Source: an optimization exercise on an open RTL-to-GDS flow (aim: small area, a short achievable clock period and few clock cycles). Production flows keep margins and buffers that such runs may drop. Function was checked by simulation only, so behaviour that the tests miss may differ from the original. The series may have gaps, and a smaller design here may also do less where the tests do not look.

==> design/flow/design.v <==
module HAMMING_IP #(parameter IP_BIT = 8) (
    IN_code,
    OUT_code
);
input [IP_BIT+4-1:0]  IN_code;
output reg [IP_BIT-1:0] OUT_code;
wire [11-IP_BIT:0] padding;
wire [15:0]        full;
wire [3:0]         correct;
reg  [10:0]  decode;
assign padding = 0;
assign full = {IN_code, padding};
assign correct[0] = full[15] ^ full[13] ^ full[11] ^ full[9] ^ full[7] ^ full[5] ^ full[3] ^ full[1];
assign correct[1] = full[14] ^ full[13] ^ full[10] ^ full[9] ^ full[6] ^ full[5] ^ full[2] ^ full[1];
assign correct[2] = full[12] ^ full[11] ^ full[10] ^ full[9] ^ full[4] ^ full[3] ^ full[2] ^ full[1];
assign correct[3] = full[8]  ^ full[7]  ^ full[6]  ^ full[5] ^ full[4] ^ full[3] ^ full[2] ^ full[1];
always @(*) begin
    decode[0]  = full[1];
    decode[1]  = full[2];
    decode[2]  = full[3];
    decode[3]  = full[4];
    decode[4]  = full[5];
    decode[5]  = full[6];
    decode[6]  = full[7];
    decode[7]  = full[9];
    decode[8]  = full[10];
    decode[9]  = full[11];
    decode[10] = full[13];
    case (correct)
        4'd3: begin
            decode[10] = ~full[13];
        end
        4'd5: begin
            decode[9]  = ~full[11];
        end
        4'd6: begin
            decode[8]  = ~full[10];
        end
        4'd7: begin
            decode[7]  = ~full[9];
        end
        4'd9: begin
            decode[6]  = ~full[7];
        end
        4'd10: begin
            decode[5]  = ~full[6];
        end
        4'd11: begin
            decode[4]  = ~full[5];
        end
        4'd12: begin
            decode[3]  = ~full[4];
        end
        4'd13: begin
            decode[2]  = ~full[3];
        end
        4'd14: begin
            decode[1]  = ~full[2];
        end
        4'd15: begin
            decode[0]  = ~full[1];
        end
    endcase
end
assign OUT_code = (decode >> (11-IP_BIT));
endmodule
module MDC(clk, rst_n, in_valid, in_data, in_mode, out_valid, out_data);
input clk, rst_n, in_valid;
input [8:0] in_mode;
input [14:0] in_data;
output reg out_valid;
output [206:0] out_data;
wire [15:1] cw;
genvar gi;
generate for (gi = 1; gi <= 15; gi = gi + 1) begin : g_cw
  assign cw[gi] = in_data[15-gi];
end endgenerate
wire [3:0] syn;
assign syn[0] = cw[1]^cw[3]^cw[5]^cw[7]^cw[9]^cw[11]^cw[13]^cw[15];
assign syn[1] = cw[2]^cw[3]^cw[6]^cw[7]^cw[10]^cw[11]^cw[14]^cw[15];
assign syn[2] = cw[4]^cw[5]^cw[6]^cw[7]^cw[12]^cw[13]^cw[14]^cw[15];
assign syn[3] = cw[8]^cw[9]^cw[10]^cw[11]^cw[12]^cw[13]^cw[14]^cw[15];
wire [10:0] din;
assign din[10] = cw[3] ^ (syn == 4'd3);
assign din[9] = cw[5] ^ (syn == 4'd5);
assign din[8] = cw[6] ^ (syn == 4'd6);
assign din[7] = cw[7] ^ (syn == 4'd7);
assign din[6] = cw[9] ^ (syn == 4'd9);
assign din[5] = cw[10] ^ (syn == 4'd10);
assign din[4] = cw[11] ^ (syn == 4'd11);
assign din[3] = cw[12] ^ (syn == 4'd12);
assign din[2] = cw[13] ^ (syn == 4'd13);
assign din[1] = cw[14] ^ (syn == 4'd14);
assign din[0] = cw[15] ^ (syn == 4'd15);
wire [9:1] mw;
generate for (gi = 1; gi <= 9; gi = gi + 1) begin : g_mw
  assign mw[gi] = in_mode[9-gi];
end endgenerate
wire [3:0] msyn;
assign msyn[0] = mw[1]^mw[3]^mw[5]^mw[7]^mw[9];
assign msyn[1] = mw[2]^mw[3]^mw[6]^mw[7];
assign msyn[2] = mw[4]^mw[5]^mw[6]^mw[7];
assign msyn[3] = mw[8]^mw[9];
wire md4 = mw[3] ^ (msyn == 4'd3);
wire md1 = mw[7] ^ (msyn == 4'd7);
reg [4:0] cyc;
reg oe2, oe3, oe4;    
reg [1:0] mode;       
wire m4 = mode[1];
wire m3 = ~mode[1] & mode[0];
wire m2 = ~mode[0];
always @(posedge clk or negedge rst_n) begin
  if (!rst_n) begin
    cyc <= 5'd0; out_valid <= 1'b0; oe2 <= 1'b0; oe3 <= 1'b0; oe4 <= 1'b0;
  end else begin
    if (cyc == 5'd0) cyc <= in_valid ? 5'd1 : 5'd0;
    else if ((cyc == 5'd18 && !m4) || cyc == 5'd19) cyc <= 5'd0;
    else cyc <= cyc + 5'd1;
    out_valid <= (cyc == 5'd17 && !m4) || (cyc == 5'd18 && m4);
    oe2 <= cyc == 5'd17 && m2;
    oe3 <= cyc == 5'd17 && m3;
    oe4 <= cyc == 5'd18 && m4;
  end
end
reg signed [10:0] xd;    
always @(posedge clk) begin
  if (in_valid && cyc == 5'd0) mode <= {md4, md1};
  xd <= din;
end
reg signed [10:0] e0 [0:3];
reg signed [10:0] e1 [0:3];
always @(posedge clk) begin
  if (in_valid && (cyc[4:2] == 3'd0 || (cyc[4:2] == 3'd2 && m2))) e0[cyc[1:0]] <= din;
  if (in_valid && (cyc[4:2] == 3'd1 || (cyc[4:2] == 3'd2 && m4))) e1[cyc[1:0]] <= din;
end
reg [21:0] m01;
reg [21:0] m02;
reg [21:0] m03;
reg [21:0] m12;
reg [21:0] m13;
reg [21:0] m23;
reg [32:0] b0;
reg [32:0] b1;
reg [32:0] b2;
reg [32:0] b3;
reg [12:0] bx;
wire [45:0] det = {bx, b0};
reg [45:0] U0_S, U0_C;       
wire [45:0] U0_Y = U0_S + U0_C;
reg [32:0] U1_S, U1_C;       
wire [32:0] U1_Y = U1_S + U1_C;
reg [32:0] U2_S, U2_C;       
wire [32:0] U2_Y = U2_S + U2_C;
wire [10:0] U0_A =
  ({11{U0_as_din}} & din) |
  ({11{U0_as_e00}} & e0[0]) |
  ({11{U0_as_e01}} & e0[1]) |
  ({11{U0_as_e02}} & e0[2]) |
  ({11{U0_as_xd}} & xd);
wire [12:0] U0_Ae = {U0_A[10], U0_A, 1'b0};
reg [5:0] U0_one, U0_two, U0_neg;
always @(posedge clk) begin
  U0_one[0] <= U0_Ae[1] ^ U0_Ae[0];
  U0_two[0] <= (U0_Ae[2] & ~U0_Ae[1] & ~U0_Ae[0]) | (~U0_Ae[2] & U0_Ae[1] & U0_Ae[0]);
  U0_neg[0] <= U0_Ae[2] ^ U0_sg;
  U0_one[1] <= U0_Ae[3] ^ U0_Ae[2];
  U0_two[1] <= (U0_Ae[4] & ~U0_Ae[3] & ~U0_Ae[2]) | (~U0_Ae[4] & U0_Ae[3] & U0_Ae[2]);
  U0_neg[1] <= U0_Ae[4] ^ U0_sg;
  U0_one[2] <= U0_Ae[5] ^ U0_Ae[4];
  U0_two[2] <= (U0_Ae[6] & ~U0_Ae[5] & ~U0_Ae[4]) | (~U0_Ae[6] & U0_Ae[5] & U0_Ae[4]);
  U0_neg[2] <= U0_Ae[6] ^ U0_sg;
  U0_one[3] <= U0_Ae[7] ^ U0_Ae[6];
  U0_two[3] <= (U0_Ae[8] & ~U0_Ae[7] & ~U0_Ae[6]) | (~U0_Ae[8] & U0_Ae[7] & U0_Ae[6]);
  U0_neg[3] <= U0_Ae[8] ^ U0_sg;
  U0_one[4] <= U0_Ae[9] ^ U0_Ae[8];
  U0_two[4] <= (U0_Ae[10] & ~U0_Ae[9] & ~U0_Ae[8]) | (~U0_Ae[10] & U0_Ae[9] & U0_Ae[8]);
  U0_neg[4] <= U0_Ae[10] ^ U0_sg;
  U0_one[5] <= U0_Ae[11] ^ U0_Ae[10];
  U0_two[5] <= (U0_Ae[12] & ~U0_Ae[11] & ~U0_Ae[10]) | (~U0_Ae[12] & U0_Ae[11] & U0_Ae[10]);
  U0_neg[5] <= U0_Ae[12] ^ U0_sg;
end
reg [32:0] U0_B;
always @(posedge clk) U0_B <=
  ({33{U0_bs_e00}} & {{22{e0[0][10]}}, e0[0]}) |
  ({33{U0_bs_e01}} & {{22{e0[1][10]}}, e0[1]}) |
  ({33{U0_bs_e10}} & {{22{e1[0][10]}}, e1[0]}) |
  ({33{U0_bs_e11}} & {{22{e1[1][10]}}, e1[1]}) |
  ({33{U0_bs_fU0b0}} & U0_Y[32:0]) |
  ({33{U0_bs_fU0m01}} & {{11{U0_Y[21:0][21]}}, U0_Y[21:0]}) |
  ({33{U0_bs_fU1b3}} & U1_Y[32:0]) |
  ({33{U0_bs_fU1m12}} & {{11{U1_Y[21:0][21]}}, U1_Y[21:0]}) |
  ({33{U0_bs_fU2m23}} & {{11{U2_Y[21:0][21]}}, U2_Y[21:0]}) |
  ({33{U0_bs_b1}} & b1) |
  ({33{U0_bs_b2}} & b2) |
  ({33{U0_bs_m02}} & {{11{m02[21]}}, m02}) |
  ({33{U0_bs_m12}} & {{11{m12[21]}}, m12}) |
  ({33{U0_bs_m13}} & {{11{m13[21]}}, m13}) |
  ({33{U0_bs_m23}} & {{11{m23[21]}}, m23});
wire [45:0] U0_ca =
  ({46{U0_cf_U0}} & U0_S) |
  ({46{U0_cs_b3}} & {13'd0, b3}) |
  ({46{U0_cs_m02}} & {24'd0, m02}) |
  ({46{U0_cs_m03}} & {24'd0, m03});
wire [45:0] U0_cb =
  ({46{U0_cf_U0}} & U0_C);
wire [33:0] U0_pp0;
wire [34:0] U0_Bx0 = {U0_B[32], U0_B, 1'b0};
generate for (gi = 0; gi <= 33; gi = gi + 1) begin : g_U0_pp0
  assign U0_pp0[gi] = ((U0_one[0] & U0_Bx0[gi+1]) | (U0_two[0] & U0_Bx0[gi])) ^ U0_neg[0];
end endgenerate
wire [33:0] U0_pp1;
wire [34:0] U0_Bx1 = {U0_B[32], U0_B, 1'b0};
generate for (gi = 0; gi <= 33; gi = gi + 1) begin : g_U0_pp1
  assign U0_pp1[gi] = ((U0_one[1] & U0_Bx1[gi+1]) | (U0_two[1] & U0_Bx1[gi])) ^ U0_neg[1];
end endgenerate
wire [33:0] U0_pp2;
wire [34:0] U0_Bx2 = {U0_B[32], U0_B, 1'b0};
generate for (gi = 0; gi <= 33; gi = gi + 1) begin : g_U0_pp2
  assign U0_pp2[gi] = ((U0_one[2] & U0_Bx2[gi+1]) | (U0_two[2] & U0_Bx2[gi])) ^ U0_neg[2];
end endgenerate
wire [33:0] U0_pp3;
wire [34:0] U0_Bx3 = {U0_B[32], U0_B, 1'b0};
generate for (gi = 0; gi <= 33; gi = gi + 1) begin : g_U0_pp3
  assign U0_pp3[gi] = ((U0_one[3] & U0_Bx3[gi+1]) | (U0_two[3] & U0_Bx3[gi])) ^ U0_neg[3];
end endgenerate
wire [33:0] U0_pp4;
wire [34:0] U0_Bx4 = {U0_B[32], U0_B, 1'b0};
generate for (gi = 0; gi <= 33; gi = gi + 1) begin : g_U0_pp4
  assign U0_pp4[gi] = ((U0_one[4] & U0_Bx4[gi+1]) | (U0_two[4] & U0_Bx4[gi])) ^ U0_neg[4];
end endgenerate
wire [33:0] U0_pp5;
wire [34:0] U0_Bx5 = {U0_B[32], U0_B, 1'b0};
generate for (gi = 0; gi <= 33; gi = gi + 1) begin : g_U0_pp5
  assign U0_pp5[gi] = ((U0_one[5] & U0_Bx5[gi+1]) | (U0_two[5] & U0_Bx5[gi])) ^ U0_neg[5];
end endgenerate
wire U0_t1 = U0_pp0[6] ^ U0_pp1[4];
wire U0_t2 = U0_pp0[6] & U0_pp1[4];
wire U0_t3 = U0_pp0[7] ^ U0_pp1[5];
wire U0_t4 = U0_pp0[7] & U0_pp1[5];
wire U0_t5 = U0_pp0[8] ^ U0_pp1[6] ^ U0_pp2[4];
wire U0_t6 = (U0_pp0[8] & U0_pp1[6]) | (U0_pp0[8] & U0_pp2[4]) | (U0_pp1[6] & U0_pp2[4]);
wire U0_t7 = U0_pp3[2] ^ U0_pp4[0];
wire U0_t8 = U0_pp3[2] & U0_pp4[0];
wire U0_t9 = U0_pp0[9] ^ U0_pp1[7] ^ U0_pp2[5];
wire U0_t10 = (U0_pp0[9] & U0_pp1[7]) | (U0_pp0[9] & U0_pp2[5]) | (U0_pp1[7] & U0_pp2[5]);
wire U0_t11 = U0_pp3[3] ^ U0_pp4[1];
wire U0_t12 = U0_pp3[3] & U0_pp4[1];
wire U0_t13 = U0_pp0[10] ^ U0_pp1[8] ^ U0_pp2[6];
wire U0_t14 = (U0_pp0[10] & U0_pp1[8]) | (U0_pp0[10] & U0_pp2[6]) | (U0_pp1[8] & U0_pp2[6]);
wire U0_t15 = U0_pp3[4] ^ U0_pp4[2] ^ U0_pp5[0];
wire U0_t16 = (U0_pp3[4] & U0_pp4[2]) | (U0_pp3[4] & U0_pp5[0]) | (U0_pp4[2] & U0_pp5[0]);
wire U0_t17 = U0_neg[5] ^ U0_ca[10];
wire U0_t18 = U0_neg[5] & U0_ca[10];
wire U0_t19 = U0_pp0[11] ^ U0_pp1[9] ^ U0_pp2[7];
wire U0_t20 = (U0_pp0[11] & U0_pp1[9]) | (U0_pp0[11] & U0_pp2[7]) | (U0_pp1[9] & U0_pp2[7]);
wire U0_t21 = U0_pp3[5] ^ U0_pp4[3] ^ U0_pp5[1];
wire U0_t22 = (U0_pp3[5] & U0_pp4[3]) | (U0_pp3[5] & U0_pp5[1]) | (U0_pp4[3] & U0_pp5[1]);
wire U0_t23 = U0_ca[11] ^ U0_cb[11];
wire U0_t24 = U0_ca[11] & U0_cb[11];
wire U0_t25 = U0_pp0[12] ^ U0_pp1[10] ^ U0_pp2[8];
wire U0_t26 = (U0_pp0[12] & U0_pp1[10]) | (U0_pp0[12] & U0_pp2[8]) | (U0_pp1[10] & U0_pp2[8]);
wire U0_t27 = U0_pp3[6] ^ U0_pp4[4] ^ U0_pp5[2];
wire U0_t28 = (U0_pp3[6] & U0_pp4[4]) | (U0_pp3[6] & U0_pp5[2]) | (U0_pp4[4] & U0_pp5[2]);
wire U0_t29 = U0_ca[12] ^ U0_cb[12];
wire U0_t30 = U0_ca[12] & U0_cb[12];
wire U0_t31 = U0_pp0[13] ^ U0_pp1[11] ^ U0_pp2[9];
wire U0_t32 = (U0_pp0[13] & U0_pp1[11]) | (U0_pp0[13] & U0_pp2[9]) | (U0_pp1[11] & U0_pp2[9]);
wire U0_t33 = U0_pp3[7] ^ U0_pp4[5] ^ U0_pp5[3];
wire U0_t34 = (U0_pp3[7] & U0_pp4[5]) | (U0_pp3[7] & U0_pp5[3]) | (U0_pp4[5] & U0_pp5[3]);
wire U0_t35 = U0_ca[13] ^ U0_cb[13];
wire U0_t36 = U0_ca[13] & U0_cb[13];
wire U0_t37 = U0_pp0[14] ^ U0_pp1[12] ^ U0_pp2[10];
wire U0_t38 = (U0_pp0[14] & U0_pp1[12]) | (U0_pp0[14] & U0_pp2[10]) | (U0_pp1[12] & U0_pp2[10]);
wire U0_t39 = U0_pp3[8] ^ U0_pp4[6] ^ U0_pp5[4];
wire U0_t40 = (U0_pp3[8] & U0_pp4[6]) | (U0_pp3[8] & U0_pp5[4]) | (U0_pp4[6] & U0_pp5[4]);
wire U0_t41 = U0_ca[14] ^ U0_cb[14];
wire U0_t42 = U0_ca[14] & U0_cb[14];
wire U0_t43 = U0_pp0[15] ^ U0_pp1[13] ^ U0_pp2[11];
wire U0_t44 = (U0_pp0[15] & U0_pp1[13]) | (U0_pp0[15] & U0_pp2[11]) | (U0_pp1[13] & U0_pp2[11]);
wire U0_t45 = U0_pp3[9] ^ U0_pp4[7] ^ U0_pp5[5];
wire U0_t46 = (U0_pp3[9] & U0_pp4[7]) | (U0_pp3[9] & U0_pp5[5]) | (U0_pp4[7] & U0_pp5[5]);
wire U0_t47 = U0_ca[15] ^ U0_cb[15];
wire U0_t48 = U0_ca[15] & U0_cb[15];
wire U0_t49 = U0_pp0[16] ^ U0_pp1[14] ^ U0_pp2[12];
wire U0_t50 = (U0_pp0[16] & U0_pp1[14]) | (U0_pp0[16] & U0_pp2[12]) | (U0_pp1[14] & U0_pp2[12]);
wire U0_t51 = U0_pp3[10] ^ U0_pp4[8] ^ U0_pp5[6];
wire U0_t52 = (U0_pp3[10] & U0_pp4[8]) | (U0_pp3[10] & U0_pp5[6]) | (U0_pp4[8] & U0_pp5[6]);
wire U0_t53 = U0_ca[16] ^ U0_cb[16];
wire U0_t54 = U0_ca[16] & U0_cb[16];
wire U0_t55 = U0_pp0[17] ^ U0_pp1[15] ^ U0_pp2[13];
wire U0_t56 = (U0_pp0[17] & U0_pp1[15]) | (U0_pp0[17] & U0_pp2[13]) | (U0_pp1[15] & U0_pp2[13]);
wire U0_t57 = U0_pp3[11] ^ U0_pp4[9] ^ U0_pp5[7];
wire U0_t58 = (U0_pp3[11] & U0_pp4[9]) | (U0_pp3[11] & U0_pp5[7]) | (U0_pp4[9] & U0_pp5[7]);
wire U0_t59 = U0_ca[17] ^ U0_cb[17];
wire U0_t60 = U0_ca[17] & U0_cb[17];
wire U0_t61 = U0_pp0[18] ^ U0_pp1[16] ^ U0_pp2[14];
wire U0_t62 = (U0_pp0[18] & U0_pp1[16]) | (U0_pp0[18] & U0_pp2[14]) | (U0_pp1[16] & U0_pp2[14]);
wire U0_t63 = U0_pp3[12] ^ U0_pp4[10] ^ U0_pp5[8];
wire U0_t64 = (U0_pp3[12] & U0_pp4[10]) | (U0_pp3[12] & U0_pp5[8]) | (U0_pp4[10] & U0_pp5[8]);
wire U0_t65 = U0_ca[18] ^ U0_cb[18];
wire U0_t66 = U0_ca[18] & U0_cb[18];
wire U0_t67 = U0_pp0[19] ^ U0_pp1[17] ^ U0_pp2[15];
wire U0_t68 = (U0_pp0[19] & U0_pp1[17]) | (U0_pp0[19] & U0_pp2[15]) | (U0_pp1[17] & U0_pp2[15]);
wire U0_t69 = U0_pp3[13] ^ U0_pp4[11] ^ U0_pp5[9];
wire U0_t70 = (U0_pp3[13] & U0_pp4[11]) | (U0_pp3[13] & U0_pp5[9]) | (U0_pp4[11] & U0_pp5[9]);
wire U0_t71 = U0_ca[19] ^ U0_cb[19];
wire U0_t72 = U0_ca[19] & U0_cb[19];
wire U0_t73 = U0_pp0[20] ^ U0_pp1[18] ^ U0_pp2[16];
wire U0_t74 = (U0_pp0[20] & U0_pp1[18]) | (U0_pp0[20] & U0_pp2[16]) | (U0_pp1[18] & U0_pp2[16]);
wire U0_t75 = U0_pp3[14] ^ U0_pp4[12] ^ U0_pp5[10];
wire U0_t76 = (U0_pp3[14] & U0_pp4[12]) | (U0_pp3[14] & U0_pp5[10]) | (U0_pp4[12] & U0_pp5[10]);
wire U0_t77 = U0_ca[20] ^ U0_cb[20];
wire U0_t78 = U0_ca[20] & U0_cb[20];
wire U0_t79 = U0_pp0[21] ^ U0_pp1[19] ^ U0_pp2[17];
wire U0_t80 = (U0_pp0[21] & U0_pp1[19]) | (U0_pp0[21] & U0_pp2[17]) | (U0_pp1[19] & U0_pp2[17]);
wire U0_t81 = U0_pp3[15] ^ U0_pp4[13] ^ U0_pp5[11];
wire U0_t82 = (U0_pp3[15] & U0_pp4[13]) | (U0_pp3[15] & U0_pp5[11]) | (U0_pp4[13] & U0_pp5[11]);
wire U0_t83 = U0_ca[21] ^ U0_cb[21];
wire U0_t84 = U0_ca[21] & U0_cb[21];
wire U0_t85 = U0_pp0[22] ^ U0_pp1[20] ^ U0_pp2[18];
wire U0_t86 = (U0_pp0[22] & U0_pp1[20]) | (U0_pp0[22] & U0_pp2[18]) | (U0_pp1[20] & U0_pp2[18]);
wire U0_t87 = U0_pp3[16] ^ U0_pp4[14] ^ U0_pp5[12];
wire U0_t88 = (U0_pp3[16] & U0_pp4[14]) | (U0_pp3[16] & U0_pp5[12]) | (U0_pp4[14] & U0_pp5[12]);
wire U0_t89 = U0_ca[22] ^ U0_cb[22];
wire U0_t90 = U0_ca[22] & U0_cb[22];
wire U0_t91 = U0_pp0[23] ^ U0_pp1[21] ^ U0_pp2[19];
wire U0_t92 = (U0_pp0[23] & U0_pp1[21]) | (U0_pp0[23] & U0_pp2[19]) | (U0_pp1[21] & U0_pp2[19]);
wire U0_t93 = U0_pp3[17] ^ U0_pp4[15] ^ U0_pp5[13];
wire U0_t94 = (U0_pp3[17] & U0_pp4[15]) | (U0_pp3[17] & U0_pp5[13]) | (U0_pp4[15] & U0_pp5[13]);
wire U0_t95 = U0_ca[23] ^ U0_cb[23];
wire U0_t96 = U0_ca[23] & U0_cb[23];
wire U0_t97 = U0_pp0[24] ^ U0_pp1[22] ^ U0_pp2[20];
wire U0_t98 = (U0_pp0[24] & U0_pp1[22]) | (U0_pp0[24] & U0_pp2[20]) | (U0_pp1[22] & U0_pp2[20]);
wire U0_t99 = U0_pp3[18] ^ U0_pp4[16] ^ U0_pp5[14];
wire U0_t100 = (U0_pp3[18] & U0_pp4[16]) | (U0_pp3[18] & U0_pp5[14]) | (U0_pp4[16] & U0_pp5[14]);
wire U0_t101 = U0_ca[24] ^ U0_cb[24];
wire U0_t102 = U0_ca[24] & U0_cb[24];
wire U0_t103 = U0_pp0[25] ^ U0_pp1[23] ^ U0_pp2[21];
wire U0_t104 = (U0_pp0[25] & U0_pp1[23]) | (U0_pp0[25] & U0_pp2[21]) | (U0_pp1[23] & U0_pp2[21]);
wire U0_t105 = U0_pp3[19] ^ U0_pp4[17] ^ U0_pp5[15];
wire U0_t106 = (U0_pp3[19] & U0_pp4[17]) | (U0_pp3[19] & U0_pp5[15]) | (U0_pp4[17] & U0_pp5[15]);
wire U0_t107 = U0_ca[25] ^ U0_cb[25];
wire U0_t108 = U0_ca[25] & U0_cb[25];
wire U0_t109 = U0_pp0[26] ^ U0_pp1[24] ^ U0_pp2[22];
wire U0_t110 = (U0_pp0[26] & U0_pp1[24]) | (U0_pp0[26] & U0_pp2[22]) | (U0_pp1[24] & U0_pp2[22]);
wire U0_t111 = U0_pp3[20] ^ U0_pp4[18] ^ U0_pp5[16];
wire U0_t112 = (U0_pp3[20] & U0_pp4[18]) | (U0_pp3[20] & U0_pp5[16]) | (U0_pp4[18] & U0_pp5[16]);
wire U0_t113 = U0_ca[26] ^ U0_cb[26];
wire U0_t114 = U0_ca[26] & U0_cb[26];
wire U0_t115 = U0_pp0[27] ^ U0_pp1[25] ^ U0_pp2[23];
wire U0_t116 = (U0_pp0[27] & U0_pp1[25]) | (U0_pp0[27] & U0_pp2[23]) | (U0_pp1[25] & U0_pp2[23]);
wire U0_t117 = U0_pp3[21] ^ U0_pp4[19] ^ U0_pp5[17];
wire U0_t118 = (U0_pp3[21] & U0_pp4[19]) | (U0_pp3[21] & U0_pp5[17]) | (U0_pp4[19] & U0_pp5[17]);
wire U0_t119 = U0_ca[27] ^ U0_cb[27];
wire U0_t120 = U0_ca[27] & U0_cb[27];
wire U0_t121 = U0_pp0[28] ^ U0_pp1[26] ^ U0_pp2[24];
wire U0_t122 = (U0_pp0[28] & U0_pp1[26]) | (U0_pp0[28] & U0_pp2[24]) | (U0_pp1[26] & U0_pp2[24]);
wire U0_t123 = U0_pp3[22] ^ U0_pp4[20] ^ U0_pp5[18];
wire U0_t124 = (U0_pp3[22] & U0_pp4[20]) | (U0_pp3[22] & U0_pp5[18]) | (U0_pp4[20] & U0_pp5[18]);
wire U0_t125 = U0_ca[28] ^ U0_cb[28];
wire U0_t126 = U0_ca[28] & U0_cb[28];
wire U0_t127 = U0_pp0[29] ^ U0_pp1[27] ^ U0_pp2[25];
wire U0_t128 = (U0_pp0[29] & U0_pp1[27]) | (U0_pp0[29] & U0_pp2[25]) | (U0_pp1[27] & U0_pp2[25]);
wire U0_t129 = U0_pp3[23] ^ U0_pp4[21] ^ U0_pp5[19];
wire U0_t130 = (U0_pp3[23] & U0_pp4[21]) | (U0_pp3[23] & U0_pp5[19]) | (U0_pp4[21] & U0_pp5[19]);
wire U0_t131 = U0_ca[29] ^ U0_cb[29];
wire U0_t132 = U0_ca[29] & U0_cb[29];
wire U0_t133 = U0_pp0[30] ^ U0_pp1[28] ^ U0_pp2[26];
wire U0_t134 = (U0_pp0[30] & U0_pp1[28]) | (U0_pp0[30] & U0_pp2[26]) | (U0_pp1[28] & U0_pp2[26]);
wire U0_t135 = U0_pp3[24] ^ U0_pp4[22] ^ U0_pp5[20];
wire U0_t136 = (U0_pp3[24] & U0_pp4[22]) | (U0_pp3[24] & U0_pp5[20]) | (U0_pp4[22] & U0_pp5[20]);
wire U0_t137 = U0_ca[30] ^ U0_cb[30];
wire U0_t138 = U0_ca[30] & U0_cb[30];
wire U0_t139 = U0_pp0[31] ^ U0_pp1[29] ^ U0_pp2[27];
wire U0_t140 = (U0_pp0[31] & U0_pp1[29]) | (U0_pp0[31] & U0_pp2[27]) | (U0_pp1[29] & U0_pp2[27]);
wire U0_t141 = U0_pp3[25] ^ U0_pp4[23] ^ U0_pp5[21];
wire U0_t142 = (U0_pp3[25] & U0_pp4[23]) | (U0_pp3[25] & U0_pp5[21]) | (U0_pp4[23] & U0_pp5[21]);
wire U0_t143 = U0_ca[31] ^ U0_cb[31];
wire U0_t144 = U0_ca[31] & U0_cb[31];
wire U0_t145 = U0_pp0[32] ^ U0_pp1[30] ^ U0_pp2[28];
wire U0_t146 = (U0_pp0[32] & U0_pp1[30]) | (U0_pp0[32] & U0_pp2[28]) | (U0_pp1[30] & U0_pp2[28]);
wire U0_t147 = U0_pp3[26] ^ U0_pp4[24] ^ U0_pp5[22];
wire U0_t148 = (U0_pp3[26] & U0_pp4[24]) | (U0_pp3[26] & U0_pp5[22]) | (U0_pp4[24] & U0_pp5[22]);
wire U0_t149 = U0_ca[32] ^ U0_cb[32];
wire U0_t150 = U0_ca[32] & U0_cb[32];
wire U0_t151 = ~U0_pp0[33] ^ U0_pp1[31] ^ U0_pp2[29];
wire U0_t152 = (~U0_pp0[33] & U0_pp1[31]) | (~U0_pp0[33] & U0_pp2[29]) | (U0_pp1[31] & U0_pp2[29]);
wire U0_t153 = U0_pp3[27] ^ U0_pp4[25] ^ U0_pp5[23];
wire U0_t154 = (U0_pp3[27] & U0_pp4[25]) | (U0_pp3[27] & U0_pp5[23]) | (U0_pp4[25] & U0_pp5[23]);
wire U0_t155 = U0_ca[33] ^ U0_cb[33] ^ 1'b1;
wire U0_t156 = (U0_ca[33] & U0_cb[33]) | (U0_ca[33] & 1'b1) | (U0_cb[33] & 1'b1);
wire U0_t157 = U0_pp1[32] ^ U0_pp2[30] ^ U0_pp3[28];
wire U0_t158 = (U0_pp1[32] & U0_pp2[30]) | (U0_pp1[32] & U0_pp3[28]) | (U0_pp2[30] & U0_pp3[28]);
wire U0_t159 = U0_pp4[26] ^ U0_pp5[24] ^ U0_ca[34];
wire U0_t160 = (U0_pp4[26] & U0_pp5[24]) | (U0_pp4[26] & U0_ca[34]) | (U0_pp5[24] & U0_ca[34]);
wire U0_t161 = U0_cb[34] ^ 1'b1;
wire U0_t162 = U0_cb[34] & 1'b1;
wire U0_t163 = ~U0_pp1[33] ^ U0_pp2[31] ^ U0_pp3[29];
wire U0_t164 = (~U0_pp1[33] & U0_pp2[31]) | (~U0_pp1[33] & U0_pp3[29]) | (U0_pp2[31] & U0_pp3[29]);
wire U0_t165 = U0_pp4[27] ^ U0_pp5[25] ^ U0_ca[35];
wire U0_t166 = (U0_pp4[27] & U0_pp5[25]) | (U0_pp4[27] & U0_ca[35]) | (U0_pp5[25] & U0_ca[35]);
wire U0_t167 = U0_pp2[32] ^ U0_pp3[30] ^ U0_pp4[28];
wire U0_t168 = (U0_pp2[32] & U0_pp3[30]) | (U0_pp2[32] & U0_pp4[28]) | (U0_pp3[30] & U0_pp4[28]);
wire U0_t169 = U0_pp5[26] ^ U0_ca[36];
wire U0_t170 = U0_pp5[26] & U0_ca[36];
wire U0_t171 = ~U0_pp2[33] ^ U0_pp3[31] ^ U0_pp4[29];
wire U0_t172 = (~U0_pp2[33] & U0_pp3[31]) | (~U0_pp2[33] & U0_pp4[29]) | (U0_pp3[31] & U0_pp4[29]);
wire U0_t173 = U0_pp3[32] ^ U0_pp4[30];
wire U0_t174 = U0_pp3[32] & U0_pp4[30];
wire U0_t175 = U0_pp0[2] ^ U0_pp1[0];
wire U0_t176 = U0_pp0[2] & U0_pp1[0];
wire U0_t177 = U0_pp0[3] ^ U0_pp1[1];
wire U0_t178 = U0_pp0[3] & U0_pp1[1];
wire U0_t179 = U0_pp0[4] ^ U0_pp1[2] ^ U0_pp2[0];
wire U0_t180 = (U0_pp0[4] & U0_pp1[2]) | (U0_pp0[4] & U0_pp2[0]) | (U0_pp1[2] & U0_pp2[0]);
wire U0_t181 = U0_neg[2] ^ U0_ca[4];
wire U0_t182 = U0_neg[2] & U0_ca[4];
wire U0_t183 = U0_pp0[5] ^ U0_pp1[3] ^ U0_pp2[1];
wire U0_t184 = (U0_pp0[5] & U0_pp1[3]) | (U0_pp0[5] & U0_pp2[1]) | (U0_pp1[3] & U0_pp2[1]);
wire U0_t185 = U0_ca[5] ^ U0_cb[5];
wire U0_t186 = U0_ca[5] & U0_cb[5];
wire U0_t187 = U0_t1 ^ U0_pp2[2] ^ U0_pp3[0];
wire U0_t188 = (U0_t1 & U0_pp2[2]) | (U0_t1 & U0_pp3[0]) | (U0_pp2[2] & U0_pp3[0]);
wire U0_t189 = U0_neg[3] ^ U0_ca[6] ^ U0_cb[6];
wire U0_t190 = (U0_neg[3] & U0_ca[6]) | (U0_neg[3] & U0_cb[6]) | (U0_ca[6] & U0_cb[6]);
wire U0_t191 = U0_t2 ^ U0_t3 ^ U0_pp2[3];
wire U0_t192 = (U0_t2 & U0_t3) | (U0_t2 & U0_pp2[3]) | (U0_t3 & U0_pp2[3]);
wire U0_t193 = U0_pp3[1] ^ U0_ca[7] ^ U0_cb[7];
wire U0_t194 = (U0_pp3[1] & U0_ca[7]) | (U0_pp3[1] & U0_cb[7]) | (U0_ca[7] & U0_cb[7]);
wire U0_t195 = U0_t4 ^ U0_t5 ^ U0_t7;
wire U0_t196 = (U0_t4 & U0_t5) | (U0_t4 & U0_t7) | (U0_t5 & U0_t7);
wire U0_t197 = U0_neg[4] ^ U0_ca[8] ^ U0_cb[8];
wire U0_t198 = (U0_neg[4] & U0_ca[8]) | (U0_neg[4] & U0_cb[8]) | (U0_ca[8] & U0_cb[8]);
wire U0_t199 = U0_t6 ^ U0_t8 ^ U0_t9;
wire U0_t200 = (U0_t6 & U0_t8) | (U0_t6 & U0_t9) | (U0_t8 & U0_t9);
wire U0_t201 = U0_t11 ^ U0_ca[9] ^ U0_cb[9];
wire U0_t202 = (U0_t11 & U0_ca[9]) | (U0_t11 & U0_cb[9]) | (U0_ca[9] & U0_cb[9]);
wire U0_t203 = U0_t10 ^ U0_t12 ^ U0_t13;
wire U0_t204 = (U0_t10 & U0_t12) | (U0_t10 & U0_t13) | (U0_t12 & U0_t13);
wire U0_t205 = U0_t15 ^ U0_t17 ^ U0_cb[10];
wire U0_t206 = (U0_t15 & U0_t17) | (U0_t15 & U0_cb[10]) | (U0_t17 & U0_cb[10]);
wire U0_t207 = U0_t14 ^ U0_t16 ^ U0_t18;
wire U0_t208 = (U0_t14 & U0_t16) | (U0_t14 & U0_t18) | (U0_t16 & U0_t18);
wire U0_t209 = U0_t19 ^ U0_t21 ^ U0_t23;
wire U0_t210 = (U0_t19 & U0_t21) | (U0_t19 & U0_t23) | (U0_t21 & U0_t23);
wire U0_t211 = U0_t20 ^ U0_t22 ^ U0_t24;
wire U0_t212 = (U0_t20 & U0_t22) | (U0_t20 & U0_t24) | (U0_t22 & U0_t24);
wire U0_t213 = U0_t25 ^ U0_t27 ^ U0_t29;
wire U0_t214 = (U0_t25 & U0_t27) | (U0_t25 & U0_t29) | (U0_t27 & U0_t29);
wire U0_t215 = U0_t26 ^ U0_t28 ^ U0_t30;
wire U0_t216 = (U0_t26 & U0_t28) | (U0_t26 & U0_t30) | (U0_t28 & U0_t30);
wire U0_t217 = U0_t31 ^ U0_t33 ^ U0_t35;
wire U0_t218 = (U0_t31 & U0_t33) | (U0_t31 & U0_t35) | (U0_t33 & U0_t35);
wire U0_t219 = U0_t32 ^ U0_t34 ^ U0_t36;
wire U0_t220 = (U0_t32 & U0_t34) | (U0_t32 & U0_t36) | (U0_t34 & U0_t36);
wire U0_t221 = U0_t37 ^ U0_t39 ^ U0_t41;
wire U0_t222 = (U0_t37 & U0_t39) | (U0_t37 & U0_t41) | (U0_t39 & U0_t41);
wire U0_t223 = U0_t38 ^ U0_t40 ^ U0_t42;
wire U0_t224 = (U0_t38 & U0_t40) | (U0_t38 & U0_t42) | (U0_t40 & U0_t42);
wire U0_t225 = U0_t43 ^ U0_t45 ^ U0_t47;
wire U0_t226 = (U0_t43 & U0_t45) | (U0_t43 & U0_t47) | (U0_t45 & U0_t47);
wire U0_t227 = U0_t44 ^ U0_t46 ^ U0_t48;
wire U0_t228 = (U0_t44 & U0_t46) | (U0_t44 & U0_t48) | (U0_t46 & U0_t48);
wire U0_t229 = U0_t49 ^ U0_t51 ^ U0_t53;
wire U0_t230 = (U0_t49 & U0_t51) | (U0_t49 & U0_t53) | (U0_t51 & U0_t53);
wire U0_t231 = U0_t50 ^ U0_t52 ^ U0_t54;
wire U0_t232 = (U0_t50 & U0_t52) | (U0_t50 & U0_t54) | (U0_t52 & U0_t54);
wire U0_t233 = U0_t55 ^ U0_t57 ^ U0_t59;
wire U0_t234 = (U0_t55 & U0_t57) | (U0_t55 & U0_t59) | (U0_t57 & U0_t59);
wire U0_t235 = U0_t56 ^ U0_t58 ^ U0_t60;
wire U0_t236 = (U0_t56 & U0_t58) | (U0_t56 & U0_t60) | (U0_t58 & U0_t60);
wire U0_t237 = U0_t61 ^ U0_t63 ^ U0_t65;
wire U0_t238 = (U0_t61 & U0_t63) | (U0_t61 & U0_t65) | (U0_t63 & U0_t65);
wire U0_t239 = U0_t62 ^ U0_t64 ^ U0_t66;
wire U0_t240 = (U0_t62 & U0_t64) | (U0_t62 & U0_t66) | (U0_t64 & U0_t66);
wire U0_t241 = U0_t67 ^ U0_t69 ^ U0_t71;
wire U0_t242 = (U0_t67 & U0_t69) | (U0_t67 & U0_t71) | (U0_t69 & U0_t71);
wire U0_t243 = U0_t68 ^ U0_t70 ^ U0_t72;
wire U0_t244 = (U0_t68 & U0_t70) | (U0_t68 & U0_t72) | (U0_t70 & U0_t72);
wire U0_t245 = U0_t73 ^ U0_t75 ^ U0_t77;
wire U0_t246 = (U0_t73 & U0_t75) | (U0_t73 & U0_t77) | (U0_t75 & U0_t77);
wire U0_t247 = U0_t74 ^ U0_t76 ^ U0_t78;
wire U0_t248 = (U0_t74 & U0_t76) | (U0_t74 & U0_t78) | (U0_t76 & U0_t78);
wire U0_t249 = U0_t79 ^ U0_t81 ^ U0_t83;
wire U0_t250 = (U0_t79 & U0_t81) | (U0_t79 & U0_t83) | (U0_t81 & U0_t83);
wire U0_t251 = U0_t80 ^ U0_t82 ^ U0_t84;
wire U0_t252 = (U0_t80 & U0_t82) | (U0_t80 & U0_t84) | (U0_t82 & U0_t84);
wire U0_t253 = U0_t85 ^ U0_t87 ^ U0_t89;
wire U0_t254 = (U0_t85 & U0_t87) | (U0_t85 & U0_t89) | (U0_t87 & U0_t89);
wire U0_t255 = U0_t86 ^ U0_t88 ^ U0_t90;
wire U0_t256 = (U0_t86 & U0_t88) | (U0_t86 & U0_t90) | (U0_t88 & U0_t90);
wire U0_t257 = U0_t91 ^ U0_t93 ^ U0_t95;
wire U0_t258 = (U0_t91 & U0_t93) | (U0_t91 & U0_t95) | (U0_t93 & U0_t95);
wire U0_t259 = U0_t92 ^ U0_t94 ^ U0_t96;
wire U0_t260 = (U0_t92 & U0_t94) | (U0_t92 & U0_t96) | (U0_t94 & U0_t96);
wire U0_t261 = U0_t97 ^ U0_t99 ^ U0_t101;
wire U0_t262 = (U0_t97 & U0_t99) | (U0_t97 & U0_t101) | (U0_t99 & U0_t101);
wire U0_t263 = U0_t98 ^ U0_t100 ^ U0_t102;
wire U0_t264 = (U0_t98 & U0_t100) | (U0_t98 & U0_t102) | (U0_t100 & U0_t102);
wire U0_t265 = U0_t103 ^ U0_t105 ^ U0_t107;
wire U0_t266 = (U0_t103 & U0_t105) | (U0_t103 & U0_t107) | (U0_t105 & U0_t107);
wire U0_t267 = U0_t104 ^ U0_t106 ^ U0_t108;
wire U0_t268 = (U0_t104 & U0_t106) | (U0_t104 & U0_t108) | (U0_t106 & U0_t108);
wire U0_t269 = U0_t109 ^ U0_t111 ^ U0_t113;
wire U0_t270 = (U0_t109 & U0_t111) | (U0_t109 & U0_t113) | (U0_t111 & U0_t113);
wire U0_t271 = U0_t110 ^ U0_t112 ^ U0_t114;
wire U0_t272 = (U0_t110 & U0_t112) | (U0_t110 & U0_t114) | (U0_t112 & U0_t114);
wire U0_t273 = U0_t115 ^ U0_t117 ^ U0_t119;
wire U0_t274 = (U0_t115 & U0_t117) | (U0_t115 & U0_t119) | (U0_t117 & U0_t119);
wire U0_t275 = U0_t116 ^ U0_t118 ^ U0_t120;
wire U0_t276 = (U0_t116 & U0_t118) | (U0_t116 & U0_t120) | (U0_t118 & U0_t120);
wire U0_t277 = U0_t121 ^ U0_t123 ^ U0_t125;
wire U0_t278 = (U0_t121 & U0_t123) | (U0_t121 & U0_t125) | (U0_t123 & U0_t125);
wire U0_t279 = U0_t122 ^ U0_t124 ^ U0_t126;
wire U0_t280 = (U0_t122 & U0_t124) | (U0_t122 & U0_t126) | (U0_t124 & U0_t126);
wire U0_t281 = U0_t127 ^ U0_t129 ^ U0_t131;
wire U0_t282 = (U0_t127 & U0_t129) | (U0_t127 & U0_t131) | (U0_t129 & U0_t131);
wire U0_t283 = U0_t128 ^ U0_t130 ^ U0_t132;
wire U0_t284 = (U0_t128 & U0_t130) | (U0_t128 & U0_t132) | (U0_t130 & U0_t132);
wire U0_t285 = U0_t133 ^ U0_t135 ^ U0_t137;
wire U0_t286 = (U0_t133 & U0_t135) | (U0_t133 & U0_t137) | (U0_t135 & U0_t137);
wire U0_t287 = U0_t134 ^ U0_t136 ^ U0_t138;
wire U0_t288 = (U0_t134 & U0_t136) | (U0_t134 & U0_t138) | (U0_t136 & U0_t138);
wire U0_t289 = U0_t139 ^ U0_t141 ^ U0_t143;
wire U0_t290 = (U0_t139 & U0_t141) | (U0_t139 & U0_t143) | (U0_t141 & U0_t143);
wire U0_t291 = U0_t140 ^ U0_t142 ^ U0_t144;
wire U0_t292 = (U0_t140 & U0_t142) | (U0_t140 & U0_t144) | (U0_t142 & U0_t144);
wire U0_t293 = U0_t145 ^ U0_t147 ^ U0_t149;
wire U0_t294 = (U0_t145 & U0_t147) | (U0_t145 & U0_t149) | (U0_t147 & U0_t149);
wire U0_t295 = U0_t146 ^ U0_t148 ^ U0_t150;
wire U0_t296 = (U0_t146 & U0_t148) | (U0_t146 & U0_t150) | (U0_t148 & U0_t150);
wire U0_t297 = U0_t151 ^ U0_t153 ^ U0_t155;
wire U0_t298 = (U0_t151 & U0_t153) | (U0_t151 & U0_t155) | (U0_t153 & U0_t155);
wire U0_t299 = U0_t152 ^ U0_t154 ^ U0_t156;
wire U0_t300 = (U0_t152 & U0_t154) | (U0_t152 & U0_t156) | (U0_t154 & U0_t156);
wire U0_t301 = U0_t157 ^ U0_t159 ^ U0_t161;
wire U0_t302 = (U0_t157 & U0_t159) | (U0_t157 & U0_t161) | (U0_t159 & U0_t161);
wire U0_t303 = U0_t158 ^ U0_t160 ^ U0_t162;
wire U0_t304 = (U0_t158 & U0_t160) | (U0_t158 & U0_t162) | (U0_t160 & U0_t162);
wire U0_t305 = U0_t163 ^ U0_t165 ^ U0_cb[35];
wire U0_t306 = (U0_t163 & U0_t165) | (U0_t163 & U0_cb[35]) | (U0_t165 & U0_cb[35]);
wire U0_t307 = U0_t164 ^ U0_t166 ^ U0_t167;
wire U0_t308 = (U0_t164 & U0_t166) | (U0_t164 & U0_t167) | (U0_t166 & U0_t167);
wire U0_t309 = U0_t169 ^ U0_cb[36] ^ 1'b1;
wire U0_t310 = (U0_t169 & U0_cb[36]) | (U0_t169 & 1'b1) | (U0_cb[36] & 1'b1);
wire U0_t311 = U0_t168 ^ U0_t170 ^ U0_t171;
wire U0_t312 = (U0_t168 & U0_t170) | (U0_t168 & U0_t171) | (U0_t170 & U0_t171);
wire U0_t313 = U0_pp5[27] ^ U0_ca[37] ^ U0_cb[37];
wire U0_t314 = (U0_pp5[27] & U0_ca[37]) | (U0_pp5[27] & U0_cb[37]) | (U0_ca[37] & U0_cb[37]);
wire U0_t315 = U0_t172 ^ U0_t173 ^ U0_pp5[28];
wire U0_t316 = (U0_t172 & U0_t173) | (U0_t172 & U0_pp5[28]) | (U0_t173 & U0_pp5[28]);
wire U0_t317 = U0_ca[38] ^ U0_cb[38] ^ 1'b1;
wire U0_t318 = (U0_ca[38] & U0_cb[38]) | (U0_ca[38] & 1'b1) | (U0_cb[38] & 1'b1);
wire U0_t319 = U0_t174 ^ ~U0_pp3[33] ^ U0_pp4[31];
wire U0_t320 = (U0_t174 & ~U0_pp3[33]) | (U0_t174 & U0_pp4[31]) | (~U0_pp3[33] & U0_pp4[31]);
wire U0_t321 = U0_pp5[29] ^ U0_ca[39] ^ U0_cb[39];
wire U0_t322 = (U0_pp5[29] & U0_ca[39]) | (U0_pp5[29] & U0_cb[39]) | (U0_ca[39] & U0_cb[39]);
wire U0_t323 = U0_pp4[32] ^ U0_pp5[30] ^ U0_ca[40];
wire U0_t324 = (U0_pp4[32] & U0_pp5[30]) | (U0_pp4[32] & U0_ca[40]) | (U0_pp5[30] & U0_ca[40]);
wire U0_t325 = U0_cb[40] ^ 1'b1;
wire U0_t326 = U0_cb[40] & 1'b1;
wire U0_t327 = ~U0_pp4[33] ^ U0_pp5[31] ^ U0_ca[41];
wire U0_t328 = (~U0_pp4[33] & U0_pp5[31]) | (~U0_pp4[33] & U0_ca[41]) | (U0_pp5[31] & U0_ca[41]);
wire U0_t329 = U0_pp5[32] ^ U0_ca[42];
wire U0_t330 = U0_pp5[32] & U0_ca[42];
wire U0_t331 = U0_pp0[0] ^ U0_neg[0];
wire U0_t332 = U0_pp0[0] & U0_neg[0];
wire U0_t333 = U0_pp0[1] ^ U0_ca[1];
wire U0_t334 = U0_pp0[1] & U0_ca[1];
wire U0_t335 = U0_t175 ^ U0_neg[1] ^ U0_ca[2];
wire U0_t336 = (U0_t175 & U0_neg[1]) | (U0_t175 & U0_ca[2]) | (U0_neg[1] & U0_ca[2]);
wire U0_t337 = U0_t176 ^ U0_t177 ^ U0_ca[3];
wire U0_t338 = (U0_t176 & U0_t177) | (U0_t176 & U0_ca[3]) | (U0_t177 & U0_ca[3]);
wire U0_t339 = U0_t178 ^ U0_t179 ^ U0_t181;
wire U0_t340 = (U0_t178 & U0_t179) | (U0_t178 & U0_t181) | (U0_t179 & U0_t181);
wire U0_t341 = U0_t180 ^ U0_t182 ^ U0_t183;
wire U0_t342 = (U0_t180 & U0_t182) | (U0_t180 & U0_t183) | (U0_t182 & U0_t183);
wire U0_t343 = U0_t184 ^ U0_t186 ^ U0_t187;
wire U0_t344 = (U0_t184 & U0_t186) | (U0_t184 & U0_t187) | (U0_t186 & U0_t187);
wire U0_t345 = U0_t188 ^ U0_t190 ^ U0_t191;
wire U0_t346 = (U0_t188 & U0_t190) | (U0_t188 & U0_t191) | (U0_t190 & U0_t191);
wire U0_t347 = U0_t192 ^ U0_t194 ^ U0_t195;
wire U0_t348 = (U0_t192 & U0_t194) | (U0_t192 & U0_t195) | (U0_t194 & U0_t195);
wire U0_t349 = U0_t196 ^ U0_t198 ^ U0_t199;
wire U0_t350 = (U0_t196 & U0_t198) | (U0_t196 & U0_t199) | (U0_t198 & U0_t199);
wire U0_t351 = U0_t200 ^ U0_t202 ^ U0_t203;
wire U0_t352 = (U0_t200 & U0_t202) | (U0_t200 & U0_t203) | (U0_t202 & U0_t203);
wire U0_t353 = U0_t204 ^ U0_t206 ^ U0_t207;
wire U0_t354 = (U0_t204 & U0_t206) | (U0_t204 & U0_t207) | (U0_t206 & U0_t207);
wire U0_t355 = U0_t208 ^ U0_t210 ^ U0_t211;
wire U0_t356 = (U0_t208 & U0_t210) | (U0_t208 & U0_t211) | (U0_t210 & U0_t211);
wire U0_t357 = U0_t212 ^ U0_t214 ^ U0_t215;
wire U0_t358 = (U0_t212 & U0_t214) | (U0_t212 & U0_t215) | (U0_t214 & U0_t215);
wire U0_t359 = U0_t216 ^ U0_t218 ^ U0_t219;
wire U0_t360 = (U0_t216 & U0_t218) | (U0_t216 & U0_t219) | (U0_t218 & U0_t219);
wire U0_t361 = U0_t220 ^ U0_t222 ^ U0_t223;
wire U0_t362 = (U0_t220 & U0_t222) | (U0_t220 & U0_t223) | (U0_t222 & U0_t223);
wire U0_t363 = U0_t224 ^ U0_t226 ^ U0_t227;
wire U0_t364 = (U0_t224 & U0_t226) | (U0_t224 & U0_t227) | (U0_t226 & U0_t227);
wire U0_t365 = U0_t228 ^ U0_t230 ^ U0_t231;
wire U0_t366 = (U0_t228 & U0_t230) | (U0_t228 & U0_t231) | (U0_t230 & U0_t231);
wire U0_t367 = U0_t232 ^ U0_t234 ^ U0_t235;
wire U0_t368 = (U0_t232 & U0_t234) | (U0_t232 & U0_t235) | (U0_t234 & U0_t235);
wire U0_t369 = U0_t236 ^ U0_t238 ^ U0_t239;
wire U0_t370 = (U0_t236 & U0_t238) | (U0_t236 & U0_t239) | (U0_t238 & U0_t239);
wire U0_t371 = U0_t240 ^ U0_t242 ^ U0_t243;
wire U0_t372 = (U0_t240 & U0_t242) | (U0_t240 & U0_t243) | (U0_t242 & U0_t243);
wire U0_t373 = U0_t244 ^ U0_t246 ^ U0_t247;
wire U0_t374 = (U0_t244 & U0_t246) | (U0_t244 & U0_t247) | (U0_t246 & U0_t247);
wire U0_t375 = U0_t248 ^ U0_t250 ^ U0_t251;
wire U0_t376 = (U0_t248 & U0_t250) | (U0_t248 & U0_t251) | (U0_t250 & U0_t251);
wire U0_t377 = U0_t252 ^ U0_t254 ^ U0_t255;
wire U0_t378 = (U0_t252 & U0_t254) | (U0_t252 & U0_t255) | (U0_t254 & U0_t255);
wire U0_t379 = U0_t256 ^ U0_t258 ^ U0_t259;
wire U0_t380 = (U0_t256 & U0_t258) | (U0_t256 & U0_t259) | (U0_t258 & U0_t259);
wire U0_t381 = U0_t260 ^ U0_t262 ^ U0_t263;
wire U0_t382 = (U0_t260 & U0_t262) | (U0_t260 & U0_t263) | (U0_t262 & U0_t263);
wire U0_t383 = U0_t264 ^ U0_t266 ^ U0_t267;
wire U0_t384 = (U0_t264 & U0_t266) | (U0_t264 & U0_t267) | (U0_t266 & U0_t267);
wire U0_t385 = U0_t268 ^ U0_t270 ^ U0_t271;
wire U0_t386 = (U0_t268 & U0_t270) | (U0_t268 & U0_t271) | (U0_t270 & U0_t271);
wire U0_t387 = U0_t272 ^ U0_t274 ^ U0_t275;
wire U0_t388 = (U0_t272 & U0_t274) | (U0_t272 & U0_t275) | (U0_t274 & U0_t275);
wire U0_t389 = U0_t276 ^ U0_t278 ^ U0_t279;
wire U0_t390 = (U0_t276 & U0_t278) | (U0_t276 & U0_t279) | (U0_t278 & U0_t279);
wire U0_t391 = U0_t280 ^ U0_t282 ^ U0_t283;
wire U0_t392 = (U0_t280 & U0_t282) | (U0_t280 & U0_t283) | (U0_t282 & U0_t283);
wire U0_t393 = U0_t284 ^ U0_t286 ^ U0_t287;
wire U0_t394 = (U0_t284 & U0_t286) | (U0_t284 & U0_t287) | (U0_t286 & U0_t287);
wire U0_t395 = U0_t288 ^ U0_t290 ^ U0_t291;
wire U0_t396 = (U0_t288 & U0_t290) | (U0_t288 & U0_t291) | (U0_t290 & U0_t291);
wire U0_t397 = U0_t292 ^ U0_t294 ^ U0_t295;
wire U0_t398 = (U0_t292 & U0_t294) | (U0_t292 & U0_t295) | (U0_t294 & U0_t295);
wire U0_t399 = U0_t296 ^ U0_t298 ^ U0_t299;
wire U0_t400 = (U0_t296 & U0_t298) | (U0_t296 & U0_t299) | (U0_t298 & U0_t299);
wire U0_t401 = U0_t300 ^ U0_t302 ^ U0_t303;
wire U0_t402 = (U0_t300 & U0_t302) | (U0_t300 & U0_t303) | (U0_t302 & U0_t303);
wire U0_t403 = U0_t304 ^ U0_t306 ^ U0_t307;
wire U0_t404 = (U0_t304 & U0_t306) | (U0_t304 & U0_t307) | (U0_t306 & U0_t307);
wire U0_t405 = U0_t308 ^ U0_t310 ^ U0_t311;
wire U0_t406 = (U0_t308 & U0_t310) | (U0_t308 & U0_t311) | (U0_t310 & U0_t311);
wire U0_t407 = U0_t312 ^ U0_t314 ^ U0_t315;
wire U0_t408 = (U0_t312 & U0_t314) | (U0_t312 & U0_t315) | (U0_t314 & U0_t315);
wire U0_t409 = U0_t316 ^ U0_t318 ^ U0_t319;
wire U0_t410 = (U0_t316 & U0_t318) | (U0_t316 & U0_t319) | (U0_t318 & U0_t319);
wire U0_t411 = U0_t320 ^ U0_t322 ^ U0_t323;
wire U0_t412 = (U0_t320 & U0_t322) | (U0_t320 & U0_t323) | (U0_t322 & U0_t323);
wire U0_t413 = U0_t324 ^ U0_t326 ^ U0_t327;
wire U0_t414 = (U0_t324 & U0_t326) | (U0_t324 & U0_t327) | (U0_t326 & U0_t327);
wire U0_t415 = U0_t328 ^ U0_t329 ^ U0_cb[42];
wire U0_t416 = (U0_t328 & U0_t329) | (U0_t328 & U0_cb[42]) | (U0_t329 & U0_cb[42]);
wire U0_t417 = U0_t330 ^ ~U0_pp5[33] ^ U0_ca[43];
wire U0_t418 = (U0_t330 & ~U0_pp5[33]) | (U0_t330 & U0_ca[43]) | (~U0_pp5[33] & U0_ca[43]);
wire U0_t419 = U0_ca[44] ^ U0_cb[44];
wire U0_t420 = U0_ca[44] & U0_cb[44];
wire U0_t421 = U0_ca[45] ^ U0_cb[45];
wire U0_t422 = U0_ca[45] & U0_cb[45];
wire U0_t423 = U0_t331 ^ U0_ca[0];
wire U0_t424 = U0_t331 & U0_ca[0];
wire U0_t425 = U0_t332 ^ U0_t333 ^ U0_cb[1];
wire U0_t426 = (U0_t332 & U0_t333) | (U0_t332 & U0_cb[1]) | (U0_t333 & U0_cb[1]);
wire U0_t427 = U0_t334 ^ U0_t335 ^ U0_cb[2];
wire U0_t428 = (U0_t334 & U0_t335) | (U0_t334 & U0_cb[2]) | (U0_t335 & U0_cb[2]);
wire U0_t429 = U0_t336 ^ U0_t337 ^ U0_cb[3];
wire U0_t430 = (U0_t336 & U0_t337) | (U0_t336 & U0_cb[3]) | (U0_t337 & U0_cb[3]);
wire U0_t431 = U0_t338 ^ U0_t339 ^ U0_cb[4];
wire U0_t432 = (U0_t338 & U0_t339) | (U0_t338 & U0_cb[4]) | (U0_t339 & U0_cb[4]);
wire U0_t433 = U0_t340 ^ U0_t341 ^ U0_t185;
wire U0_t434 = (U0_t340 & U0_t341) | (U0_t340 & U0_t185) | (U0_t341 & U0_t185);
wire U0_t435 = U0_t342 ^ U0_t343 ^ U0_t189;
wire U0_t436 = (U0_t342 & U0_t343) | (U0_t342 & U0_t189) | (U0_t343 & U0_t189);
wire U0_t437 = U0_t344 ^ U0_t345 ^ U0_t193;
wire U0_t438 = (U0_t344 & U0_t345) | (U0_t344 & U0_t193) | (U0_t345 & U0_t193);
wire U0_t439 = U0_t346 ^ U0_t347 ^ U0_t197;
wire U0_t440 = (U0_t346 & U0_t347) | (U0_t346 & U0_t197) | (U0_t347 & U0_t197);
wire U0_t441 = U0_t348 ^ U0_t349 ^ U0_t201;
wire U0_t442 = (U0_t348 & U0_t349) | (U0_t348 & U0_t201) | (U0_t349 & U0_t201);
wire U0_t443 = U0_t350 ^ U0_t351 ^ U0_t205;
wire U0_t444 = (U0_t350 & U0_t351) | (U0_t350 & U0_t205) | (U0_t351 & U0_t205);
wire U0_t445 = U0_t352 ^ U0_t353 ^ U0_t209;
wire U0_t446 = (U0_t352 & U0_t353) | (U0_t352 & U0_t209) | (U0_t353 & U0_t209);
wire U0_t447 = U0_t354 ^ U0_t355 ^ U0_t213;
wire U0_t448 = (U0_t354 & U0_t355) | (U0_t354 & U0_t213) | (U0_t355 & U0_t213);
wire U0_t449 = U0_t356 ^ U0_t357 ^ U0_t217;
wire U0_t450 = (U0_t356 & U0_t357) | (U0_t356 & U0_t217) | (U0_t357 & U0_t217);
wire U0_t451 = U0_t358 ^ U0_t359 ^ U0_t221;
wire U0_t452 = (U0_t358 & U0_t359) | (U0_t358 & U0_t221) | (U0_t359 & U0_t221);
wire U0_t453 = U0_t360 ^ U0_t361 ^ U0_t225;
wire U0_t454 = (U0_t360 & U0_t361) | (U0_t360 & U0_t225) | (U0_t361 & U0_t225);
wire U0_t455 = U0_t362 ^ U0_t363 ^ U0_t229;
wire U0_t456 = (U0_t362 & U0_t363) | (U0_t362 & U0_t229) | (U0_t363 & U0_t229);
wire U0_t457 = U0_t364 ^ U0_t365 ^ U0_t233;
wire U0_t458 = (U0_t364 & U0_t365) | (U0_t364 & U0_t233) | (U0_t365 & U0_t233);
wire U0_t459 = U0_t366 ^ U0_t367 ^ U0_t237;
wire U0_t460 = (U0_t366 & U0_t367) | (U0_t366 & U0_t237) | (U0_t367 & U0_t237);
wire U0_t461 = U0_t368 ^ U0_t369 ^ U0_t241;
wire U0_t462 = (U0_t368 & U0_t369) | (U0_t368 & U0_t241) | (U0_t369 & U0_t241);
wire U0_t463 = U0_t370 ^ U0_t371 ^ U0_t245;
wire U0_t464 = (U0_t370 & U0_t371) | (U0_t370 & U0_t245) | (U0_t371 & U0_t245);
wire U0_t465 = U0_t372 ^ U0_t373 ^ U0_t249;
wire U0_t466 = (U0_t372 & U0_t373) | (U0_t372 & U0_t249) | (U0_t373 & U0_t249);
wire U0_t467 = U0_t374 ^ U0_t375 ^ U0_t253;
wire U0_t468 = (U0_t374 & U0_t375) | (U0_t374 & U0_t253) | (U0_t375 & U0_t253);
wire U0_t469 = U0_t376 ^ U0_t377 ^ U0_t257;
wire U0_t470 = (U0_t376 & U0_t377) | (U0_t376 & U0_t257) | (U0_t377 & U0_t257);
wire U0_t471 = U0_t378 ^ U0_t379 ^ U0_t261;
wire U0_t472 = (U0_t378 & U0_t379) | (U0_t378 & U0_t261) | (U0_t379 & U0_t261);
wire U0_t473 = U0_t380 ^ U0_t381 ^ U0_t265;
wire U0_t474 = (U0_t380 & U0_t381) | (U0_t380 & U0_t265) | (U0_t381 & U0_t265);
wire U0_t475 = U0_t382 ^ U0_t383 ^ U0_t269;
wire U0_t476 = (U0_t382 & U0_t383) | (U0_t382 & U0_t269) | (U0_t383 & U0_t269);
wire U0_t477 = U0_t384 ^ U0_t385 ^ U0_t273;
wire U0_t478 = (U0_t384 & U0_t385) | (U0_t384 & U0_t273) | (U0_t385 & U0_t273);
wire U0_t479 = U0_t386 ^ U0_t387 ^ U0_t277;
wire U0_t480 = (U0_t386 & U0_t387) | (U0_t386 & U0_t277) | (U0_t387 & U0_t277);
wire U0_t481 = U0_t388 ^ U0_t389 ^ U0_t281;
wire U0_t482 = (U0_t388 & U0_t389) | (U0_t388 & U0_t281) | (U0_t389 & U0_t281);
wire U0_t483 = U0_t390 ^ U0_t391 ^ U0_t285;
wire U0_t484 = (U0_t390 & U0_t391) | (U0_t390 & U0_t285) | (U0_t391 & U0_t285);
wire U0_t485 = U0_t392 ^ U0_t393 ^ U0_t289;
wire U0_t486 = (U0_t392 & U0_t393) | (U0_t392 & U0_t289) | (U0_t393 & U0_t289);
wire U0_t487 = U0_t394 ^ U0_t395 ^ U0_t293;
wire U0_t488 = (U0_t394 & U0_t395) | (U0_t394 & U0_t293) | (U0_t395 & U0_t293);
wire U0_t489 = U0_t396 ^ U0_t397 ^ U0_t297;
wire U0_t490 = (U0_t396 & U0_t397) | (U0_t396 & U0_t297) | (U0_t397 & U0_t297);
wire U0_t491 = U0_t398 ^ U0_t399 ^ U0_t301;
wire U0_t492 = (U0_t398 & U0_t399) | (U0_t398 & U0_t301) | (U0_t399 & U0_t301);
wire U0_t493 = U0_t400 ^ U0_t401 ^ U0_t305;
wire U0_t494 = (U0_t400 & U0_t401) | (U0_t400 & U0_t305) | (U0_t401 & U0_t305);
wire U0_t495 = U0_t402 ^ U0_t403 ^ U0_t309;
wire U0_t496 = (U0_t402 & U0_t403) | (U0_t402 & U0_t309) | (U0_t403 & U0_t309);
wire U0_t497 = U0_t404 ^ U0_t405 ^ U0_t313;
wire U0_t498 = (U0_t404 & U0_t405) | (U0_t404 & U0_t313) | (U0_t405 & U0_t313);
wire U0_t499 = U0_t406 ^ U0_t407 ^ U0_t317;
wire U0_t500 = (U0_t406 & U0_t407) | (U0_t406 & U0_t317) | (U0_t407 & U0_t317);
wire U0_t501 = U0_t408 ^ U0_t409 ^ U0_t321;
wire U0_t502 = (U0_t408 & U0_t409) | (U0_t408 & U0_t321) | (U0_t409 & U0_t321);
wire U0_t503 = U0_t410 ^ U0_t411 ^ U0_t325;
wire U0_t504 = (U0_t410 & U0_t411) | (U0_t410 & U0_t325) | (U0_t411 & U0_t325);
wire U0_t505 = U0_t412 ^ U0_t413 ^ U0_cb[41];
wire U0_t506 = (U0_t412 & U0_t413) | (U0_t412 & U0_cb[41]) | (U0_t413 & U0_cb[41]);
wire U0_t507 = U0_t414 ^ U0_t415 ^ 1'b1;
wire U0_t508 = (U0_t414 & U0_t415) | (U0_t414 & 1'b1) | (U0_t415 & 1'b1);
wire U0_t509 = U0_t416 ^ U0_t417 ^ U0_cb[43];
wire U0_t510 = (U0_t416 & U0_t417) | (U0_t416 & U0_cb[43]) | (U0_t417 & U0_cb[43]);
wire U0_t511 = U0_t418 ^ U0_t419 ^ 1'b1;
wire U0_t512 = (U0_t418 & U0_t419) | (U0_t418 & 1'b1) | (U0_t419 & 1'b1);
wire U0_t513 = U0_t420 ^ U0_t421 ^ 1'b1;
wire U0_t514 = (U0_t420 & U0_t421) | (U0_t420 & 1'b1) | (U0_t421 & 1'b1);
always @(posedge clk) begin
  U0_S <= {U0_t512, U0_t510, U0_t508, U0_t506, U0_t504, U0_t502, U0_t500, U0_t498, U0_t496, U0_t494, U0_t492, U0_t490, U0_t488, U0_t486, U0_t484, U0_t482, U0_t480, U0_t478, U0_t476, U0_t474, U0_t472, U0_t470, U0_t468, U0_t466, U0_t464, U0_t462, U0_t460, U0_t458, U0_t456, U0_t454, U0_t452, U0_t450, U0_t448, U0_t446, U0_t444, U0_t442, U0_t440, U0_t438, U0_t436, U0_t434, U0_t432, U0_t430, U0_t428, U0_t426, U0_t424, U0_t423};
  U0_C <= {U0_t513, U0_t511, U0_t509, U0_t507, U0_t505, U0_t503, U0_t501, U0_t499, U0_t497, U0_t495, U0_t493, U0_t491, U0_t489, U0_t487, U0_t485, U0_t483, U0_t481, U0_t479, U0_t477, U0_t475, U0_t473, U0_t471, U0_t469, U0_t467, U0_t465, U0_t463, U0_t461, U0_t459, U0_t457, U0_t455, U0_t453, U0_t451, U0_t449, U0_t447, U0_t445, U0_t443, U0_t441, U0_t439, U0_t437, U0_t435, U0_t433, U0_t431, U0_t429, U0_t427, U0_t425, U0_cb[0]};
end
wire [10:0] U1_A =
  ({11{U1_as_din}} & din) |
  ({11{U1_as_e10}} & e1[0]) |
  ({11{U1_as_e11}} & e1[1]) |
  ({11{U1_as_e12}} & e1[2]) |
  ({11{U1_as_xd}} & xd);
wire [12:0] U1_Ae = {U1_A[10], U1_A, 1'b0};
reg [5:0] U1_one, U1_two, U1_neg;
always @(posedge clk) begin
  U1_one[0] <= U1_Ae[1] ^ U1_Ae[0];
  U1_two[0] <= (U1_Ae[2] & ~U1_Ae[1] & ~U1_Ae[0]) | (~U1_Ae[2] & U1_Ae[1] & U1_Ae[0]);
  U1_neg[0] <= U1_Ae[2] ^ U1_sg;
  U1_one[1] <= U1_Ae[3] ^ U1_Ae[2];
  U1_two[1] <= (U1_Ae[4] & ~U1_Ae[3] & ~U1_Ae[2]) | (~U1_Ae[4] & U1_Ae[3] & U1_Ae[2]);
  U1_neg[1] <= U1_Ae[4] ^ U1_sg;
  U1_one[2] <= U1_Ae[5] ^ U1_Ae[4];
  U1_two[2] <= (U1_Ae[6] & ~U1_Ae[5] & ~U1_Ae[4]) | (~U1_Ae[6] & U1_Ae[5] & U1_Ae[4]);
  U1_neg[2] <= U1_Ae[6] ^ U1_sg;
  U1_one[3] <= U1_Ae[7] ^ U1_Ae[6];
  U1_two[3] <= (U1_Ae[8] & ~U1_Ae[7] & ~U1_Ae[6]) | (~U1_Ae[8] & U1_Ae[7] & U1_Ae[6]);
  U1_neg[3] <= U1_Ae[8] ^ U1_sg;
  U1_one[4] <= U1_Ae[9] ^ U1_Ae[8];
  U1_two[4] <= (U1_Ae[10] & ~U1_Ae[9] & ~U1_Ae[8]) | (~U1_Ae[10] & U1_Ae[9] & U1_Ae[8]);
  U1_neg[4] <= U1_Ae[10] ^ U1_sg;
  U1_one[5] <= U1_Ae[11] ^ U1_Ae[10];
  U1_two[5] <= (U1_Ae[12] & ~U1_Ae[11] & ~U1_Ae[10]) | (~U1_Ae[12] & U1_Ae[11] & U1_Ae[10]);
  U1_neg[5] <= U1_Ae[12] ^ U1_sg;
end
reg [21:0] U1_B;
always @(posedge clk) U1_B <=
  ({22{U1_bs_e01}} & {{11{e0[1][10]}}, e0[1]}) |
  ({22{U1_bs_e02}} & {{11{e0[2][10]}}, e0[2]}) |
  ({22{U1_bs_e11}} & {{11{e1[1][10]}}, e1[1]}) |
  ({22{U1_bs_e12}} & {{11{e1[2][10]}}, e1[2]}) |
  ({22{U1_bs_fU1m12}} & U1_Y[21:0]) |
  ({22{U1_bs_fU2m23}} & U2_Y[21:0]) |
  ({22{U1_bs_m01}} & m01) |
  ({22{U1_bs_m02}} & m02) |
  ({22{U1_bs_m03}} & m03) |
  ({22{U1_bs_m12}} & m12);
wire [32:0] U1_ca =
  ({33{U1_cf_U1}} & U1_S) |
  ({33{U1_cs_m13}} & {11'd0, m13});
wire [32:0] U1_cb =
  ({33{U1_cf_U1}} & U1_C);
wire [22:0] U1_pp0;
wire [23:0] U1_Bx0 = {U1_B[21], U1_B, 1'b0};
generate for (gi = 0; gi <= 22; gi = gi + 1) begin : g_U1_pp0
  assign U1_pp0[gi] = ((U1_one[0] & U1_Bx0[gi+1]) | (U1_two[0] & U1_Bx0[gi])) ^ U1_neg[0];
end endgenerate
wire [22:0] U1_pp1;
wire [23:0] U1_Bx1 = {U1_B[21], U1_B, 1'b0};
generate for (gi = 0; gi <= 22; gi = gi + 1) begin : g_U1_pp1
  assign U1_pp1[gi] = ((U1_one[1] & U1_Bx1[gi+1]) | (U1_two[1] & U1_Bx1[gi])) ^ U1_neg[1];
end endgenerate
wire [22:0] U1_pp2;
wire [23:0] U1_Bx2 = {U1_B[21], U1_B, 1'b0};
generate for (gi = 0; gi <= 22; gi = gi + 1) begin : g_U1_pp2
  assign U1_pp2[gi] = ((U1_one[2] & U1_Bx2[gi+1]) | (U1_two[2] & U1_Bx2[gi])) ^ U1_neg[2];
end endgenerate
wire [22:0] U1_pp3;
wire [23:0] U1_Bx3 = {U1_B[21], U1_B, 1'b0};
generate for (gi = 0; gi <= 22; gi = gi + 1) begin : g_U1_pp3
  assign U1_pp3[gi] = ((U1_one[3] & U1_Bx3[gi+1]) | (U1_two[3] & U1_Bx3[gi])) ^ U1_neg[3];
end endgenerate
wire [22:0] U1_pp4;
wire [23:0] U1_Bx4 = {U1_B[21], U1_B, 1'b0};
generate for (gi = 0; gi <= 22; gi = gi + 1) begin : g_U1_pp4
  assign U1_pp4[gi] = ((U1_one[4] & U1_Bx4[gi+1]) | (U1_two[4] & U1_Bx4[gi])) ^ U1_neg[4];
end endgenerate
wire [22:0] U1_pp5;
wire [23:0] U1_Bx5 = {U1_B[21], U1_B, 1'b0};
generate for (gi = 0; gi <= 22; gi = gi + 1) begin : g_U1_pp5
  assign U1_pp5[gi] = ((U1_one[5] & U1_Bx5[gi+1]) | (U1_two[5] & U1_Bx5[gi])) ^ U1_neg[5];
end endgenerate
wire U1_t1 = U1_pp0[6] ^ U1_pp1[4];
wire U1_t2 = U1_pp0[6] & U1_pp1[4];
wire U1_t3 = U1_pp0[7] ^ U1_pp1[5];
wire U1_t4 = U1_pp0[7] & U1_pp1[5];
wire U1_t5 = U1_pp0[8] ^ U1_pp1[6] ^ U1_pp2[4];
wire U1_t6 = (U1_pp0[8] & U1_pp1[6]) | (U1_pp0[8] & U1_pp2[4]) | (U1_pp1[6] & U1_pp2[4]);
wire U1_t7 = U1_pp3[2] ^ U1_pp4[0];
wire U1_t8 = U1_pp3[2] & U1_pp4[0];
wire U1_t9 = U1_pp0[9] ^ U1_pp1[7] ^ U1_pp2[5];
wire U1_t10 = (U1_pp0[9] & U1_pp1[7]) | (U1_pp0[9] & U1_pp2[5]) | (U1_pp1[7] & U1_pp2[5]);
wire U1_t11 = U1_pp3[3] ^ U1_pp4[1];
wire U1_t12 = U1_pp3[3] & U1_pp4[1];
wire U1_t13 = U1_pp0[10] ^ U1_pp1[8] ^ U1_pp2[6];
wire U1_t14 = (U1_pp0[10] & U1_pp1[8]) | (U1_pp0[10] & U1_pp2[6]) | (U1_pp1[8] & U1_pp2[6]);
wire U1_t15 = U1_pp3[4] ^ U1_pp4[2] ^ U1_pp5[0];
wire U1_t16 = (U1_pp3[4] & U1_pp4[2]) | (U1_pp3[4] & U1_pp5[0]) | (U1_pp4[2] & U1_pp5[0]);
wire U1_t17 = U1_neg[5] ^ U1_ca[10];
wire U1_t18 = U1_neg[5] & U1_ca[10];
wire U1_t19 = U1_pp0[11] ^ U1_pp1[9] ^ U1_pp2[7];
wire U1_t20 = (U1_pp0[11] & U1_pp1[9]) | (U1_pp0[11] & U1_pp2[7]) | (U1_pp1[9] & U1_pp2[7]);
wire U1_t21 = U1_pp3[5] ^ U1_pp4[3] ^ U1_pp5[1];
wire U1_t22 = (U1_pp3[5] & U1_pp4[3]) | (U1_pp3[5] & U1_pp5[1]) | (U1_pp4[3] & U1_pp5[1]);
wire U1_t23 = U1_ca[11] ^ U1_cb[11];
wire U1_t24 = U1_ca[11] & U1_cb[11];
wire U1_t25 = U1_pp0[12] ^ U1_pp1[10] ^ U1_pp2[8];
wire U1_t26 = (U1_pp0[12] & U1_pp1[10]) | (U1_pp0[12] & U1_pp2[8]) | (U1_pp1[10] & U1_pp2[8]);
wire U1_t27 = U1_pp3[6] ^ U1_pp4[4] ^ U1_pp5[2];
wire U1_t28 = (U1_pp3[6] & U1_pp4[4]) | (U1_pp3[6] & U1_pp5[2]) | (U1_pp4[4] & U1_pp5[2]);
wire U1_t29 = U1_ca[12] ^ U1_cb[12];
wire U1_t30 = U1_ca[12] & U1_cb[12];
wire U1_t31 = U1_pp0[13] ^ U1_pp1[11] ^ U1_pp2[9];
wire U1_t32 = (U1_pp0[13] & U1_pp1[11]) | (U1_pp0[13] & U1_pp2[9]) | (U1_pp1[11] & U1_pp2[9]);
wire U1_t33 = U1_pp3[7] ^ U1_pp4[5] ^ U1_pp5[3];
wire U1_t34 = (U1_pp3[7] & U1_pp4[5]) | (U1_pp3[7] & U1_pp5[3]) | (U1_pp4[5] & U1_pp5[3]);
wire U1_t35 = U1_ca[13] ^ U1_cb[13];
wire U1_t36 = U1_ca[13] & U1_cb[13];
wire U1_t37 = U1_pp0[14] ^ U1_pp1[12] ^ U1_pp2[10];
wire U1_t38 = (U1_pp0[14] & U1_pp1[12]) | (U1_pp0[14] & U1_pp2[10]) | (U1_pp1[12] & U1_pp2[10]);
wire U1_t39 = U1_pp3[8] ^ U1_pp4[6] ^ U1_pp5[4];
wire U1_t40 = (U1_pp3[8] & U1_pp4[6]) | (U1_pp3[8] & U1_pp5[4]) | (U1_pp4[6] & U1_pp5[4]);
wire U1_t41 = U1_ca[14] ^ U1_cb[14];
wire U1_t42 = U1_ca[14] & U1_cb[14];
wire U1_t43 = U1_pp0[15] ^ U1_pp1[13] ^ U1_pp2[11];
wire U1_t44 = (U1_pp0[15] & U1_pp1[13]) | (U1_pp0[15] & U1_pp2[11]) | (U1_pp1[13] & U1_pp2[11]);
wire U1_t45 = U1_pp3[9] ^ U1_pp4[7] ^ U1_pp5[5];
wire U1_t46 = (U1_pp3[9] & U1_pp4[7]) | (U1_pp3[9] & U1_pp5[5]) | (U1_pp4[7] & U1_pp5[5]);
wire U1_t47 = U1_ca[15] ^ U1_cb[15];
wire U1_t48 = U1_ca[15] & U1_cb[15];
wire U1_t49 = U1_pp0[16] ^ U1_pp1[14] ^ U1_pp2[12];
wire U1_t50 = (U1_pp0[16] & U1_pp1[14]) | (U1_pp0[16] & U1_pp2[12]) | (U1_pp1[14] & U1_pp2[12]);
wire U1_t51 = U1_pp3[10] ^ U1_pp4[8] ^ U1_pp5[6];
wire U1_t52 = (U1_pp3[10] & U1_pp4[8]) | (U1_pp3[10] & U1_pp5[6]) | (U1_pp4[8] & U1_pp5[6]);
wire U1_t53 = U1_ca[16] ^ U1_cb[16];
wire U1_t54 = U1_ca[16] & U1_cb[16];
wire U1_t55 = U1_pp0[17] ^ U1_pp1[15] ^ U1_pp2[13];
wire U1_t56 = (U1_pp0[17] & U1_pp1[15]) | (U1_pp0[17] & U1_pp2[13]) | (U1_pp1[15] & U1_pp2[13]);
wire U1_t57 = U1_pp3[11] ^ U1_pp4[9] ^ U1_pp5[7];
wire U1_t58 = (U1_pp3[11] & U1_pp4[9]) | (U1_pp3[11] & U1_pp5[7]) | (U1_pp4[9] & U1_pp5[7]);
wire U1_t59 = U1_ca[17] ^ U1_cb[17];
wire U1_t60 = U1_ca[17] & U1_cb[17];
wire U1_t61 = U1_pp0[18] ^ U1_pp1[16] ^ U1_pp2[14];
wire U1_t62 = (U1_pp0[18] & U1_pp1[16]) | (U1_pp0[18] & U1_pp2[14]) | (U1_pp1[16] & U1_pp2[14]);
wire U1_t63 = U1_pp3[12] ^ U1_pp4[10] ^ U1_pp5[8];
wire U1_t64 = (U1_pp3[12] & U1_pp4[10]) | (U1_pp3[12] & U1_pp5[8]) | (U1_pp4[10] & U1_pp5[8]);
wire U1_t65 = U1_ca[18] ^ U1_cb[18];
wire U1_t66 = U1_ca[18] & U1_cb[18];
wire U1_t67 = U1_pp0[19] ^ U1_pp1[17] ^ U1_pp2[15];
wire U1_t68 = (U1_pp0[19] & U1_pp1[17]) | (U1_pp0[19] & U1_pp2[15]) | (U1_pp1[17] & U1_pp2[15]);
wire U1_t69 = U1_pp3[13] ^ U1_pp4[11] ^ U1_pp5[9];
wire U1_t70 = (U1_pp3[13] & U1_pp4[11]) | (U1_pp3[13] & U1_pp5[9]) | (U1_pp4[11] & U1_pp5[9]);
wire U1_t71 = U1_ca[19] ^ U1_cb[19];
wire U1_t72 = U1_ca[19] & U1_cb[19];
wire U1_t73 = U1_pp0[20] ^ U1_pp1[18] ^ U1_pp2[16];
wire U1_t74 = (U1_pp0[20] & U1_pp1[18]) | (U1_pp0[20] & U1_pp2[16]) | (U1_pp1[18] & U1_pp2[16]);
wire U1_t75 = U1_pp3[14] ^ U1_pp4[12] ^ U1_pp5[10];
wire U1_t76 = (U1_pp3[14] & U1_pp4[12]) | (U1_pp3[14] & U1_pp5[10]) | (U1_pp4[12] & U1_pp5[10]);
wire U1_t77 = U1_ca[20] ^ U1_cb[20];
wire U1_t78 = U1_ca[20] & U1_cb[20];
wire U1_t79 = U1_pp0[21] ^ U1_pp1[19] ^ U1_pp2[17];
wire U1_t80 = (U1_pp0[21] & U1_pp1[19]) | (U1_pp0[21] & U1_pp2[17]) | (U1_pp1[19] & U1_pp2[17]);
wire U1_t81 = U1_pp3[15] ^ U1_pp4[13] ^ U1_pp5[11];
wire U1_t82 = (U1_pp3[15] & U1_pp4[13]) | (U1_pp3[15] & U1_pp5[11]) | (U1_pp4[13] & U1_pp5[11]);
wire U1_t83 = U1_ca[21] ^ U1_cb[21];
wire U1_t84 = U1_ca[21] & U1_cb[21];
wire U1_t85 = ~U1_pp0[22] ^ U1_pp1[20] ^ U1_pp2[18];
wire U1_t86 = (~U1_pp0[22] & U1_pp1[20]) | (~U1_pp0[22] & U1_pp2[18]) | (U1_pp1[20] & U1_pp2[18]);
wire U1_t87 = U1_pp3[16] ^ U1_pp4[14] ^ U1_pp5[12];
wire U1_t88 = (U1_pp3[16] & U1_pp4[14]) | (U1_pp3[16] & U1_pp5[12]) | (U1_pp4[14] & U1_pp5[12]);
wire U1_t89 = U1_ca[22] ^ U1_cb[22] ^ 1'b1;
wire U1_t90 = (U1_ca[22] & U1_cb[22]) | (U1_ca[22] & 1'b1) | (U1_cb[22] & 1'b1);
wire U1_t91 = U1_pp1[21] ^ U1_pp2[19] ^ U1_pp3[17];
wire U1_t92 = (U1_pp1[21] & U1_pp2[19]) | (U1_pp1[21] & U1_pp3[17]) | (U1_pp2[19] & U1_pp3[17]);
wire U1_t93 = U1_pp4[15] ^ U1_pp5[13] ^ U1_ca[23];
wire U1_t94 = (U1_pp4[15] & U1_pp5[13]) | (U1_pp4[15] & U1_ca[23]) | (U1_pp5[13] & U1_ca[23]);
wire U1_t95 = U1_cb[23] ^ 1'b1;
wire U1_t96 = U1_cb[23] & 1'b1;
wire U1_t97 = ~U1_pp1[22] ^ U1_pp2[20] ^ U1_pp3[18];
wire U1_t98 = (~U1_pp1[22] & U1_pp2[20]) | (~U1_pp1[22] & U1_pp3[18]) | (U1_pp2[20] & U1_pp3[18]);
wire U1_t99 = U1_pp4[16] ^ U1_pp5[14] ^ U1_ca[24];
wire U1_t100 = (U1_pp4[16] & U1_pp5[14]) | (U1_pp4[16] & U1_ca[24]) | (U1_pp5[14] & U1_ca[24]);
wire U1_t101 = U1_pp2[21] ^ U1_pp3[19] ^ U1_pp4[17];
wire U1_t102 = (U1_pp2[21] & U1_pp3[19]) | (U1_pp2[21] & U1_pp4[17]) | (U1_pp3[19] & U1_pp4[17]);
wire U1_t103 = U1_pp5[15] ^ U1_ca[25];
wire U1_t104 = U1_pp5[15] & U1_ca[25];
wire U1_t105 = ~U1_pp2[22] ^ U1_pp3[20] ^ U1_pp4[18];
wire U1_t106 = (~U1_pp2[22] & U1_pp3[20]) | (~U1_pp2[22] & U1_pp4[18]) | (U1_pp3[20] & U1_pp4[18]);
wire U1_t107 = U1_pp3[21] ^ U1_pp4[19];
wire U1_t108 = U1_pp3[21] & U1_pp4[19];
wire U1_t109 = U1_pp0[2] ^ U1_pp1[0];
wire U1_t110 = U1_pp0[2] & U1_pp1[0];
wire U1_t111 = U1_pp0[3] ^ U1_pp1[1];
wire U1_t112 = U1_pp0[3] & U1_pp1[1];
wire U1_t113 = U1_pp0[4] ^ U1_pp1[2] ^ U1_pp2[0];
wire U1_t114 = (U1_pp0[4] & U1_pp1[2]) | (U1_pp0[4] & U1_pp2[0]) | (U1_pp1[2] & U1_pp2[0]);
wire U1_t115 = U1_neg[2] ^ U1_ca[4];
wire U1_t116 = U1_neg[2] & U1_ca[4];
wire U1_t117 = U1_pp0[5] ^ U1_pp1[3] ^ U1_pp2[1];
wire U1_t118 = (U1_pp0[5] & U1_pp1[3]) | (U1_pp0[5] & U1_pp2[1]) | (U1_pp1[3] & U1_pp2[1]);
wire U1_t119 = U1_ca[5] ^ U1_cb[5];
wire U1_t120 = U1_ca[5] & U1_cb[5];
wire U1_t121 = U1_t1 ^ U1_pp2[2] ^ U1_pp3[0];
wire U1_t122 = (U1_t1 & U1_pp2[2]) | (U1_t1 & U1_pp3[0]) | (U1_pp2[2] & U1_pp3[0]);
wire U1_t123 = U1_neg[3] ^ U1_ca[6] ^ U1_cb[6];
wire U1_t124 = (U1_neg[3] & U1_ca[6]) | (U1_neg[3] & U1_cb[6]) | (U1_ca[6] & U1_cb[6]);
wire U1_t125 = U1_t2 ^ U1_t3 ^ U1_pp2[3];
wire U1_t126 = (U1_t2 & U1_t3) | (U1_t2 & U1_pp2[3]) | (U1_t3 & U1_pp2[3]);
wire U1_t127 = U1_pp3[1] ^ U1_ca[7] ^ U1_cb[7];
wire U1_t128 = (U1_pp3[1] & U1_ca[7]) | (U1_pp3[1] & U1_cb[7]) | (U1_ca[7] & U1_cb[7]);
wire U1_t129 = U1_t4 ^ U1_t5 ^ U1_t7;
wire U1_t130 = (U1_t4 & U1_t5) | (U1_t4 & U1_t7) | (U1_t5 & U1_t7);
wire U1_t131 = U1_neg[4] ^ U1_ca[8] ^ U1_cb[8];
wire U1_t132 = (U1_neg[4] & U1_ca[8]) | (U1_neg[4] & U1_cb[8]) | (U1_ca[8] & U1_cb[8]);
wire U1_t133 = U1_t6 ^ U1_t8 ^ U1_t9;
wire U1_t134 = (U1_t6 & U1_t8) | (U1_t6 & U1_t9) | (U1_t8 & U1_t9);
wire U1_t135 = U1_t11 ^ U1_ca[9] ^ U1_cb[9];
wire U1_t136 = (U1_t11 & U1_ca[9]) | (U1_t11 & U1_cb[9]) | (U1_ca[9] & U1_cb[9]);
wire U1_t137 = U1_t10 ^ U1_t12 ^ U1_t13;
wire U1_t138 = (U1_t10 & U1_t12) | (U1_t10 & U1_t13) | (U1_t12 & U1_t13);
wire U1_t139 = U1_t15 ^ U1_t17 ^ U1_cb[10];
wire U1_t140 = (U1_t15 & U1_t17) | (U1_t15 & U1_cb[10]) | (U1_t17 & U1_cb[10]);
wire U1_t141 = U1_t14 ^ U1_t16 ^ U1_t18;
wire U1_t142 = (U1_t14 & U1_t16) | (U1_t14 & U1_t18) | (U1_t16 & U1_t18);
wire U1_t143 = U1_t19 ^ U1_t21 ^ U1_t23;
wire U1_t144 = (U1_t19 & U1_t21) | (U1_t19 & U1_t23) | (U1_t21 & U1_t23);
wire U1_t145 = U1_t20 ^ U1_t22 ^ U1_t24;
wire U1_t146 = (U1_t20 & U1_t22) | (U1_t20 & U1_t24) | (U1_t22 & U1_t24);
wire U1_t147 = U1_t25 ^ U1_t27 ^ U1_t29;
wire U1_t148 = (U1_t25 & U1_t27) | (U1_t25 & U1_t29) | (U1_t27 & U1_t29);
wire U1_t149 = U1_t26 ^ U1_t28 ^ U1_t30;
wire U1_t150 = (U1_t26 & U1_t28) | (U1_t26 & U1_t30) | (U1_t28 & U1_t30);
wire U1_t151 = U1_t31 ^ U1_t33 ^ U1_t35;
wire U1_t152 = (U1_t31 & U1_t33) | (U1_t31 & U1_t35) | (U1_t33 & U1_t35);
wire U1_t153 = U1_t32 ^ U1_t34 ^ U1_t36;
wire U1_t154 = (U1_t32 & U1_t34) | (U1_t32 & U1_t36) | (U1_t34 & U1_t36);
wire U1_t155 = U1_t37 ^ U1_t39 ^ U1_t41;
wire U1_t156 = (U1_t37 & U1_t39) | (U1_t37 & U1_t41) | (U1_t39 & U1_t41);
wire U1_t157 = U1_t38 ^ U1_t40 ^ U1_t42;
wire U1_t158 = (U1_t38 & U1_t40) | (U1_t38 & U1_t42) | (U1_t40 & U1_t42);
wire U1_t159 = U1_t43 ^ U1_t45 ^ U1_t47;
wire U1_t160 = (U1_t43 & U1_t45) | (U1_t43 & U1_t47) | (U1_t45 & U1_t47);
wire U1_t161 = U1_t44 ^ U1_t46 ^ U1_t48;
wire U1_t162 = (U1_t44 & U1_t46) | (U1_t44 & U1_t48) | (U1_t46 & U1_t48);
wire U1_t163 = U1_t49 ^ U1_t51 ^ U1_t53;
wire U1_t164 = (U1_t49 & U1_t51) | (U1_t49 & U1_t53) | (U1_t51 & U1_t53);
wire U1_t165 = U1_t50 ^ U1_t52 ^ U1_t54;
wire U1_t166 = (U1_t50 & U1_t52) | (U1_t50 & U1_t54) | (U1_t52 & U1_t54);
wire U1_t167 = U1_t55 ^ U1_t57 ^ U1_t59;
wire U1_t168 = (U1_t55 & U1_t57) | (U1_t55 & U1_t59) | (U1_t57 & U1_t59);
wire U1_t169 = U1_t56 ^ U1_t58 ^ U1_t60;
wire U1_t170 = (U1_t56 & U1_t58) | (U1_t56 & U1_t60) | (U1_t58 & U1_t60);
wire U1_t171 = U1_t61 ^ U1_t63 ^ U1_t65;
wire U1_t172 = (U1_t61 & U1_t63) | (U1_t61 & U1_t65) | (U1_t63 & U1_t65);
wire U1_t173 = U1_t62 ^ U1_t64 ^ U1_t66;
wire U1_t174 = (U1_t62 & U1_t64) | (U1_t62 & U1_t66) | (U1_t64 & U1_t66);
wire U1_t175 = U1_t67 ^ U1_t69 ^ U1_t71;
wire U1_t176 = (U1_t67 & U1_t69) | (U1_t67 & U1_t71) | (U1_t69 & U1_t71);
wire U1_t177 = U1_t68 ^ U1_t70 ^ U1_t72;
wire U1_t178 = (U1_t68 & U1_t70) | (U1_t68 & U1_t72) | (U1_t70 & U1_t72);
wire U1_t179 = U1_t73 ^ U1_t75 ^ U1_t77;
wire U1_t180 = (U1_t73 & U1_t75) | (U1_t73 & U1_t77) | (U1_t75 & U1_t77);
wire U1_t181 = U1_t74 ^ U1_t76 ^ U1_t78;
wire U1_t182 = (U1_t74 & U1_t76) | (U1_t74 & U1_t78) | (U1_t76 & U1_t78);
wire U1_t183 = U1_t79 ^ U1_t81 ^ U1_t83;
wire U1_t184 = (U1_t79 & U1_t81) | (U1_t79 & U1_t83) | (U1_t81 & U1_t83);
wire U1_t185 = U1_t80 ^ U1_t82 ^ U1_t84;
wire U1_t186 = (U1_t80 & U1_t82) | (U1_t80 & U1_t84) | (U1_t82 & U1_t84);
wire U1_t187 = U1_t85 ^ U1_t87 ^ U1_t89;
wire U1_t188 = (U1_t85 & U1_t87) | (U1_t85 & U1_t89) | (U1_t87 & U1_t89);
wire U1_t189 = U1_t86 ^ U1_t88 ^ U1_t90;
wire U1_t190 = (U1_t86 & U1_t88) | (U1_t86 & U1_t90) | (U1_t88 & U1_t90);
wire U1_t191 = U1_t91 ^ U1_t93 ^ U1_t95;
wire U1_t192 = (U1_t91 & U1_t93) | (U1_t91 & U1_t95) | (U1_t93 & U1_t95);
wire U1_t193 = U1_t92 ^ U1_t94 ^ U1_t96;
wire U1_t194 = (U1_t92 & U1_t94) | (U1_t92 & U1_t96) | (U1_t94 & U1_t96);
wire U1_t195 = U1_t97 ^ U1_t99 ^ U1_cb[24];
wire U1_t196 = (U1_t97 & U1_t99) | (U1_t97 & U1_cb[24]) | (U1_t99 & U1_cb[24]);
wire U1_t197 = U1_t98 ^ U1_t100 ^ U1_t101;
wire U1_t198 = (U1_t98 & U1_t100) | (U1_t98 & U1_t101) | (U1_t100 & U1_t101);
wire U1_t199 = U1_t103 ^ U1_cb[25] ^ 1'b1;
wire U1_t200 = (U1_t103 & U1_cb[25]) | (U1_t103 & 1'b1) | (U1_cb[25] & 1'b1);
wire U1_t201 = U1_t102 ^ U1_t104 ^ U1_t105;
wire U1_t202 = (U1_t102 & U1_t104) | (U1_t102 & U1_t105) | (U1_t104 & U1_t105);
wire U1_t203 = U1_pp5[16] ^ U1_ca[26] ^ U1_cb[26];
wire U1_t204 = (U1_pp5[16] & U1_ca[26]) | (U1_pp5[16] & U1_cb[26]) | (U1_ca[26] & U1_cb[26]);
wire U1_t205 = U1_t106 ^ U1_t107 ^ U1_pp5[17];
wire U1_t206 = (U1_t106 & U1_t107) | (U1_t106 & U1_pp5[17]) | (U1_t107 & U1_pp5[17]);
wire U1_t207 = U1_ca[27] ^ U1_cb[27] ^ 1'b1;
wire U1_t208 = (U1_ca[27] & U1_cb[27]) | (U1_ca[27] & 1'b1) | (U1_cb[27] & 1'b1);
wire U1_t209 = U1_t108 ^ ~U1_pp3[22] ^ U1_pp4[20];
wire U1_t210 = (U1_t108 & ~U1_pp3[22]) | (U1_t108 & U1_pp4[20]) | (~U1_pp3[22] & U1_pp4[20]);
wire U1_t211 = U1_pp5[18] ^ U1_ca[28] ^ U1_cb[28];
wire U1_t212 = (U1_pp5[18] & U1_ca[28]) | (U1_pp5[18] & U1_cb[28]) | (U1_ca[28] & U1_cb[28]);
wire U1_t213 = U1_pp4[21] ^ U1_pp5[19] ^ U1_ca[29];
wire U1_t214 = (U1_pp4[21] & U1_pp5[19]) | (U1_pp4[21] & U1_ca[29]) | (U1_pp5[19] & U1_ca[29]);
wire U1_t215 = U1_cb[29] ^ 1'b1;
wire U1_t216 = U1_cb[29] & 1'b1;
wire U1_t217 = ~U1_pp4[22] ^ U1_pp5[20] ^ U1_ca[30];
wire U1_t218 = (~U1_pp4[22] & U1_pp5[20]) | (~U1_pp4[22] & U1_ca[30]) | (U1_pp5[20] & U1_ca[30]);
wire U1_t219 = U1_pp5[21] ^ U1_ca[31];
wire U1_t220 = U1_pp5[21] & U1_ca[31];
wire U1_t221 = U1_pp0[0] ^ U1_neg[0];
wire U1_t222 = U1_pp0[0] & U1_neg[0];
wire U1_t223 = U1_pp0[1] ^ U1_ca[1];
wire U1_t224 = U1_pp0[1] & U1_ca[1];
wire U1_t225 = U1_t109 ^ U1_neg[1] ^ U1_ca[2];
wire U1_t226 = (U1_t109 & U1_neg[1]) | (U1_t109 & U1_ca[2]) | (U1_neg[1] & U1_ca[2]);
wire U1_t227 = U1_t110 ^ U1_t111 ^ U1_ca[3];
wire U1_t228 = (U1_t110 & U1_t111) | (U1_t110 & U1_ca[3]) | (U1_t111 & U1_ca[3]);
wire U1_t229 = U1_t112 ^ U1_t113 ^ U1_t115;
wire U1_t230 = (U1_t112 & U1_t113) | (U1_t112 & U1_t115) | (U1_t113 & U1_t115);
wire U1_t231 = U1_t114 ^ U1_t116 ^ U1_t117;
wire U1_t232 = (U1_t114 & U1_t116) | (U1_t114 & U1_t117) | (U1_t116 & U1_t117);
wire U1_t233 = U1_t118 ^ U1_t120 ^ U1_t121;
wire U1_t234 = (U1_t118 & U1_t120) | (U1_t118 & U1_t121) | (U1_t120 & U1_t121);
wire U1_t235 = U1_t122 ^ U1_t124 ^ U1_t125;
wire U1_t236 = (U1_t122 & U1_t124) | (U1_t122 & U1_t125) | (U1_t124 & U1_t125);
wire U1_t237 = U1_t126 ^ U1_t128 ^ U1_t129;
wire U1_t238 = (U1_t126 & U1_t128) | (U1_t126 & U1_t129) | (U1_t128 & U1_t129);
wire U1_t239 = U1_t130 ^ U1_t132 ^ U1_t133;
wire U1_t240 = (U1_t130 & U1_t132) | (U1_t130 & U1_t133) | (U1_t132 & U1_t133);
wire U1_t241 = U1_t134 ^ U1_t136 ^ U1_t137;
wire U1_t242 = (U1_t134 & U1_t136) | (U1_t134 & U1_t137) | (U1_t136 & U1_t137);
wire U1_t243 = U1_t138 ^ U1_t140 ^ U1_t141;
wire U1_t244 = (U1_t138 & U1_t140) | (U1_t138 & U1_t141) | (U1_t140 & U1_t141);
wire U1_t245 = U1_t142 ^ U1_t144 ^ U1_t145;
wire U1_t246 = (U1_t142 & U1_t144) | (U1_t142 & U1_t145) | (U1_t144 & U1_t145);
wire U1_t247 = U1_t146 ^ U1_t148 ^ U1_t149;
wire U1_t248 = (U1_t146 & U1_t148) | (U1_t146 & U1_t149) | (U1_t148 & U1_t149);
wire U1_t249 = U1_t150 ^ U1_t152 ^ U1_t153;
wire U1_t250 = (U1_t150 & U1_t152) | (U1_t150 & U1_t153) | (U1_t152 & U1_t153);
wire U1_t251 = U1_t154 ^ U1_t156 ^ U1_t157;
wire U1_t252 = (U1_t154 & U1_t156) | (U1_t154 & U1_t157) | (U1_t156 & U1_t157);
wire U1_t253 = U1_t158 ^ U1_t160 ^ U1_t161;
wire U1_t254 = (U1_t158 & U1_t160) | (U1_t158 & U1_t161) | (U1_t160 & U1_t161);
wire U1_t255 = U1_t162 ^ U1_t164 ^ U1_t165;
wire U1_t256 = (U1_t162 & U1_t164) | (U1_t162 & U1_t165) | (U1_t164 & U1_t165);
wire U1_t257 = U1_t166 ^ U1_t168 ^ U1_t169;
wire U1_t258 = (U1_t166 & U1_t168) | (U1_t166 & U1_t169) | (U1_t168 & U1_t169);
wire U1_t259 = U1_t170 ^ U1_t172 ^ U1_t173;
wire U1_t260 = (U1_t170 & U1_t172) | (U1_t170 & U1_t173) | (U1_t172 & U1_t173);
wire U1_t261 = U1_t174 ^ U1_t176 ^ U1_t177;
wire U1_t262 = (U1_t174 & U1_t176) | (U1_t174 & U1_t177) | (U1_t176 & U1_t177);
wire U1_t263 = U1_t178 ^ U1_t180 ^ U1_t181;
wire U1_t264 = (U1_t178 & U1_t180) | (U1_t178 & U1_t181) | (U1_t180 & U1_t181);
wire U1_t265 = U1_t182 ^ U1_t184 ^ U1_t185;
wire U1_t266 = (U1_t182 & U1_t184) | (U1_t182 & U1_t185) | (U1_t184 & U1_t185);
wire U1_t267 = U1_t186 ^ U1_t188 ^ U1_t189;
wire U1_t268 = (U1_t186 & U1_t188) | (U1_t186 & U1_t189) | (U1_t188 & U1_t189);
wire U1_t269 = U1_t190 ^ U1_t192 ^ U1_t193;
wire U1_t270 = (U1_t190 & U1_t192) | (U1_t190 & U1_t193) | (U1_t192 & U1_t193);
wire U1_t271 = U1_t194 ^ U1_t196 ^ U1_t197;
wire U1_t272 = (U1_t194 & U1_t196) | (U1_t194 & U1_t197) | (U1_t196 & U1_t197);
wire U1_t273 = U1_t198 ^ U1_t200 ^ U1_t201;
wire U1_t274 = (U1_t198 & U1_t200) | (U1_t198 & U1_t201) | (U1_t200 & U1_t201);
wire U1_t275 = U1_t202 ^ U1_t204 ^ U1_t205;
wire U1_t276 = (U1_t202 & U1_t204) | (U1_t202 & U1_t205) | (U1_t204 & U1_t205);
wire U1_t277 = U1_t206 ^ U1_t208 ^ U1_t209;
wire U1_t278 = (U1_t206 & U1_t208) | (U1_t206 & U1_t209) | (U1_t208 & U1_t209);
wire U1_t279 = U1_t210 ^ U1_t212 ^ U1_t213;
wire U1_t280 = (U1_t210 & U1_t212) | (U1_t210 & U1_t213) | (U1_t212 & U1_t213);
wire U1_t281 = U1_t214 ^ U1_t216 ^ U1_t217;
wire U1_t282 = (U1_t214 & U1_t216) | (U1_t214 & U1_t217) | (U1_t216 & U1_t217);
wire U1_t283 = U1_t218 ^ U1_t219 ^ U1_cb[31];
wire U1_t284 = (U1_t218 & U1_t219) | (U1_t218 & U1_cb[31]) | (U1_t219 & U1_cb[31]);
wire U1_t285 = U1_t220 ^ ~U1_pp5[22] ^ U1_ca[32];
wire U1_t286 = (U1_t220 & ~U1_pp5[22]) | (U1_t220 & U1_ca[32]) | (~U1_pp5[22] & U1_ca[32]);
wire U1_t287 = U1_t221 ^ U1_ca[0];
wire U1_t288 = U1_t221 & U1_ca[0];
wire U1_t289 = U1_t222 ^ U1_t223 ^ U1_cb[1];
wire U1_t290 = (U1_t222 & U1_t223) | (U1_t222 & U1_cb[1]) | (U1_t223 & U1_cb[1]);
wire U1_t291 = U1_t224 ^ U1_t225 ^ U1_cb[2];
wire U1_t292 = (U1_t224 & U1_t225) | (U1_t224 & U1_cb[2]) | (U1_t225 & U1_cb[2]);
wire U1_t293 = U1_t226 ^ U1_t227 ^ U1_cb[3];
wire U1_t294 = (U1_t226 & U1_t227) | (U1_t226 & U1_cb[3]) | (U1_t227 & U1_cb[3]);
wire U1_t295 = U1_t228 ^ U1_t229 ^ U1_cb[4];
wire U1_t296 = (U1_t228 & U1_t229) | (U1_t228 & U1_cb[4]) | (U1_t229 & U1_cb[4]);
wire U1_t297 = U1_t230 ^ U1_t231 ^ U1_t119;
wire U1_t298 = (U1_t230 & U1_t231) | (U1_t230 & U1_t119) | (U1_t231 & U1_t119);
wire U1_t299 = U1_t232 ^ U1_t233 ^ U1_t123;
wire U1_t300 = (U1_t232 & U1_t233) | (U1_t232 & U1_t123) | (U1_t233 & U1_t123);
wire U1_t301 = U1_t234 ^ U1_t235 ^ U1_t127;
wire U1_t302 = (U1_t234 & U1_t235) | (U1_t234 & U1_t127) | (U1_t235 & U1_t127);
wire U1_t303 = U1_t236 ^ U1_t237 ^ U1_t131;
wire U1_t304 = (U1_t236 & U1_t237) | (U1_t236 & U1_t131) | (U1_t237 & U1_t131);
wire U1_t305 = U1_t238 ^ U1_t239 ^ U1_t135;
wire U1_t306 = (U1_t238 & U1_t239) | (U1_t238 & U1_t135) | (U1_t239 & U1_t135);
wire U1_t307 = U1_t240 ^ U1_t241 ^ U1_t139;
wire U1_t308 = (U1_t240 & U1_t241) | (U1_t240 & U1_t139) | (U1_t241 & U1_t139);
wire U1_t309 = U1_t242 ^ U1_t243 ^ U1_t143;
wire U1_t310 = (U1_t242 & U1_t243) | (U1_t242 & U1_t143) | (U1_t243 & U1_t143);
wire U1_t311 = U1_t244 ^ U1_t245 ^ U1_t147;
wire U1_t312 = (U1_t244 & U1_t245) | (U1_t244 & U1_t147) | (U1_t245 & U1_t147);
wire U1_t313 = U1_t246 ^ U1_t247 ^ U1_t151;
wire U1_t314 = (U1_t246 & U1_t247) | (U1_t246 & U1_t151) | (U1_t247 & U1_t151);
wire U1_t315 = U1_t248 ^ U1_t249 ^ U1_t155;
wire U1_t316 = (U1_t248 & U1_t249) | (U1_t248 & U1_t155) | (U1_t249 & U1_t155);
wire U1_t317 = U1_t250 ^ U1_t251 ^ U1_t159;
wire U1_t318 = (U1_t250 & U1_t251) | (U1_t250 & U1_t159) | (U1_t251 & U1_t159);
wire U1_t319 = U1_t252 ^ U1_t253 ^ U1_t163;
wire U1_t320 = (U1_t252 & U1_t253) | (U1_t252 & U1_t163) | (U1_t253 & U1_t163);
wire U1_t321 = U1_t254 ^ U1_t255 ^ U1_t167;
wire U1_t322 = (U1_t254 & U1_t255) | (U1_t254 & U1_t167) | (U1_t255 & U1_t167);
wire U1_t323 = U1_t256 ^ U1_t257 ^ U1_t171;
wire U1_t324 = (U1_t256 & U1_t257) | (U1_t256 & U1_t171) | (U1_t257 & U1_t171);
wire U1_t325 = U1_t258 ^ U1_t259 ^ U1_t175;
wire U1_t326 = (U1_t258 & U1_t259) | (U1_t258 & U1_t175) | (U1_t259 & U1_t175);
wire U1_t327 = U1_t260 ^ U1_t261 ^ U1_t179;
wire U1_t328 = (U1_t260 & U1_t261) | (U1_t260 & U1_t179) | (U1_t261 & U1_t179);
wire U1_t329 = U1_t262 ^ U1_t263 ^ U1_t183;
wire U1_t330 = (U1_t262 & U1_t263) | (U1_t262 & U1_t183) | (U1_t263 & U1_t183);
wire U1_t331 = U1_t264 ^ U1_t265 ^ U1_t187;
wire U1_t332 = (U1_t264 & U1_t265) | (U1_t264 & U1_t187) | (U1_t265 & U1_t187);
wire U1_t333 = U1_t266 ^ U1_t267 ^ U1_t191;
wire U1_t334 = (U1_t266 & U1_t267) | (U1_t266 & U1_t191) | (U1_t267 & U1_t191);
wire U1_t335 = U1_t268 ^ U1_t269 ^ U1_t195;
wire U1_t336 = (U1_t268 & U1_t269) | (U1_t268 & U1_t195) | (U1_t269 & U1_t195);
wire U1_t337 = U1_t270 ^ U1_t271 ^ U1_t199;
wire U1_t338 = (U1_t270 & U1_t271) | (U1_t270 & U1_t199) | (U1_t271 & U1_t199);
wire U1_t339 = U1_t272 ^ U1_t273 ^ U1_t203;
wire U1_t340 = (U1_t272 & U1_t273) | (U1_t272 & U1_t203) | (U1_t273 & U1_t203);
wire U1_t341 = U1_t274 ^ U1_t275 ^ U1_t207;
wire U1_t342 = (U1_t274 & U1_t275) | (U1_t274 & U1_t207) | (U1_t275 & U1_t207);
wire U1_t343 = U1_t276 ^ U1_t277 ^ U1_t211;
wire U1_t344 = (U1_t276 & U1_t277) | (U1_t276 & U1_t211) | (U1_t277 & U1_t211);
wire U1_t345 = U1_t278 ^ U1_t279 ^ U1_t215;
wire U1_t346 = (U1_t278 & U1_t279) | (U1_t278 & U1_t215) | (U1_t279 & U1_t215);
wire U1_t347 = U1_t280 ^ U1_t281 ^ U1_cb[30];
wire U1_t348 = (U1_t280 & U1_t281) | (U1_t280 & U1_cb[30]) | (U1_t281 & U1_cb[30]);
wire U1_t349 = U1_t282 ^ U1_t283 ^ 1'b1;
wire U1_t350 = (U1_t282 & U1_t283) | (U1_t282 & 1'b1) | (U1_t283 & 1'b1);
wire U1_t351 = U1_t284 ^ U1_t285 ^ U1_cb[32];
wire U1_t352 = (U1_t284 & U1_t285) | (U1_t284 & U1_cb[32]) | (U1_t285 & U1_cb[32]);
always @(posedge clk) begin
  U1_S <= {U1_t350, U1_t348, U1_t346, U1_t344, U1_t342, U1_t340, U1_t338, U1_t336, U1_t334, U1_t332, U1_t330, U1_t328, U1_t326, U1_t324, U1_t322, U1_t320, U1_t318, U1_t316, U1_t314, U1_t312, U1_t310, U1_t308, U1_t306, U1_t304, U1_t302, U1_t300, U1_t298, U1_t296, U1_t294, U1_t292, U1_t290, U1_t288, U1_t287};
  U1_C <= {U1_t351, U1_t349, U1_t347, U1_t345, U1_t343, U1_t341, U1_t339, U1_t337, U1_t335, U1_t333, U1_t331, U1_t329, U1_t327, U1_t325, U1_t323, U1_t321, U1_t319, U1_t317, U1_t315, U1_t313, U1_t311, U1_t309, U1_t307, U1_t305, U1_t303, U1_t301, U1_t299, U1_t297, U1_t295, U1_t293, U1_t291, U1_t289, U1_cb[0]};
end
wire [10:0] U2_A =
  ({11{U2_as_din}} & din) |
  ({11{U2_as_e03}} & e0[3]) |
  ({11{U2_as_xd}} & xd);
wire [12:0] U2_Ae = {U2_A[10], U2_A, 1'b0};
reg [5:0] U2_one, U2_two, U2_neg;
always @(posedge clk) begin
  U2_one[0] <= U2_Ae[1] ^ U2_Ae[0];
  U2_two[0] <= (U2_Ae[2] & ~U2_Ae[1] & ~U2_Ae[0]) | (~U2_Ae[2] & U2_Ae[1] & U2_Ae[0]);
  U2_neg[0] <= U2_Ae[2] ^ U2_sg;
  U2_one[1] <= U2_Ae[3] ^ U2_Ae[2];
  U2_two[1] <= (U2_Ae[4] & ~U2_Ae[3] & ~U2_Ae[2]) | (~U2_Ae[4] & U2_Ae[3] & U2_Ae[2]);
  U2_neg[1] <= U2_Ae[4] ^ U2_sg;
  U2_one[2] <= U2_Ae[5] ^ U2_Ae[4];
  U2_two[2] <= (U2_Ae[6] & ~U2_Ae[5] & ~U2_Ae[4]) | (~U2_Ae[6] & U2_Ae[5] & U2_Ae[4]);
  U2_neg[2] <= U2_Ae[6] ^ U2_sg;
  U2_one[3] <= U2_Ae[7] ^ U2_Ae[6];
  U2_two[3] <= (U2_Ae[8] & ~U2_Ae[7] & ~U2_Ae[6]) | (~U2_Ae[8] & U2_Ae[7] & U2_Ae[6]);
  U2_neg[3] <= U2_Ae[8] ^ U2_sg;
  U2_one[4] <= U2_Ae[9] ^ U2_Ae[8];
  U2_two[4] <= (U2_Ae[10] & ~U2_Ae[9] & ~U2_Ae[8]) | (~U2_Ae[10] & U2_Ae[9] & U2_Ae[8]);
  U2_neg[4] <= U2_Ae[10] ^ U2_sg;
  U2_one[5] <= U2_Ae[11] ^ U2_Ae[10];
  U2_two[5] <= (U2_Ae[12] & ~U2_Ae[11] & ~U2_Ae[10]) | (~U2_Ae[12] & U2_Ae[11] & U2_Ae[10]);
  U2_neg[5] <= U2_Ae[12] ^ U2_sg;
end
reg [21:0] U2_B;
always @(posedge clk) U2_B <=
  ({22{U2_bs_e02}} & {{11{e0[2][10]}}, e0[2]}) |
  ({22{U2_bs_e03}} & {{11{e0[3][10]}}, e0[3]}) |
  ({22{U2_bs_e12}} & {{11{e1[2][10]}}, e1[2]}) |
  ({22{U2_bs_e13}} & {{11{e1[3][10]}}, e1[3]}) |
  ({22{U2_bs_fU1m12}} & U1_Y[21:0]) |
  ({22{U2_bs_fU1m13}} & U1_Y[21:0]) |
  ({22{U2_bs_fU2m23}} & U2_Y[21:0]) |
  ({22{U2_bs_m01}} & m01) |
  ({22{U2_bs_m03}} & m03) |
  ({22{U2_bs_m12}} & m12) |
  ({22{U2_bs_m13}} & m13);
wire [32:0] U2_ca =
  ({33{U2_cf_U2}} & U2_S);
wire [32:0] U2_cb =
  ({33{U2_cf_U2}} & U2_C);
wire [22:0] U2_pp0;
wire [23:0] U2_Bx0 = {U2_B[21], U2_B, 1'b0};
generate for (gi = 0; gi <= 22; gi = gi + 1) begin : g_U2_pp0
  assign U2_pp0[gi] = ((U2_one[0] & U2_Bx0[gi+1]) | (U2_two[0] & U2_Bx0[gi])) ^ U2_neg[0];
end endgenerate
wire [22:0] U2_pp1;
wire [23:0] U2_Bx1 = {U2_B[21], U2_B, 1'b0};
generate for (gi = 0; gi <= 22; gi = gi + 1) begin : g_U2_pp1
  assign U2_pp1[gi] = ((U2_one[1] & U2_Bx1[gi+1]) | (U2_two[1] & U2_Bx1[gi])) ^ U2_neg[1];
end endgenerate
wire [22:0] U2_pp2;
wire [23:0] U2_Bx2 = {U2_B[21], U2_B, 1'b0};
generate for (gi = 0; gi <= 22; gi = gi + 1) begin : g_U2_pp2
  assign U2_pp2[gi] = ((U2_one[2] & U2_Bx2[gi+1]) | (U2_two[2] & U2_Bx2[gi])) ^ U2_neg[2];
end endgenerate
wire [22:0] U2_pp3;
wire [23:0] U2_Bx3 = {U2_B[21], U2_B, 1'b0};
generate for (gi = 0; gi <= 22; gi = gi + 1) begin : g_U2_pp3
  assign U2_pp3[gi] = ((U2_one[3] & U2_Bx3[gi+1]) | (U2_two[3] & U2_Bx3[gi])) ^ U2_neg[3];
end endgenerate
wire [22:0] U2_pp4;
wire [23:0] U2_Bx4 = {U2_B[21], U2_B, 1'b0};
generate for (gi = 0; gi <= 22; gi = gi + 1) begin : g_U2_pp4
  assign U2_pp4[gi] = ((U2_one[4] & U2_Bx4[gi+1]) | (U2_two[4] & U2_Bx4[gi])) ^ U2_neg[4];
end endgenerate
wire [22:0] U2_pp5;
wire [23:0] U2_Bx5 = {U2_B[21], U2_B, 1'b0};
generate for (gi = 0; gi <= 22; gi = gi + 1) begin : g_U2_pp5
  assign U2_pp5[gi] = ((U2_one[5] & U2_Bx5[gi+1]) | (U2_two[5] & U2_Bx5[gi])) ^ U2_neg[5];
end endgenerate
wire U2_t1 = U2_pp0[6] ^ U2_pp1[4];
wire U2_t2 = U2_pp0[6] & U2_pp1[4];
wire U2_t3 = U2_pp0[7] ^ U2_pp1[5];
wire U2_t4 = U2_pp0[7] & U2_pp1[5];
wire U2_t5 = U2_pp0[8] ^ U2_pp1[6] ^ U2_pp2[4];
wire U2_t6 = (U2_pp0[8] & U2_pp1[6]) | (U2_pp0[8] & U2_pp2[4]) | (U2_pp1[6] & U2_pp2[4]);
wire U2_t7 = U2_pp3[2] ^ U2_pp4[0];
wire U2_t8 = U2_pp3[2] & U2_pp4[0];
wire U2_t9 = U2_pp0[9] ^ U2_pp1[7] ^ U2_pp2[5];
wire U2_t10 = (U2_pp0[9] & U2_pp1[7]) | (U2_pp0[9] & U2_pp2[5]) | (U2_pp1[7] & U2_pp2[5]);
wire U2_t11 = U2_pp3[3] ^ U2_pp4[1];
wire U2_t12 = U2_pp3[3] & U2_pp4[1];
wire U2_t13 = U2_pp0[10] ^ U2_pp1[8] ^ U2_pp2[6];
wire U2_t14 = (U2_pp0[10] & U2_pp1[8]) | (U2_pp0[10] & U2_pp2[6]) | (U2_pp1[8] & U2_pp2[6]);
wire U2_t15 = U2_pp3[4] ^ U2_pp4[2] ^ U2_pp5[0];
wire U2_t16 = (U2_pp3[4] & U2_pp4[2]) | (U2_pp3[4] & U2_pp5[0]) | (U2_pp4[2] & U2_pp5[0]);
wire U2_t17 = U2_neg[5] ^ U2_ca[10];
wire U2_t18 = U2_neg[5] & U2_ca[10];
wire U2_t19 = U2_pp0[11] ^ U2_pp1[9] ^ U2_pp2[7];
wire U2_t20 = (U2_pp0[11] & U2_pp1[9]) | (U2_pp0[11] & U2_pp2[7]) | (U2_pp1[9] & U2_pp2[7]);
wire U2_t21 = U2_pp3[5] ^ U2_pp4[3] ^ U2_pp5[1];
wire U2_t22 = (U2_pp3[5] & U2_pp4[3]) | (U2_pp3[5] & U2_pp5[1]) | (U2_pp4[3] & U2_pp5[1]);
wire U2_t23 = U2_ca[11] ^ U2_cb[11];
wire U2_t24 = U2_ca[11] & U2_cb[11];
wire U2_t25 = U2_pp0[12] ^ U2_pp1[10] ^ U2_pp2[8];
wire U2_t26 = (U2_pp0[12] & U2_pp1[10]) | (U2_pp0[12] & U2_pp2[8]) | (U2_pp1[10] & U2_pp2[8]);
wire U2_t27 = U2_pp3[6] ^ U2_pp4[4] ^ U2_pp5[2];
wire U2_t28 = (U2_pp3[6] & U2_pp4[4]) | (U2_pp3[6] & U2_pp5[2]) | (U2_pp4[4] & U2_pp5[2]);
wire U2_t29 = U2_ca[12] ^ U2_cb[12];
wire U2_t30 = U2_ca[12] & U2_cb[12];
wire U2_t31 = U2_pp0[13] ^ U2_pp1[11] ^ U2_pp2[9];
wire U2_t32 = (U2_pp0[13] & U2_pp1[11]) | (U2_pp0[13] & U2_pp2[9]) | (U2_pp1[11] & U2_pp2[9]);
wire U2_t33 = U2_pp3[7] ^ U2_pp4[5] ^ U2_pp5[3];
wire U2_t34 = (U2_pp3[7] & U2_pp4[5]) | (U2_pp3[7] & U2_pp5[3]) | (U2_pp4[5] & U2_pp5[3]);
wire U2_t35 = U2_ca[13] ^ U2_cb[13];
wire U2_t36 = U2_ca[13] & U2_cb[13];
wire U2_t37 = U2_pp0[14] ^ U2_pp1[12] ^ U2_pp2[10];
wire U2_t38 = (U2_pp0[14] & U2_pp1[12]) | (U2_pp0[14] & U2_pp2[10]) | (U2_pp1[12] & U2_pp2[10]);
wire U2_t39 = U2_pp3[8] ^ U2_pp4[6] ^ U2_pp5[4];
wire U2_t40 = (U2_pp3[8] & U2_pp4[6]) | (U2_pp3[8] & U2_pp5[4]) | (U2_pp4[6] & U2_pp5[4]);
wire U2_t41 = U2_ca[14] ^ U2_cb[14];
wire U2_t42 = U2_ca[14] & U2_cb[14];
wire U2_t43 = U2_pp0[15] ^ U2_pp1[13] ^ U2_pp2[11];
wire U2_t44 = (U2_pp0[15] & U2_pp1[13]) | (U2_pp0[15] & U2_pp2[11]) | (U2_pp1[13] & U2_pp2[11]);
wire U2_t45 = U2_pp3[9] ^ U2_pp4[7] ^ U2_pp5[5];
wire U2_t46 = (U2_pp3[9] & U2_pp4[7]) | (U2_pp3[9] & U2_pp5[5]) | (U2_pp4[7] & U2_pp5[5]);
wire U2_t47 = U2_ca[15] ^ U2_cb[15];
wire U2_t48 = U2_ca[15] & U2_cb[15];
wire U2_t49 = U2_pp0[16] ^ U2_pp1[14] ^ U2_pp2[12];
wire U2_t50 = (U2_pp0[16] & U2_pp1[14]) | (U2_pp0[16] & U2_pp2[12]) | (U2_pp1[14] & U2_pp2[12]);
wire U2_t51 = U2_pp3[10] ^ U2_pp4[8] ^ U2_pp5[6];
wire U2_t52 = (U2_pp3[10] & U2_pp4[8]) | (U2_pp3[10] & U2_pp5[6]) | (U2_pp4[8] & U2_pp5[6]);
wire U2_t53 = U2_ca[16] ^ U2_cb[16];
wire U2_t54 = U2_ca[16] & U2_cb[16];
wire U2_t55 = U2_pp0[17] ^ U2_pp1[15] ^ U2_pp2[13];
wire U2_t56 = (U2_pp0[17] & U2_pp1[15]) | (U2_pp0[17] & U2_pp2[13]) | (U2_pp1[15] & U2_pp2[13]);
wire U2_t57 = U2_pp3[11] ^ U2_pp4[9] ^ U2_pp5[7];
wire U2_t58 = (U2_pp3[11] & U2_pp4[9]) | (U2_pp3[11] & U2_pp5[7]) | (U2_pp4[9] & U2_pp5[7]);
wire U2_t59 = U2_ca[17] ^ U2_cb[17];
wire U2_t60 = U2_ca[17] & U2_cb[17];
wire U2_t61 = U2_pp0[18] ^ U2_pp1[16] ^ U2_pp2[14];
wire U2_t62 = (U2_pp0[18] & U2_pp1[16]) | (U2_pp0[18] & U2_pp2[14]) | (U2_pp1[16] & U2_pp2[14]);
wire U2_t63 = U2_pp3[12] ^ U2_pp4[10] ^ U2_pp5[8];
wire U2_t64 = (U2_pp3[12] & U2_pp4[10]) | (U2_pp3[12] & U2_pp5[8]) | (U2_pp4[10] & U2_pp5[8]);
wire U2_t65 = U2_ca[18] ^ U2_cb[18];
wire U2_t66 = U2_ca[18] & U2_cb[18];
wire U2_t67 = U2_pp0[19] ^ U2_pp1[17] ^ U2_pp2[15];
wire U2_t68 = (U2_pp0[19] & U2_pp1[17]) | (U2_pp0[19] & U2_pp2[15]) | (U2_pp1[17] & U2_pp2[15]);
wire U2_t69 = U2_pp3[13] ^ U2_pp4[11] ^ U2_pp5[9];
wire U2_t70 = (U2_pp3[13] & U2_pp4[11]) | (U2_pp3[13] & U2_pp5[9]) | (U2_pp4[11] & U2_pp5[9]);
wire U2_t71 = U2_ca[19] ^ U2_cb[19];
wire U2_t72 = U2_ca[19] & U2_cb[19];
wire U2_t73 = U2_pp0[20] ^ U2_pp1[18] ^ U2_pp2[16];
wire U2_t74 = (U2_pp0[20] & U2_pp1[18]) | (U2_pp0[20] & U2_pp2[16]) | (U2_pp1[18] & U2_pp2[16]);
wire U2_t75 = U2_pp3[14] ^ U2_pp4[12] ^ U2_pp5[10];
wire U2_t76 = (U2_pp3[14] & U2_pp4[12]) | (U2_pp3[14] & U2_pp5[10]) | (U2_pp4[12] & U2_pp5[10]);
wire U2_t77 = U2_ca[20] ^ U2_cb[20];
wire U2_t78 = U2_ca[20] & U2_cb[20];
wire U2_t79 = U2_pp0[21] ^ U2_pp1[19] ^ U2_pp2[17];
wire U2_t80 = (U2_pp0[21] & U2_pp1[19]) | (U2_pp0[21] & U2_pp2[17]) | (U2_pp1[19] & U2_pp2[17]);
wire U2_t81 = U2_pp3[15] ^ U2_pp4[13] ^ U2_pp5[11];
wire U2_t82 = (U2_pp3[15] & U2_pp4[13]) | (U2_pp3[15] & U2_pp5[11]) | (U2_pp4[13] & U2_pp5[11]);
wire U2_t83 = U2_ca[21] ^ U2_cb[21];
wire U2_t84 = U2_ca[21] & U2_cb[21];
wire U2_t85 = ~U2_pp0[22] ^ U2_pp1[20] ^ U2_pp2[18];
wire U2_t86 = (~U2_pp0[22] & U2_pp1[20]) | (~U2_pp0[22] & U2_pp2[18]) | (U2_pp1[20] & U2_pp2[18]);
wire U2_t87 = U2_pp3[16] ^ U2_pp4[14] ^ U2_pp5[12];
wire U2_t88 = (U2_pp3[16] & U2_pp4[14]) | (U2_pp3[16] & U2_pp5[12]) | (U2_pp4[14] & U2_pp5[12]);
wire U2_t89 = U2_ca[22] ^ U2_cb[22] ^ 1'b1;
wire U2_t90 = (U2_ca[22] & U2_cb[22]) | (U2_ca[22] & 1'b1) | (U2_cb[22] & 1'b1);
wire U2_t91 = U2_pp1[21] ^ U2_pp2[19] ^ U2_pp3[17];
wire U2_t92 = (U2_pp1[21] & U2_pp2[19]) | (U2_pp1[21] & U2_pp3[17]) | (U2_pp2[19] & U2_pp3[17]);
wire U2_t93 = U2_pp4[15] ^ U2_pp5[13] ^ U2_ca[23];
wire U2_t94 = (U2_pp4[15] & U2_pp5[13]) | (U2_pp4[15] & U2_ca[23]) | (U2_pp5[13] & U2_ca[23]);
wire U2_t95 = U2_cb[23] ^ 1'b1;
wire U2_t96 = U2_cb[23] & 1'b1;
wire U2_t97 = ~U2_pp1[22] ^ U2_pp2[20] ^ U2_pp3[18];
wire U2_t98 = (~U2_pp1[22] & U2_pp2[20]) | (~U2_pp1[22] & U2_pp3[18]) | (U2_pp2[20] & U2_pp3[18]);
wire U2_t99 = U2_pp4[16] ^ U2_pp5[14] ^ U2_ca[24];
wire U2_t100 = (U2_pp4[16] & U2_pp5[14]) | (U2_pp4[16] & U2_ca[24]) | (U2_pp5[14] & U2_ca[24]);
wire U2_t101 = U2_pp2[21] ^ U2_pp3[19] ^ U2_pp4[17];
wire U2_t102 = (U2_pp2[21] & U2_pp3[19]) | (U2_pp2[21] & U2_pp4[17]) | (U2_pp3[19] & U2_pp4[17]);
wire U2_t103 = U2_pp5[15] ^ U2_ca[25];
wire U2_t104 = U2_pp5[15] & U2_ca[25];
wire U2_t105 = ~U2_pp2[22] ^ U2_pp3[20] ^ U2_pp4[18];
wire U2_t106 = (~U2_pp2[22] & U2_pp3[20]) | (~U2_pp2[22] & U2_pp4[18]) | (U2_pp3[20] & U2_pp4[18]);
wire U2_t107 = U2_pp3[21] ^ U2_pp4[19];
wire U2_t108 = U2_pp3[21] & U2_pp4[19];
wire U2_t109 = U2_pp0[2] ^ U2_pp1[0];
wire U2_t110 = U2_pp0[2] & U2_pp1[0];
wire U2_t111 = U2_pp0[3] ^ U2_pp1[1];
wire U2_t112 = U2_pp0[3] & U2_pp1[1];
wire U2_t113 = U2_pp0[4] ^ U2_pp1[2] ^ U2_pp2[0];
wire U2_t114 = (U2_pp0[4] & U2_pp1[2]) | (U2_pp0[4] & U2_pp2[0]) | (U2_pp1[2] & U2_pp2[0]);
wire U2_t115 = U2_neg[2] ^ U2_ca[4];
wire U2_t116 = U2_neg[2] & U2_ca[4];
wire U2_t117 = U2_pp0[5] ^ U2_pp1[3] ^ U2_pp2[1];
wire U2_t118 = (U2_pp0[5] & U2_pp1[3]) | (U2_pp0[5] & U2_pp2[1]) | (U2_pp1[3] & U2_pp2[1]);
wire U2_t119 = U2_ca[5] ^ U2_cb[5];
wire U2_t120 = U2_ca[5] & U2_cb[5];
wire U2_t121 = U2_t1 ^ U2_pp2[2] ^ U2_pp3[0];
wire U2_t122 = (U2_t1 & U2_pp2[2]) | (U2_t1 & U2_pp3[0]) | (U2_pp2[2] & U2_pp3[0]);
wire U2_t123 = U2_neg[3] ^ U2_ca[6] ^ U2_cb[6];
wire U2_t124 = (U2_neg[3] & U2_ca[6]) | (U2_neg[3] & U2_cb[6]) | (U2_ca[6] & U2_cb[6]);
wire U2_t125 = U2_t2 ^ U2_t3 ^ U2_pp2[3];
wire U2_t126 = (U2_t2 & U2_t3) | (U2_t2 & U2_pp2[3]) | (U2_t3 & U2_pp2[3]);
wire U2_t127 = U2_pp3[1] ^ U2_ca[7] ^ U2_cb[7];
wire U2_t128 = (U2_pp3[1] & U2_ca[7]) | (U2_pp3[1] & U2_cb[7]) | (U2_ca[7] & U2_cb[7]);
wire U2_t129 = U2_t4 ^ U2_t5 ^ U2_t7;
wire U2_t130 = (U2_t4 & U2_t5) | (U2_t4 & U2_t7) | (U2_t5 & U2_t7);
wire U2_t131 = U2_neg[4] ^ U2_ca[8] ^ U2_cb[8];
wire U2_t132 = (U2_neg[4] & U2_ca[8]) | (U2_neg[4] & U2_cb[8]) | (U2_ca[8] & U2_cb[8]);
wire U2_t133 = U2_t6 ^ U2_t8 ^ U2_t9;
wire U2_t134 = (U2_t6 & U2_t8) | (U2_t6 & U2_t9) | (U2_t8 & U2_t9);
wire U2_t135 = U2_t11 ^ U2_ca[9] ^ U2_cb[9];
wire U2_t136 = (U2_t11 & U2_ca[9]) | (U2_t11 & U2_cb[9]) | (U2_ca[9] & U2_cb[9]);
wire U2_t137 = U2_t10 ^ U2_t12 ^ U2_t13;
wire U2_t138 = (U2_t10 & U2_t12) | (U2_t10 & U2_t13) | (U2_t12 & U2_t13);
wire U2_t139 = U2_t15 ^ U2_t17 ^ U2_cb[10];
wire U2_t140 = (U2_t15 & U2_t17) | (U2_t15 & U2_cb[10]) | (U2_t17 & U2_cb[10]);
wire U2_t141 = U2_t14 ^ U2_t16 ^ U2_t18;
wire U2_t142 = (U2_t14 & U2_t16) | (U2_t14 & U2_t18) | (U2_t16 & U2_t18);
wire U2_t143 = U2_t19 ^ U2_t21 ^ U2_t23;
wire U2_t144 = (U2_t19 & U2_t21) | (U2_t19 & U2_t23) | (U2_t21 & U2_t23);
wire U2_t145 = U2_t20 ^ U2_t22 ^ U2_t24;
wire U2_t146 = (U2_t20 & U2_t22) | (U2_t20 & U2_t24) | (U2_t22 & U2_t24);
wire U2_t147 = U2_t25 ^ U2_t27 ^ U2_t29;
wire U2_t148 = (U2_t25 & U2_t27) | (U2_t25 & U2_t29) | (U2_t27 & U2_t29);
wire U2_t149 = U2_t26 ^ U2_t28 ^ U2_t30;
wire U2_t150 = (U2_t26 & U2_t28) | (U2_t26 & U2_t30) | (U2_t28 & U2_t30);
wire U2_t151 = U2_t31 ^ U2_t33 ^ U2_t35;
wire U2_t152 = (U2_t31 & U2_t33) | (U2_t31 & U2_t35) | (U2_t33 & U2_t35);
wire U2_t153 = U2_t32 ^ U2_t34 ^ U2_t36;
wire U2_t154 = (U2_t32 & U2_t34) | (U2_t32 & U2_t36) | (U2_t34 & U2_t36);
wire U2_t155 = U2_t37 ^ U2_t39 ^ U2_t41;
wire U2_t156 = (U2_t37 & U2_t39) | (U2_t37 & U2_t41) | (U2_t39 & U2_t41);
wire U2_t157 = U2_t38 ^ U2_t40 ^ U2_t42;
wire U2_t158 = (U2_t38 & U2_t40) | (U2_t38 & U2_t42) | (U2_t40 & U2_t42);
wire U2_t159 = U2_t43 ^ U2_t45 ^ U2_t47;
wire U2_t160 = (U2_t43 & U2_t45) | (U2_t43 & U2_t47) | (U2_t45 & U2_t47);
wire U2_t161 = U2_t44 ^ U2_t46 ^ U2_t48;
wire U2_t162 = (U2_t44 & U2_t46) | (U2_t44 & U2_t48) | (U2_t46 & U2_t48);
wire U2_t163 = U2_t49 ^ U2_t51 ^ U2_t53;
wire U2_t164 = (U2_t49 & U2_t51) | (U2_t49 & U2_t53) | (U2_t51 & U2_t53);
wire U2_t165 = U2_t50 ^ U2_t52 ^ U2_t54;
wire U2_t166 = (U2_t50 & U2_t52) | (U2_t50 & U2_t54) | (U2_t52 & U2_t54);
wire U2_t167 = U2_t55 ^ U2_t57 ^ U2_t59;
wire U2_t168 = (U2_t55 & U2_t57) | (U2_t55 & U2_t59) | (U2_t57 & U2_t59);
wire U2_t169 = U2_t56 ^ U2_t58 ^ U2_t60;
wire U2_t170 = (U2_t56 & U2_t58) | (U2_t56 & U2_t60) | (U2_t58 & U2_t60);
wire U2_t171 = U2_t61 ^ U2_t63 ^ U2_t65;
wire U2_t172 = (U2_t61 & U2_t63) | (U2_t61 & U2_t65) | (U2_t63 & U2_t65);
wire U2_t173 = U2_t62 ^ U2_t64 ^ U2_t66;
wire U2_t174 = (U2_t62 & U2_t64) | (U2_t62 & U2_t66) | (U2_t64 & U2_t66);
wire U2_t175 = U2_t67 ^ U2_t69 ^ U2_t71;
wire U2_t176 = (U2_t67 & U2_t69) | (U2_t67 & U2_t71) | (U2_t69 & U2_t71);
wire U2_t177 = U2_t68 ^ U2_t70 ^ U2_t72;
wire U2_t178 = (U2_t68 & U2_t70) | (U2_t68 & U2_t72) | (U2_t70 & U2_t72);
wire U2_t179 = U2_t73 ^ U2_t75 ^ U2_t77;
wire U2_t180 = (U2_t73 & U2_t75) | (U2_t73 & U2_t77) | (U2_t75 & U2_t77);
wire U2_t181 = U2_t74 ^ U2_t76 ^ U2_t78;
wire U2_t182 = (U2_t74 & U2_t76) | (U2_t74 & U2_t78) | (U2_t76 & U2_t78);
wire U2_t183 = U2_t79 ^ U2_t81 ^ U2_t83;
wire U2_t184 = (U2_t79 & U2_t81) | (U2_t79 & U2_t83) | (U2_t81 & U2_t83);
wire U2_t185 = U2_t80 ^ U2_t82 ^ U2_t84;
wire U2_t186 = (U2_t80 & U2_t82) | (U2_t80 & U2_t84) | (U2_t82 & U2_t84);
wire U2_t187 = U2_t85 ^ U2_t87 ^ U2_t89;
wire U2_t188 = (U2_t85 & U2_t87) | (U2_t85 & U2_t89) | (U2_t87 & U2_t89);
wire U2_t189 = U2_t86 ^ U2_t88 ^ U2_t90;
wire U2_t190 = (U2_t86 & U2_t88) | (U2_t86 & U2_t90) | (U2_t88 & U2_t90);
wire U2_t191 = U2_t91 ^ U2_t93 ^ U2_t95;
wire U2_t192 = (U2_t91 & U2_t93) | (U2_t91 & U2_t95) | (U2_t93 & U2_t95);
wire U2_t193 = U2_t92 ^ U2_t94 ^ U2_t96;
wire U2_t194 = (U2_t92 & U2_t94) | (U2_t92 & U2_t96) | (U2_t94 & U2_t96);
wire U2_t195 = U2_t97 ^ U2_t99 ^ U2_cb[24];
wire U2_t196 = (U2_t97 & U2_t99) | (U2_t97 & U2_cb[24]) | (U2_t99 & U2_cb[24]);
wire U2_t197 = U2_t98 ^ U2_t100 ^ U2_t101;
wire U2_t198 = (U2_t98 & U2_t100) | (U2_t98 & U2_t101) | (U2_t100 & U2_t101);
wire U2_t199 = U2_t103 ^ U2_cb[25] ^ 1'b1;
wire U2_t200 = (U2_t103 & U2_cb[25]) | (U2_t103 & 1'b1) | (U2_cb[25] & 1'b1);
wire U2_t201 = U2_t102 ^ U2_t104 ^ U2_t105;
wire U2_t202 = (U2_t102 & U2_t104) | (U2_t102 & U2_t105) | (U2_t104 & U2_t105);
wire U2_t203 = U2_pp5[16] ^ U2_ca[26] ^ U2_cb[26];
wire U2_t204 = (U2_pp5[16] & U2_ca[26]) | (U2_pp5[16] & U2_cb[26]) | (U2_ca[26] & U2_cb[26]);
wire U2_t205 = U2_t106 ^ U2_t107 ^ U2_pp5[17];
wire U2_t206 = (U2_t106 & U2_t107) | (U2_t106 & U2_pp5[17]) | (U2_t107 & U2_pp5[17]);
wire U2_t207 = U2_ca[27] ^ U2_cb[27] ^ 1'b1;
wire U2_t208 = (U2_ca[27] & U2_cb[27]) | (U2_ca[27] & 1'b1) | (U2_cb[27] & 1'b1);
wire U2_t209 = U2_t108 ^ ~U2_pp3[22] ^ U2_pp4[20];
wire U2_t210 = (U2_t108 & ~U2_pp3[22]) | (U2_t108 & U2_pp4[20]) | (~U2_pp3[22] & U2_pp4[20]);
wire U2_t211 = U2_pp5[18] ^ U2_ca[28] ^ U2_cb[28];
wire U2_t212 = (U2_pp5[18] & U2_ca[28]) | (U2_pp5[18] & U2_cb[28]) | (U2_ca[28] & U2_cb[28]);
wire U2_t213 = U2_pp4[21] ^ U2_pp5[19] ^ U2_ca[29];
wire U2_t214 = (U2_pp4[21] & U2_pp5[19]) | (U2_pp4[21] & U2_ca[29]) | (U2_pp5[19] & U2_ca[29]);
wire U2_t215 = U2_cb[29] ^ 1'b1;
wire U2_t216 = U2_cb[29] & 1'b1;
wire U2_t217 = ~U2_pp4[22] ^ U2_pp5[20] ^ U2_ca[30];
wire U2_t218 = (~U2_pp4[22] & U2_pp5[20]) | (~U2_pp4[22] & U2_ca[30]) | (U2_pp5[20] & U2_ca[30]);
wire U2_t219 = U2_pp5[21] ^ U2_ca[31];
wire U2_t220 = U2_pp5[21] & U2_ca[31];
wire U2_t221 = U2_pp0[0] ^ U2_neg[0];
wire U2_t222 = U2_pp0[0] & U2_neg[0];
wire U2_t223 = U2_pp0[1] ^ U2_ca[1];
wire U2_t224 = U2_pp0[1] & U2_ca[1];
wire U2_t225 = U2_t109 ^ U2_neg[1] ^ U2_ca[2];
wire U2_t226 = (U2_t109 & U2_neg[1]) | (U2_t109 & U2_ca[2]) | (U2_neg[1] & U2_ca[2]);
wire U2_t227 = U2_t110 ^ U2_t111 ^ U2_ca[3];
wire U2_t228 = (U2_t110 & U2_t111) | (U2_t110 & U2_ca[3]) | (U2_t111 & U2_ca[3]);
wire U2_t229 = U2_t112 ^ U2_t113 ^ U2_t115;
wire U2_t230 = (U2_t112 & U2_t113) | (U2_t112 & U2_t115) | (U2_t113 & U2_t115);
wire U2_t231 = U2_t114 ^ U2_t116 ^ U2_t117;
wire U2_t232 = (U2_t114 & U2_t116) | (U2_t114 & U2_t117) | (U2_t116 & U2_t117);
wire U2_t233 = U2_t118 ^ U2_t120 ^ U2_t121;
wire U2_t234 = (U2_t118 & U2_t120) | (U2_t118 & U2_t121) | (U2_t120 & U2_t121);
wire U2_t235 = U2_t122 ^ U2_t124 ^ U2_t125;
wire U2_t236 = (U2_t122 & U2_t124) | (U2_t122 & U2_t125) | (U2_t124 & U2_t125);
wire U2_t237 = U2_t126 ^ U2_t128 ^ U2_t129;
wire U2_t238 = (U2_t126 & U2_t128) | (U2_t126 & U2_t129) | (U2_t128 & U2_t129);
wire U2_t239 = U2_t130 ^ U2_t132 ^ U2_t133;
wire U2_t240 = (U2_t130 & U2_t132) | (U2_t130 & U2_t133) | (U2_t132 & U2_t133);
wire U2_t241 = U2_t134 ^ U2_t136 ^ U2_t137;
wire U2_t242 = (U2_t134 & U2_t136) | (U2_t134 & U2_t137) | (U2_t136 & U2_t137);
wire U2_t243 = U2_t138 ^ U2_t140 ^ U2_t141;
wire U2_t244 = (U2_t138 & U2_t140) | (U2_t138 & U2_t141) | (U2_t140 & U2_t141);
wire U2_t245 = U2_t142 ^ U2_t144 ^ U2_t145;
wire U2_t246 = (U2_t142 & U2_t144) | (U2_t142 & U2_t145) | (U2_t144 & U2_t145);
wire U2_t247 = U2_t146 ^ U2_t148 ^ U2_t149;
wire U2_t248 = (U2_t146 & U2_t148) | (U2_t146 & U2_t149) | (U2_t148 & U2_t149);
wire U2_t249 = U2_t150 ^ U2_t152 ^ U2_t153;
wire U2_t250 = (U2_t150 & U2_t152) | (U2_t150 & U2_t153) | (U2_t152 & U2_t153);
wire U2_t251 = U2_t154 ^ U2_t156 ^ U2_t157;
wire U2_t252 = (U2_t154 & U2_t156) | (U2_t154 & U2_t157) | (U2_t156 & U2_t157);
wire U2_t253 = U2_t158 ^ U2_t160 ^ U2_t161;
wire U2_t254 = (U2_t158 & U2_t160) | (U2_t158 & U2_t161) | (U2_t160 & U2_t161);
wire U2_t255 = U2_t162 ^ U2_t164 ^ U2_t165;
wire U2_t256 = (U2_t162 & U2_t164) | (U2_t162 & U2_t165) | (U2_t164 & U2_t165);
wire U2_t257 = U2_t166 ^ U2_t168 ^ U2_t169;
wire U2_t258 = (U2_t166 & U2_t168) | (U2_t166 & U2_t169) | (U2_t168 & U2_t169);
wire U2_t259 = U2_t170 ^ U2_t172 ^ U2_t173;
wire U2_t260 = (U2_t170 & U2_t172) | (U2_t170 & U2_t173) | (U2_t172 & U2_t173);
wire U2_t261 = U2_t174 ^ U2_t176 ^ U2_t177;
wire U2_t262 = (U2_t174 & U2_t176) | (U2_t174 & U2_t177) | (U2_t176 & U2_t177);
wire U2_t263 = U2_t178 ^ U2_t180 ^ U2_t181;
wire U2_t264 = (U2_t178 & U2_t180) | (U2_t178 & U2_t181) | (U2_t180 & U2_t181);
wire U2_t265 = U2_t182 ^ U2_t184 ^ U2_t185;
wire U2_t266 = (U2_t182 & U2_t184) | (U2_t182 & U2_t185) | (U2_t184 & U2_t185);
wire U2_t267 = U2_t186 ^ U2_t188 ^ U2_t189;
wire U2_t268 = (U2_t186 & U2_t188) | (U2_t186 & U2_t189) | (U2_t188 & U2_t189);
wire U2_t269 = U2_t190 ^ U2_t192 ^ U2_t193;
wire U2_t270 = (U2_t190 & U2_t192) | (U2_t190 & U2_t193) | (U2_t192 & U2_t193);
wire U2_t271 = U2_t194 ^ U2_t196 ^ U2_t197;
wire U2_t272 = (U2_t194 & U2_t196) | (U2_t194 & U2_t197) | (U2_t196 & U2_t197);
wire U2_t273 = U2_t198 ^ U2_t200 ^ U2_t201;
wire U2_t274 = (U2_t198 & U2_t200) | (U2_t198 & U2_t201) | (U2_t200 & U2_t201);
wire U2_t275 = U2_t202 ^ U2_t204 ^ U2_t205;
wire U2_t276 = (U2_t202 & U2_t204) | (U2_t202 & U2_t205) | (U2_t204 & U2_t205);
wire U2_t277 = U2_t206 ^ U2_t208 ^ U2_t209;
wire U2_t278 = (U2_t206 & U2_t208) | (U2_t206 & U2_t209) | (U2_t208 & U2_t209);
wire U2_t279 = U2_t210 ^ U2_t212 ^ U2_t213;
wire U2_t280 = (U2_t210 & U2_t212) | (U2_t210 & U2_t213) | (U2_t212 & U2_t213);
wire U2_t281 = U2_t214 ^ U2_t216 ^ U2_t217;
wire U2_t282 = (U2_t214 & U2_t216) | (U2_t214 & U2_t217) | (U2_t216 & U2_t217);
wire U2_t283 = U2_t218 ^ U2_t219 ^ U2_cb[31];
wire U2_t284 = (U2_t218 & U2_t219) | (U2_t218 & U2_cb[31]) | (U2_t219 & U2_cb[31]);
wire U2_t285 = U2_t220 ^ ~U2_pp5[22] ^ U2_ca[32];
wire U2_t286 = (U2_t220 & ~U2_pp5[22]) | (U2_t220 & U2_ca[32]) | (~U2_pp5[22] & U2_ca[32]);
wire U2_t287 = U2_t221 ^ U2_ca[0];
wire U2_t288 = U2_t221 & U2_ca[0];
wire U2_t289 = U2_t222 ^ U2_t223 ^ U2_cb[1];
wire U2_t290 = (U2_t222 & U2_t223) | (U2_t222 & U2_cb[1]) | (U2_t223 & U2_cb[1]);
wire U2_t291 = U2_t224 ^ U2_t225 ^ U2_cb[2];
wire U2_t292 = (U2_t224 & U2_t225) | (U2_t224 & U2_cb[2]) | (U2_t225 & U2_cb[2]);
wire U2_t293 = U2_t226 ^ U2_t227 ^ U2_cb[3];
wire U2_t294 = (U2_t226 & U2_t227) | (U2_t226 & U2_cb[3]) | (U2_t227 & U2_cb[3]);
wire U2_t295 = U2_t228 ^ U2_t229 ^ U2_cb[4];
wire U2_t296 = (U2_t228 & U2_t229) | (U2_t228 & U2_cb[4]) | (U2_t229 & U2_cb[4]);
wire U2_t297 = U2_t230 ^ U2_t231 ^ U2_t119;
wire U2_t298 = (U2_t230 & U2_t231) | (U2_t230 & U2_t119) | (U2_t231 & U2_t119);
wire U2_t299 = U2_t232 ^ U2_t233 ^ U2_t123;
wire U2_t300 = (U2_t232 & U2_t233) | (U2_t232 & U2_t123) | (U2_t233 & U2_t123);
wire U2_t301 = U2_t234 ^ U2_t235 ^ U2_t127;
wire U2_t302 = (U2_t234 & U2_t235) | (U2_t234 & U2_t127) | (U2_t235 & U2_t127);
wire U2_t303 = U2_t236 ^ U2_t237 ^ U2_t131;
wire U2_t304 = (U2_t236 & U2_t237) | (U2_t236 & U2_t131) | (U2_t237 & U2_t131);
wire U2_t305 = U2_t238 ^ U2_t239 ^ U2_t135;
wire U2_t306 = (U2_t238 & U2_t239) | (U2_t238 & U2_t135) | (U2_t239 & U2_t135);
wire U2_t307 = U2_t240 ^ U2_t241 ^ U2_t139;
wire U2_t308 = (U2_t240 & U2_t241) | (U2_t240 & U2_t139) | (U2_t241 & U2_t139);
wire U2_t309 = U2_t242 ^ U2_t243 ^ U2_t143;
wire U2_t310 = (U2_t242 & U2_t243) | (U2_t242 & U2_t143) | (U2_t243 & U2_t143);
wire U2_t311 = U2_t244 ^ U2_t245 ^ U2_t147;
wire U2_t312 = (U2_t244 & U2_t245) | (U2_t244 & U2_t147) | (U2_t245 & U2_t147);
wire U2_t313 = U2_t246 ^ U2_t247 ^ U2_t151;
wire U2_t314 = (U2_t246 & U2_t247) | (U2_t246 & U2_t151) | (U2_t247 & U2_t151);
wire U2_t315 = U2_t248 ^ U2_t249 ^ U2_t155;
wire U2_t316 = (U2_t248 & U2_t249) | (U2_t248 & U2_t155) | (U2_t249 & U2_t155);
wire U2_t317 = U2_t250 ^ U2_t251 ^ U2_t159;
wire U2_t318 = (U2_t250 & U2_t251) | (U2_t250 & U2_t159) | (U2_t251 & U2_t159);
wire U2_t319 = U2_t252 ^ U2_t253 ^ U2_t163;
wire U2_t320 = (U2_t252 & U2_t253) | (U2_t252 & U2_t163) | (U2_t253 & U2_t163);
wire U2_t321 = U2_t254 ^ U2_t255 ^ U2_t167;
wire U2_t322 = (U2_t254 & U2_t255) | (U2_t254 & U2_t167) | (U2_t255 & U2_t167);
wire U2_t323 = U2_t256 ^ U2_t257 ^ U2_t171;
wire U2_t324 = (U2_t256 & U2_t257) | (U2_t256 & U2_t171) | (U2_t257 & U2_t171);
wire U2_t325 = U2_t258 ^ U2_t259 ^ U2_t175;
wire U2_t326 = (U2_t258 & U2_t259) | (U2_t258 & U2_t175) | (U2_t259 & U2_t175);
wire U2_t327 = U2_t260 ^ U2_t261 ^ U2_t179;
wire U2_t328 = (U2_t260 & U2_t261) | (U2_t260 & U2_t179) | (U2_t261 & U2_t179);
wire U2_t329 = U2_t262 ^ U2_t263 ^ U2_t183;
wire U2_t330 = (U2_t262 & U2_t263) | (U2_t262 & U2_t183) | (U2_t263 & U2_t183);
wire U2_t331 = U2_t264 ^ U2_t265 ^ U2_t187;
wire U2_t332 = (U2_t264 & U2_t265) | (U2_t264 & U2_t187) | (U2_t265 & U2_t187);
wire U2_t333 = U2_t266 ^ U2_t267 ^ U2_t191;
wire U2_t334 = (U2_t266 & U2_t267) | (U2_t266 & U2_t191) | (U2_t267 & U2_t191);
wire U2_t335 = U2_t268 ^ U2_t269 ^ U2_t195;
wire U2_t336 = (U2_t268 & U2_t269) | (U2_t268 & U2_t195) | (U2_t269 & U2_t195);
wire U2_t337 = U2_t270 ^ U2_t271 ^ U2_t199;
wire U2_t338 = (U2_t270 & U2_t271) | (U2_t270 & U2_t199) | (U2_t271 & U2_t199);
wire U2_t339 = U2_t272 ^ U2_t273 ^ U2_t203;
wire U2_t340 = (U2_t272 & U2_t273) | (U2_t272 & U2_t203) | (U2_t273 & U2_t203);
wire U2_t341 = U2_t274 ^ U2_t275 ^ U2_t207;
wire U2_t342 = (U2_t274 & U2_t275) | (U2_t274 & U2_t207) | (U2_t275 & U2_t207);
wire U2_t343 = U2_t276 ^ U2_t277 ^ U2_t211;
wire U2_t344 = (U2_t276 & U2_t277) | (U2_t276 & U2_t211) | (U2_t277 & U2_t211);
wire U2_t345 = U2_t278 ^ U2_t279 ^ U2_t215;
wire U2_t346 = (U2_t278 & U2_t279) | (U2_t278 & U2_t215) | (U2_t279 & U2_t215);
wire U2_t347 = U2_t280 ^ U2_t281 ^ U2_cb[30];
wire U2_t348 = (U2_t280 & U2_t281) | (U2_t280 & U2_cb[30]) | (U2_t281 & U2_cb[30]);
wire U2_t349 = U2_t282 ^ U2_t283 ^ 1'b1;
wire U2_t350 = (U2_t282 & U2_t283) | (U2_t282 & 1'b1) | (U2_t283 & 1'b1);
wire U2_t351 = U2_t284 ^ U2_t285 ^ U2_cb[32];
wire U2_t352 = (U2_t284 & U2_t285) | (U2_t284 & U2_cb[32]) | (U2_t285 & U2_cb[32]);
always @(posedge clk) begin
  U2_S <= {U2_t350, U2_t348, U2_t346, U2_t344, U2_t342, U2_t340, U2_t338, U2_t336, U2_t334, U2_t332, U2_t330, U2_t328, U2_t326, U2_t324, U2_t322, U2_t320, U2_t318, U2_t316, U2_t314, U2_t312, U2_t310, U2_t308, U2_t306, U2_t304, U2_t302, U2_t300, U2_t298, U2_t296, U2_t294, U2_t292, U2_t290, U2_t288, U2_t287};
  U2_C <= {U2_t351, U2_t349, U2_t347, U2_t345, U2_t343, U2_t341, U2_t339, U2_t337, U2_t335, U2_t333, U2_t331, U2_t329, U2_t327, U2_t325, U2_t323, U2_t321, U2_t319, U2_t317, U2_t315, U2_t313, U2_t311, U2_t309, U2_t307, U2_t305, U2_t303, U2_t301, U2_t299, U2_t297, U2_t295, U2_t293, U2_t291, U2_t289, U2_cb[0]};
end
always @(posedge clk) begin
  if (we_m01_U0_m01) m01 <= U0_Y[21:0];
  if (we_m02_U0_m02) m02 <= U0_Y[21:0];
  else if (we_m02_U1_m02) m02 <= U1_Y[21:0];
  if (we_m03_U0_m03) m03 <= U0_Y[21:0];
  else if (we_m03_U2_m03) m03 <= U2_Y[21:0];
  if (we_m12_U1_m12) m12 <= U1_Y[21:0];
  if (we_m13_U1_m13) m13 <= U1_Y[21:0];
  else if (we_m13_U2_m13) m13 <= U2_Y[21:0];
  if (we_m23_U2_m23) m23 <= U2_Y[21:0];
  if (we_b0_U0_b0) b0 <= U0_Y[32:0];
  else if (we_b0_U0_det) b0 <= U0_Y[32:0];
  if (we_b1_U1_b1) b1 <= U1_Y[32:0];
  if (we_b2_U2_b2) b2 <= U2_Y[32:0];
  if (we_b3_U0_b3) b3 <= U0_Y[32:0];
  else if (we_b3_U1_b3) b3 <= U1_Y[32:0];
  else if (we_b3_U2_b3) b3 <= U2_Y[32:0];
  if (we_bx_U0_det) bx <= U0_Y[45:33];
end
reg U0_as_din;
reg U0_as_e00;
reg U0_as_e01;
reg U0_as_e02;
reg U0_as_xd;
reg U0_sg;
reg U0_bs_e00;
reg U0_bs_e01;
reg U0_bs_e10;
reg U0_bs_e11;
reg U0_bs_fU0b0;
reg U0_bs_fU0m01;
reg U0_bs_fU1b3;
reg U0_bs_fU1m12;
reg U0_bs_fU2m23;
reg U0_bs_b1;
reg U0_bs_b2;
reg U0_bs_m02;
reg U0_bs_m12;
reg U0_bs_m13;
reg U0_bs_m23;
reg U0_cf_U0;
reg U0_cs_b3;
reg U0_cs_m02;
reg U0_cs_m03;
reg U1_as_din;
reg U1_as_e10;
reg U1_as_e11;
reg U1_as_e12;
reg U1_as_xd;
reg U1_sg;
reg U1_bs_e01;
reg U1_bs_e02;
reg U1_bs_e11;
reg U1_bs_e12;
reg U1_bs_fU1m12;
reg U1_bs_fU2m23;
reg U1_bs_m01;
reg U1_bs_m02;
reg U1_bs_m03;
reg U1_bs_m12;
reg U1_cf_U1;
reg U1_cs_m13;
reg U2_as_din;
reg U2_as_e03;
reg U2_as_xd;
reg U2_sg;
reg U2_bs_e02;
reg U2_bs_e03;
reg U2_bs_e12;
reg U2_bs_e13;
reg U2_bs_fU1m12;
reg U2_bs_fU1m13;
reg U2_bs_fU2m23;
reg U2_bs_m01;
reg U2_bs_m03;
reg U2_bs_m12;
reg U2_bs_m13;
reg U2_cf_U2;
reg we_m01_U0_m01;
reg we_m02_U0_m02;
reg we_m02_U1_m02;
reg we_m03_U0_m03;
reg we_m03_U2_m03;
reg we_m12_U1_m12;
reg we_m13_U1_m13;
reg we_m13_U2_m13;
reg we_m23_U2_m23;
reg we_b0_U0_b0;
reg we_b0_U0_det;
reg we_b1_U1_b1;
reg we_b2_U2_b2;
reg we_b3_U0_b3;
reg we_b3_U1_b3;
reg we_b3_U2_b3;
reg we_bx_U0_det;
always @(posedge clk) begin
  U0_as_din <= (cyc == 5'd3 && m2) ||
      (cyc == 5'd4 && m2) ||
      (cyc == 5'd7 && m2) ||
      (cyc == 5'd8 && m2) ||
      (cyc == 5'd11 && m2) ||
      (cyc == 5'd12 && m2) ||
      (cyc == 5'd7 && m3) ||
      (cyc == 5'd8 && m3) ||
      (cyc == 5'd9 && m3) ||
      (cyc == 5'd3 && m4) ||
      (cyc == 5'd4 && m4) ||
      (cyc == 5'd5 && m4) ||
      (cyc == 5'd6 && m4) ||
      (cyc == 5'd8 && m4) ||
      (cyc == 5'd9 && m4) ||
      (cyc == 5'd10 && m4);
  U0_as_e00 <= (cyc == 5'd11 && m3);
  U0_as_e01 <= (cyc == 5'd12 && m3) ||
      (cyc == 5'd13 && m3);
  U0_as_e02 <= (cyc == 5'd10 && m3) ||
      (cyc == 5'd14 && m3);
  U0_as_xd <= (cyc == 5'd12 && m4) ||
      (cyc == 5'd13 && m4) ||
      (cyc == 5'd14 && m4) ||
      (cyc == 5'd15 && m4);
  U0_sg <= (cyc == 5'd3 && m2) ||
      (cyc == 5'd7 && m2) ||
      (cyc == 5'd11 && m2) ||
      (cyc == 5'd7 && m3) ||
      (cyc == 5'd12 && m3) ||
      (cyc == 5'd14 && m3) ||
      (cyc == 5'd3 && m4) ||
      (cyc == 5'd9 && m4) ||
      (cyc == 5'd12 && m4) ||
      (cyc == 5'd14 && m4);
  U0_bs_e00 <= (cyc == 5'd4 && m2) ||
      (cyc == 5'd12 && m2) ||
      (cyc == 5'd4 && m4) ||
      (cyc == 5'd5 && m4) ||
      (cyc == 5'd6 && m4);
  U0_bs_e01 <= (cyc == 5'd3 && m2) ||
      (cyc == 5'd11 && m2) ||
      (cyc == 5'd3 && m4);
  U0_bs_e10 <= (cyc == 5'd8 && m2) ||
      (cyc == 5'd8 && m3) ||
      (cyc == 5'd9 && m3);
  U0_bs_e11 <= (cyc == 5'd7 && m2) ||
      (cyc == 5'd7 && m3);
  U0_bs_fU0b0 <= (cyc == 5'd12 && m4);
  U0_bs_fU0m01 <= (cyc == 5'd10 && m3);
  U0_bs_fU1b3 <= (cyc == 5'd15 && m4);
  U0_bs_fU1m12 <= (cyc == 5'd11 && m3);
  U0_bs_fU2m23 <= (cyc == 5'd8 && m4);
  U0_bs_b1 <= (cyc == 5'd13 && m4);
  U0_bs_b2 <= (cyc == 5'd14 && m4);
  U0_bs_m02 <= (cyc == 5'd12 && m3);
  U0_bs_m12 <= (cyc == 5'd10 && m4);
  U0_bs_m13 <= (cyc == 5'd14 && m3) ||
      (cyc == 5'd9 && m4);
  U0_bs_m23 <= (cyc == 5'd13 && m3);
  U0_cf_U0 <= (cyc == 5'd5 && m2) ||
      (cyc == 5'd9 && m2) ||
      (cyc == 5'd13 && m2) ||
      (cyc == 5'd9 && m3) ||
      (cyc == 5'd12 && m3) ||
      (cyc == 5'd13 && m3) ||
      (cyc == 5'd15 && m3) ||
      (cyc == 5'd5 && m4) ||
      (cyc == 5'd10 && m4) ||
      (cyc == 5'd11 && m4) ||
      (cyc == 5'd14 && m4) ||
      (cyc == 5'd15 && m4) ||
      (cyc == 5'd16 && m4);
  U0_cs_b3 <= (cyc == 5'd14 && m3);
  U0_cs_m02 <= (cyc == 5'd10 && m3) ||
      (cyc == 5'd6 && m4);
  U0_cs_m03 <= (cyc == 5'd7 && m4);
  U1_as_din <= (cyc == 5'd4 && m2) ||
      (cyc == 5'd5 && m2) ||
      (cyc == 5'd8 && m2) ||
      (cyc == 5'd9 && m2) ||
      (cyc == 5'd12 && m2) ||
      (cyc == 5'd13 && m2) ||
      (cyc == 5'd7 && m3) ||
      (cyc == 5'd8 && m3) ||
      (cyc == 5'd9 && m3) ||
      (cyc == 5'd10 && m3) ||
      (cyc == 5'd11 && m3) ||
      (cyc == 5'd12 && m3) ||
      (cyc == 5'd13 && m3) ||
      (cyc == 5'd3 && m4) ||
      (cyc == 5'd4 && m4) ||
      (cyc == 5'd5 && m4) ||
      (cyc == 5'd6 && m4) ||
      (cyc == 5'd9 && m4) ||
      (cyc == 5'd10 && m4);
  U1_as_e10 <= (cyc == 5'd11 && m4);
  U1_as_e11 <= (cyc == 5'd12 && m4);
  U1_as_e12 <= (cyc == 5'd13 && m4);
  U1_as_xd <= (cyc == 5'd8 && m4);
  U1_sg <= (cyc == 5'd4 && m2) ||
      (cyc == 5'd8 && m2) ||
      (cyc == 5'd12 && m2) ||
      (cyc == 5'd7 && m3) ||
      (cyc == 5'd8 && m3) ||
      (cyc == 5'd12 && m3) ||
      (cyc == 5'd3 && m4) ||
      (cyc == 5'd4 && m4) ||
      (cyc == 5'd9 && m4) ||
      (cyc == 5'd12 && m4);
  U1_bs_e01 <= (cyc == 5'd5 && m2) ||
      (cyc == 5'd13 && m2) ||
      (cyc == 5'd5 && m4) ||
      (cyc == 5'd6 && m4);
  U1_bs_e02 <= (cyc == 5'd4 && m2) ||
      (cyc == 5'd12 && m2) ||
      (cyc == 5'd3 && m4) ||
      (cyc == 5'd4 && m4);
  U1_bs_e11 <= (cyc == 5'd9 && m2) ||
      (cyc == 5'd9 && m3) ||
      (cyc == 5'd10 && m3);
  U1_bs_e12 <= (cyc == 5'd8 && m2) ||
      (cyc == 5'd7 && m3) ||
      (cyc == 5'd8 && m3);
  U1_bs_fU1m12 <= (cyc == 5'd11 && m3);
  U1_bs_fU2m23 <= (cyc == 5'd8 && m4);
  U1_bs_m01 <= (cyc == 5'd13 && m3) ||
      (cyc == 5'd13 && m4);
  U1_bs_m02 <= (cyc == 5'd12 && m3) ||
      (cyc == 5'd10 && m4) ||
      (cyc == 5'd12 && m4);
  U1_bs_m03 <= (cyc == 5'd9 && m4);
  U1_bs_m12 <= (cyc == 5'd11 && m4);
  U1_cf_U1 <= (cyc == 5'd6 && m2) ||
      (cyc == 5'd10 && m2) ||
      (cyc == 5'd14 && m2) ||
      (cyc == 5'd10 && m3) ||
      (cyc == 5'd13 && m3) ||
      (cyc == 5'd14 && m3) ||
      (cyc == 5'd6 && m4) ||
      (cyc == 5'd10 && m4) ||
      (cyc == 5'd11 && m4) ||
      (cyc == 5'd13 && m4) ||
      (cyc == 5'd14 && m4);
  U1_cs_m13 <= (cyc == 5'd11 && m3) ||
      (cyc == 5'd7 && m4);
  U2_as_din <= (cyc == 5'd5 && m2) ||
      (cyc == 5'd6 && m2) ||
      (cyc == 5'd9 && m2) ||
      (cyc == 5'd10 && m2) ||
      (cyc == 5'd13 && m2) ||
      (cyc == 5'd14 && m2) ||
      (cyc == 5'd8 && m3) ||
      (cyc == 5'd9 && m3) ||
      (cyc == 5'd10 && m3) ||
      (cyc == 5'd12 && m3) ||
      (cyc == 5'd13 && m3) ||
      (cyc == 5'd14 && m3) ||
      (cyc == 5'd3 && m4) ||
      (cyc == 5'd4 && m4) ||
      (cyc == 5'd5 && m4) ||
      (cyc == 5'd6 && m4) ||
      (cyc == 5'd10 && m4);
  U2_as_e03 <= (cyc == 5'd11 && m3);
  U2_as_xd <= (cyc == 5'd8 && m4) ||
      (cyc == 5'd9 && m4);
  U2_sg <= (cyc == 5'd5 && m2) ||
      (cyc == 5'd9 && m2) ||
      (cyc == 5'd13 && m2) ||
      (cyc == 5'd8 && m3) ||
      (cyc == 5'd9 && m3) ||
      (cyc == 5'd13 && m3) ||
      (cyc == 5'd3 && m4) ||
      (cyc == 5'd4 && m4) ||
      (cyc == 5'd5 && m4) ||
      (cyc == 5'd9 && m4);
  U2_bs_e02 <= (cyc == 5'd6 && m2) ||
      (cyc == 5'd14 && m2) ||
      (cyc == 5'd6 && m4);
  U2_bs_e03 <= (cyc == 5'd5 && m2) ||
      (cyc == 5'd13 && m2) ||
      (cyc == 5'd3 && m4) ||
      (cyc == 5'd4 && m4) ||
      (cyc == 5'd5 && m4);
  U2_bs_e12 <= (cyc == 5'd10 && m2) ||
      (cyc == 5'd10 && m3);
  U2_bs_e13 <= (cyc == 5'd9 && m2) ||
      (cyc == 5'd8 && m3) ||
      (cyc == 5'd9 && m3);
  U2_bs_fU1m12 <= (cyc == 5'd11 && m3);
  U2_bs_fU1m13 <= (cyc == 5'd8 && m4);
  U2_bs_fU2m23 <= (cyc == 5'd12 && m3);
  U2_bs_m01 <= (cyc == 5'd10 && m4);
  U2_bs_m03 <= (cyc == 5'd9 && m4);
  U2_bs_m12 <= (cyc == 5'd14 && m3);
  U2_bs_m13 <= (cyc == 5'd13 && m3);
  U2_cf_U2 <= (cyc == 5'd7 && m2) ||
      (cyc == 5'd11 && m2) ||
      (cyc == 5'd15 && m2) ||
      (cyc == 5'd11 && m3) ||
      (cyc == 5'd14 && m3) ||
      (cyc == 5'd15 && m3) ||
      (cyc == 5'd7 && m4) ||
      (cyc == 5'd10 && m4) ||
      (cyc == 5'd11 && m4);
  we_m01_U0_m01 <= (cyc == 5'd5 && m2) ||
      (cyc == 5'd6 && m2) ||
      (cyc == 5'd9 && m3) ||
      (cyc == 5'd10 && m3) ||
      (cyc == 5'd5 && m4) ||
      (cyc == 5'd6 && m4);
  we_m02_U0_m02 <= (cyc == 5'd9 && m2) ||
      (cyc == 5'd10 && m2) ||
      (cyc == 5'd11 && m3) ||
      (cyc == 5'd7 && m4);
  we_m02_U1_m02 <= (cyc == 5'd9 && m3) ||
      (cyc == 5'd5 && m4);
  we_m03_U0_m03 <= (cyc == 5'd8 && m4);
  we_m03_U2_m03 <= (cyc == 5'd11 && m2) ||
      (cyc == 5'd12 && m2) ||
      (cyc == 5'd5 && m4);
  we_m12_U1_m12 <= (cyc == 5'd6 && m2) ||
      (cyc == 5'd7 && m2) ||
      (cyc == 5'd10 && m3) ||
      (cyc == 5'd11 && m3) ||
      (cyc == 5'd6 && m4) ||
      (cyc == 5'd7 && m4);
  we_m13_U1_m13 <= (cyc == 5'd10 && m2) ||
      (cyc == 5'd11 && m2) ||
      (cyc == 5'd12 && m3) ||
      (cyc == 5'd8 && m4);
  we_m13_U2_m13 <= (cyc == 5'd10 && m3) ||
      (cyc == 5'd6 && m4);
  we_m23_U2_m23 <= (cyc == 5'd7 && m2) ||
      (cyc == 5'd8 && m2) ||
      (cyc == 5'd11 && m3) ||
      (cyc == 5'd12 && m3) ||
      (cyc == 5'd7 && m4) ||
      (cyc == 5'd8 && m4);
  we_b0_U0_b0 <= (cyc == 5'd13 && m2) ||
      (cyc == 5'd14 && m2) ||
      (cyc == 5'd12 && m3) ||
      (cyc == 5'd13 && m3) ||
      (cyc == 5'd14 && m3) ||
      (cyc == 5'd10 && m4) ||
      (cyc == 5'd11 && m4) ||
      (cyc == 5'd12 && m4);
  we_b0_U0_det <= (cyc == 5'd14 && m4) ||
      (cyc == 5'd15 && m4) ||
      (cyc == 5'd16 && m4) ||
      (cyc == 5'd17 && m4);
  we_b1_U1_b1 <= (cyc == 5'd14 && m2) ||
      (cyc == 5'd15 && m2) ||
      (cyc == 5'd13 && m3) ||
      (cyc == 5'd14 && m3) ||
      (cyc == 5'd15 && m3) ||
      (cyc == 5'd10 && m4) ||
      (cyc == 5'd11 && m4) ||
      (cyc == 5'd12 && m4);
  we_b2_U2_b2 <= (cyc == 5'd15 && m2) ||
      (cyc == 5'd16 && m2) ||
      (cyc == 5'd14 && m3) ||
      (cyc == 5'd15 && m3) ||
      (cyc == 5'd16 && m3) ||
      (cyc == 5'd10 && m4) ||
      (cyc == 5'd11 && m4) ||
      (cyc == 5'd12 && m4);
  we_b3_U0_b3 <= (cyc == 5'd15 && m3) ||
      (cyc == 5'd16 && m3);
  we_b3_U1_b3 <= (cyc == 5'd13 && m4) ||
      (cyc == 5'd14 && m4) ||
      (cyc == 5'd15 && m4);
  we_b3_U2_b3 <= (cyc == 5'd13 && m3);
  we_bx_U0_det <= (cyc == 5'd14 && m4) ||
      (cyc == 5'd15 && m4) ||
      (cyc == 5'd16 && m4) ||
      (cyc == 5'd17 && m4);
end
function [22:0] sx23(input [21:0] v); sx23 = {v[21], v}; endfunction
function [50:0] sx51(input [32:0] v); sx51 = {{18{v[32]}}, v}; endfunction
wire [206:0] o2 = {sx23(m01[21:0]), sx23(m12[21:0]), sx23(m23[21:0]), sx23(m02[21:0]), sx23(m13[21:0]), sx23(m03[21:0]), sx23(b0[21:0]), sx23(b1[21:0]), sx23(b2[21:0])};
wire [206:0] o3 = {3'b000, sx51(b0), sx51(b3), sx51(b1), sx51(b2)};
wire [206:0] o4 = {{161{det[45]}}, det};
assign out_data = ({207{oe2}} & o2) | ({207{oe3}} & o3) | ({207{oe4}} & o4);
endmodule
==> design/flow/run.sh <==
#!/bin/bash
# synth_recipe.tcl (not shown) runs the flow's synth.tcl, then flattens the netlist and writes it again
# the make line also repeats each setting of config.mk as NAME=value (left out here)
make -C /OpenROAD-flow-scripts/flow DESIGN_CONFIG=/design/flow/config.mk WORK_HOME=/design/flow/orfs CLKGATE_MAP_FILE= SYNTH_SCRIPT=/design/flow/synth_recipe.tcl finish
==> design/flow/config.mk <==
export PLATFORM = sky130hd
export DESIGN_NAME = MDC
export DESIGN_NICKNAME = MDC
export VERILOG_FILES = /design/flow/design.v
export SDC_FILE = /design/flow/constraint.sdc
export NUM_CORES = 4
export LEC_CHECK = 0
export CAP_MARGIN = 20
export CORE_MARGIN = 2
export CORE_UTILIZATION = 45
export SLEW_MARGIN = 20
==> design/flow/constraint.sdc <==
create_clock -name core_clock -period 11.0 [get_ports {clk}]
set_input_delay 2.2000 -clock core_clock [delete_from_list [all_inputs] [get_ports {clk}]]
set_output_delay 2.2000 -clock core_clock [all_outputs]
set_load 0.01 [all_outputs]
### Clock nets, run 1

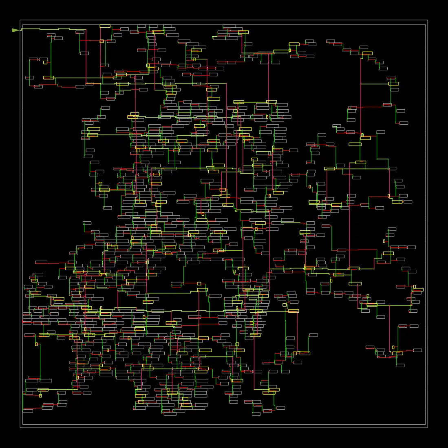
Layout clock buffers: 124
clk_skew: 0.0852 ns
Sink Count: 796

### Path with the least slack, run 1

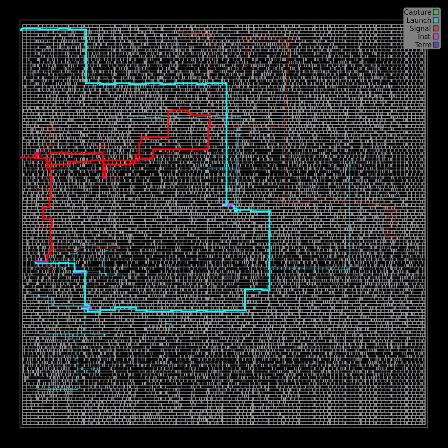
TNS Setup: 0 ns
fin cells: 7722
fin crit period: 6.27 ns

==> summary.md, run 1 <==
| Metric | Value |
|---|---|
| Pre-Repair DR Iteration Count | `13` |
| Area of the core | `between 0.1 and 0.15 mm2` |
| DR WL met2 | `104000 um` |
| EDFF count, synth | `367` |
| Rows | `roughly 130` |
| Final period util | `57.0%` |
| Grt met1 use | `51.3%` |
| Post-DP HPWL | `approximately 190000 um` |
| Critical Path End Type | `output port` |
| Status | `no timing/DRC/antenna violations` |
| Die Y-Extent | `366 um` |
| Max Freq | `160 MHz` |
| Ys Warns | `1` |
| Number of I/O port buffers | `234` |
| Synth Flop Type | `dfxtp_1` |
| Seq/Total Area, Yosys | `roughly a third` |
| Hold Path Class | `reg2reg` |
| Crit path from | `oe3` |
| Worst Tran Pin Value | `1.36 ns` |
| CTS tree | `built` |
| Num CTS Buffers | `92` |
| Top Layer Used | `met5` |
| Final setup violating endpoints | `0` |
| Final core occ | `50.8%` |
| Synth async-reset ratio | `1.13%` |
| Final Cell Area | `0.0660 mm2` |
| Hold Slack | `around 0.48 ns` |
| RSZ-0062 raised after global routing | `false` |
| CP max-delay cell | `dfrtp_4` |
| Reg clk slew, reported paths | `0.06 ns` |
| Hold Crit Depth | `1` |
| Gr ovfl total | `0` |
| Critical path's largest stage delay | `0.84 ns` |
| # IOs | `approximately 240` |
| GRT Overall Usage | `37.7%` |
| Met3 wire length | `around 37000 um` |
Testbench counts for the RTL of run 1, summed over its fixed seeds: cycles 30,937.
### Metal 2, run 1

Drawn at 1.5 px/um.
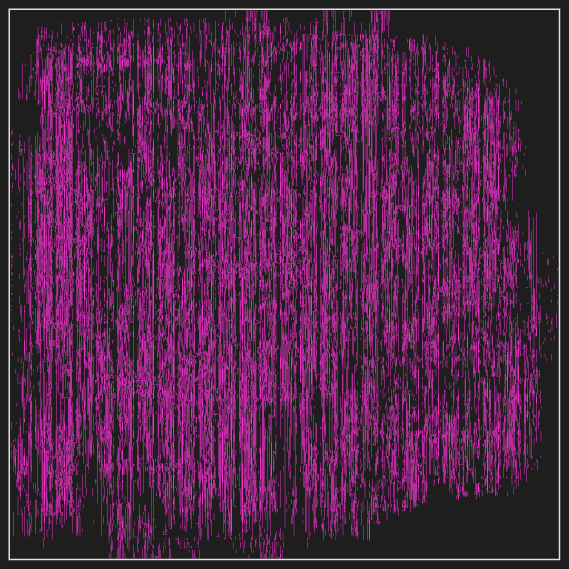
5479 nets have wire on it. The layer holds 40% of the routed length.
GR Layer Usage met2: 52.7%
DRT Wirelength: 257000 um

### M3 wires, run 1

Drawn at 1 px/um. Cells faint in the background.
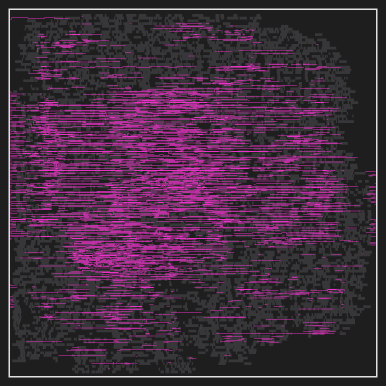
The longest straight run is 179 um. 993 nets have wire on it. The layer carries 37.4 mm of wire. The wires run mostly horizontal. The layer holds 15% of the routed length.
routing usage on met3: 14.3%
vias: 49.8k

==> run 1: through the flow <==
step                      setup WS (ns)  instances
after floorplan                    6.46       5894
after global placement             5.11       7541
after detailed placement           5.36       7541
after CTS                          4.63       7710
after global routing               4.71       7710
final                              4.73       7722
==> run 1: layout by cell type, fill, tap and decap left out, drive strengths merged, types with 25 or more instances in the layout <==
master         instances
o21ai                127
a21oi                161
a222oi                38
mux2i                 25
xor2                 170
nor2                 117
a221o                120
a22oi                599
fa                   496
a22o                  93
buf                  120
mux2                  47
edfxtp               367
clkdlybuf4s50        234
clkbuf               124
ha                   216
nand4                 70
and2                 146
clkinv                29
nand2                504
nor3                  26
inv                  723
xnor2                480
dfxtp                420
a21o                  52
a221oi                55
nand2b                28
and3                  31
nand3                 75
==> run 1: cell usage after synthesis (38+ instances only) <==
library cell  count  share of area (%)
inv_1           715                4.6
a22oi_1         599                7.6
a221o_1         120                2.0
dfxtp_1         420                 14
xor2_1          169                2.5
nand3_1          75               0.64
edfxtp_1        367                 19
nor2_1          117               0.75
o21ai_0         127                1.1
clkbuf_1        379                2.4
nand2_1         504                3.2
a22o_1           93                1.4
a21o_1           52               0.66
and2_1          146                1.5
mux2_2           47               0.90
fa_1            496                 17
xnor2_1         477                7.1
a222oi_1         38               0.65
nand4_1          70               0.74
a21oi_1         161                1.4
buf_1            67               0.43
ha_1            216                4.6
a221oi_1         55               0.82
==> run 1: cells by family (layout without fill, tap and decap cells) <==
logic type      count (synthesis)  count (layout)  share of synthesized area [%]
compound gates               1423            1423                           18.0
mux                            72              72                           1.32
flops                         796             796                           33.3
buf+inv                      1170            1244                           7.47
xor+xnor                      652             652                           9.79
fa+ha+maj                     713             713                           21.5
other cells                     0              12                              0
simple gates                 1068            1068                           8.57
==> run 1: sequential cells by signal, indices dropped and copies added, names as in the netlist, 44 cells and up <==
signal / flops
e1: 44
U0_C: 46
U0_S: 46
e0: 44
==> run 1: area by class of cell <==
| type | count | area [um2] | area share, % |
|---|---|---|---|
| clock inverter | 45 | 622 | 0.942 |
| antenna | 12 | 30.0 | 0.0455 |
| multi-input combinational | 3928 | 35000 | 53.0 |
| inverter | 721 | 2710 | 4.10 |
| clock buffer | 124 | 2540 | 3.86 |
| timing repair buffer | 354 | 3240 | 4.92 |
| sequential | 796 | 19700 | 29.8 |
| tap | 1742 | 2180 | 3.30 |
==> run 2, diff against run 1 <==
==> design/flow/flow/run.sh (new file) <==
#!/bin/bash
# The standard layout (standard.sh: unchanged synthesis, floorplan, placement, CTS,
# routing), with timing repair aiming below the design's period: SETUP_SLACK_MARGIN asks
# repair_timing for that much positive slack at the design's clock period.
set -euo pipefail
bash standard.sh SETUP_SLACK_MARGIN=7 finish > standard.log 2>&1
==> design/flow/standard.sh (new file) <==
#!/bin/bash
# synth_recipe.tcl (not shown) runs the flow's synth.tcl, then flattens the netlist and writes it again
# the make line also repeats each setting of config.mk as NAME=value (left out here)
make -C /OpenROAD-flow-scripts/flow DESIGN_CONFIG=/design/flow/config.mk WORK_HOME=/design/flow/orfs CLKGATE_MAP_FILE= SYNTH_SCRIPT=/design/flow/synth_recipe.tcl "${@:-finish}"
removed: design/flow/run.sh
### Path with the least slack, run 2

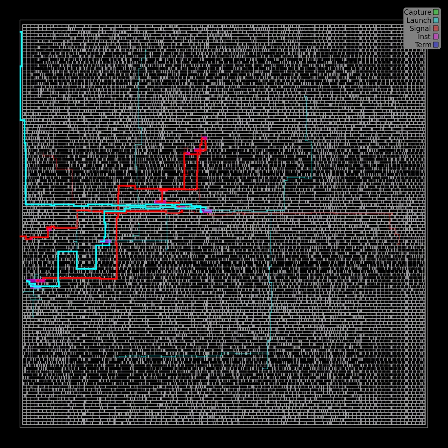
fin cells: 7931
Worst Slack Setup Final: 6.20 ns
fin crit period: 4.80 ns
final core occ: 53.9%

### Metal 2, run 2

Drawn at 1.5 px/um.
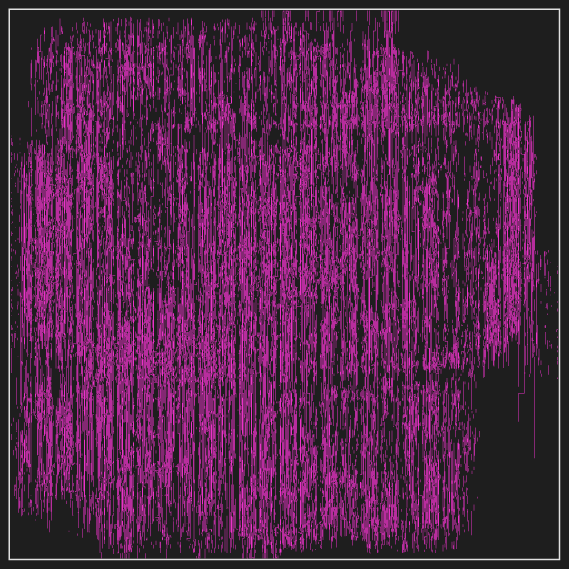
5778 nets have wire on it. The layer holds 40% of the routed length. The longest straight run is 179 um. The wires run mostly vertical.
GR Layer Usage met2: 53.6%
DRT Wirelength: 266000 um

### Clock nets, run 2

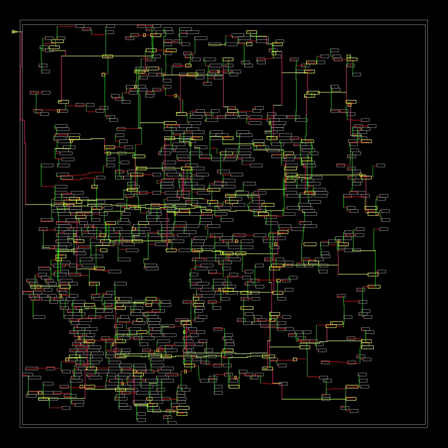
clk_skew: 0.0681 ns
clock latency on the worst-skew pair: 0.75 ns
Layout clock buffers: 117

### M3 wires, run 2

Drawn at 1 px/um. Cells faint in the background.
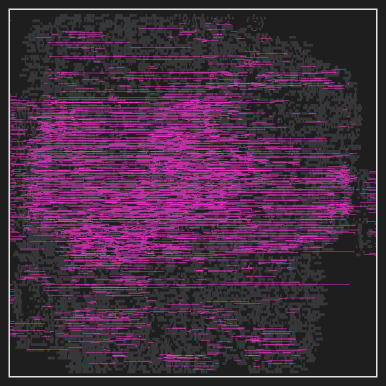
The longest straight run is 308 um. The layer holds 16% of the routed length. The wires run mostly horizontal. The layer carries 42.6 mm of wire.
vias: 51.5k
routing usage on met3: 17.6%

==> summary.md, run 2 <==
| Metric | Value |
|---|---|
| Reg clk slew, reported paths | `0.06 ns (about the same)` |
| Max Transition Viols Final | `0` |
| DIE AREA | `0.134 mm2` |
| Hold Path Class | `reg2reg` |
| Area of the core | `0.130 mm2 (unchanged)` |
| Post-DP HPWL | `190000 um (-1.5%)` |
| Max Freq | `208 MHz (+31%)` |
| Grt met1 use | `48.9% (-2.5 points)` |
| Post-route ant nets | `0` |
| Initial DRC Count | `8505` |
| Status | `no timing/DRC/antenna violations` |
| Pin count of the biggest net entering global routing | `70` |
| Crit path from | `oe4` |
| Post-synth top cells | `715 x inv_1, 599 x a22oi_1, 504 x nand2_1` |
| H-tree depth | `3` |
| HP Start | `U1_C[0]` |
| # IOs | `235 (unchanged)` |
| Worst r2r src | `U2_S[0]` |
| Pre-Repair DR Iteration Count | `12 (-1)` |
| Critical Path End Type | `output port` |
| Synth top area share | `18.7% (unchanged)` |
| Most common cell after layout, fill and taps aside | `inv_1` |
| Commonest non-fill, non-tap cells in the layout | `715 x inv_1, 589 x a22oi_1, 496 x fa_1` |
| Footprint of the multi-input gates | `0.0361 mm2 (+3.3%)` |
| FF+latch area | `0.0197 mm2 (unchanged)` |
| Biggest regs | `U0_C (46), U0_S (46)` |
| Mapped Area | `0.0589 mm2` |
| Sink Count | `796 (unchanged)` |
| RSZ-0062 raised after global routing | `true` |
| Top cells by area, synth | `edfxtp_1 19%, fa_1 17%, dfxtp_1 14%` |
| Hold Vio Cnt, Final | `0` |
| Count leader, synth | `inv_1` |
| Final period util | `43.6% (-13 points)` |
| Worst Tran Pin Value | `1.28 ns (-0.0786 ns)` |
| TNS Setup | `0 ns (unchanged)` |
| Critical path type | `reg2out` |
| Synth async-reset ratio | `1.13% (unchanged)` |
| Rows | `132 (unchanged)` |
| Cell taking the most area after synthesis | `edfxtp_1` |
| Num CTS Buffers | `90 (-2.2%)` |
| Ys Warns | `1 (unchanged)` |
| Synth Flop Type | `dfxtp_1` |
| Die Y-Extent | `366 um (unchanged)` |
| Dpl ws | `5.16 ns (-0.199 ns)` |
| CTS tree | `built` |
| Seq/Total Area, Yosys | `33.3% (unchanged)` |
| Final setup violating endpoints | `0 (unchanged)` |
| Vias in the first global route | `around 50k` |
| GRT Overall Usage | `38.4% (+0.75 points)` |
| Nets | `just under 7k` |
| Number of I/O port buffers | `234 (unchanged)` |
| EDFF count, synth | `367 (unchanged)` |
| Gr ovfl total | `0 (unchanged)` |
-- run 2: cell counts after synthesis --
No cell type changed its count.
-- run 2: cell type report --
class                           instances  area share (%)
Antenna cell                           13          0.0465
Clock buffer                          117            3.61
Clock inverter                         51            1.26
Inverter                              721            3.87
Multi-Input combinational cell       3933            51.7
Sequential cell                       796            28.2
Tap cell                             1742            3.12
Timing Repair Buffer                  558            8.29
-- run 2: cell families after synthesis --
kind of cell	count (synthesis)	synth area share, %
DFF	796	33.3
AOI/OAI and AO/OA	1423	18.0
and+or+nand+nor	1068	8.57
adders and majority gates	713	21.5
muxes	72	1.32
buffers and inverters	1170	7.47
xor gates and xnor gates	652	9.79
-- run 2: per-layer routing --
layer	wire length (um)	part of all wire, %
met1	97500	37
met3	42600	16
met2	106000	40
met5	481	0.18
met4	19400	7.3
-- run 2: what timing repair did --
item,in CTS,in global routing
gates cloned,29,8
buffers inserted,135,47
pin swaps,79,75
hold endpoints to repair,0,0
setup endpoints to repair,313,308
gates resized for setup,874,376
-- run 2: final timing paths --
check / end / slack [ns] / cells past startpoint
max: out_data[58] / 6.20 / 9
max reg2reg: U0_B[6] / 6.96 / 8
min: U1_C[0] / 0.47 / 1
min in group asynchronous: cyc[4] / 1.80 / 1
min reg2reg: U1_C[0] / 0.47 / 1
max in group asynchronous: oe2 / 8.79 / 1
-- run 2: metrics by stage --
stage / hold WS, ns / std cells / area (um2) / utilization (%)
floorplan: 0.439 / 5894 / 59100 / -
global placement: 0.450 / 7531 / 62800 / 48.4
detailed placement: 0.454 / 7531 / 62800 / 48.4
CTS: 0.472 / 7863 / 68200 / 52.6
global route: 0.486 / 7918 / 69900 / 53.8
finish: 0.469 / 7931 / 69900 / 53.9
-- run 2: worst max-delay path: stages (launching register included) --
cell and delay, ns:
dfrtp_1 0.40, buf_12 0.16, and2_4 0.17, buf_6 0.12, buf_12 0.14, buf_12 0.12, buf_16 0.14, buf_12 0.15
a221o_1 0.29, buf_2 0.15
### Local utilization, run 2

Drawn at 1 px/um. The die is cut into 37 by 37 equal tiles; black is low, pale yellow is high, 0 to 100% covered.
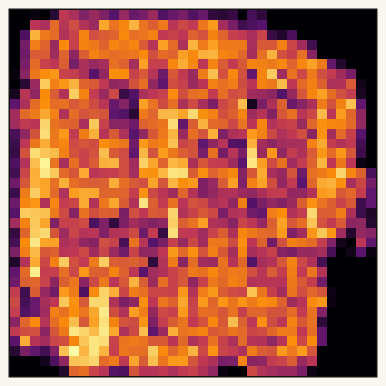

==> run 3, diff against run 2 <==
--- a/design/flow/design.v
+++ b/design/flow/design.v
@@ -104,22 +104,43 @@
 wire md4 = mw[3] ^ (msyn == 4'd3);
 wire md1 = mw[7] ^ (msyn == 4'd7);
 reg [4:0] cyc;
-reg oe2, oe3, oe4;    
+reg [7:0] oe2, oe3, oe4;
 reg [1:0] mode;       
 wire m4 = mode[1];
 wire m3 = ~mode[1] & mode[0];
 wire m2 = ~mode[0];
 always @(posedge clk or negedge rst_n) begin
   if (!rst_n) begin
-    cyc <= 5'd0; out_valid <= 1'b0; oe2 <= 1'b0; oe3 <= 1'b0; oe4 <= 1'b0;
+    cyc <= 5'd0; out_valid <= 1'b0; oe2 <= 8'd0; oe3 <= 8'd0; oe4 <= 8'd0;
   end else begin
     if (cyc == 5'd0) cyc <= in_valid ? 5'd1 : 5'd0;
     else if ((cyc == 5'd18 && !m4) || cyc == 5'd19) cyc <= 5'd0;
     else cyc <= cyc + 5'd1;
     out_valid <= (cyc == 5'd17 && !m4) || (cyc == 5'd18 && m4);
-    oe2 <= cyc == 5'd17 && m2;
-    oe3 <= cyc == 5'd17 && m3;
-    oe4 <= cyc == 5'd18 && m4;
+    oe2[0] <= (cyc == 5'd17) && m2;
+    oe3[0] <= (cyc == 5'd17) && m3;
+    oe4[0] <= (cyc == 5'd18) && m4;
+    oe2[1] <= ((cyc & 5'd1) == 5'd1) && ((cyc & 5'd30) == 5'd16) && m2;
+    oe3[1] <= ((cyc & 5'd1) == 5'd1) && ((cyc & 5'd30) == 5'd16) && m3;
+    oe4[1] <= ((cyc & 5'd1) == 5'd0) && ((cyc & 5'd30) == 5'd18) && m4;
+    oe2[2] <= ((cyc & 5'd2) == 5'd0) && ((cyc & 5'd29) == 5'd17) && m2;
+    oe3[2] <= ((cyc & 5'd2) == 5'd0) && ((cyc & 5'd29) == 5'd17) && m3;
+    oe4[2] <= ((cyc & 5'd2) == 5'd2) && ((cyc & 5'd29) == 5'd16) && m4;
+    oe2[3] <= ((cyc & 5'd3) == 5'd1) && ((cyc & 5'd28) == 5'd16) && m2;
+    oe3[3] <= ((cyc & 5'd3) == 5'd1) && ((cyc & 5'd28) == 5'd16) && m3;
+    oe4[3] <= ((cyc & 5'd3) == 5'd2) && ((cyc & 5'd28) == 5'd16) && m4;
+    oe2[4] <= ((cyc & 5'd4) == 5'd0) && ((cyc & 5'd27) == 5'd17) && m2;
+    oe3[4] <= ((cyc & 5'd4) == 5'd0) && ((cyc & 5'd27) == 5'd17) && m3;
+    oe4[4] <= ((cyc & 5'd4) == 5'd0) && ((cyc & 5'd27) == 5'd18) && m4;
+    oe2[5] <= ((cyc & 5'd5) == 5'd1) && ((cyc & 5'd26) == 5'd16) && m2;
+    oe3[5] <= ((cyc & 5'd5) == 5'd1) && ((cyc & 5'd26) == 5'd16) && m3;
+    oe4[5] <= ((cyc & 5'd5) == 5'd0) && ((cyc & 5'd26) == 5'd18) && m4;
+    oe2[6] <= ((cyc & 5'd6) == 5'd0) && ((cyc & 5'd25) == 5'd17) && m2;
+    oe3[6] <= ((cyc & 5'd6) == 5'd0) && ((cyc & 5'd25) == 5'd17) && m3;
+    oe4[6] <= ((cyc & 5'd6) == 5'd2) && ((cyc & 5'd25) == 5'd16) && m4;
+    oe2[7] <= ((cyc & 5'd7) == 5'd1) && ((cyc & 5'd24) == 5'd16) && m2;
+    oe3[7] <= ((cyc & 5'd7) == 5'd1) && ((cyc & 5'd24) == 5'd16) && m3;
+    oe4[7] <= ((cyc & 5'd7) == 5'd2) && ((cyc & 5'd24) == 5'd16) && m4;
   end
 end
 reg signed [10:0] xd;    
@@ -127,11 +148,12 @@
   if (in_valid && cyc == 5'd0) mode <= {md4, md1};
   xd <= din;
 end
+wire [4:0] pc = cyc - 5'd1;
 reg signed [10:0] e0 [0:3];
 reg signed [10:0] e1 [0:3];
 always @(posedge clk) begin
-  if (in_valid && (cyc[4:2] == 3'd0 || (cyc[4:2] == 3'd2 && m2))) e0[cyc[1:0]] <= din;
-  if (in_valid && (cyc[4:2] == 3'd1 || (cyc[4:2] == 3'd2 && m4))) e1[cyc[1:0]] <= din;
+  if ((pc[4:2] == 3'd0 && cyc != 5'd0) || (pc[4:2] == 3'd2 && m2)) e0[pc[1:0]] <= xd;
+  if (pc[4:2] == 3'd1 || (pc[4:2] == 3'd2 && m4)) e1[pc[1:0]] <= xd;
 end
 reg [21:0] m01;
 reg [21:0] m02;
@@ -1220,7 +1242,8 @@
   ({22{U2_bs_m01}} & m01) |
   ({22{U2_bs_m03}} & m03) |
   ({22{U2_bs_m12}} & m12) |
-  ({22{U2_bs_m13}} & m13);
+  ({22{U2_bs_m13}} & m13) |
+  ({22{U2_bs_xd}} & {{11{xd[10]}}, xd});
 wire [32:0] U2_ca =
   ({33{U2_cf_U2}} & U2_S);
 wire [32:0] U2_cb =
@@ -1688,6 +1711,7 @@
 reg U2_bs_m03;
 reg U2_bs_m12;
 reg U2_bs_m13;
+reg U2_bs_xd;
 reg U2_cf_U2;
 reg we_m01_U0_m01;
 reg we_m02_U0_m02;
@@ -1888,7 +1912,6 @@
       (cyc == 5'd6 && m4);
   U2_bs_e03 <= (cyc == 5'd5 && m2) ||
       (cyc == 5'd13 && m2) ||
-      (cyc == 5'd3 && m4) ||
       (cyc == 5'd4 && m4) ||
       (cyc == 5'd5 && m4);
   U2_bs_e12 <= (cyc == 5'd10 && m2) ||
@@ -1903,6 +1926,7 @@
   U2_bs_m03 <= (cyc == 5'd9 && m4);
   U2_bs_m12 <= (cyc == 5'd14 && m3);
   U2_bs_m13 <= (cyc == 5'd13 && m3);
+  U2_bs_xd <= (cyc == 5'd3 && m4);
   U2_cf_U2 <= (cyc == 5'd7 && m2) ||
       (cyc == 5'd11 && m2) ||
       (cyc == 5'd15 && m2) ||
@@ -1990,5 +2014,12 @@
 wire [206:0] o2 = {sx23(m01[21:0]), sx23(m12[21:0]), sx23(m23[21:0]), sx23(m02[21:0]), sx23(m13[21:0]), sx23(m03[21:0]), sx23(b0[21:0]), sx23(b1[21:0]), sx23(b2[21:0])};
 wire [206:0] o3 = {3'b000, sx51(b0), sx51(b3), sx51(b1), sx51(b2)};
 wire [206:0] o4 = {{161{det[45]}}, det};
-assign out_data = ({207{oe2}} & o2) | ({207{oe3}} & o3) | ({207{oe4}} & o4);
+assign out_data[24:0] = ({25{oe2[0]}} & o2[24:0]) | ({25{oe3[0]}} & o3[24:0]) | ({25{oe4[0]}} & o4[24:0]);
+assign out_data[50:25] = ({26{oe2[1]}} & o2[50:25]) | ({26{oe3[1]}} & o3[50:25]) | ({26{oe4[1]}} & o4[50:25]);
+assign out_data[76:51] = ({26{oe2[2]}} & o2[76:51]) | ({26{oe3[2]}} & o3[76:51]) | ({26{oe4[2]}} & o4[76:51]);
+assign out_data[102:77] = ({26{oe2[3]}} & o2[102:77]) | ({26{oe3[3]}} & o3[102:77]) | ({26{oe4[3]}} & o4[102:77]);
+assign out_data[128:103] = ({26{oe2[4]}} & o2[128:103]) | ({26{oe3[4]}} & o3[128:103]) | ({26{oe4[4]}} & o4[128:103]);
+assign out_data[154:129] = ({26{oe2[5]}} & o2[154:129]) | ({26{oe3[5]}} & o3[154:129]) | ({26{oe4[5]}} & o4[154:129]);
+assign out_data[180:155] = ({26{oe2[6]}} & o2[180:155]) | ({26{oe3[6]}} & o3[180:155]) | ({26{oe4[6]}} & o4[180:155]);
+assign out_data[206:181] = ({26{oe2[7]}} & o2[206:181]) | ({26{oe3[7]}} & o3[206:181]) | ({26{oe4[7]}} & o4[206:181]);
 endmodule
==> design/flow/flow/run.sh (replaced) <==
#!/bin/bash
set -euo pipefail
bash standard.sh SETUP_SLACK_MARGIN=7 TNS_END_PERCENT=25 \
  "BUFFER_PORTS_ARGS=-buffer_cell sky130_fd_sc_hd__buf_2" finish > standard.log 2>&1
### Local utilization, run 3

Drawn at 1 px/um. The die is cut into 37 by 37 equal tiles; black is low, pale yellow is high, 0 to 100% covered.
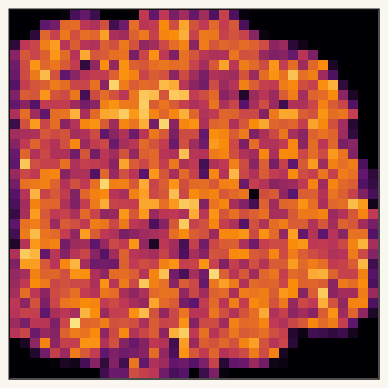
The mean over all tiles is 48%. The emptiest ninth of the die: upper right. 9.0% of the tiles are over 75% full. 11% of the tiles are nearly empty.
initial core utilization: 45.4%
final core occ: 50.9%
area of the core: 0.131 mm2

### Metal 2, run 3

Drawn at 1.5 px/um.
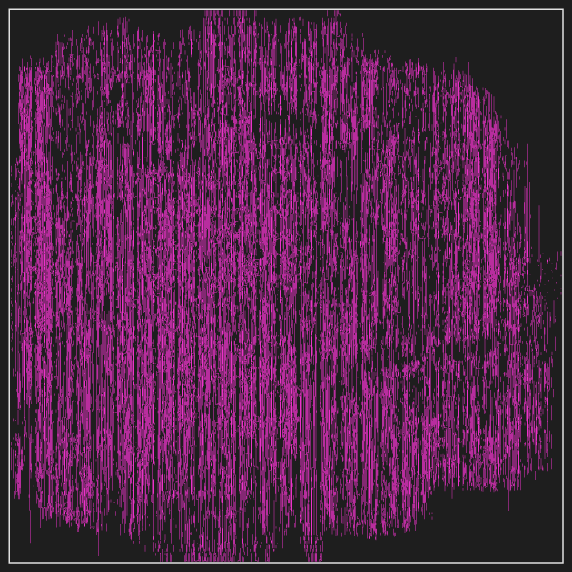
The longest straight run is 258 um. The layer carries 108 mm of wire. The layer holds 40% of the routed length. The wires run mostly vertical.
DRT Wirelength: 267000 um
vias: 51.5k
GR Layer Usage met2: 54.0%

### M3 wires, run 3

Drawn at 1 px/um. Cells faint in the background.
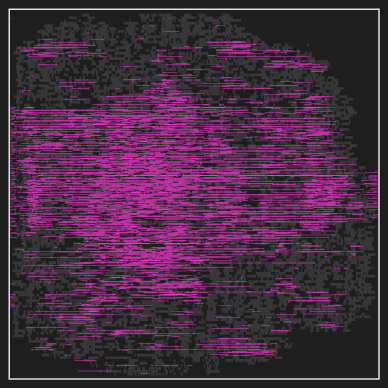
The layer holds 16% of the routed length. 1079 nets have wire on it. The layer carries 43.6 mm of wire. The longest straight run is 228 um. The wires run mostly horizontal.
routing usage on met3: 18.1%

### Clock nets, run 3

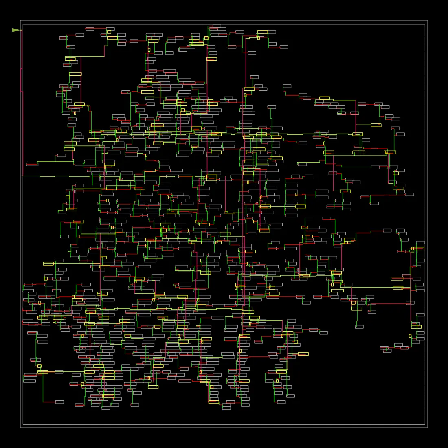
clk_skew: 0.0900 ns

==> summary.md, run 3 <==
| Metric | Value |
|---|---|
| Final period util | `41.3% (-2.3 points)` |
| CTS tree | `built` |
| H-tree depth | `3 (unchanged)` |
| Status | `no timing/DRC/antenna violations` |
| Synth async-reset ratio | `3.67% (+2.5 points)` |
| Fin crit period | `4.55 ns (-0.254 ns)` |
| Die Y-Extent | `368 um (+0.62%)` |
| Ys Warns | `1 (unchanged)` |
| Pre-Repair DR Iteration Count | `14 (+2)` |
| Cell taking the most area after synthesis | `edfxtp_1` |
| Seq/Total Area, Yosys | `33.9% (+0.50 points)` |
| Vias in the first global route | `49.6k (-0.42%)` |
| Worst r2r src | `U2_S[0]` |
| EDFF count, synth | `367 (unchanged)` |
| Number of I/O port buffers | `234 (unchanged)` |
| Max Freq | `220 MHz (+5.6%)` |
| Pin count of the biggest net entering global routing | `66 (-5.7%)` |
| Worst reg-to-reg path cell count | `12 (+4)` |
| Rows | `133 (+0.76%)` |
| RSZ-0062 raised after global routing | `true` |
| Post-route ant nets | `0 (unchanged)` |
| Most common cell after layout, fill and taps aside | `inv_1` |
Testbench counts for the RTL of run 3, summed over its fixed seeds: cycles 30,937.
==> run 3: cell count changes in the layout (fill, tap and decap cells not counted), sizes merged, moves of 15 or more <==
cell	delta
dfrtp	+21
nand4	-15
inv	-17
a22oi	+33
buf	-99
nor3	+29
nand2	+32
a221o	-18
==> run 3: per-stage QoR <==
stage                     hold WS [ns]  instances  setup slack (ns)  instance area, um2
after floorplan                  0.439       5973              6.54               59700
after global placement           0.450       7624              5.99               62300
after CTS                        0.471       7828              6.55               66200
after detailed placement         0.459       7626              5.98               62400
final                            0.472       7884              6.45               66900
after global routing             0.480       7869              6.46               66900
==> run 3: how the worst max path moves through the flow <==
stage | to | depth (start not counted)
after floorplan | U2_two[2] | 9
after global placement | U2_two[3] | 10
after detailed placement | U2_two[2] | 10
after CTS | out_data[53] | 5
after global routing | out_data[25] | 3
final | out_data[25] | 3
==> run 3: per-layer routing <==
metal  vias up  routed length, um  GRT usage, %
met5         -                661          1.28
met1     25494              99300          49.8
met3       904              43600          18.1
met2      4210             108000          54.0
li1      20878                  -             -
met4        38              15400          17.3
==> run 3: what timing repair did <==
item / in CTS / in global routing
hold buffers: 0 / 0
gates cloned: 1 / 7
pin swaps: 7 / 15
gates resized for setup: 57 / 63
setup endpoints to repair: 218 / 268
setup buffers: 25 / 31
==> run 3: area by class of cell <==
class	instances	share of cell area [%]
clock buffers	133	4.06
repair buffers	419	4.48
well taps	1755	3.28
multi-input cells	3994	53.0
diodes	18	0.0673
inverters	704	3.95
flip-flops and latches	818	30.3
clock inverters	43	0.860
==> run 3: logic make-up after synthesis <==
group                    synth area share [%]
adder cells (fa/ha/maj)                  21.2
flip-flops                               33.9
multiplexers                            0.990
AO/OA/AOI/OAI                            18.3
AND/OR/NAND/NOR                          8.71
buffers and inverters                    7.32
XOR/XNOR                                 9.63
### Path with the least slack, run 3

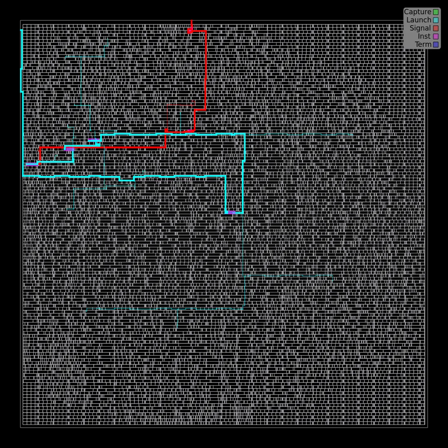

==> run 4, diff against run 3 <==
--- a/design/flow/design.v
+++ b/design/flow/design.v
@@ -104,14 +104,14 @@
 wire md4 = mw[3] ^ (msyn == 4'd3);
 wire md1 = mw[7] ^ (msyn == 4'd7);
 reg [4:0] cyc;
-reg [7:0] oe2, oe3, oe4;
+reg [15:0] oe2, oe3, oe4;
 reg [1:0] mode;       
 wire m4 = mode[1];
 wire m3 = ~mode[1] & mode[0];
 wire m2 = ~mode[0];
 always @(posedge clk or negedge rst_n) begin
   if (!rst_n) begin
-    cyc <= 5'd0; out_valid <= 1'b0; oe2 <= 8'd0; oe3 <= 8'd0; oe4 <= 8'd0;
+    cyc <= 5'd0; out_valid <= 1'b0; oe2 <= 16'd0; oe3 <= 16'd0; oe4 <= 16'd0;
   end else begin
     if (cyc == 5'd0) cyc <= in_valid ? 5'd1 : 5'd0;
     else if ((cyc == 5'd18 && !m4) || cyc == 5'd19) cyc <= 5'd0;
@@ -141,6 +141,30 @@
     oe2[7] <= ((cyc & 5'd7) == 5'd1) && ((cyc & 5'd24) == 5'd16) && m2;
     oe3[7] <= ((cyc & 5'd7) == 5'd1) && ((cyc & 5'd24) == 5'd16) && m3;
     oe4[7] <= ((cyc & 5'd7) == 5'd2) && ((cyc & 5'd24) == 5'd16) && m4;
+    oe2[8] <= ((cyc & 5'd8) == 5'd0) && ((cyc & 5'd23) == 5'd17) && m2;
+    oe3[8] <= ((cyc & 5'd8) == 5'd0) && ((cyc & 5'd23) == 5'd17) && m3;
+    oe4[8] <= ((cyc & 5'd8) == 5'd0) && ((cyc & 5'd23) == 5'd18) && m4;
+    oe2[9] <= ((cyc & 5'd9) == 5'd1) && ((cyc & 5'd22) == 5'd16) && m2;
+    oe3[9] <= ((cyc & 5'd9) == 5'd1) && ((cyc & 5'd22) == 5'd16) && m3;
+    oe4[9] <= ((cyc & 5'd9) == 5'd0) && ((cyc & 5'd22) == 5'd18) && m4;
+    oe2[10] <= ((cyc & 5'd10) == 5'd0) && ((cyc & 5'd21) == 5'd17) && m2;
+    oe3[10] <= ((cyc & 5'd10) == 5'd0) && ((cyc & 5'd21) == 5'd17) && m3;
+    oe4[10] <= ((cyc & 5'd10) == 5'd2) && ((cyc & 5'd21) == 5'd16) && m4;
+    oe2[11] <= ((cyc & 5'd11) == 5'd1) && ((cyc & 5'd20) == 5'd16) && m2;
+    oe3[11] <= ((cyc & 5'd11) == 5'd1) && ((cyc & 5'd20) == 5'd16) && m3;
+    oe4[11] <= ((cyc & 5'd11) == 5'd2) && ((cyc & 5'd20) == 5'd16) && m4;
+    oe2[12] <= ((cyc & 5'd12) == 5'd0) && ((cyc & 5'd19) == 5'd17) && m2;
+    oe3[12] <= ((cyc & 5'd12) == 5'd0) && ((cyc & 5'd19) == 5'd17) && m3;
+    oe4[12] <= ((cyc & 5'd12) == 5'd0) && ((cyc & 5'd19) == 5'd18) && m4;
+    oe2[13] <= ((cyc & 5'd13) == 5'd1) && ((cyc & 5'd18) == 5'd16) && m2;
+    oe3[13] <= ((cyc & 5'd13) == 5'd1) && ((cyc & 5'd18) == 5'd16) && m3;
+    oe4[13] <= ((cyc & 5'd13) == 5'd0) && ((cyc & 5'd18) == 5'd18) && m4;
+    oe2[14] <= ((cyc & 5'd14) == 5'd0) && ((cyc & 5'd17) == 5'd17) && m2;
+    oe3[14] <= ((cyc & 5'd14) == 5'd0) && ((cyc & 5'd17) == 5'd17) && m3;
+    oe4[14] <= ((cyc & 5'd14) == 5'd2) && ((cyc & 5'd17) == 5'd16) && m4;
+    oe2[15] <= ((cyc & 5'd15) == 5'd1) && ((cyc & 5'd16) == 5'd16) && m2;
+    oe3[15] <= ((cyc & 5'd15) == 5'd1) && ((cyc & 5'd16) == 5'd16) && m3;
+    oe4[15] <= ((cyc & 5'd15) == 5'd2) && ((cyc & 5'd16) == 5'd16) && m4;
   end
 end
 reg signed [10:0] xd;    
@@ -2014,12 +2038,20 @@
 wire [206:0] o2 = {sx23(m01[21:0]), sx23(m12[21:0]), sx23(m23[21:0]), sx23(m02[21:0]), sx23(m13[21:0]), sx23(m03[21:0]), sx23(b0[21:0]), sx23(b1[21:0]), sx23(b2[21:0])};
 wire [206:0] o3 = {3'b000, sx51(b0), sx51(b3), sx51(b1), sx51(b2)};
 wire [206:0] o4 = {{161{det[45]}}, det};
-assign out_data[24:0] = ({25{oe2[0]}} & o2[24:0]) | ({25{oe3[0]}} & o3[24:0]) | ({25{oe4[0]}} & o4[24:0]);
-assign out_data[50:25] = ({26{oe2[1]}} & o2[50:25]) | ({26{oe3[1]}} & o3[50:25]) | ({26{oe4[1]}} & o4[50:25]);
-assign out_data[76:51] = ({26{oe2[2]}} & o2[76:51]) | ({26{oe3[2]}} & o3[76:51]) | ({26{oe4[2]}} & o4[76:51]);
-assign out_data[102:77] = ({26{oe2[3]}} & o2[102:77]) | ({26{oe3[3]}} & o3[102:77]) | ({26{oe4[3]}} & o4[102:77]);
-assign out_data[128:103] = ({26{oe2[4]}} & o2[128:103]) | ({26{oe3[4]}} & o3[128:103]) | ({26{oe4[4]}} & o4[128:103]);
-assign out_data[154:129] = ({26{oe2[5]}} & o2[154:129]) | ({26{oe3[5]}} & o3[154:129]) | ({26{oe4[5]}} & o4[154:129]);
-assign out_data[180:155] = ({26{oe2[6]}} & o2[180:155]) | ({26{oe3[6]}} & o3[180:155]) | ({26{oe4[6]}} & o4[180:155]);
-assign out_data[206:181] = ({26{oe2[7]}} & o2[206:181]) | ({26{oe3[7]}} & o3[206:181]) | ({26{oe4[7]}} & o4[206:181]);
+assign out_data[11:0] = ({12{oe2[0]}} & o2[11:0]) | ({12{oe3[0]}} & o3[11:0]) | ({12{oe4[0]}} & o4[11:0]);
+assign out_data[24:12] = ({13{oe2[1]}} & o2[24:12]) | ({13{oe3[1]}} & o3[24:12]) | ({13{oe4[1]}} & o4[24:12]);
+assign out_data[37:25] = ({13{oe2[2]}} & o2[37:25]) | ({13{oe3[2]}} & o3[37:25]) | ({13{oe4[2]}} & o4[37:25]);
+assign out_data[50:38] = ({13{oe2[3]}} & o2[50:38]) | ({13{oe3[3]}} & o3[50:38]) | ({13{oe4[3]}} & o4[50:38]);
+assign out_data[63:51] = ({13{oe2[4]}} & o2[63:51]) | ({13{oe3[4]}} & o3[63:51]) | ({13{oe4[4]}} & o4[63:51]);
+assign out_data[76:64] = ({13{oe2[5]}} & o2[76:64]) | ({13{oe3[5]}} & o3[76:64]) | ({13{oe4[5]}} & o4[76:64]);
+assign out_data[89:77] = ({13{oe2[6]}} & o2[89:77]) | ({13{oe3[6]}} & o3[89:77]) | ({13{oe4[6]}} & o4[89:77]);
+assign out_data[102:90] = ({13{oe2[7]}} & o2[102:90]) | ({13{oe3[7]}} & o3[102:90]) | ({13{oe4[7]}} & o4[102:90]);
+assign out_data[115:103] = ({13{oe2[8]}} & o2[115:103]) | ({13{oe3[8]}} & o3[115:103]) | ({13{oe4[8]}} & o4[115:103]);
+assign out_data[128:116] = ({13{oe2[9]}} & o2[128:116]) | ({13{oe3[9]}} & o3[128:116]) | ({13{oe4[9]}} & o4[128:116]);
+assign out_data[141:129] = ({13{oe2[10]}} & o2[141:129]) | ({13{oe3[10]}} & o3[141:129]) | ({13{oe4[10]}} & o4[141:129]);
+assign out_data[154:142] = ({13{oe2[11]}} & o2[154:142]) | ({13{oe3[11]}} & o3[154:142]) | ({13{oe4[11]}} & o4[154:142]);
+assign out_data[167:155] = ({13{oe2[12]}} & o2[167:155]) | ({13{oe3[12]}} & o3[167:155]) | ({13{oe4[12]}} & o4[167:155]);
+assign out_data[180:168] = ({13{oe2[13]}} & o2[180:168]) | ({13{oe3[13]}} & o3[180:168]) | ({13{oe4[13]}} & o4[180:168]);
+assign out_data[193:181] = ({13{oe2[14]}} & o2[193:181]) | ({13{oe3[14]}} & o3[193:181]) | ({13{oe4[14]}} & o4[193:181]);
+assign out_data[206:194] = ({13{oe2[15]}} & o2[206:194]) | ({13{oe3[15]}} & o3[206:194]) | ({13{oe4[15]}} & o4[206:194]);
 endmodule
### Path with the least slack, run 4

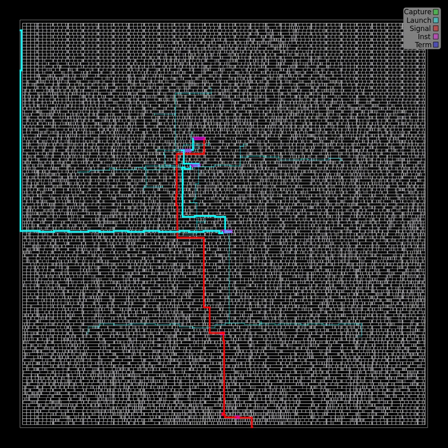
fin crit period: 4.50 ns
Worst Slack Setup Final: 6.50 ns

### M3 wires, run 4

Drawn at 1 px/um. Cells faint in the background.
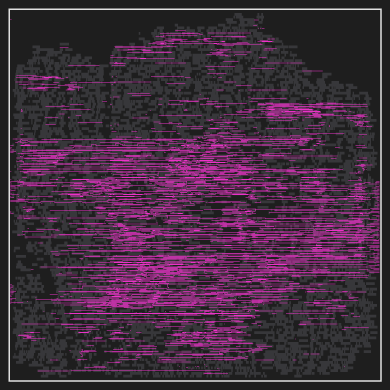
The wires run mostly horizontal. The longest straight run is 185 um. The layer holds 14% of the routed length. The layer carries 36.6 mm of wire.
vias: 51.4k
DRT Wirelength: 271000 um
routing usage on met3: 14.1%

### Clock nets, run 4

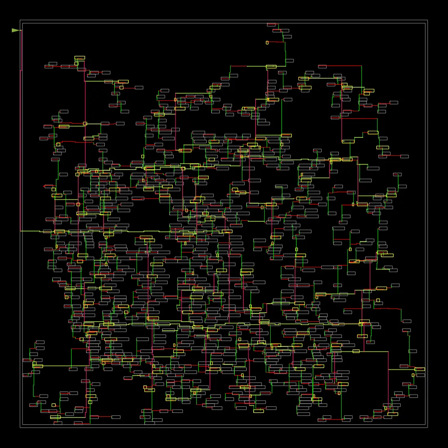
Layout clock buffers: 124
clk_skew: 0.0528 ns

### Metal 2, run 4

Drawn at 1.5 px/um.
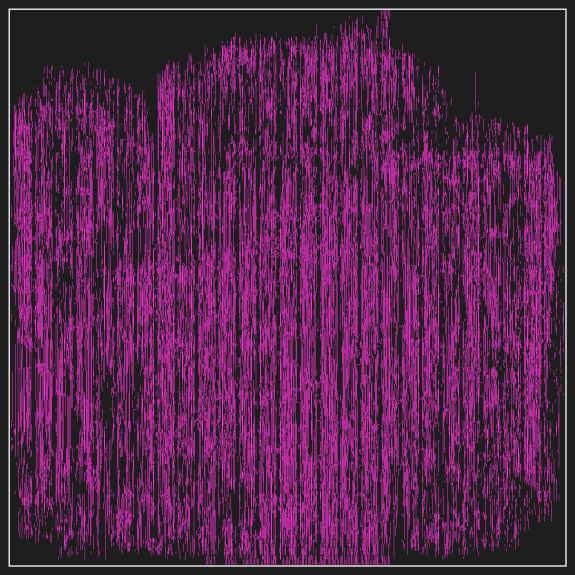
The wires run mostly vertical. The layer holds 42% of the routed length. The longest straight run is 224 um.
GR Layer Usage met2: 57.8%

==> summary.md, run 4 <==
| Metric | Value |
|---|---|
| Cell taking the most area after synthesis | `edfxtp_1` |
| Synth Area in Adders | `21.0% (-0.23 points)` |
| Met3 wire length | `36600 um (-16%)` |
| Final period util | `40.9% (-0.38 points)` |
| Dpl ws | `5.98 ns (+0.000410 ns)` |
| Pin count of the biggest net entering global routing | `66 (unchanged)` |
| Mapped Area | `about 0.06 mm2` |
| Initial core utilization | `45.3% (-0.13 points)` |
| Hold Vio Cnt, Final | `0` |
| Worst slew margin | `8.41%` |
| Mux share of post-synthesis cell area | `1.05% (+0.056 points)` |
| Post-synthesis compound-gate area fraction | `17.6% (-0.69 points)` |
| Gr ovfl total | `0` |
| Status | `no timing/DRC/antenna violations` |
| Area of the core | `0.133 mm2 (+1.4%)` |
| DR WL met2 | `115000 um (+6.8%)` |
| Vias in the first global route | `49.8k (+0.36%)` |
| Critical Path AT | `about 2.3 ns` |
| Max Freq | `222 MHz (+0.93%)` |
| RSZ-0062 raised after global routing | `true` |
| Setup crit end | `out_data[102]` |
| Grt met1 use | `48.8% (-0.99 points)` |
| Most common cell after layout, fill and taps aside | `inv_1` |
| Rows | `134 (+0.75%)` |
| Worst reg-to-reg path cell count | `13 (+1)` |
| Commonest non-fill, non-tap cells in the layout | `701 x inv_1, 649 x a22oi_1, 598 x nand2_1` |
| Pre-Repair DR Iteration Count | `13 (-1)` |
| WL met1 | `98900 um (-0.41%)` |
| Largest family of logic cells by synthesized area | `adder cells` |
| Worst r2r src | `U2_S[0]` |
| Critical Path End Type | `output port` |
| Ys Warns | `1 (unchanged)` |
| Num CTS Buffers | `a little under 100` |
| XOR/XNOR Fraction of Synth Area | `9.62% (about the same)` |
| Number of I/O port buffers | `234 (unchanged)` |
| CTS tree | `built` |
| EDFF count, synth | `367 (unchanged)` |
| H-tree depth | `3 (unchanged)` |
| Synth async-reset ratio | `6.08% (+2.4 points)` |
| Simple-gate share of the synthesized area | `9.20% (+0.49 points)` |
| Hold Slack | `0.472 ns (+0.000715 ns)` |
| Post-route ant nets | `0 (unchanged)` |
| Die Y-Extent | `370 um (+0.54%)` |
| Cts-stage hold buffer count | `0 (unchanged)` |
| Sink Count | `roughly 840` |
| Top Layer Used | `met5` |
| Top Usage Layer GRT | `met2` |
| Max_cap viols | `0` |
| Nets | `6860` |
Testbench counts for the RTL of run 4, summed over its fixed seeds: cycles 30,937.
==> run 4: cell count changes in the layout (fill, tap and decap cells not counted), moves of 10 or more <==
| cell | before | now |
|---|---|---|
| a22oi_1 | 624 | 649 |
| nand2b_1 | 30 | 20 |
| a21o_1 | 52 | 41 |
| a221o_1 | 100 | 74 |
| buf_12 | 16 | 4 |
| nor2_1 | 126 | 141 |
| nor3_1 | 54 | 64 |
| nand2_1 | 515 | 598 |
| dfrtp_1 | 15 | 40 |
| a22o_1 | 93 | 83 |
| and2_1 | 141 | 131 |
==> run 4: cell type report <==
| type | instances | area [um2] |
|---|---|---|
| antenna | 12 | 30.0 |
| clock buffer | 124 | 2680 |
| clock inverter | 62 | 694 |
| fill | 12352 | 65900 |
| inverter | 709 | 2660 |
| multi-input combinational | 4069 | 35700 |
| sequential | 839 | 20800 |
| tap | 1768 | 2210 |
| timing repair buffer | 403 | 2590 |
==> run 4: what timing repair did <==
action | in CTS | in global routing
setup endpoints to repair | 224 | 276
resized for setup | 36 | 78
gates cloned | 2 | 4
setup buffers | 17 | 20
pin swaps | 5 | 28
==> run 4: worst min-delay path by stage <==
stage,depth (start not counted),slack (ns),to
CTS,1,0.47,U1_C[0]
detailed placement,1,0.46,U1_C[0]
finish,1,0.47,U1_C[0]
global placement,1,0.45,U2_C[0]
floorplan,1,0.44,U0_C[0]
global route,1,0.49,U1_C[0]
==> run 4: metrics by stage <==
stage | area, um2 | cells | util [%]
after floorplan | 60400 | 6058 | -
after global placement | 63100 | 7744 | 47.3
after detailed placement | 63100 | 7744 | 47.4
after CTS | 66800 | 7949 | 50.1
after global routing | 67400 | 7976 | 50.5
final | 67400 | 7986 | 50.6
==> run 4: critical path, cell delays in order, from the launching register on <==
cell and delay [ns]:
edfxtp_1 0.59, a222oi_1 0.68, inv_1 0.14, buf_6 0.16
==> run 5: too many edits to list; what changed since run 4 <==
design/flow/design.v: 2057 -> 2257 lines; modules unchanged: 1
  MDC: edited, 1991 -> 2191 lines
### Clock nets, run 5

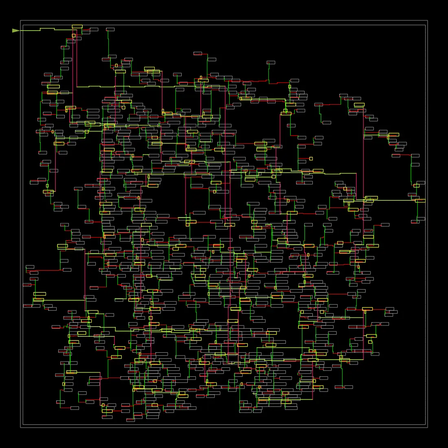
Num CTS Buffers: 96

### Metal 2, run 5

Drawn at 1.5 px/um.
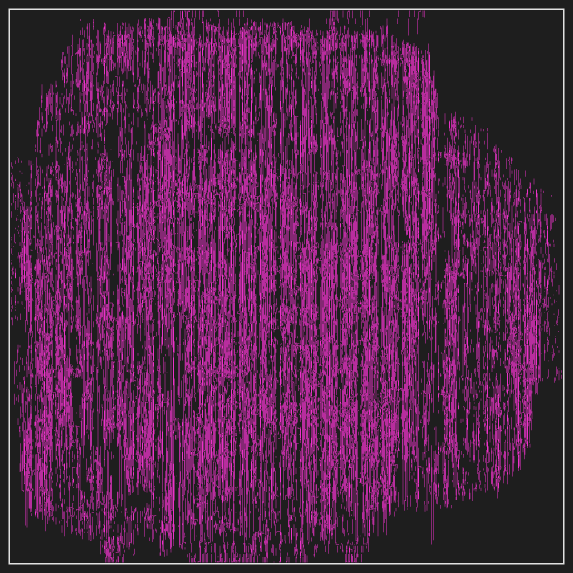
The wires run mostly vertical. The layer carries 107 mm of wire. The longest straight run is 166 um.
GR Layer Usage met2: 53.3%
vias: 51.5k
DRT Wirelength: 264000 um

### Local utilization, run 5

Drawn at 1 px/um. The die is cut into 37 by 37 equal tiles; black is low, pale yellow is high, 0 to 100% covered.
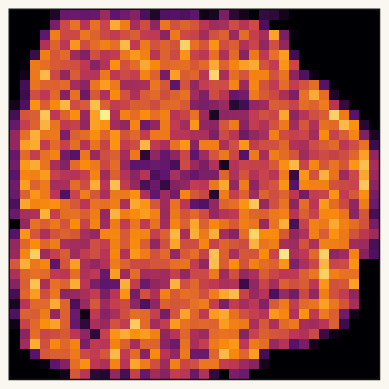
The emptiest ninth of the die: upper right. 12% of the tiles are nearly empty. The fullest tile reaches 97%. 9.7% of the tiles are over 75% full. The mean over all tiles is 48%.
final core occ: 50.9%
area of the core: 0.132 mm2
initial core utilization: 45.4%

### M3 wires, run 5

Drawn at 1 px/um. Cells faint in the background.
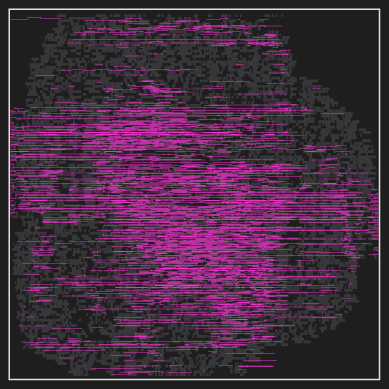
The longest straight run is 206 um. The layer carries 42.9 mm of wire. The layer holds 16% of the routed length. The wires run mostly horizontal. 1061 nets have wire on it.
routing usage on met3: 18.2%

==> summary.md, run 5 <==
| Metric | Value |
|---|---|
| Rows | `133 (-0.75%)` |
| Critical Path AT | `2.63 ns (+0.33 ns)` |
| Layout fillers | `12.1k (-2.0%)` |
| Fin crit period | `4.83 ns (+0.324 ns)` |
| Hold endpoint | `U1_C[0]` |
| Mapped Area | `0.0598 mm2 (-0.82%)` |
| Ys Warns | `1 (unchanged)` |
| Most common cell after layout, fill and taps aside | `inv_1` |
| Worst reg-to-reg path cell count | `12 (-1)` |
| Max Freq | `207 MHz (-6.7%)` |
| Clk_skew | `0.0561 ns (+0.00338 ns)` |
| Post-DP Area | `0.0626 mm2 (-0.86%)` |
| Pre-Repair DR Iteration Count | `13 (unchanged)` |
| Worst Slack Setup Final | `6.17 ns (-0.324 ns)` |
| H-tree depth | `3 (unchanged)` |
| Final period util | `43.9% (+2.9 points)` |
| Critical Path End Type | `output port` |
| Hold Vio Cnt, Final | `0 (unchanged)` |
| Critical path's largest stage delay | `1.00 ns (+0.32 ns)` |
| Status | `no timing/DRC/antenna violations` |
| Worst-path cell chain | `buf_6 > a222oi_1 > inv_1 > buf_2` |
| Hold Crit Depth | `1 (unchanged)` |
| Synth async-reset ratio | `5.40% (-0.68 points)` |
| CTS tree | `built` |
| EDFF count, synth | `367 (unchanged)` |
| Post-route ant nets | `0 (unchanged)` |
| Gr ovfl total | `0 (unchanged)` |
| Worst r2r src | `U1_S[1]` |
| Number of I/O port buffers | `234 (unchanged)` |
| Commonest non-fill, non-tap cells in the layout | `719 x inv_1, 590 x a22oi_1, 496 x fa_1` |
Testbench counts for the RTL of run 5, summed over its fixed seeds: cycles 30,937.
## run 5: worst max path at each step
stage | end | depth (start not counted) | start
floorplan | U2_two[2] | 10 | in_data[14]
finish | out_data[26] | 4 | b1[3]
global route | out_data[26] | 4 | b1[3]
global placement | out_data[90] | 4 | s4b
CTS | out_data[26] | 4 | b1[3]
detailed placement | U2_two[2] | 11 | in_data[12]
## run 5: what timing repair did
action / CTS / global route
resized for setup: 87 / 52
cloned: 4 / 7
hold buffers: 0 / 0
pin swaps: 19 / 22
setup buffers: 27 / 29
setup endpoints to repair: 214 / 286
## run 5: cell type report
| class | instances | area (um2) | area share (%) |
|---|---|---|---|
| antenna | 12 | 30.0 | 0.0447 |
| multi-input combinational | 3952 | 35200 | 52.5 |
| sequential | 833 | 20600 | 30.7 |
| timing repair buffer | 424 | 3080 | 4.58 |
| clock inverter | 47 | 453 | 0.675 |
| clock buffer | 135 | 2780 | 4.14 |
| inverter | 725 | 2720 | 4.05 |
| tap | 1755 | 2200 | 3.27 |
## run 5: kinds of logic after synthesis
group	Yosys count	synth area share [%]
AO/OA/AOI/OAI	1447	18.2
buffers and inverters	1160	7.29
AND/OR/NAND/NOR	1077	8.35
flip-flops	833	34.4
adder cells (fa/ha/maj)	714	21.1
XOR/XNOR	664	9.76
multiplexers	49	0.893
## run 5: per-stage QoR
| step | util, % | instances | hold slack [ns] |
|---|---|---|---|
| floorplan | - | 5944 | 0.439 |
| global placement | 47.5 | 7622 | 0.450 |
| detailed placement | 47.5 | 7622 | 0.455 |
| CTS | 50.5 | 7835 | 0.473 |
| global route | 50.9 | 7872 | 0.478 |
| finish | 50.9 | 7883 | 0.468 |
## run 5: metal layers
metal / vias up / global-route usage, % / routed length [um]
met5: - / 1.53 / 659
met2: 4331 / 53.3 / 107000
li1: 20767 / - / -
met4: 22 / 20.0 / 17900
met3: 905 / 18.2 / 42900
met1: 25492 / 48.4 / 96400
==> run 6: too many edits to list; what changed since run 5 <==
design/flow/design.v: 2257 -> 2293 lines; modules unchanged: 1
  MDC: edited, 2191 -> 2227 lines
==> summary.md, run 6 <==
| Metric | Value |
|---|---|
| Status | `no timing/DRC/antenna violations` |
| Pre-Repair DR Iteration Count | `9 (-4)` |
| Clk_skew | `0.0764 ns (+0.0202 ns)` |
| Gr ovfl total | `0 (unchanged)` |
| CTS tree | `built` |
| Final period util | `40.3% (-3.6 points)` |
| Initial DRC Count | `roughly 7.9k` |
| Synth async-reset ratio | `5.38% (-0.019 points)` |
| Number of I/O port buffers | `234 (unchanged)` |
| Sink Count | `836` |
| First-pass GRT wire length | `between 300000 and 400000 um` |
| Hold Vio Cnt, Final | `0 (unchanged)` |
| Top cells by area, synth | `edfxtp_1 18%, fa_1 16%, dfxtp_1 14%` |
| Critical path's largest stage delay | `0.65 ns (-0.35 ns)` |
| Worst-path cell chain | `a222oi_1 > inv_1 > buf_2` |
| Vias | `52.0k (+1.0%)` |
| Critical Path End Type | `output port` |
| WP buf/inv | `2` |
| EDFF count, synth | `367 (unchanged)` |
| Fin cells | `8053 (+2.2%)` |
| Post-route ant nets | `0 (unchanged)` |
| Cts-stage hold buffer count | `0 (unchanged)` |
| Post-Syn Nets | `6861` |
| Ys Warns | `1 (unchanged)` |
| CP max-delay cell | `a222oi_1` |
| Commonest non-fill, non-tap cells in the layout | `701 x inv_1, 592 x a22oi_1, 532 x nand2_1` |
| Max Freq | `226 MHz (+9.0%)` |
| Gate Count Post-Synth | `6120` |
| Placed Cells | `7807 (+2.4%)` |
| Seq/Total Area, Yosys | `34.0%` |
| H-tree depth | `3 (unchanged)` |
| Mapped Area | `0.0607 mm2 (+1.4%)` |
| Hold Slack | `0.469 ns (+0.00105 ns)` |
| Critical Path AT | `2.23 ns (-0.40 ns)` |
| Most common cell after layout, fill and taps aside | `inv_1` |
| Max Transition Viols Final | `0` |
| Synth top area share | `a little under a fifth` |
| Rows | `134 (+0.75%)` |
Testbench counts for the RTL of run 6, summed over its fixed seeds: cycles 30,937.
[run 6: final cells by class]
cell class | count | area, um2
repair buffers | 426 | 3190
diodes | 4 | 10.0
clock buffers | 145 | 3060
flip-flops and latches | 836 | 20700
clock inverters | 41 | 408
inverters | 707 | 2650
well taps | 1768 | 2210
fillers | 12085 | 65300
multi-input cells | 4126 | 36100
[run 6: path summary, 6_finish.rpt]
check | depth (start not counted) | to | slack, ns | startpoint
setup / recovery | 3 | out_data[32] | 6.57 | b1[9]
setup reg to reg | 11 | U1_B[19] | 6.81 | U2_S[1]
hold / removal | 1 | U1_C[0] | 0.47 | U1_C[0]
max in group asynchronous | 2 | oe2[7] | 8.69 | rst_n
hold reg to reg | 1 | U1_C[0] | 0.47 | U1_C[0]
min in group asynchronous | 2 | oe3[11] | 1.63 | rst_n
[run 6: logic make-up (layout without fill, tap and decap cells)]
logic type                 count (synthesis)  after routing  share of synthesized area [%]
adders and majority gates                715            715                           20.9
xor gates and xnor gates                 658            658                           9.51
other                                      0              4                              0
and+or+nand+nor                         1152           1154                           8.57
AOI/OAI and AO/OA                       1531           1531                           18.6
muxes                                     68             68                           1.20
DFF                                      836            836                           34.0
buffers and inverters                   1160           1319                           7.20
[run 6: routing by layer]
metal	GRT usage, %	vias to the layer above	wire length (um)
met4	19.7	26	17500
li1	-	21335	-
met3	12.6	781	35600
met2	55.6	3892	112000
met5	0.350	-	316
met1	50.7	25998	103000
[run 6: worst reg2reg max path, cell delays in order, from the launching register on]
cell and delay [ns]:
dfxtp_1 0.35, ha_1 0.32, a211oi_1 0.38, o211ai_1 0.26
a21oi_1 0.46, a21boi_0 0.32, a22o_1 0.32, o21ai_1 0.17
a21oi_1 0.11, xor2_1 0.89, nand2_1 0.21, a32oi_1 0.29
[run 6: timing repair]
item,in CTS,in global routing
setup endpoints to repair,211,248
resized for setup,111,43
endpoints found under the hold margin,0,0
setup buffers,31,13
pin swaps,18,17
cloned,5,7
[run 6: metrics by stage]
step,setup slack (ns),instance area [um2]
floorplan,6.98,60700
global placement,6.21,63500
detailed placement,6.23,63500
CTS,6.60,67900
global route,6.57,68300
finish,6.57,68300
### Clock nets, run 6

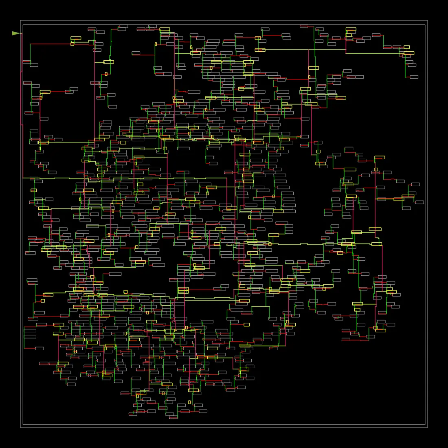
sequential cell count: 836
Num CTS Buffers: 98

### M3 wires, run 6

Drawn at 1 px/um. Cells faint in the background.
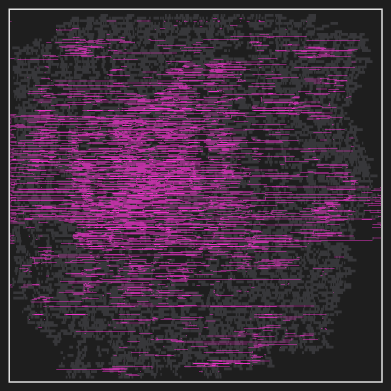
The layer carries 35.6 mm of wire. 1027 nets have wire on it. The longest straight run is 221 um. The layer holds 13% of the routed length.
DRT Wirelength: 268000 um
routing usage on met3: 12.6%

### Path with the least slack, run 6

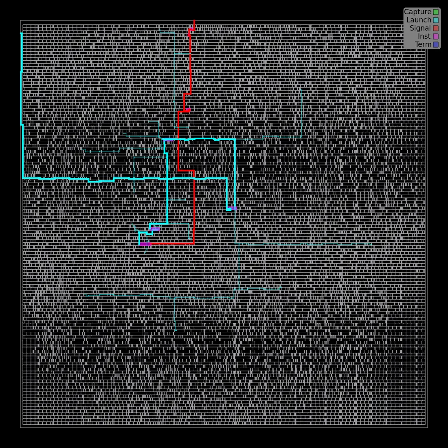
final core occ: 51.1%
fin crit period: 4.43 ns

### Local utilization, run 6

Drawn at 1 px/um. The die is cut into 37 by 37 equal tiles; black is low, pale yellow is high, 0 to 100% covered.
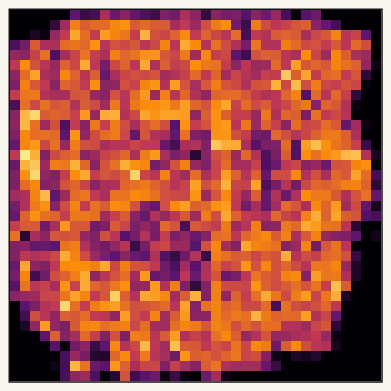
9.4% of the tiles are over 75% full. 9.9% of the tiles are nearly empty. The fullest tile reaches 95%.
area of the core: 0.134 mm2
initial core utilization: 45.4%

==> run 7, diff against run 6 <==
--- a/design/flow/config.mk
+++ b/design/flow/config.mk
@@ -8,4 +8,4 @@
 export CAP_MARGIN = 20
 export CORE_MARGIN = 2
 export CORE_UTILIZATION = 45
-export SLEW_MARGIN = 20
+export SLEW_MARGIN = 60
### Path with the least slack, run 7

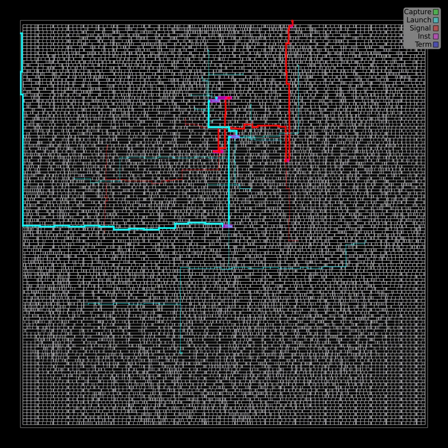
final core occ: 51.7%
fin cells: 8092
Worst Slack Setup Final: 6.63 ns
fin crit period: 4.37 ns

### Metal 2, run 7

Drawn at 1.5 px/um.
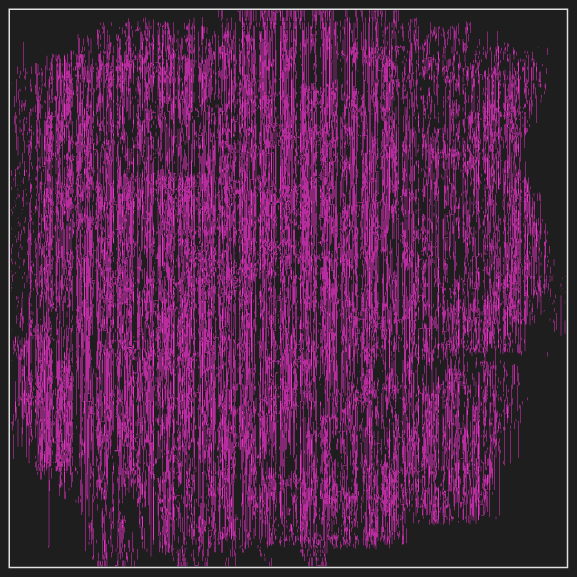
The layer holds 42% of the routed length. The layer carries 112 mm of wire. 5840 nets have wire on it.
DRT Wirelength: 269000 um
vias: 52.1k
GR Layer Usage met2: 55.5%

### Local utilization, run 7

Drawn at 1 px/um. The die is cut into 37 by 37 equal tiles; black is low, pale yellow is high, 0 to 100% covered.
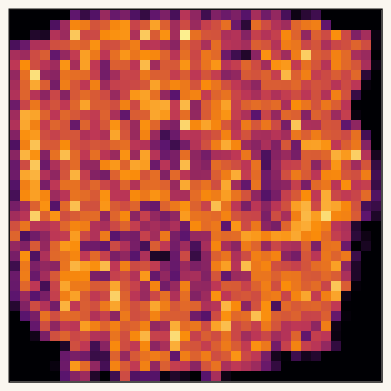
The fullest tile reaches 97%. 9.7% of the tiles are nearly empty. The mean over all tiles is 49%. The emptiest ninth of the die: lower right. 11% of the tiles are over 75% full.

### Clock nets, run 7

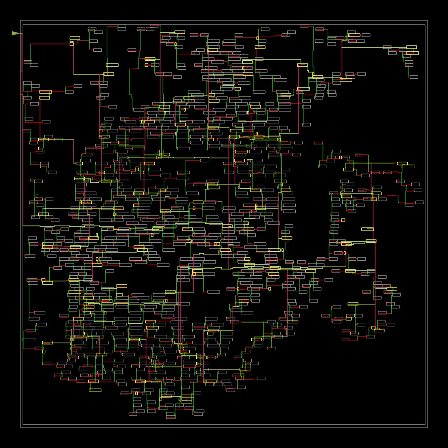
clk_skew: 0.0828 ns
Num CTS Buffers: 96
Layout clock buffers: 129
clock latency on the worst-skew pair: 0.78 ns

==> summary.md, run 7 <==
| Metric | Value |
|---|---|
| Largest family of logic cells by synthesized area | `adder cells` |
| Initial core utilization | `45.4% (unchanged)` |
| Most common cell after layout, fill and taps aside | `inv_1` |
| Seq/Total Area, Yosys | `34.0% (unchanged)` |
| Max Transition Viols Final | `0 (unchanged)` |
| Vias in the first global route | `50.6k` |
| XOR/XNOR Fraction of Synth Area | `9.51% (unchanged)` |
| Initial DRC Count | `8150 (+3.0%)` |
| Final Cell Area | `0.0691 mm2 (+1.2%)` |
| Post-DP Area | `0.0644 mm2 (+1.4%)` |
| Worst r2r src | `U1_S[0]` |
| Rows | `134 (unchanged)` |
| GRT Overall Usage | `between 30% and 40%` |
| DR WL met2 | `112000 um (+0.22%)` |
| Crit path from | `s4a` |
| Sink Count | `836 (unchanged)` |
| Synth cell types | `79` |
| Top Layer Used | `met5` |
| Pre-Repair DR Iteration Count | `10 (+1)` |
| Reg clk slew, reported paths | `roughly 0.070 ns` |
| RSZ-0062 raised after global routing | `true` |
| Post-route ant nets | `0 (unchanged)` |
| Pin count of the biggest net entering global routing | `91` |
| H-tree depth | `3 (unchanged)` |
| Gate Count Post-Synth | `6120 (unchanged)` |
| FF-to-FF setup slack | `7.03 ns (+0.22 ns)` |
| Met3 wire length | `36400 um (+2.2%)` |
| Cts-stage hold buffer count | `0 (unchanged)` |
| Number of I/O port buffers | `234 (unchanged)` |
| Synth top area share | `18.2% (unchanged)` |
| Post-synthesis compound-gate area fraction | `18.6% (unchanged)` |
| TNS Setup | `0 ns` |
| First-pass GRT wire length | `376000 um (-0.17%)` |
| HP Start | `U1_C[0]` |
| Hold Vio Cnt, Final | `0 (unchanged)` |
| Final period util | `39.7% (-0.57 points)` |
| Top cells by area, synth | `edfxtp_1 18%, fa_1 16%, dfxtp_1 14%` |
| Critical Path End Type | `output port` |
| Max Freq | `229 MHz (+1.4%)` |
| Gr ovfl total | `0 (unchanged)` |
| Ys Warns | `1 (unchanged)` |
| WL met1 | `102000 um (-0.78%)` |
| Count leader, synth | `inv_1` |
| Simple-gate share of the synthesized area | `8.57% (unchanged)` |
| Hold Slack | `0.470 ns (+0.000963 ns)` |
| Critical Path AT | `2.17 ns (-0.06 ns)` |
| CTS tree | `built` |
| Status | `no timing/DRC/antenna violations` |
| Post-Syn Nets | `6861 (unchanged)` |
| Commonest non-fill, non-tap cells in the layout | `700 x inv_1, 590 x a22oi_1, 539 x nand2_1` |
## run 7: metrics by stage
step | std cells | utilization, % | worst slack [ns]
3_5_place_dp | 7836 | 48.2 | 6.29
3_3_place_gp | 7807 | 47.5 | 6.21
2_1_floorplan | 6120 | - | 6.98
5_1_grt | 8080 | 51.7 | 6.62
6_report | 8092 | 51.7 | 6.63
4_1_cts | 8041 | 51.1 | 6.60
## run 7: area by class of cell
| class | count | area, um2 |
|---|---|---|
| clock buffer | 129 | 2720 |
| clock inverter | 51 | 648 |
| timing repair buffer | 462 | 3580 |
| fill | 12107 | 64500 |
| multi-input combinational | 4126 | 36500 |
| tap | 1768 | 2210 |
| inverter | 707 | 2660 |
| antenna | 13 | 32.5 |
| sequential | 836 | 20800 |
## run 7: critical path, stage by stage, from the launching register on
cell,delay [ns]
dfrtp_2,0.46
buf_4,0.17
clkbuf_16,0.20
a221o_1,0.39
buf_2,0.18
## run 7: timing repair
action | in CTS | in global routing
pin swaps | 18 | 15
endpoints found under the setup margin | 207 | 225
resized for setup | 51 | 44
buffers inserted | 22 | 19
cloned | 3 | 10
## run 7: cell families after synthesis
| family | after synthesis |
|---|---|
| compound gates | 1531 |
| buf+inv | 1160 |
| simple gates | 1152 |
| flops | 836 |
| fa+ha+maj | 715 |
| xor+xnor | 658 |
| mux | 68 |
## run 7: layer usage
metal,up-vias,GRT usage (%)
li1,21415,-
met3,823,12.9
met5,-,0.210
met2,3889,55.5
met1,25978,50.3
met4,26,19.9
## run 7: final timing paths
path | end | depth (start not counted)
setup / recovery | out_data[123] | 4
hold / removal | U1_C[0] | 1
setup reg to reg | b3[30] | 12
hold reg to reg | U1_C[0] | 1
max in group asynchronous | oe2[7] | 2
min in group asynchronous | oe3[4] | 2
==> run 8, diff against run 7 <==
==> design/flow/flow/run.sh (replaced) <==
#!/bin/bash
set -euo pipefail
bash standard.sh SETUP_SLACK_MARGIN=7 TNS_END_PERCENT=5 \
  "BUFFER_PORTS_ARGS=-buffer_cell sky130_fd_sc_hd__buf_2" finish > standard.log 2>&1
==> summary.md, run 8 <==
| Metric | Value |
|---|---|
| Num CTS Buffers | `96 (unchanged)` |
| Critical Path AT | `2.26 ns (+0.09 ns)` |
| Synth Flop Type | `dfxtp_1` |
| WP buf/inv | `1 (-2)` |
| Synth cell types | `79 (unchanged)` |
| Max Transition Viols Final | `0 (unchanged)` |
| Hold Vio Cnt, Final | `0 (unchanged)` |
| Placed Cells | `7836 (unchanged)` |
| Final period util | `40.5% (+0.81 points)` |
| Met3 wire length | `36300 um (-0.32%)` |
| Gate Count Post-Synth | `6120 (unchanged)` |
| Cts-stage hold buffer count | `0 (unchanged)` |
| Seq/Total Area, Yosys | `34.0% (unchanged)` |
| Status | `no timing/DRC/antenna violations` |
| Initial core utilization | `45.4% (unchanged)` |
| Ys Warns | `1 (unchanged)` |
| Layout fillers | `12.1k (+0.12%)` |
| Hold Slack | `0.472 ns (+0.00165 ns)` |
| Footprint of the multi-input gates | `0.0364 mm2 (-0.20%)` |
| First-pass GRT wire length | `375000 um (about the same)` |
| Most common cell after layout, fill and taps aside | `inv_1` |
| Post-DP Area | `0.0644 mm2 (unchanged)` |
| Max Freq | `224 MHz (-2.0%)` |
| Critical Path End Type | `output port` |
| FF+latch area | `0.0208 mm2 (about the same)` |
| Vias in the first global route | `50.6k (+0.067%)` |
| GRT Overall Usage | `38.1% (-0.051 points)` |
| Final Cell Area | `0.0689 mm2 (-0.34%)` |
| Worst-path cell chain | `a221o_1 > buf_2` |
| Worst Slack Setup Final | `6.54 ns (-0.0889 ns)` |
| Rows | `134 (unchanged)` |
| TNS Setup | `0 ns (unchanged)` |
| RSZ-0062 raised after global routing | `true` |
| Reg clk slew, reported paths | `0.06 ns (about the same)` |
| Commonest non-fill, non-tap cells in the layout | `701 x inv_1, 590 x a22oi_1, 544 x nand2_1` |
| H-tree depth | `3 (unchanged)` |
| Initial DRC Count | `7944 (-2.5%)` |
| Post-route ant nets | `0 (unchanged)` |
| Largest delay share family, worst path | `flip-flops` |
| Count leader, synth | `inv_1` |
| Critical path's largest stage delay | `0.78 ns (+0.32 ns)` |
| Fraction of layout cells with a size suffix above 1 | `13.7%` |
| DR WL met2 | `112000 um (-0.40%)` |
| CP max-delay cell | `dfrtp_1` |
| Clock latency on the worst-skew pair | `0.78 ns (about the same)` |
| Number of I/O port buffers | `234 (unchanged)` |
| Gr ovfl total | `0 (unchanged)` |
| Top Layer Used | `met5` |
| Pre-Repair DR Iteration Count | `9 (-1)` |
| Synth top area share | `18.2% (unchanged)` |
| Post-Syn Nets | `6861 (unchanged)` |
| Pin count of the biggest net entering global routing | `91 (unchanged)` |
| WL met1 | `102000 um (-0.47%)` |
| Top cells by area, synth | `edfxtp_1 18%, fa_1 16%, dfxtp_1 14%` |
| Cell taking the most area after synthesis | `edfxtp_1` |
run 8: cell counts after synthesis:
No cell type changed its count.
run 8: metal layers:
layer | global-route usage (%) | up-vias
met1 | 50.1 | 25959
met4 | 20.5 | 16
met3 | 13.1 | 760
met2 | 55.2 | 3795
li1 | - | 21390
met5 | 0.175 | -
run 8: worst register-to-register path: cells and delay by family (launching register included):
family                   cells  cell delay, ns
adder cells (fa/ha/maj)      2            0.61
AO/OA/AOI/OAI                9            2.33
XOR/XNOR                     1            0.37
flip-flops                   1            0.32
run 8: cell type report:
type / instances / area share [%]
timing repair buffer: 449 / 4.98
antenna: 10 / 0.0363
sequential: 836 / 30.2
inverter: 707 / 3.86
multi-input combinational: 4125 / 52.8
tap: 1768 / 3.21
clock inverter: 51 / 0.941
clock buffer: 129 / 3.95
run 8: worst paths after layout:
kind	startpoint	endpoint	slack, ns	cells after the start
max	oe2[5]	out_data[71]	6.54	2
min	U1_C[0]	U1_C[0]	0.47	1
max reg2reg	U1_S[0]	b3[30]	7.02	12
min reg2reg	U1_C[0]	U1_C[0]	0.47	1
max in group asynchronous	rst_n	oe2[7]	9.06	2
min in group asynchronous	rst_n	oe2[0]	1.49	2
run 8: repair_timing:
action | in CTS | in global routing
cloned | 3 | 7
endpoints found under the setup margin | 207 | 225
endpoints found under the hold margin | 0 | 0
setup buffers | 15 | 15
pin swaps | 14 | 4
gates resized for setup | 33 | 25
run 8: cells by family after synthesis:
logic type	count (synthesis)	synth area share, %
flops	836	34.0
buf+inv	1160	7.20
mux	68	1.20
simple gates	1152	8.57
fa+ha+maj	715	20.9
xor+xnor	658	9.51
compound gates	1531	18.6
### Path with the least slack, run 8

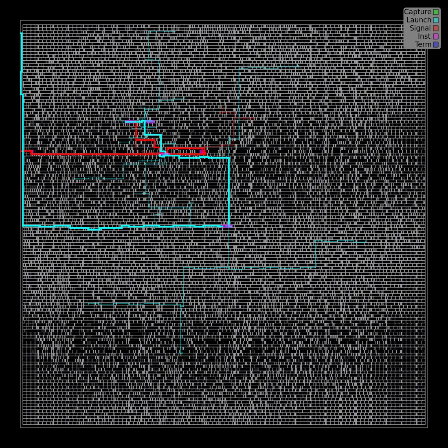
final core occ: 51.5%
fin crit period: 4.46 ns
fin cells: 8075

### Local utilization, run 8

Drawn at 1 px/um. The die is cut into 37 by 37 equal tiles; black is low, pale yellow is high, 0 to 100% covered.
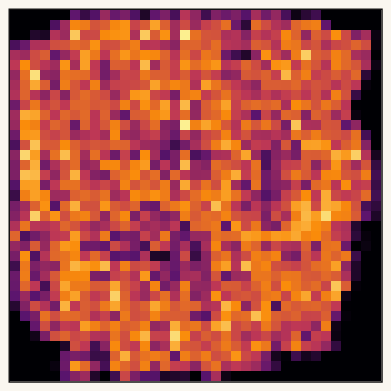
The fullest tile reaches 97%. 9.9% of the tiles are over 75% full. 9.8% of the tiles are nearly empty. The emptiest ninth of the die: lower right. The mean over all tiles is 48%.

### Metal 2, run 8

Drawn at 1.5 px/um.
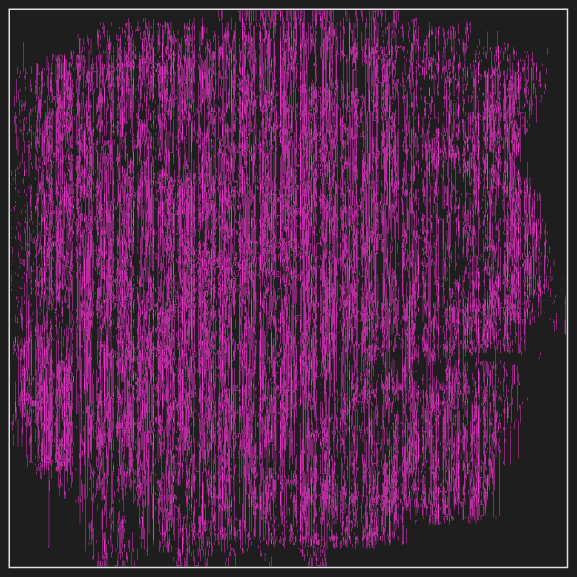
The wires run mostly vertical. The layer carries 112 mm of wire. The longest straight run is 176 um. 5834 nets have wire on it.
GR Layer Usage met2: 55.2%
vias: 51.9k

### Clock nets, run 8

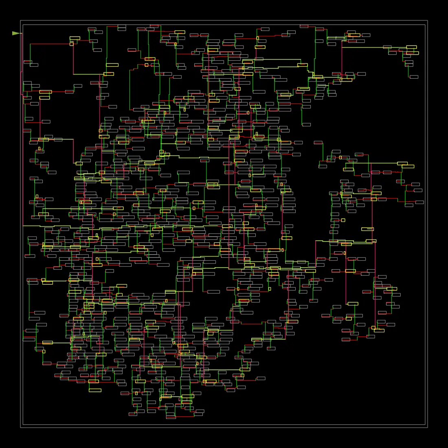
Sink Count: 836
clk_skew: 0.0830 ns

==> run 9, diff against run 8 <==
--- a/design/flow/config.mk
+++ b/design/flow/config.mk
@@ -8,4 +8,4 @@
 export CAP_MARGIN = 20
 export CORE_MARGIN = 2
 export CORE_UTILIZATION = 45
-export SLEW_MARGIN = 60
+export SLEW_MARGIN = 20
### Local utilization, run 9

Drawn at 1 px/um. The die is cut into 37 by 37 equal tiles; black is low, pale yellow is high, 0 to 100% covered.
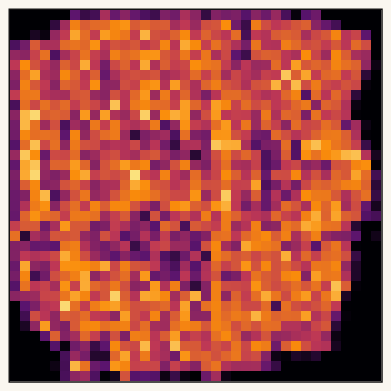
8.8% of the tiles are over 75% full. 9.9% of the tiles are nearly empty. The mean over all tiles is 48%. The emptiest ninth of the die: lower right. The fullest tile reaches 94%.
final core occ: 50.7%

### Metal 2, run 9

Drawn at 1.5 px/um.
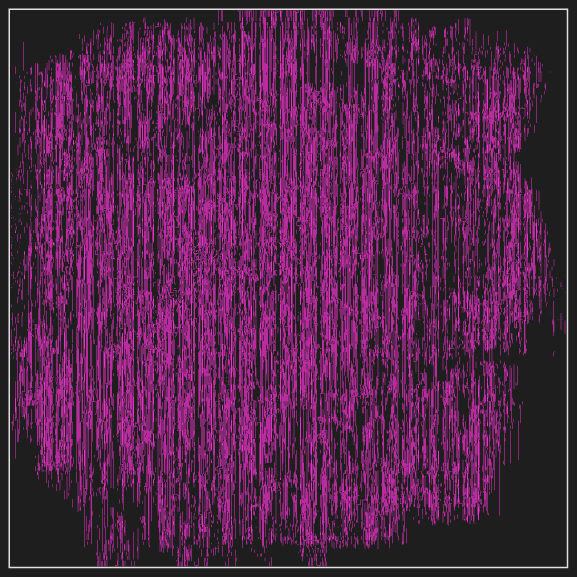
The longest straight run is 195 um. The wires run mostly vertical. The layer holds 42% of the routed length. 5800 nets have wire on it.
DRT Wirelength: 266000 um
GR Layer Usage met2: 55.4%

### Clock nets, run 9

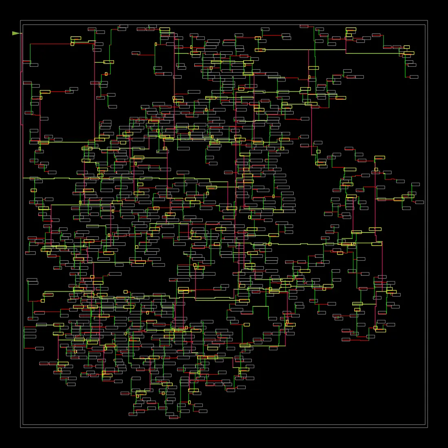
clk_skew: 0.0758 ns
Layout clock buffers: 145
Num CTS Buffers: 98

### Path with the least slack, run 9

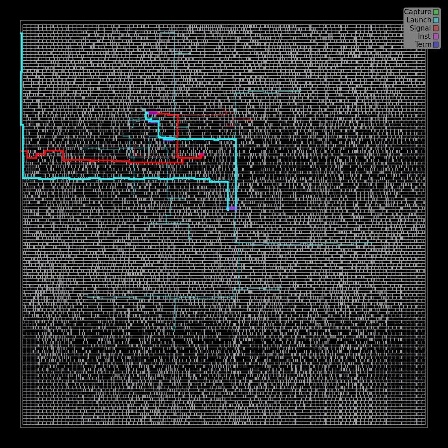
Worst Slack Setup Final: 6.55 ns
fin crit period: 4.45 ns
fin cells: 8045

==> summary.md, run 9 <==
| Metric | Value |
|---|---|
| Status | `no timing/DRC/antenna violations` |
| Grt met1 use | `50.2% (+0.11 points)` |
| Pin count of the biggest net entering global routing | `91 (unchanged)` |
| Count leader, synth | `inv_1` |
| Crit path from | `oe3[5]` |
| Max Freq | `225 MHz (+0.24%)` |
| TNS Setup | `0 ns (unchanged)` |
| Number of I/O port buffers | `234 (unchanged)` |
| Ys Warns | `1 (unchanged)` |
| Commonest non-fill, non-tap cells in the layout | `701 x inv_1, 592 x a22oi_1, 545 x nand2_1` |
| Most common cell after layout, fill and taps aside | `inv_1` |
| Reg clk slew, reported paths | `0.06 ns (about the same)` |
| Clock latency on the worst-skew pair | `0.78 ns (about the same)` |
| Placed Cells | `7807 (-0.37%)` |
| Largest delay share family, worst path | `flip-flops` |
| CP max-delay cell | `dfrtp_1` |
| Post-Syn Nets | `6861 (unchanged)` |
| Gr ovfl total | `0 (unchanged)` |
| GRT Overall Usage | `38.0% (-0.12 points)` |
| Worst r2r src | `U1_S[0]` |
| Worst-path cell chain | `a221o_1 > buf_2` |
| FF-to-FF setup slack | `6.77 ns (-0.25 ns)` |
| WP buf/inv | `1 (unchanged)` |
| Vias per cell | `6.44` |
| Critical path's largest stage delay | `0.78 ns (about the same)` |
| Area growth syn-to-layout | `11.7%` |
| Pre-Repair DR Iteration Count | `12 (+3)` |
| Initial core utilization | `45.4% (unchanged)` |
| Critical Path AT | `2.25 ns (about the same)` |
| Post-route ant nets | `0 (unchanged)` |
| Vias | `51.8k (-0.17%)` |
| Routing usage on met3 | `12.8% (-0.35 points)` |
| Final period util | `40.4% (-0.098 points)` |
| Hold Path Class | `reg2reg` |
| Synth Flop Type | `dfxtp_1` |
| Top cells by area, synth | `edfxtp_1 18%, fa_1 16%, dfxtp_1 14%` |
| Top Usage Layer GRT | `met2` |
| Fraction of layout cells with a size suffix above 1 | `11.5% (-2.2 points)` |
| Initial DRC Count | `7590 (-4.5%)` |
| Rows | `134 (unchanged)` |
| Sink Count | `836 (unchanged)` |
| Hold Vio Cnt, Final | `0 (unchanged)` |
| First-pass GRT wire length | `374000 um (-0.33%)` |
| Vias in the first global route | `50.3k (-0.62%)` |
| Gate Count Post-Synth | `6120 (unchanged)` |
| Max Transition Viols Final | `0 (unchanged)` |
| HP Start | `U1_C[0]` |
| Cell taking the most area after synthesis | `edfxtp_1` |
| H-tree depth | `3 (unchanged)` |
| Max clock buf depth | `3` |
| Critical Path End Type | `output port` |
| Synth top area share | `18.2% (unchanged)` |
| Seq/Total Area, Yosys | `34.0% (unchanged)` |
| Cts-stage hold buffer count | `0 (unchanged)` |
| CTS tree | `built` |
| Synth cell types | `79 (unchanged)` |
-- run 9: through the flow --
| step | instance area [um2] | utilization, % | worst slack (ns) | hold WS, ns |
|---|---|---|---|---|
| detailed placement | 63500 | 47.5 | 6.23 | 0.455 |
| finish | 67800 | 50.7 | 6.55 | 0.469 |
| floorplan | 60700 | - | 6.98 | 0.439 |
| global placement | 63500 | 47.5 | 6.21 | 0.451 |
| CTS | 67200 | 50.3 | 6.60 | 0.473 |
| global route | 67700 | 50.7 | 6.60 | 0.479 |
-- run 9: worst paths after layout --
| check | end | cells past startpoint |
|---|---|---|
| max | out_data[71] | 2 |
| max reg2reg | b3[30] | 12 |
| min | U1_C[0] | 1 |
| max in group asynchronous | oe2[7] | 2 |
| min reg2reg | U1_C[0] | 1 |
| min in group asynchronous | oe2[3] | 2 |
-- run 9: cells by family after synthesis --
kind of cell    Yosys count  synth area share [%]
mux                      68                  1.20
simple gates           1152                  8.57
buf+inv                1160                  7.20
compound gates         1531                  18.6
flops                   836                  34.0
xor+xnor                658                  9.51
fa+ha+maj               715                  20.9
-- run 9: worst reg2reg max path: stages (launching register included) --
cell and delay [ns]:
dfxtp_1 0.32, ha_1 0.24, fa_1 0.43, a21oi_1 0.23, a2bb2oi_1 0.31, a21oi_2 0.16, a41o_1 0.26, a21oi_1 0.41
o211ai_1 0.18, a31o_2 0.26, a21oi_1 0.17, xor2_1 0.71, a311oi_1 0.20
-- run 9: area by class of cell --
cell class              instances  area [um2]  area share [%]
multi-input cells            4124       35900            52.9
flip-flops and latches        836       20700            30.5
clock buffers                 145        3060            4.52
repair buffers                411        2830            4.17
inverters                     707        2650            3.92
well taps                    1768        2210            3.26
clock inverters                41         408           0.602
diodes                         13        32.5          0.0480
-- run 9: metal layers --
layer	share of wire, %	vias up	routed length (um)
met5	0.11	-	298
li1	-	21307	-
met3	13	790	35500
met1	38	25868	102000
met4	6.4	30	17200
met2	42	3835	112000
-- run 9: timing repair --
item | in CTS | in global routing
endpoints found under the setup margin | 211 | 248
hold endpoints to repair | 0 | 0
gates resized for setup | 23 | 38
cloned | 1 | 4
pin swaps | 12 | 8
buffers inserted | 15 | 18
--- run 10: outline of the changes from run 9 ---
design/flow/design.v: 2293 -> 2461 lines; modules unchanged: 1
  MDC: edited, 2227 -> 2395 lines
==> design/flow/flow/run.sh (replaced) <==
#!/bin/bash
set -euo pipefail
bash standard.sh SETUP_SLACK_MARGIN=7 TNS_END_PERCENT=25 \
  "BUFFER_PORTS_ARGS=-buffer_cell sky130_fd_sc_hd__buf_2" finish > standard.log 2>&1
### Metal 2, run 10

Drawn at 1.5 px/um.
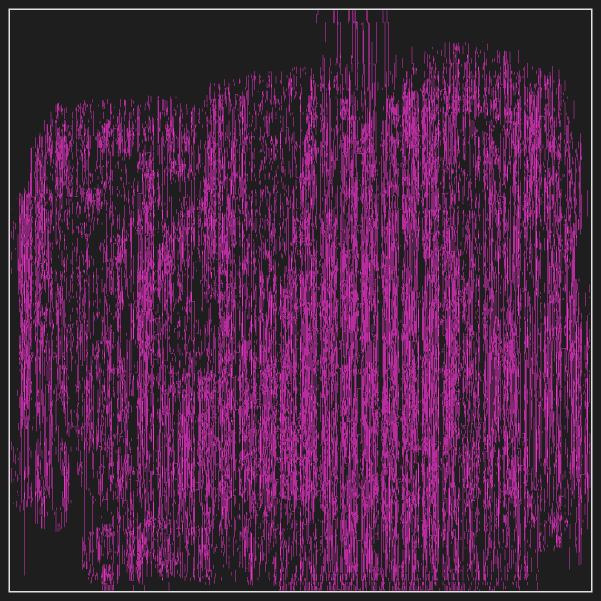
The longest straight run is 192 um. 5939 nets have wire on it. The wires run mostly vertical. The layer carries 112 mm of wire.
DRT Wirelength: 266000 um
vias: 52.9k

### Register map, names as in the netlist, run 10

Drawn at 1.5 px/um. Other sequential cells in the stronger grey, the rest of the logic in the fainter grey.
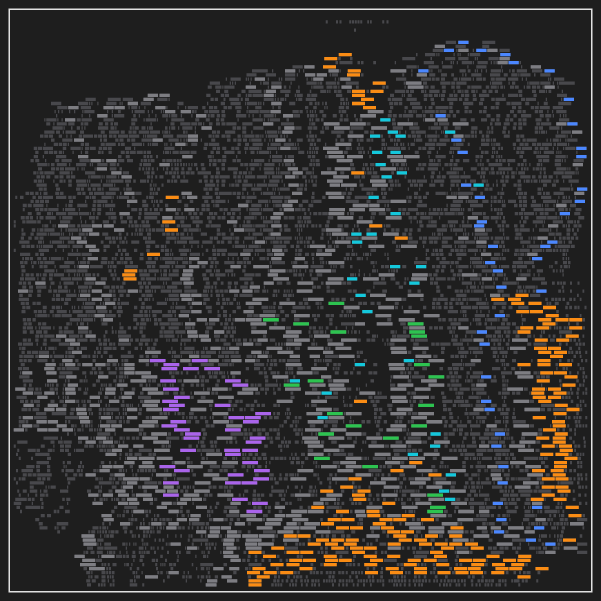
Key: green = `m12` [sequential cells 22]; blue = `U0_C` [sequential cells 46, where a column on the right]; orange = `R` [sequential cells 204]; cyan = `U0_B` [sequential cells 33]; purple = `e1` [sequential cells 44]
Another 648 sequential cells are not coloured.
final core occ: 50.3%
sequential portion of the cell area: 33.6%
FF+latch area: 0.0246 mm2

### Path with the least slack, run 10

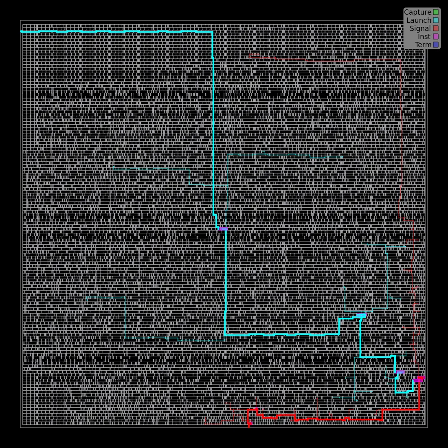
fin crit period: 4.20 ns
Worst Slack Setup Final: 6.80 ns

### Clock nets, run 10

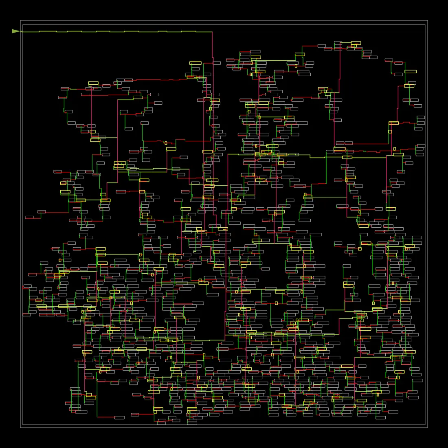
sequential cell count: 997
Sink Count: 997
Num CTS Buffers: 109

==> summary.md, run 10 <==
| Metric | Value |
|---|---|
| Status | `no timing/DRC/antenna violations` |
| Synth Area in Adders | `19.2% (-1.7 points)` |
| Pin count of the biggest net entering global routing | `144 (+58%)` |
| Max clock buf depth | `3 (unchanged)` |
| Count leader, synth | `inv_1` |
| Commonest non-fill, non-tap cells in the layout | `703 x inv_1, 601 x a22oi_1, 496 x fa_1` |
| Synth top area share | `16.1% (-2.1 points)` |
| Number of I/O port buffers | `234 (unchanged)` |
| Hold Path Class | `reg2reg` |
| Pre-Repair DR Iteration Count | `9 (-3)` |
| Max Freq | `238 MHz (+5.9%)` |
| Simple-gate share of the synthesized area | `9.40% (+0.83 points)` |
| Ys Warns | `1 (unchanged)` |
| Post-route ant nets | `0 (unchanged)` |
| Critical Path End Type | `output port` |
| Post-Syn Nets | `7213 (+5.1%)` |
| First-pass GRT wire length | `380000 um (+1.5%)` |
| Rows | `140 (+4.5%)` |
| Initial DRC Count | `7509 (-1.1%)` |
| WP buf/inv | `2 (+1)` |
| GRT Overall Usage | `34.8% (-3.2 points)` |
| Mux share of post-synthesis cell area | `1.24% (+0.037 points)` |
| Clock latency on the worst-skew pair | `0.80 ns (+0.02 ns)` |
| Clk_skew | `0.0854 ns (+0.00959 ns)` |
| CP max-delay cell | `or3_1` |
| Cell taking the most area after synthesis | `edfxtp_1` |
| Worst-path cell chain | `buf_12 > or3_1 > buf_2` |
| Largest delay share family, worst path | `simple AND/OR/NAND/NOR gates` |
| XOR/XNOR Fraction of Synth Area | `8.84% (-0.67 points)` |
| Top cells by area, synth | `edfxtp_1 16%, fa_1 15%, dfxtp_1 13%` |
| Gr ovfl total | `0 (unchanged)` |
| Area growth syn-to-layout | `10.8%` |
| Final period util | `38.2% (-2.3 points)` |
| Synth Area per Inst | `10.2 um2` |
| Dpl ws | `5.88 ns (-0.351 ns)` |
| Initial core utilization | `45.4% (about the same)` |
| FF-to-FF setup slack | `6.94 ns (+0.17 ns)` |
| Max Transition Viols Final | `0 (unchanged)` |
| Seq/Total Area, Yosys | `37.2% (+3.2 points)` |
| Fraction of layout cells with a size suffix above 1 | `12.9% (+1.4 points)` |
| Placed Cells | `8255 (+5.7%)` |
| Synth Flop Type | `dfxtp_1` |
| Reg clk slew, reported paths | `0.06 ns (about the same)` |
| Most common cell after layout, fill and taps aside | `inv_1` |
| Hold Slack | `0.468 ns (-0.00174 ns)` |
| Vias per cell | `6.24 (-3.2%)` |
| Critical Path AT | `2.00 ns (-0.25 ns)` |
| Vias in the first global route | `51.8k (+3.0%)` |
| Fin cells | `8491 (+5.5%)` |
Testbench counts for the RTL of run 10, summed over its fixed seeds: cycles 30,937.
[run 10: worst register-to-register path: stages, from the launching register on]
cell       delay (ns)
dfxtp_1          0.33
ha_1             0.28
a21o_1           0.15
nand4_1          0.20
a21boi_0         0.34
o21ai_0          0.22
a2111oi_0        0.69
nor3b_1          0.26
xnor2_2          1.00
a22o_1           0.45
[run 10: path summary, 6_finish.rpt]
check / start / depth (start not counted) / end
setup / recovery: s4b / 3 / out_data[140]
hold / removal: b0[27] / 1 / R[180]
setup reg to reg: U0_S[1] / 9 / R[13]
hold reg to reg: b0[27] / 1 / R[180]
max in group asynchronous: rst_n / 2 / R[105]
min in group asynchronous: rst_n / 1 / out_valid
[run 10: cell families (layout without fill, tap and decap cells)]
kind of cell,count (synthesis),in the layout
buffers and inverters,1214,1308
multiplexers,76,76
XOR/XNOR,654,654
other,0,8
adder cells (fa/ha/maj),715,715
AND/OR/NAND/NOR,1253,1253
flip-flops,997,997
AO/OA/AOI/OAI,1563,1563
[run 10: layout make-up]
cell class | instances | share of cell area [%]
multi-input combinational | 4261 | 50.9
sequential | 997 | 33.6
clock buffer | 156 | 4.30
inverter | 708 | 3.63
timing repair buffer | 394 | 3.47
tap | 1917 | 3.27
clock inverter | 50 | 0.721
antenna | 8 | 0.0273
[run 10: per-stage QoR]
stage                     area, um2
final                         73300
after global routing          73200
after CTS                     72800
after detailed placement      69000
after global placement        69000
after floorplan               66200
[run 10: layer usage]
metal  part of all wire, %  GRT usage, %  wire (um)
met1                    39          45.7     102000
met2                    42          51.2     112000
met3                    13          11.2      33400
met4                   6.7          18.7      17800
met5                 0.072         0.351        191
[run 10: repair_timing]
action                                  CTS  global route
pin swaps                                 0            15
setup buffers                             1            16
cloned                                    2             1
endpoints found under the hold margin     0             0
resized for setup                        11            43
endpoints found under the setup margin  198           263

==> notes/layouts.md <==
Pictures saved along the way, in no particular order.

Local utilization.
panel A
Drawn at 1 px/um. The die is cut into 37 by 37 equal tiles; black is low, pale yellow is high, 0 to 100% covered.
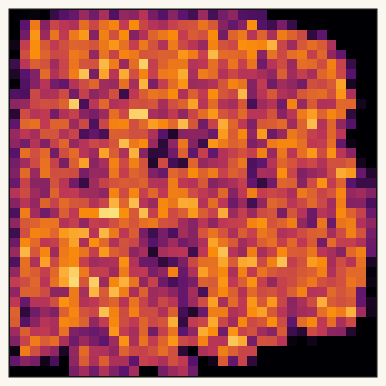
panel B
Drawn at 1 px/um. The die is cut into 37 by 37 equal tiles; black is low, pale yellow is high, 0 to 100% covered.
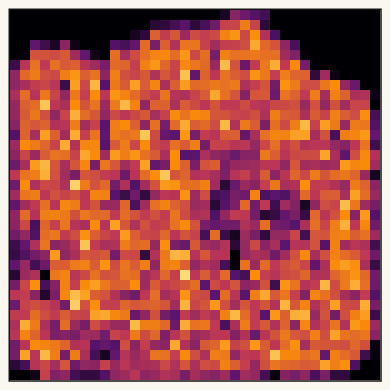
panel C
Drawn at 1 px/um. The die is cut into 39 by 39 equal tiles; black is low, pale yellow is high, 0 to 100% covered.
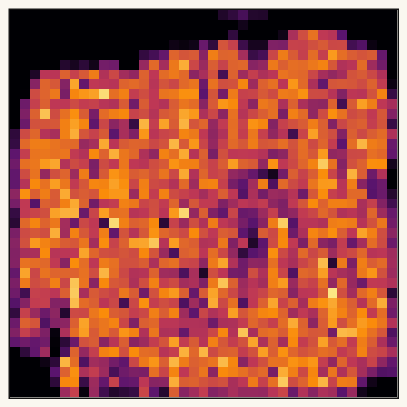
Panel A comes from run 1.
Panel B comes from run 4.
Panel C comes from run 10.

Key to panel B:
The fullest tile reaches 92%. 7.6% of the tiles are over 75% full. The emptiest ninth of the die: upper right. 9.3% of the tiles are nearly empty.

## what the ideal ports hide
The flow's constraints put no driver on any port. The routed layouts listed below were extracted and timed again, unchanged, in two steps. Step 1: set_driving_cell puts a clkbuf_16 on clk and a buf_2 on each other input, an assumption about the parent block. Step 2 adds t to the input delays and takes it off the output delays; t is the mean of the earliest and latest rising clock arrival at the registers after step 1. Input paths then give back, and output paths get back, about the clock's delay inside the block. a / b / c = ideal / step 1 / step 2; a / b = the first two.
run | shift t [ns] | setup WS [ns] | hold WS [ns] | slew at the worst register clock pin (ns) | cell pins on the clock port's net
run 1 | 0.813 | 4.732 / 4.649 / 5.409 | 0.475 / 0.475 / 0.475 | 0.07 / 0.07 | 1
run 2 | 0.800 | 6.200 / 6.122 / 6.127 | 0.469 / 0.469 / 0.469 | 0.07 / 0.07 | 1
run 3 | 0.795 | 6.454 / 6.368 / 6.272 | 0.472 / 0.472 / 0.472 | 0.07 / 0.07 | 1
run 4 | 0.811 | 6.496 / 6.413 / 6.172 | 0.472 / 0.472 / 0.472 | 0.07 / 0.07 | 1
run 5 | 0.801 | 6.172 / 6.087 / 6.220 | 0.468 / 0.468 / 0.468 | 0.07 / 0.07 | 1
run 6 | 0.820 | 6.569 / 6.485 / 6.270 | 0.469 / 0.469 / 0.469 | 0.07 / 0.07 | 1
run 7 | 0.825 | 6.632 / 6.546 / 6.315 | 0.470 / 0.470 / 0.470 | 0.07 / 0.07 | 1
run 8 | 0.824 | 6.543 / 6.458 / 6.300 | 0.472 / 0.472 / 0.472 | 0.07 / 0.07 | 1
run 9 | 0.820 | 6.554 / 6.472 / 6.269 | 0.469 / 0.469 / 0.469 | 0.07 / 0.07 | 1
run 10 | 0.829 | 6.802 / 6.726 / 6.275 | 0.468 / 0.468 / 0.468 | 0.07 / 0.07 | 1
After both steps setup and hold are still met in every run listed. The setup slack of run 10, which loses most, moves by -0.076 ns with the drivers and by -0.527 ns with both steps.
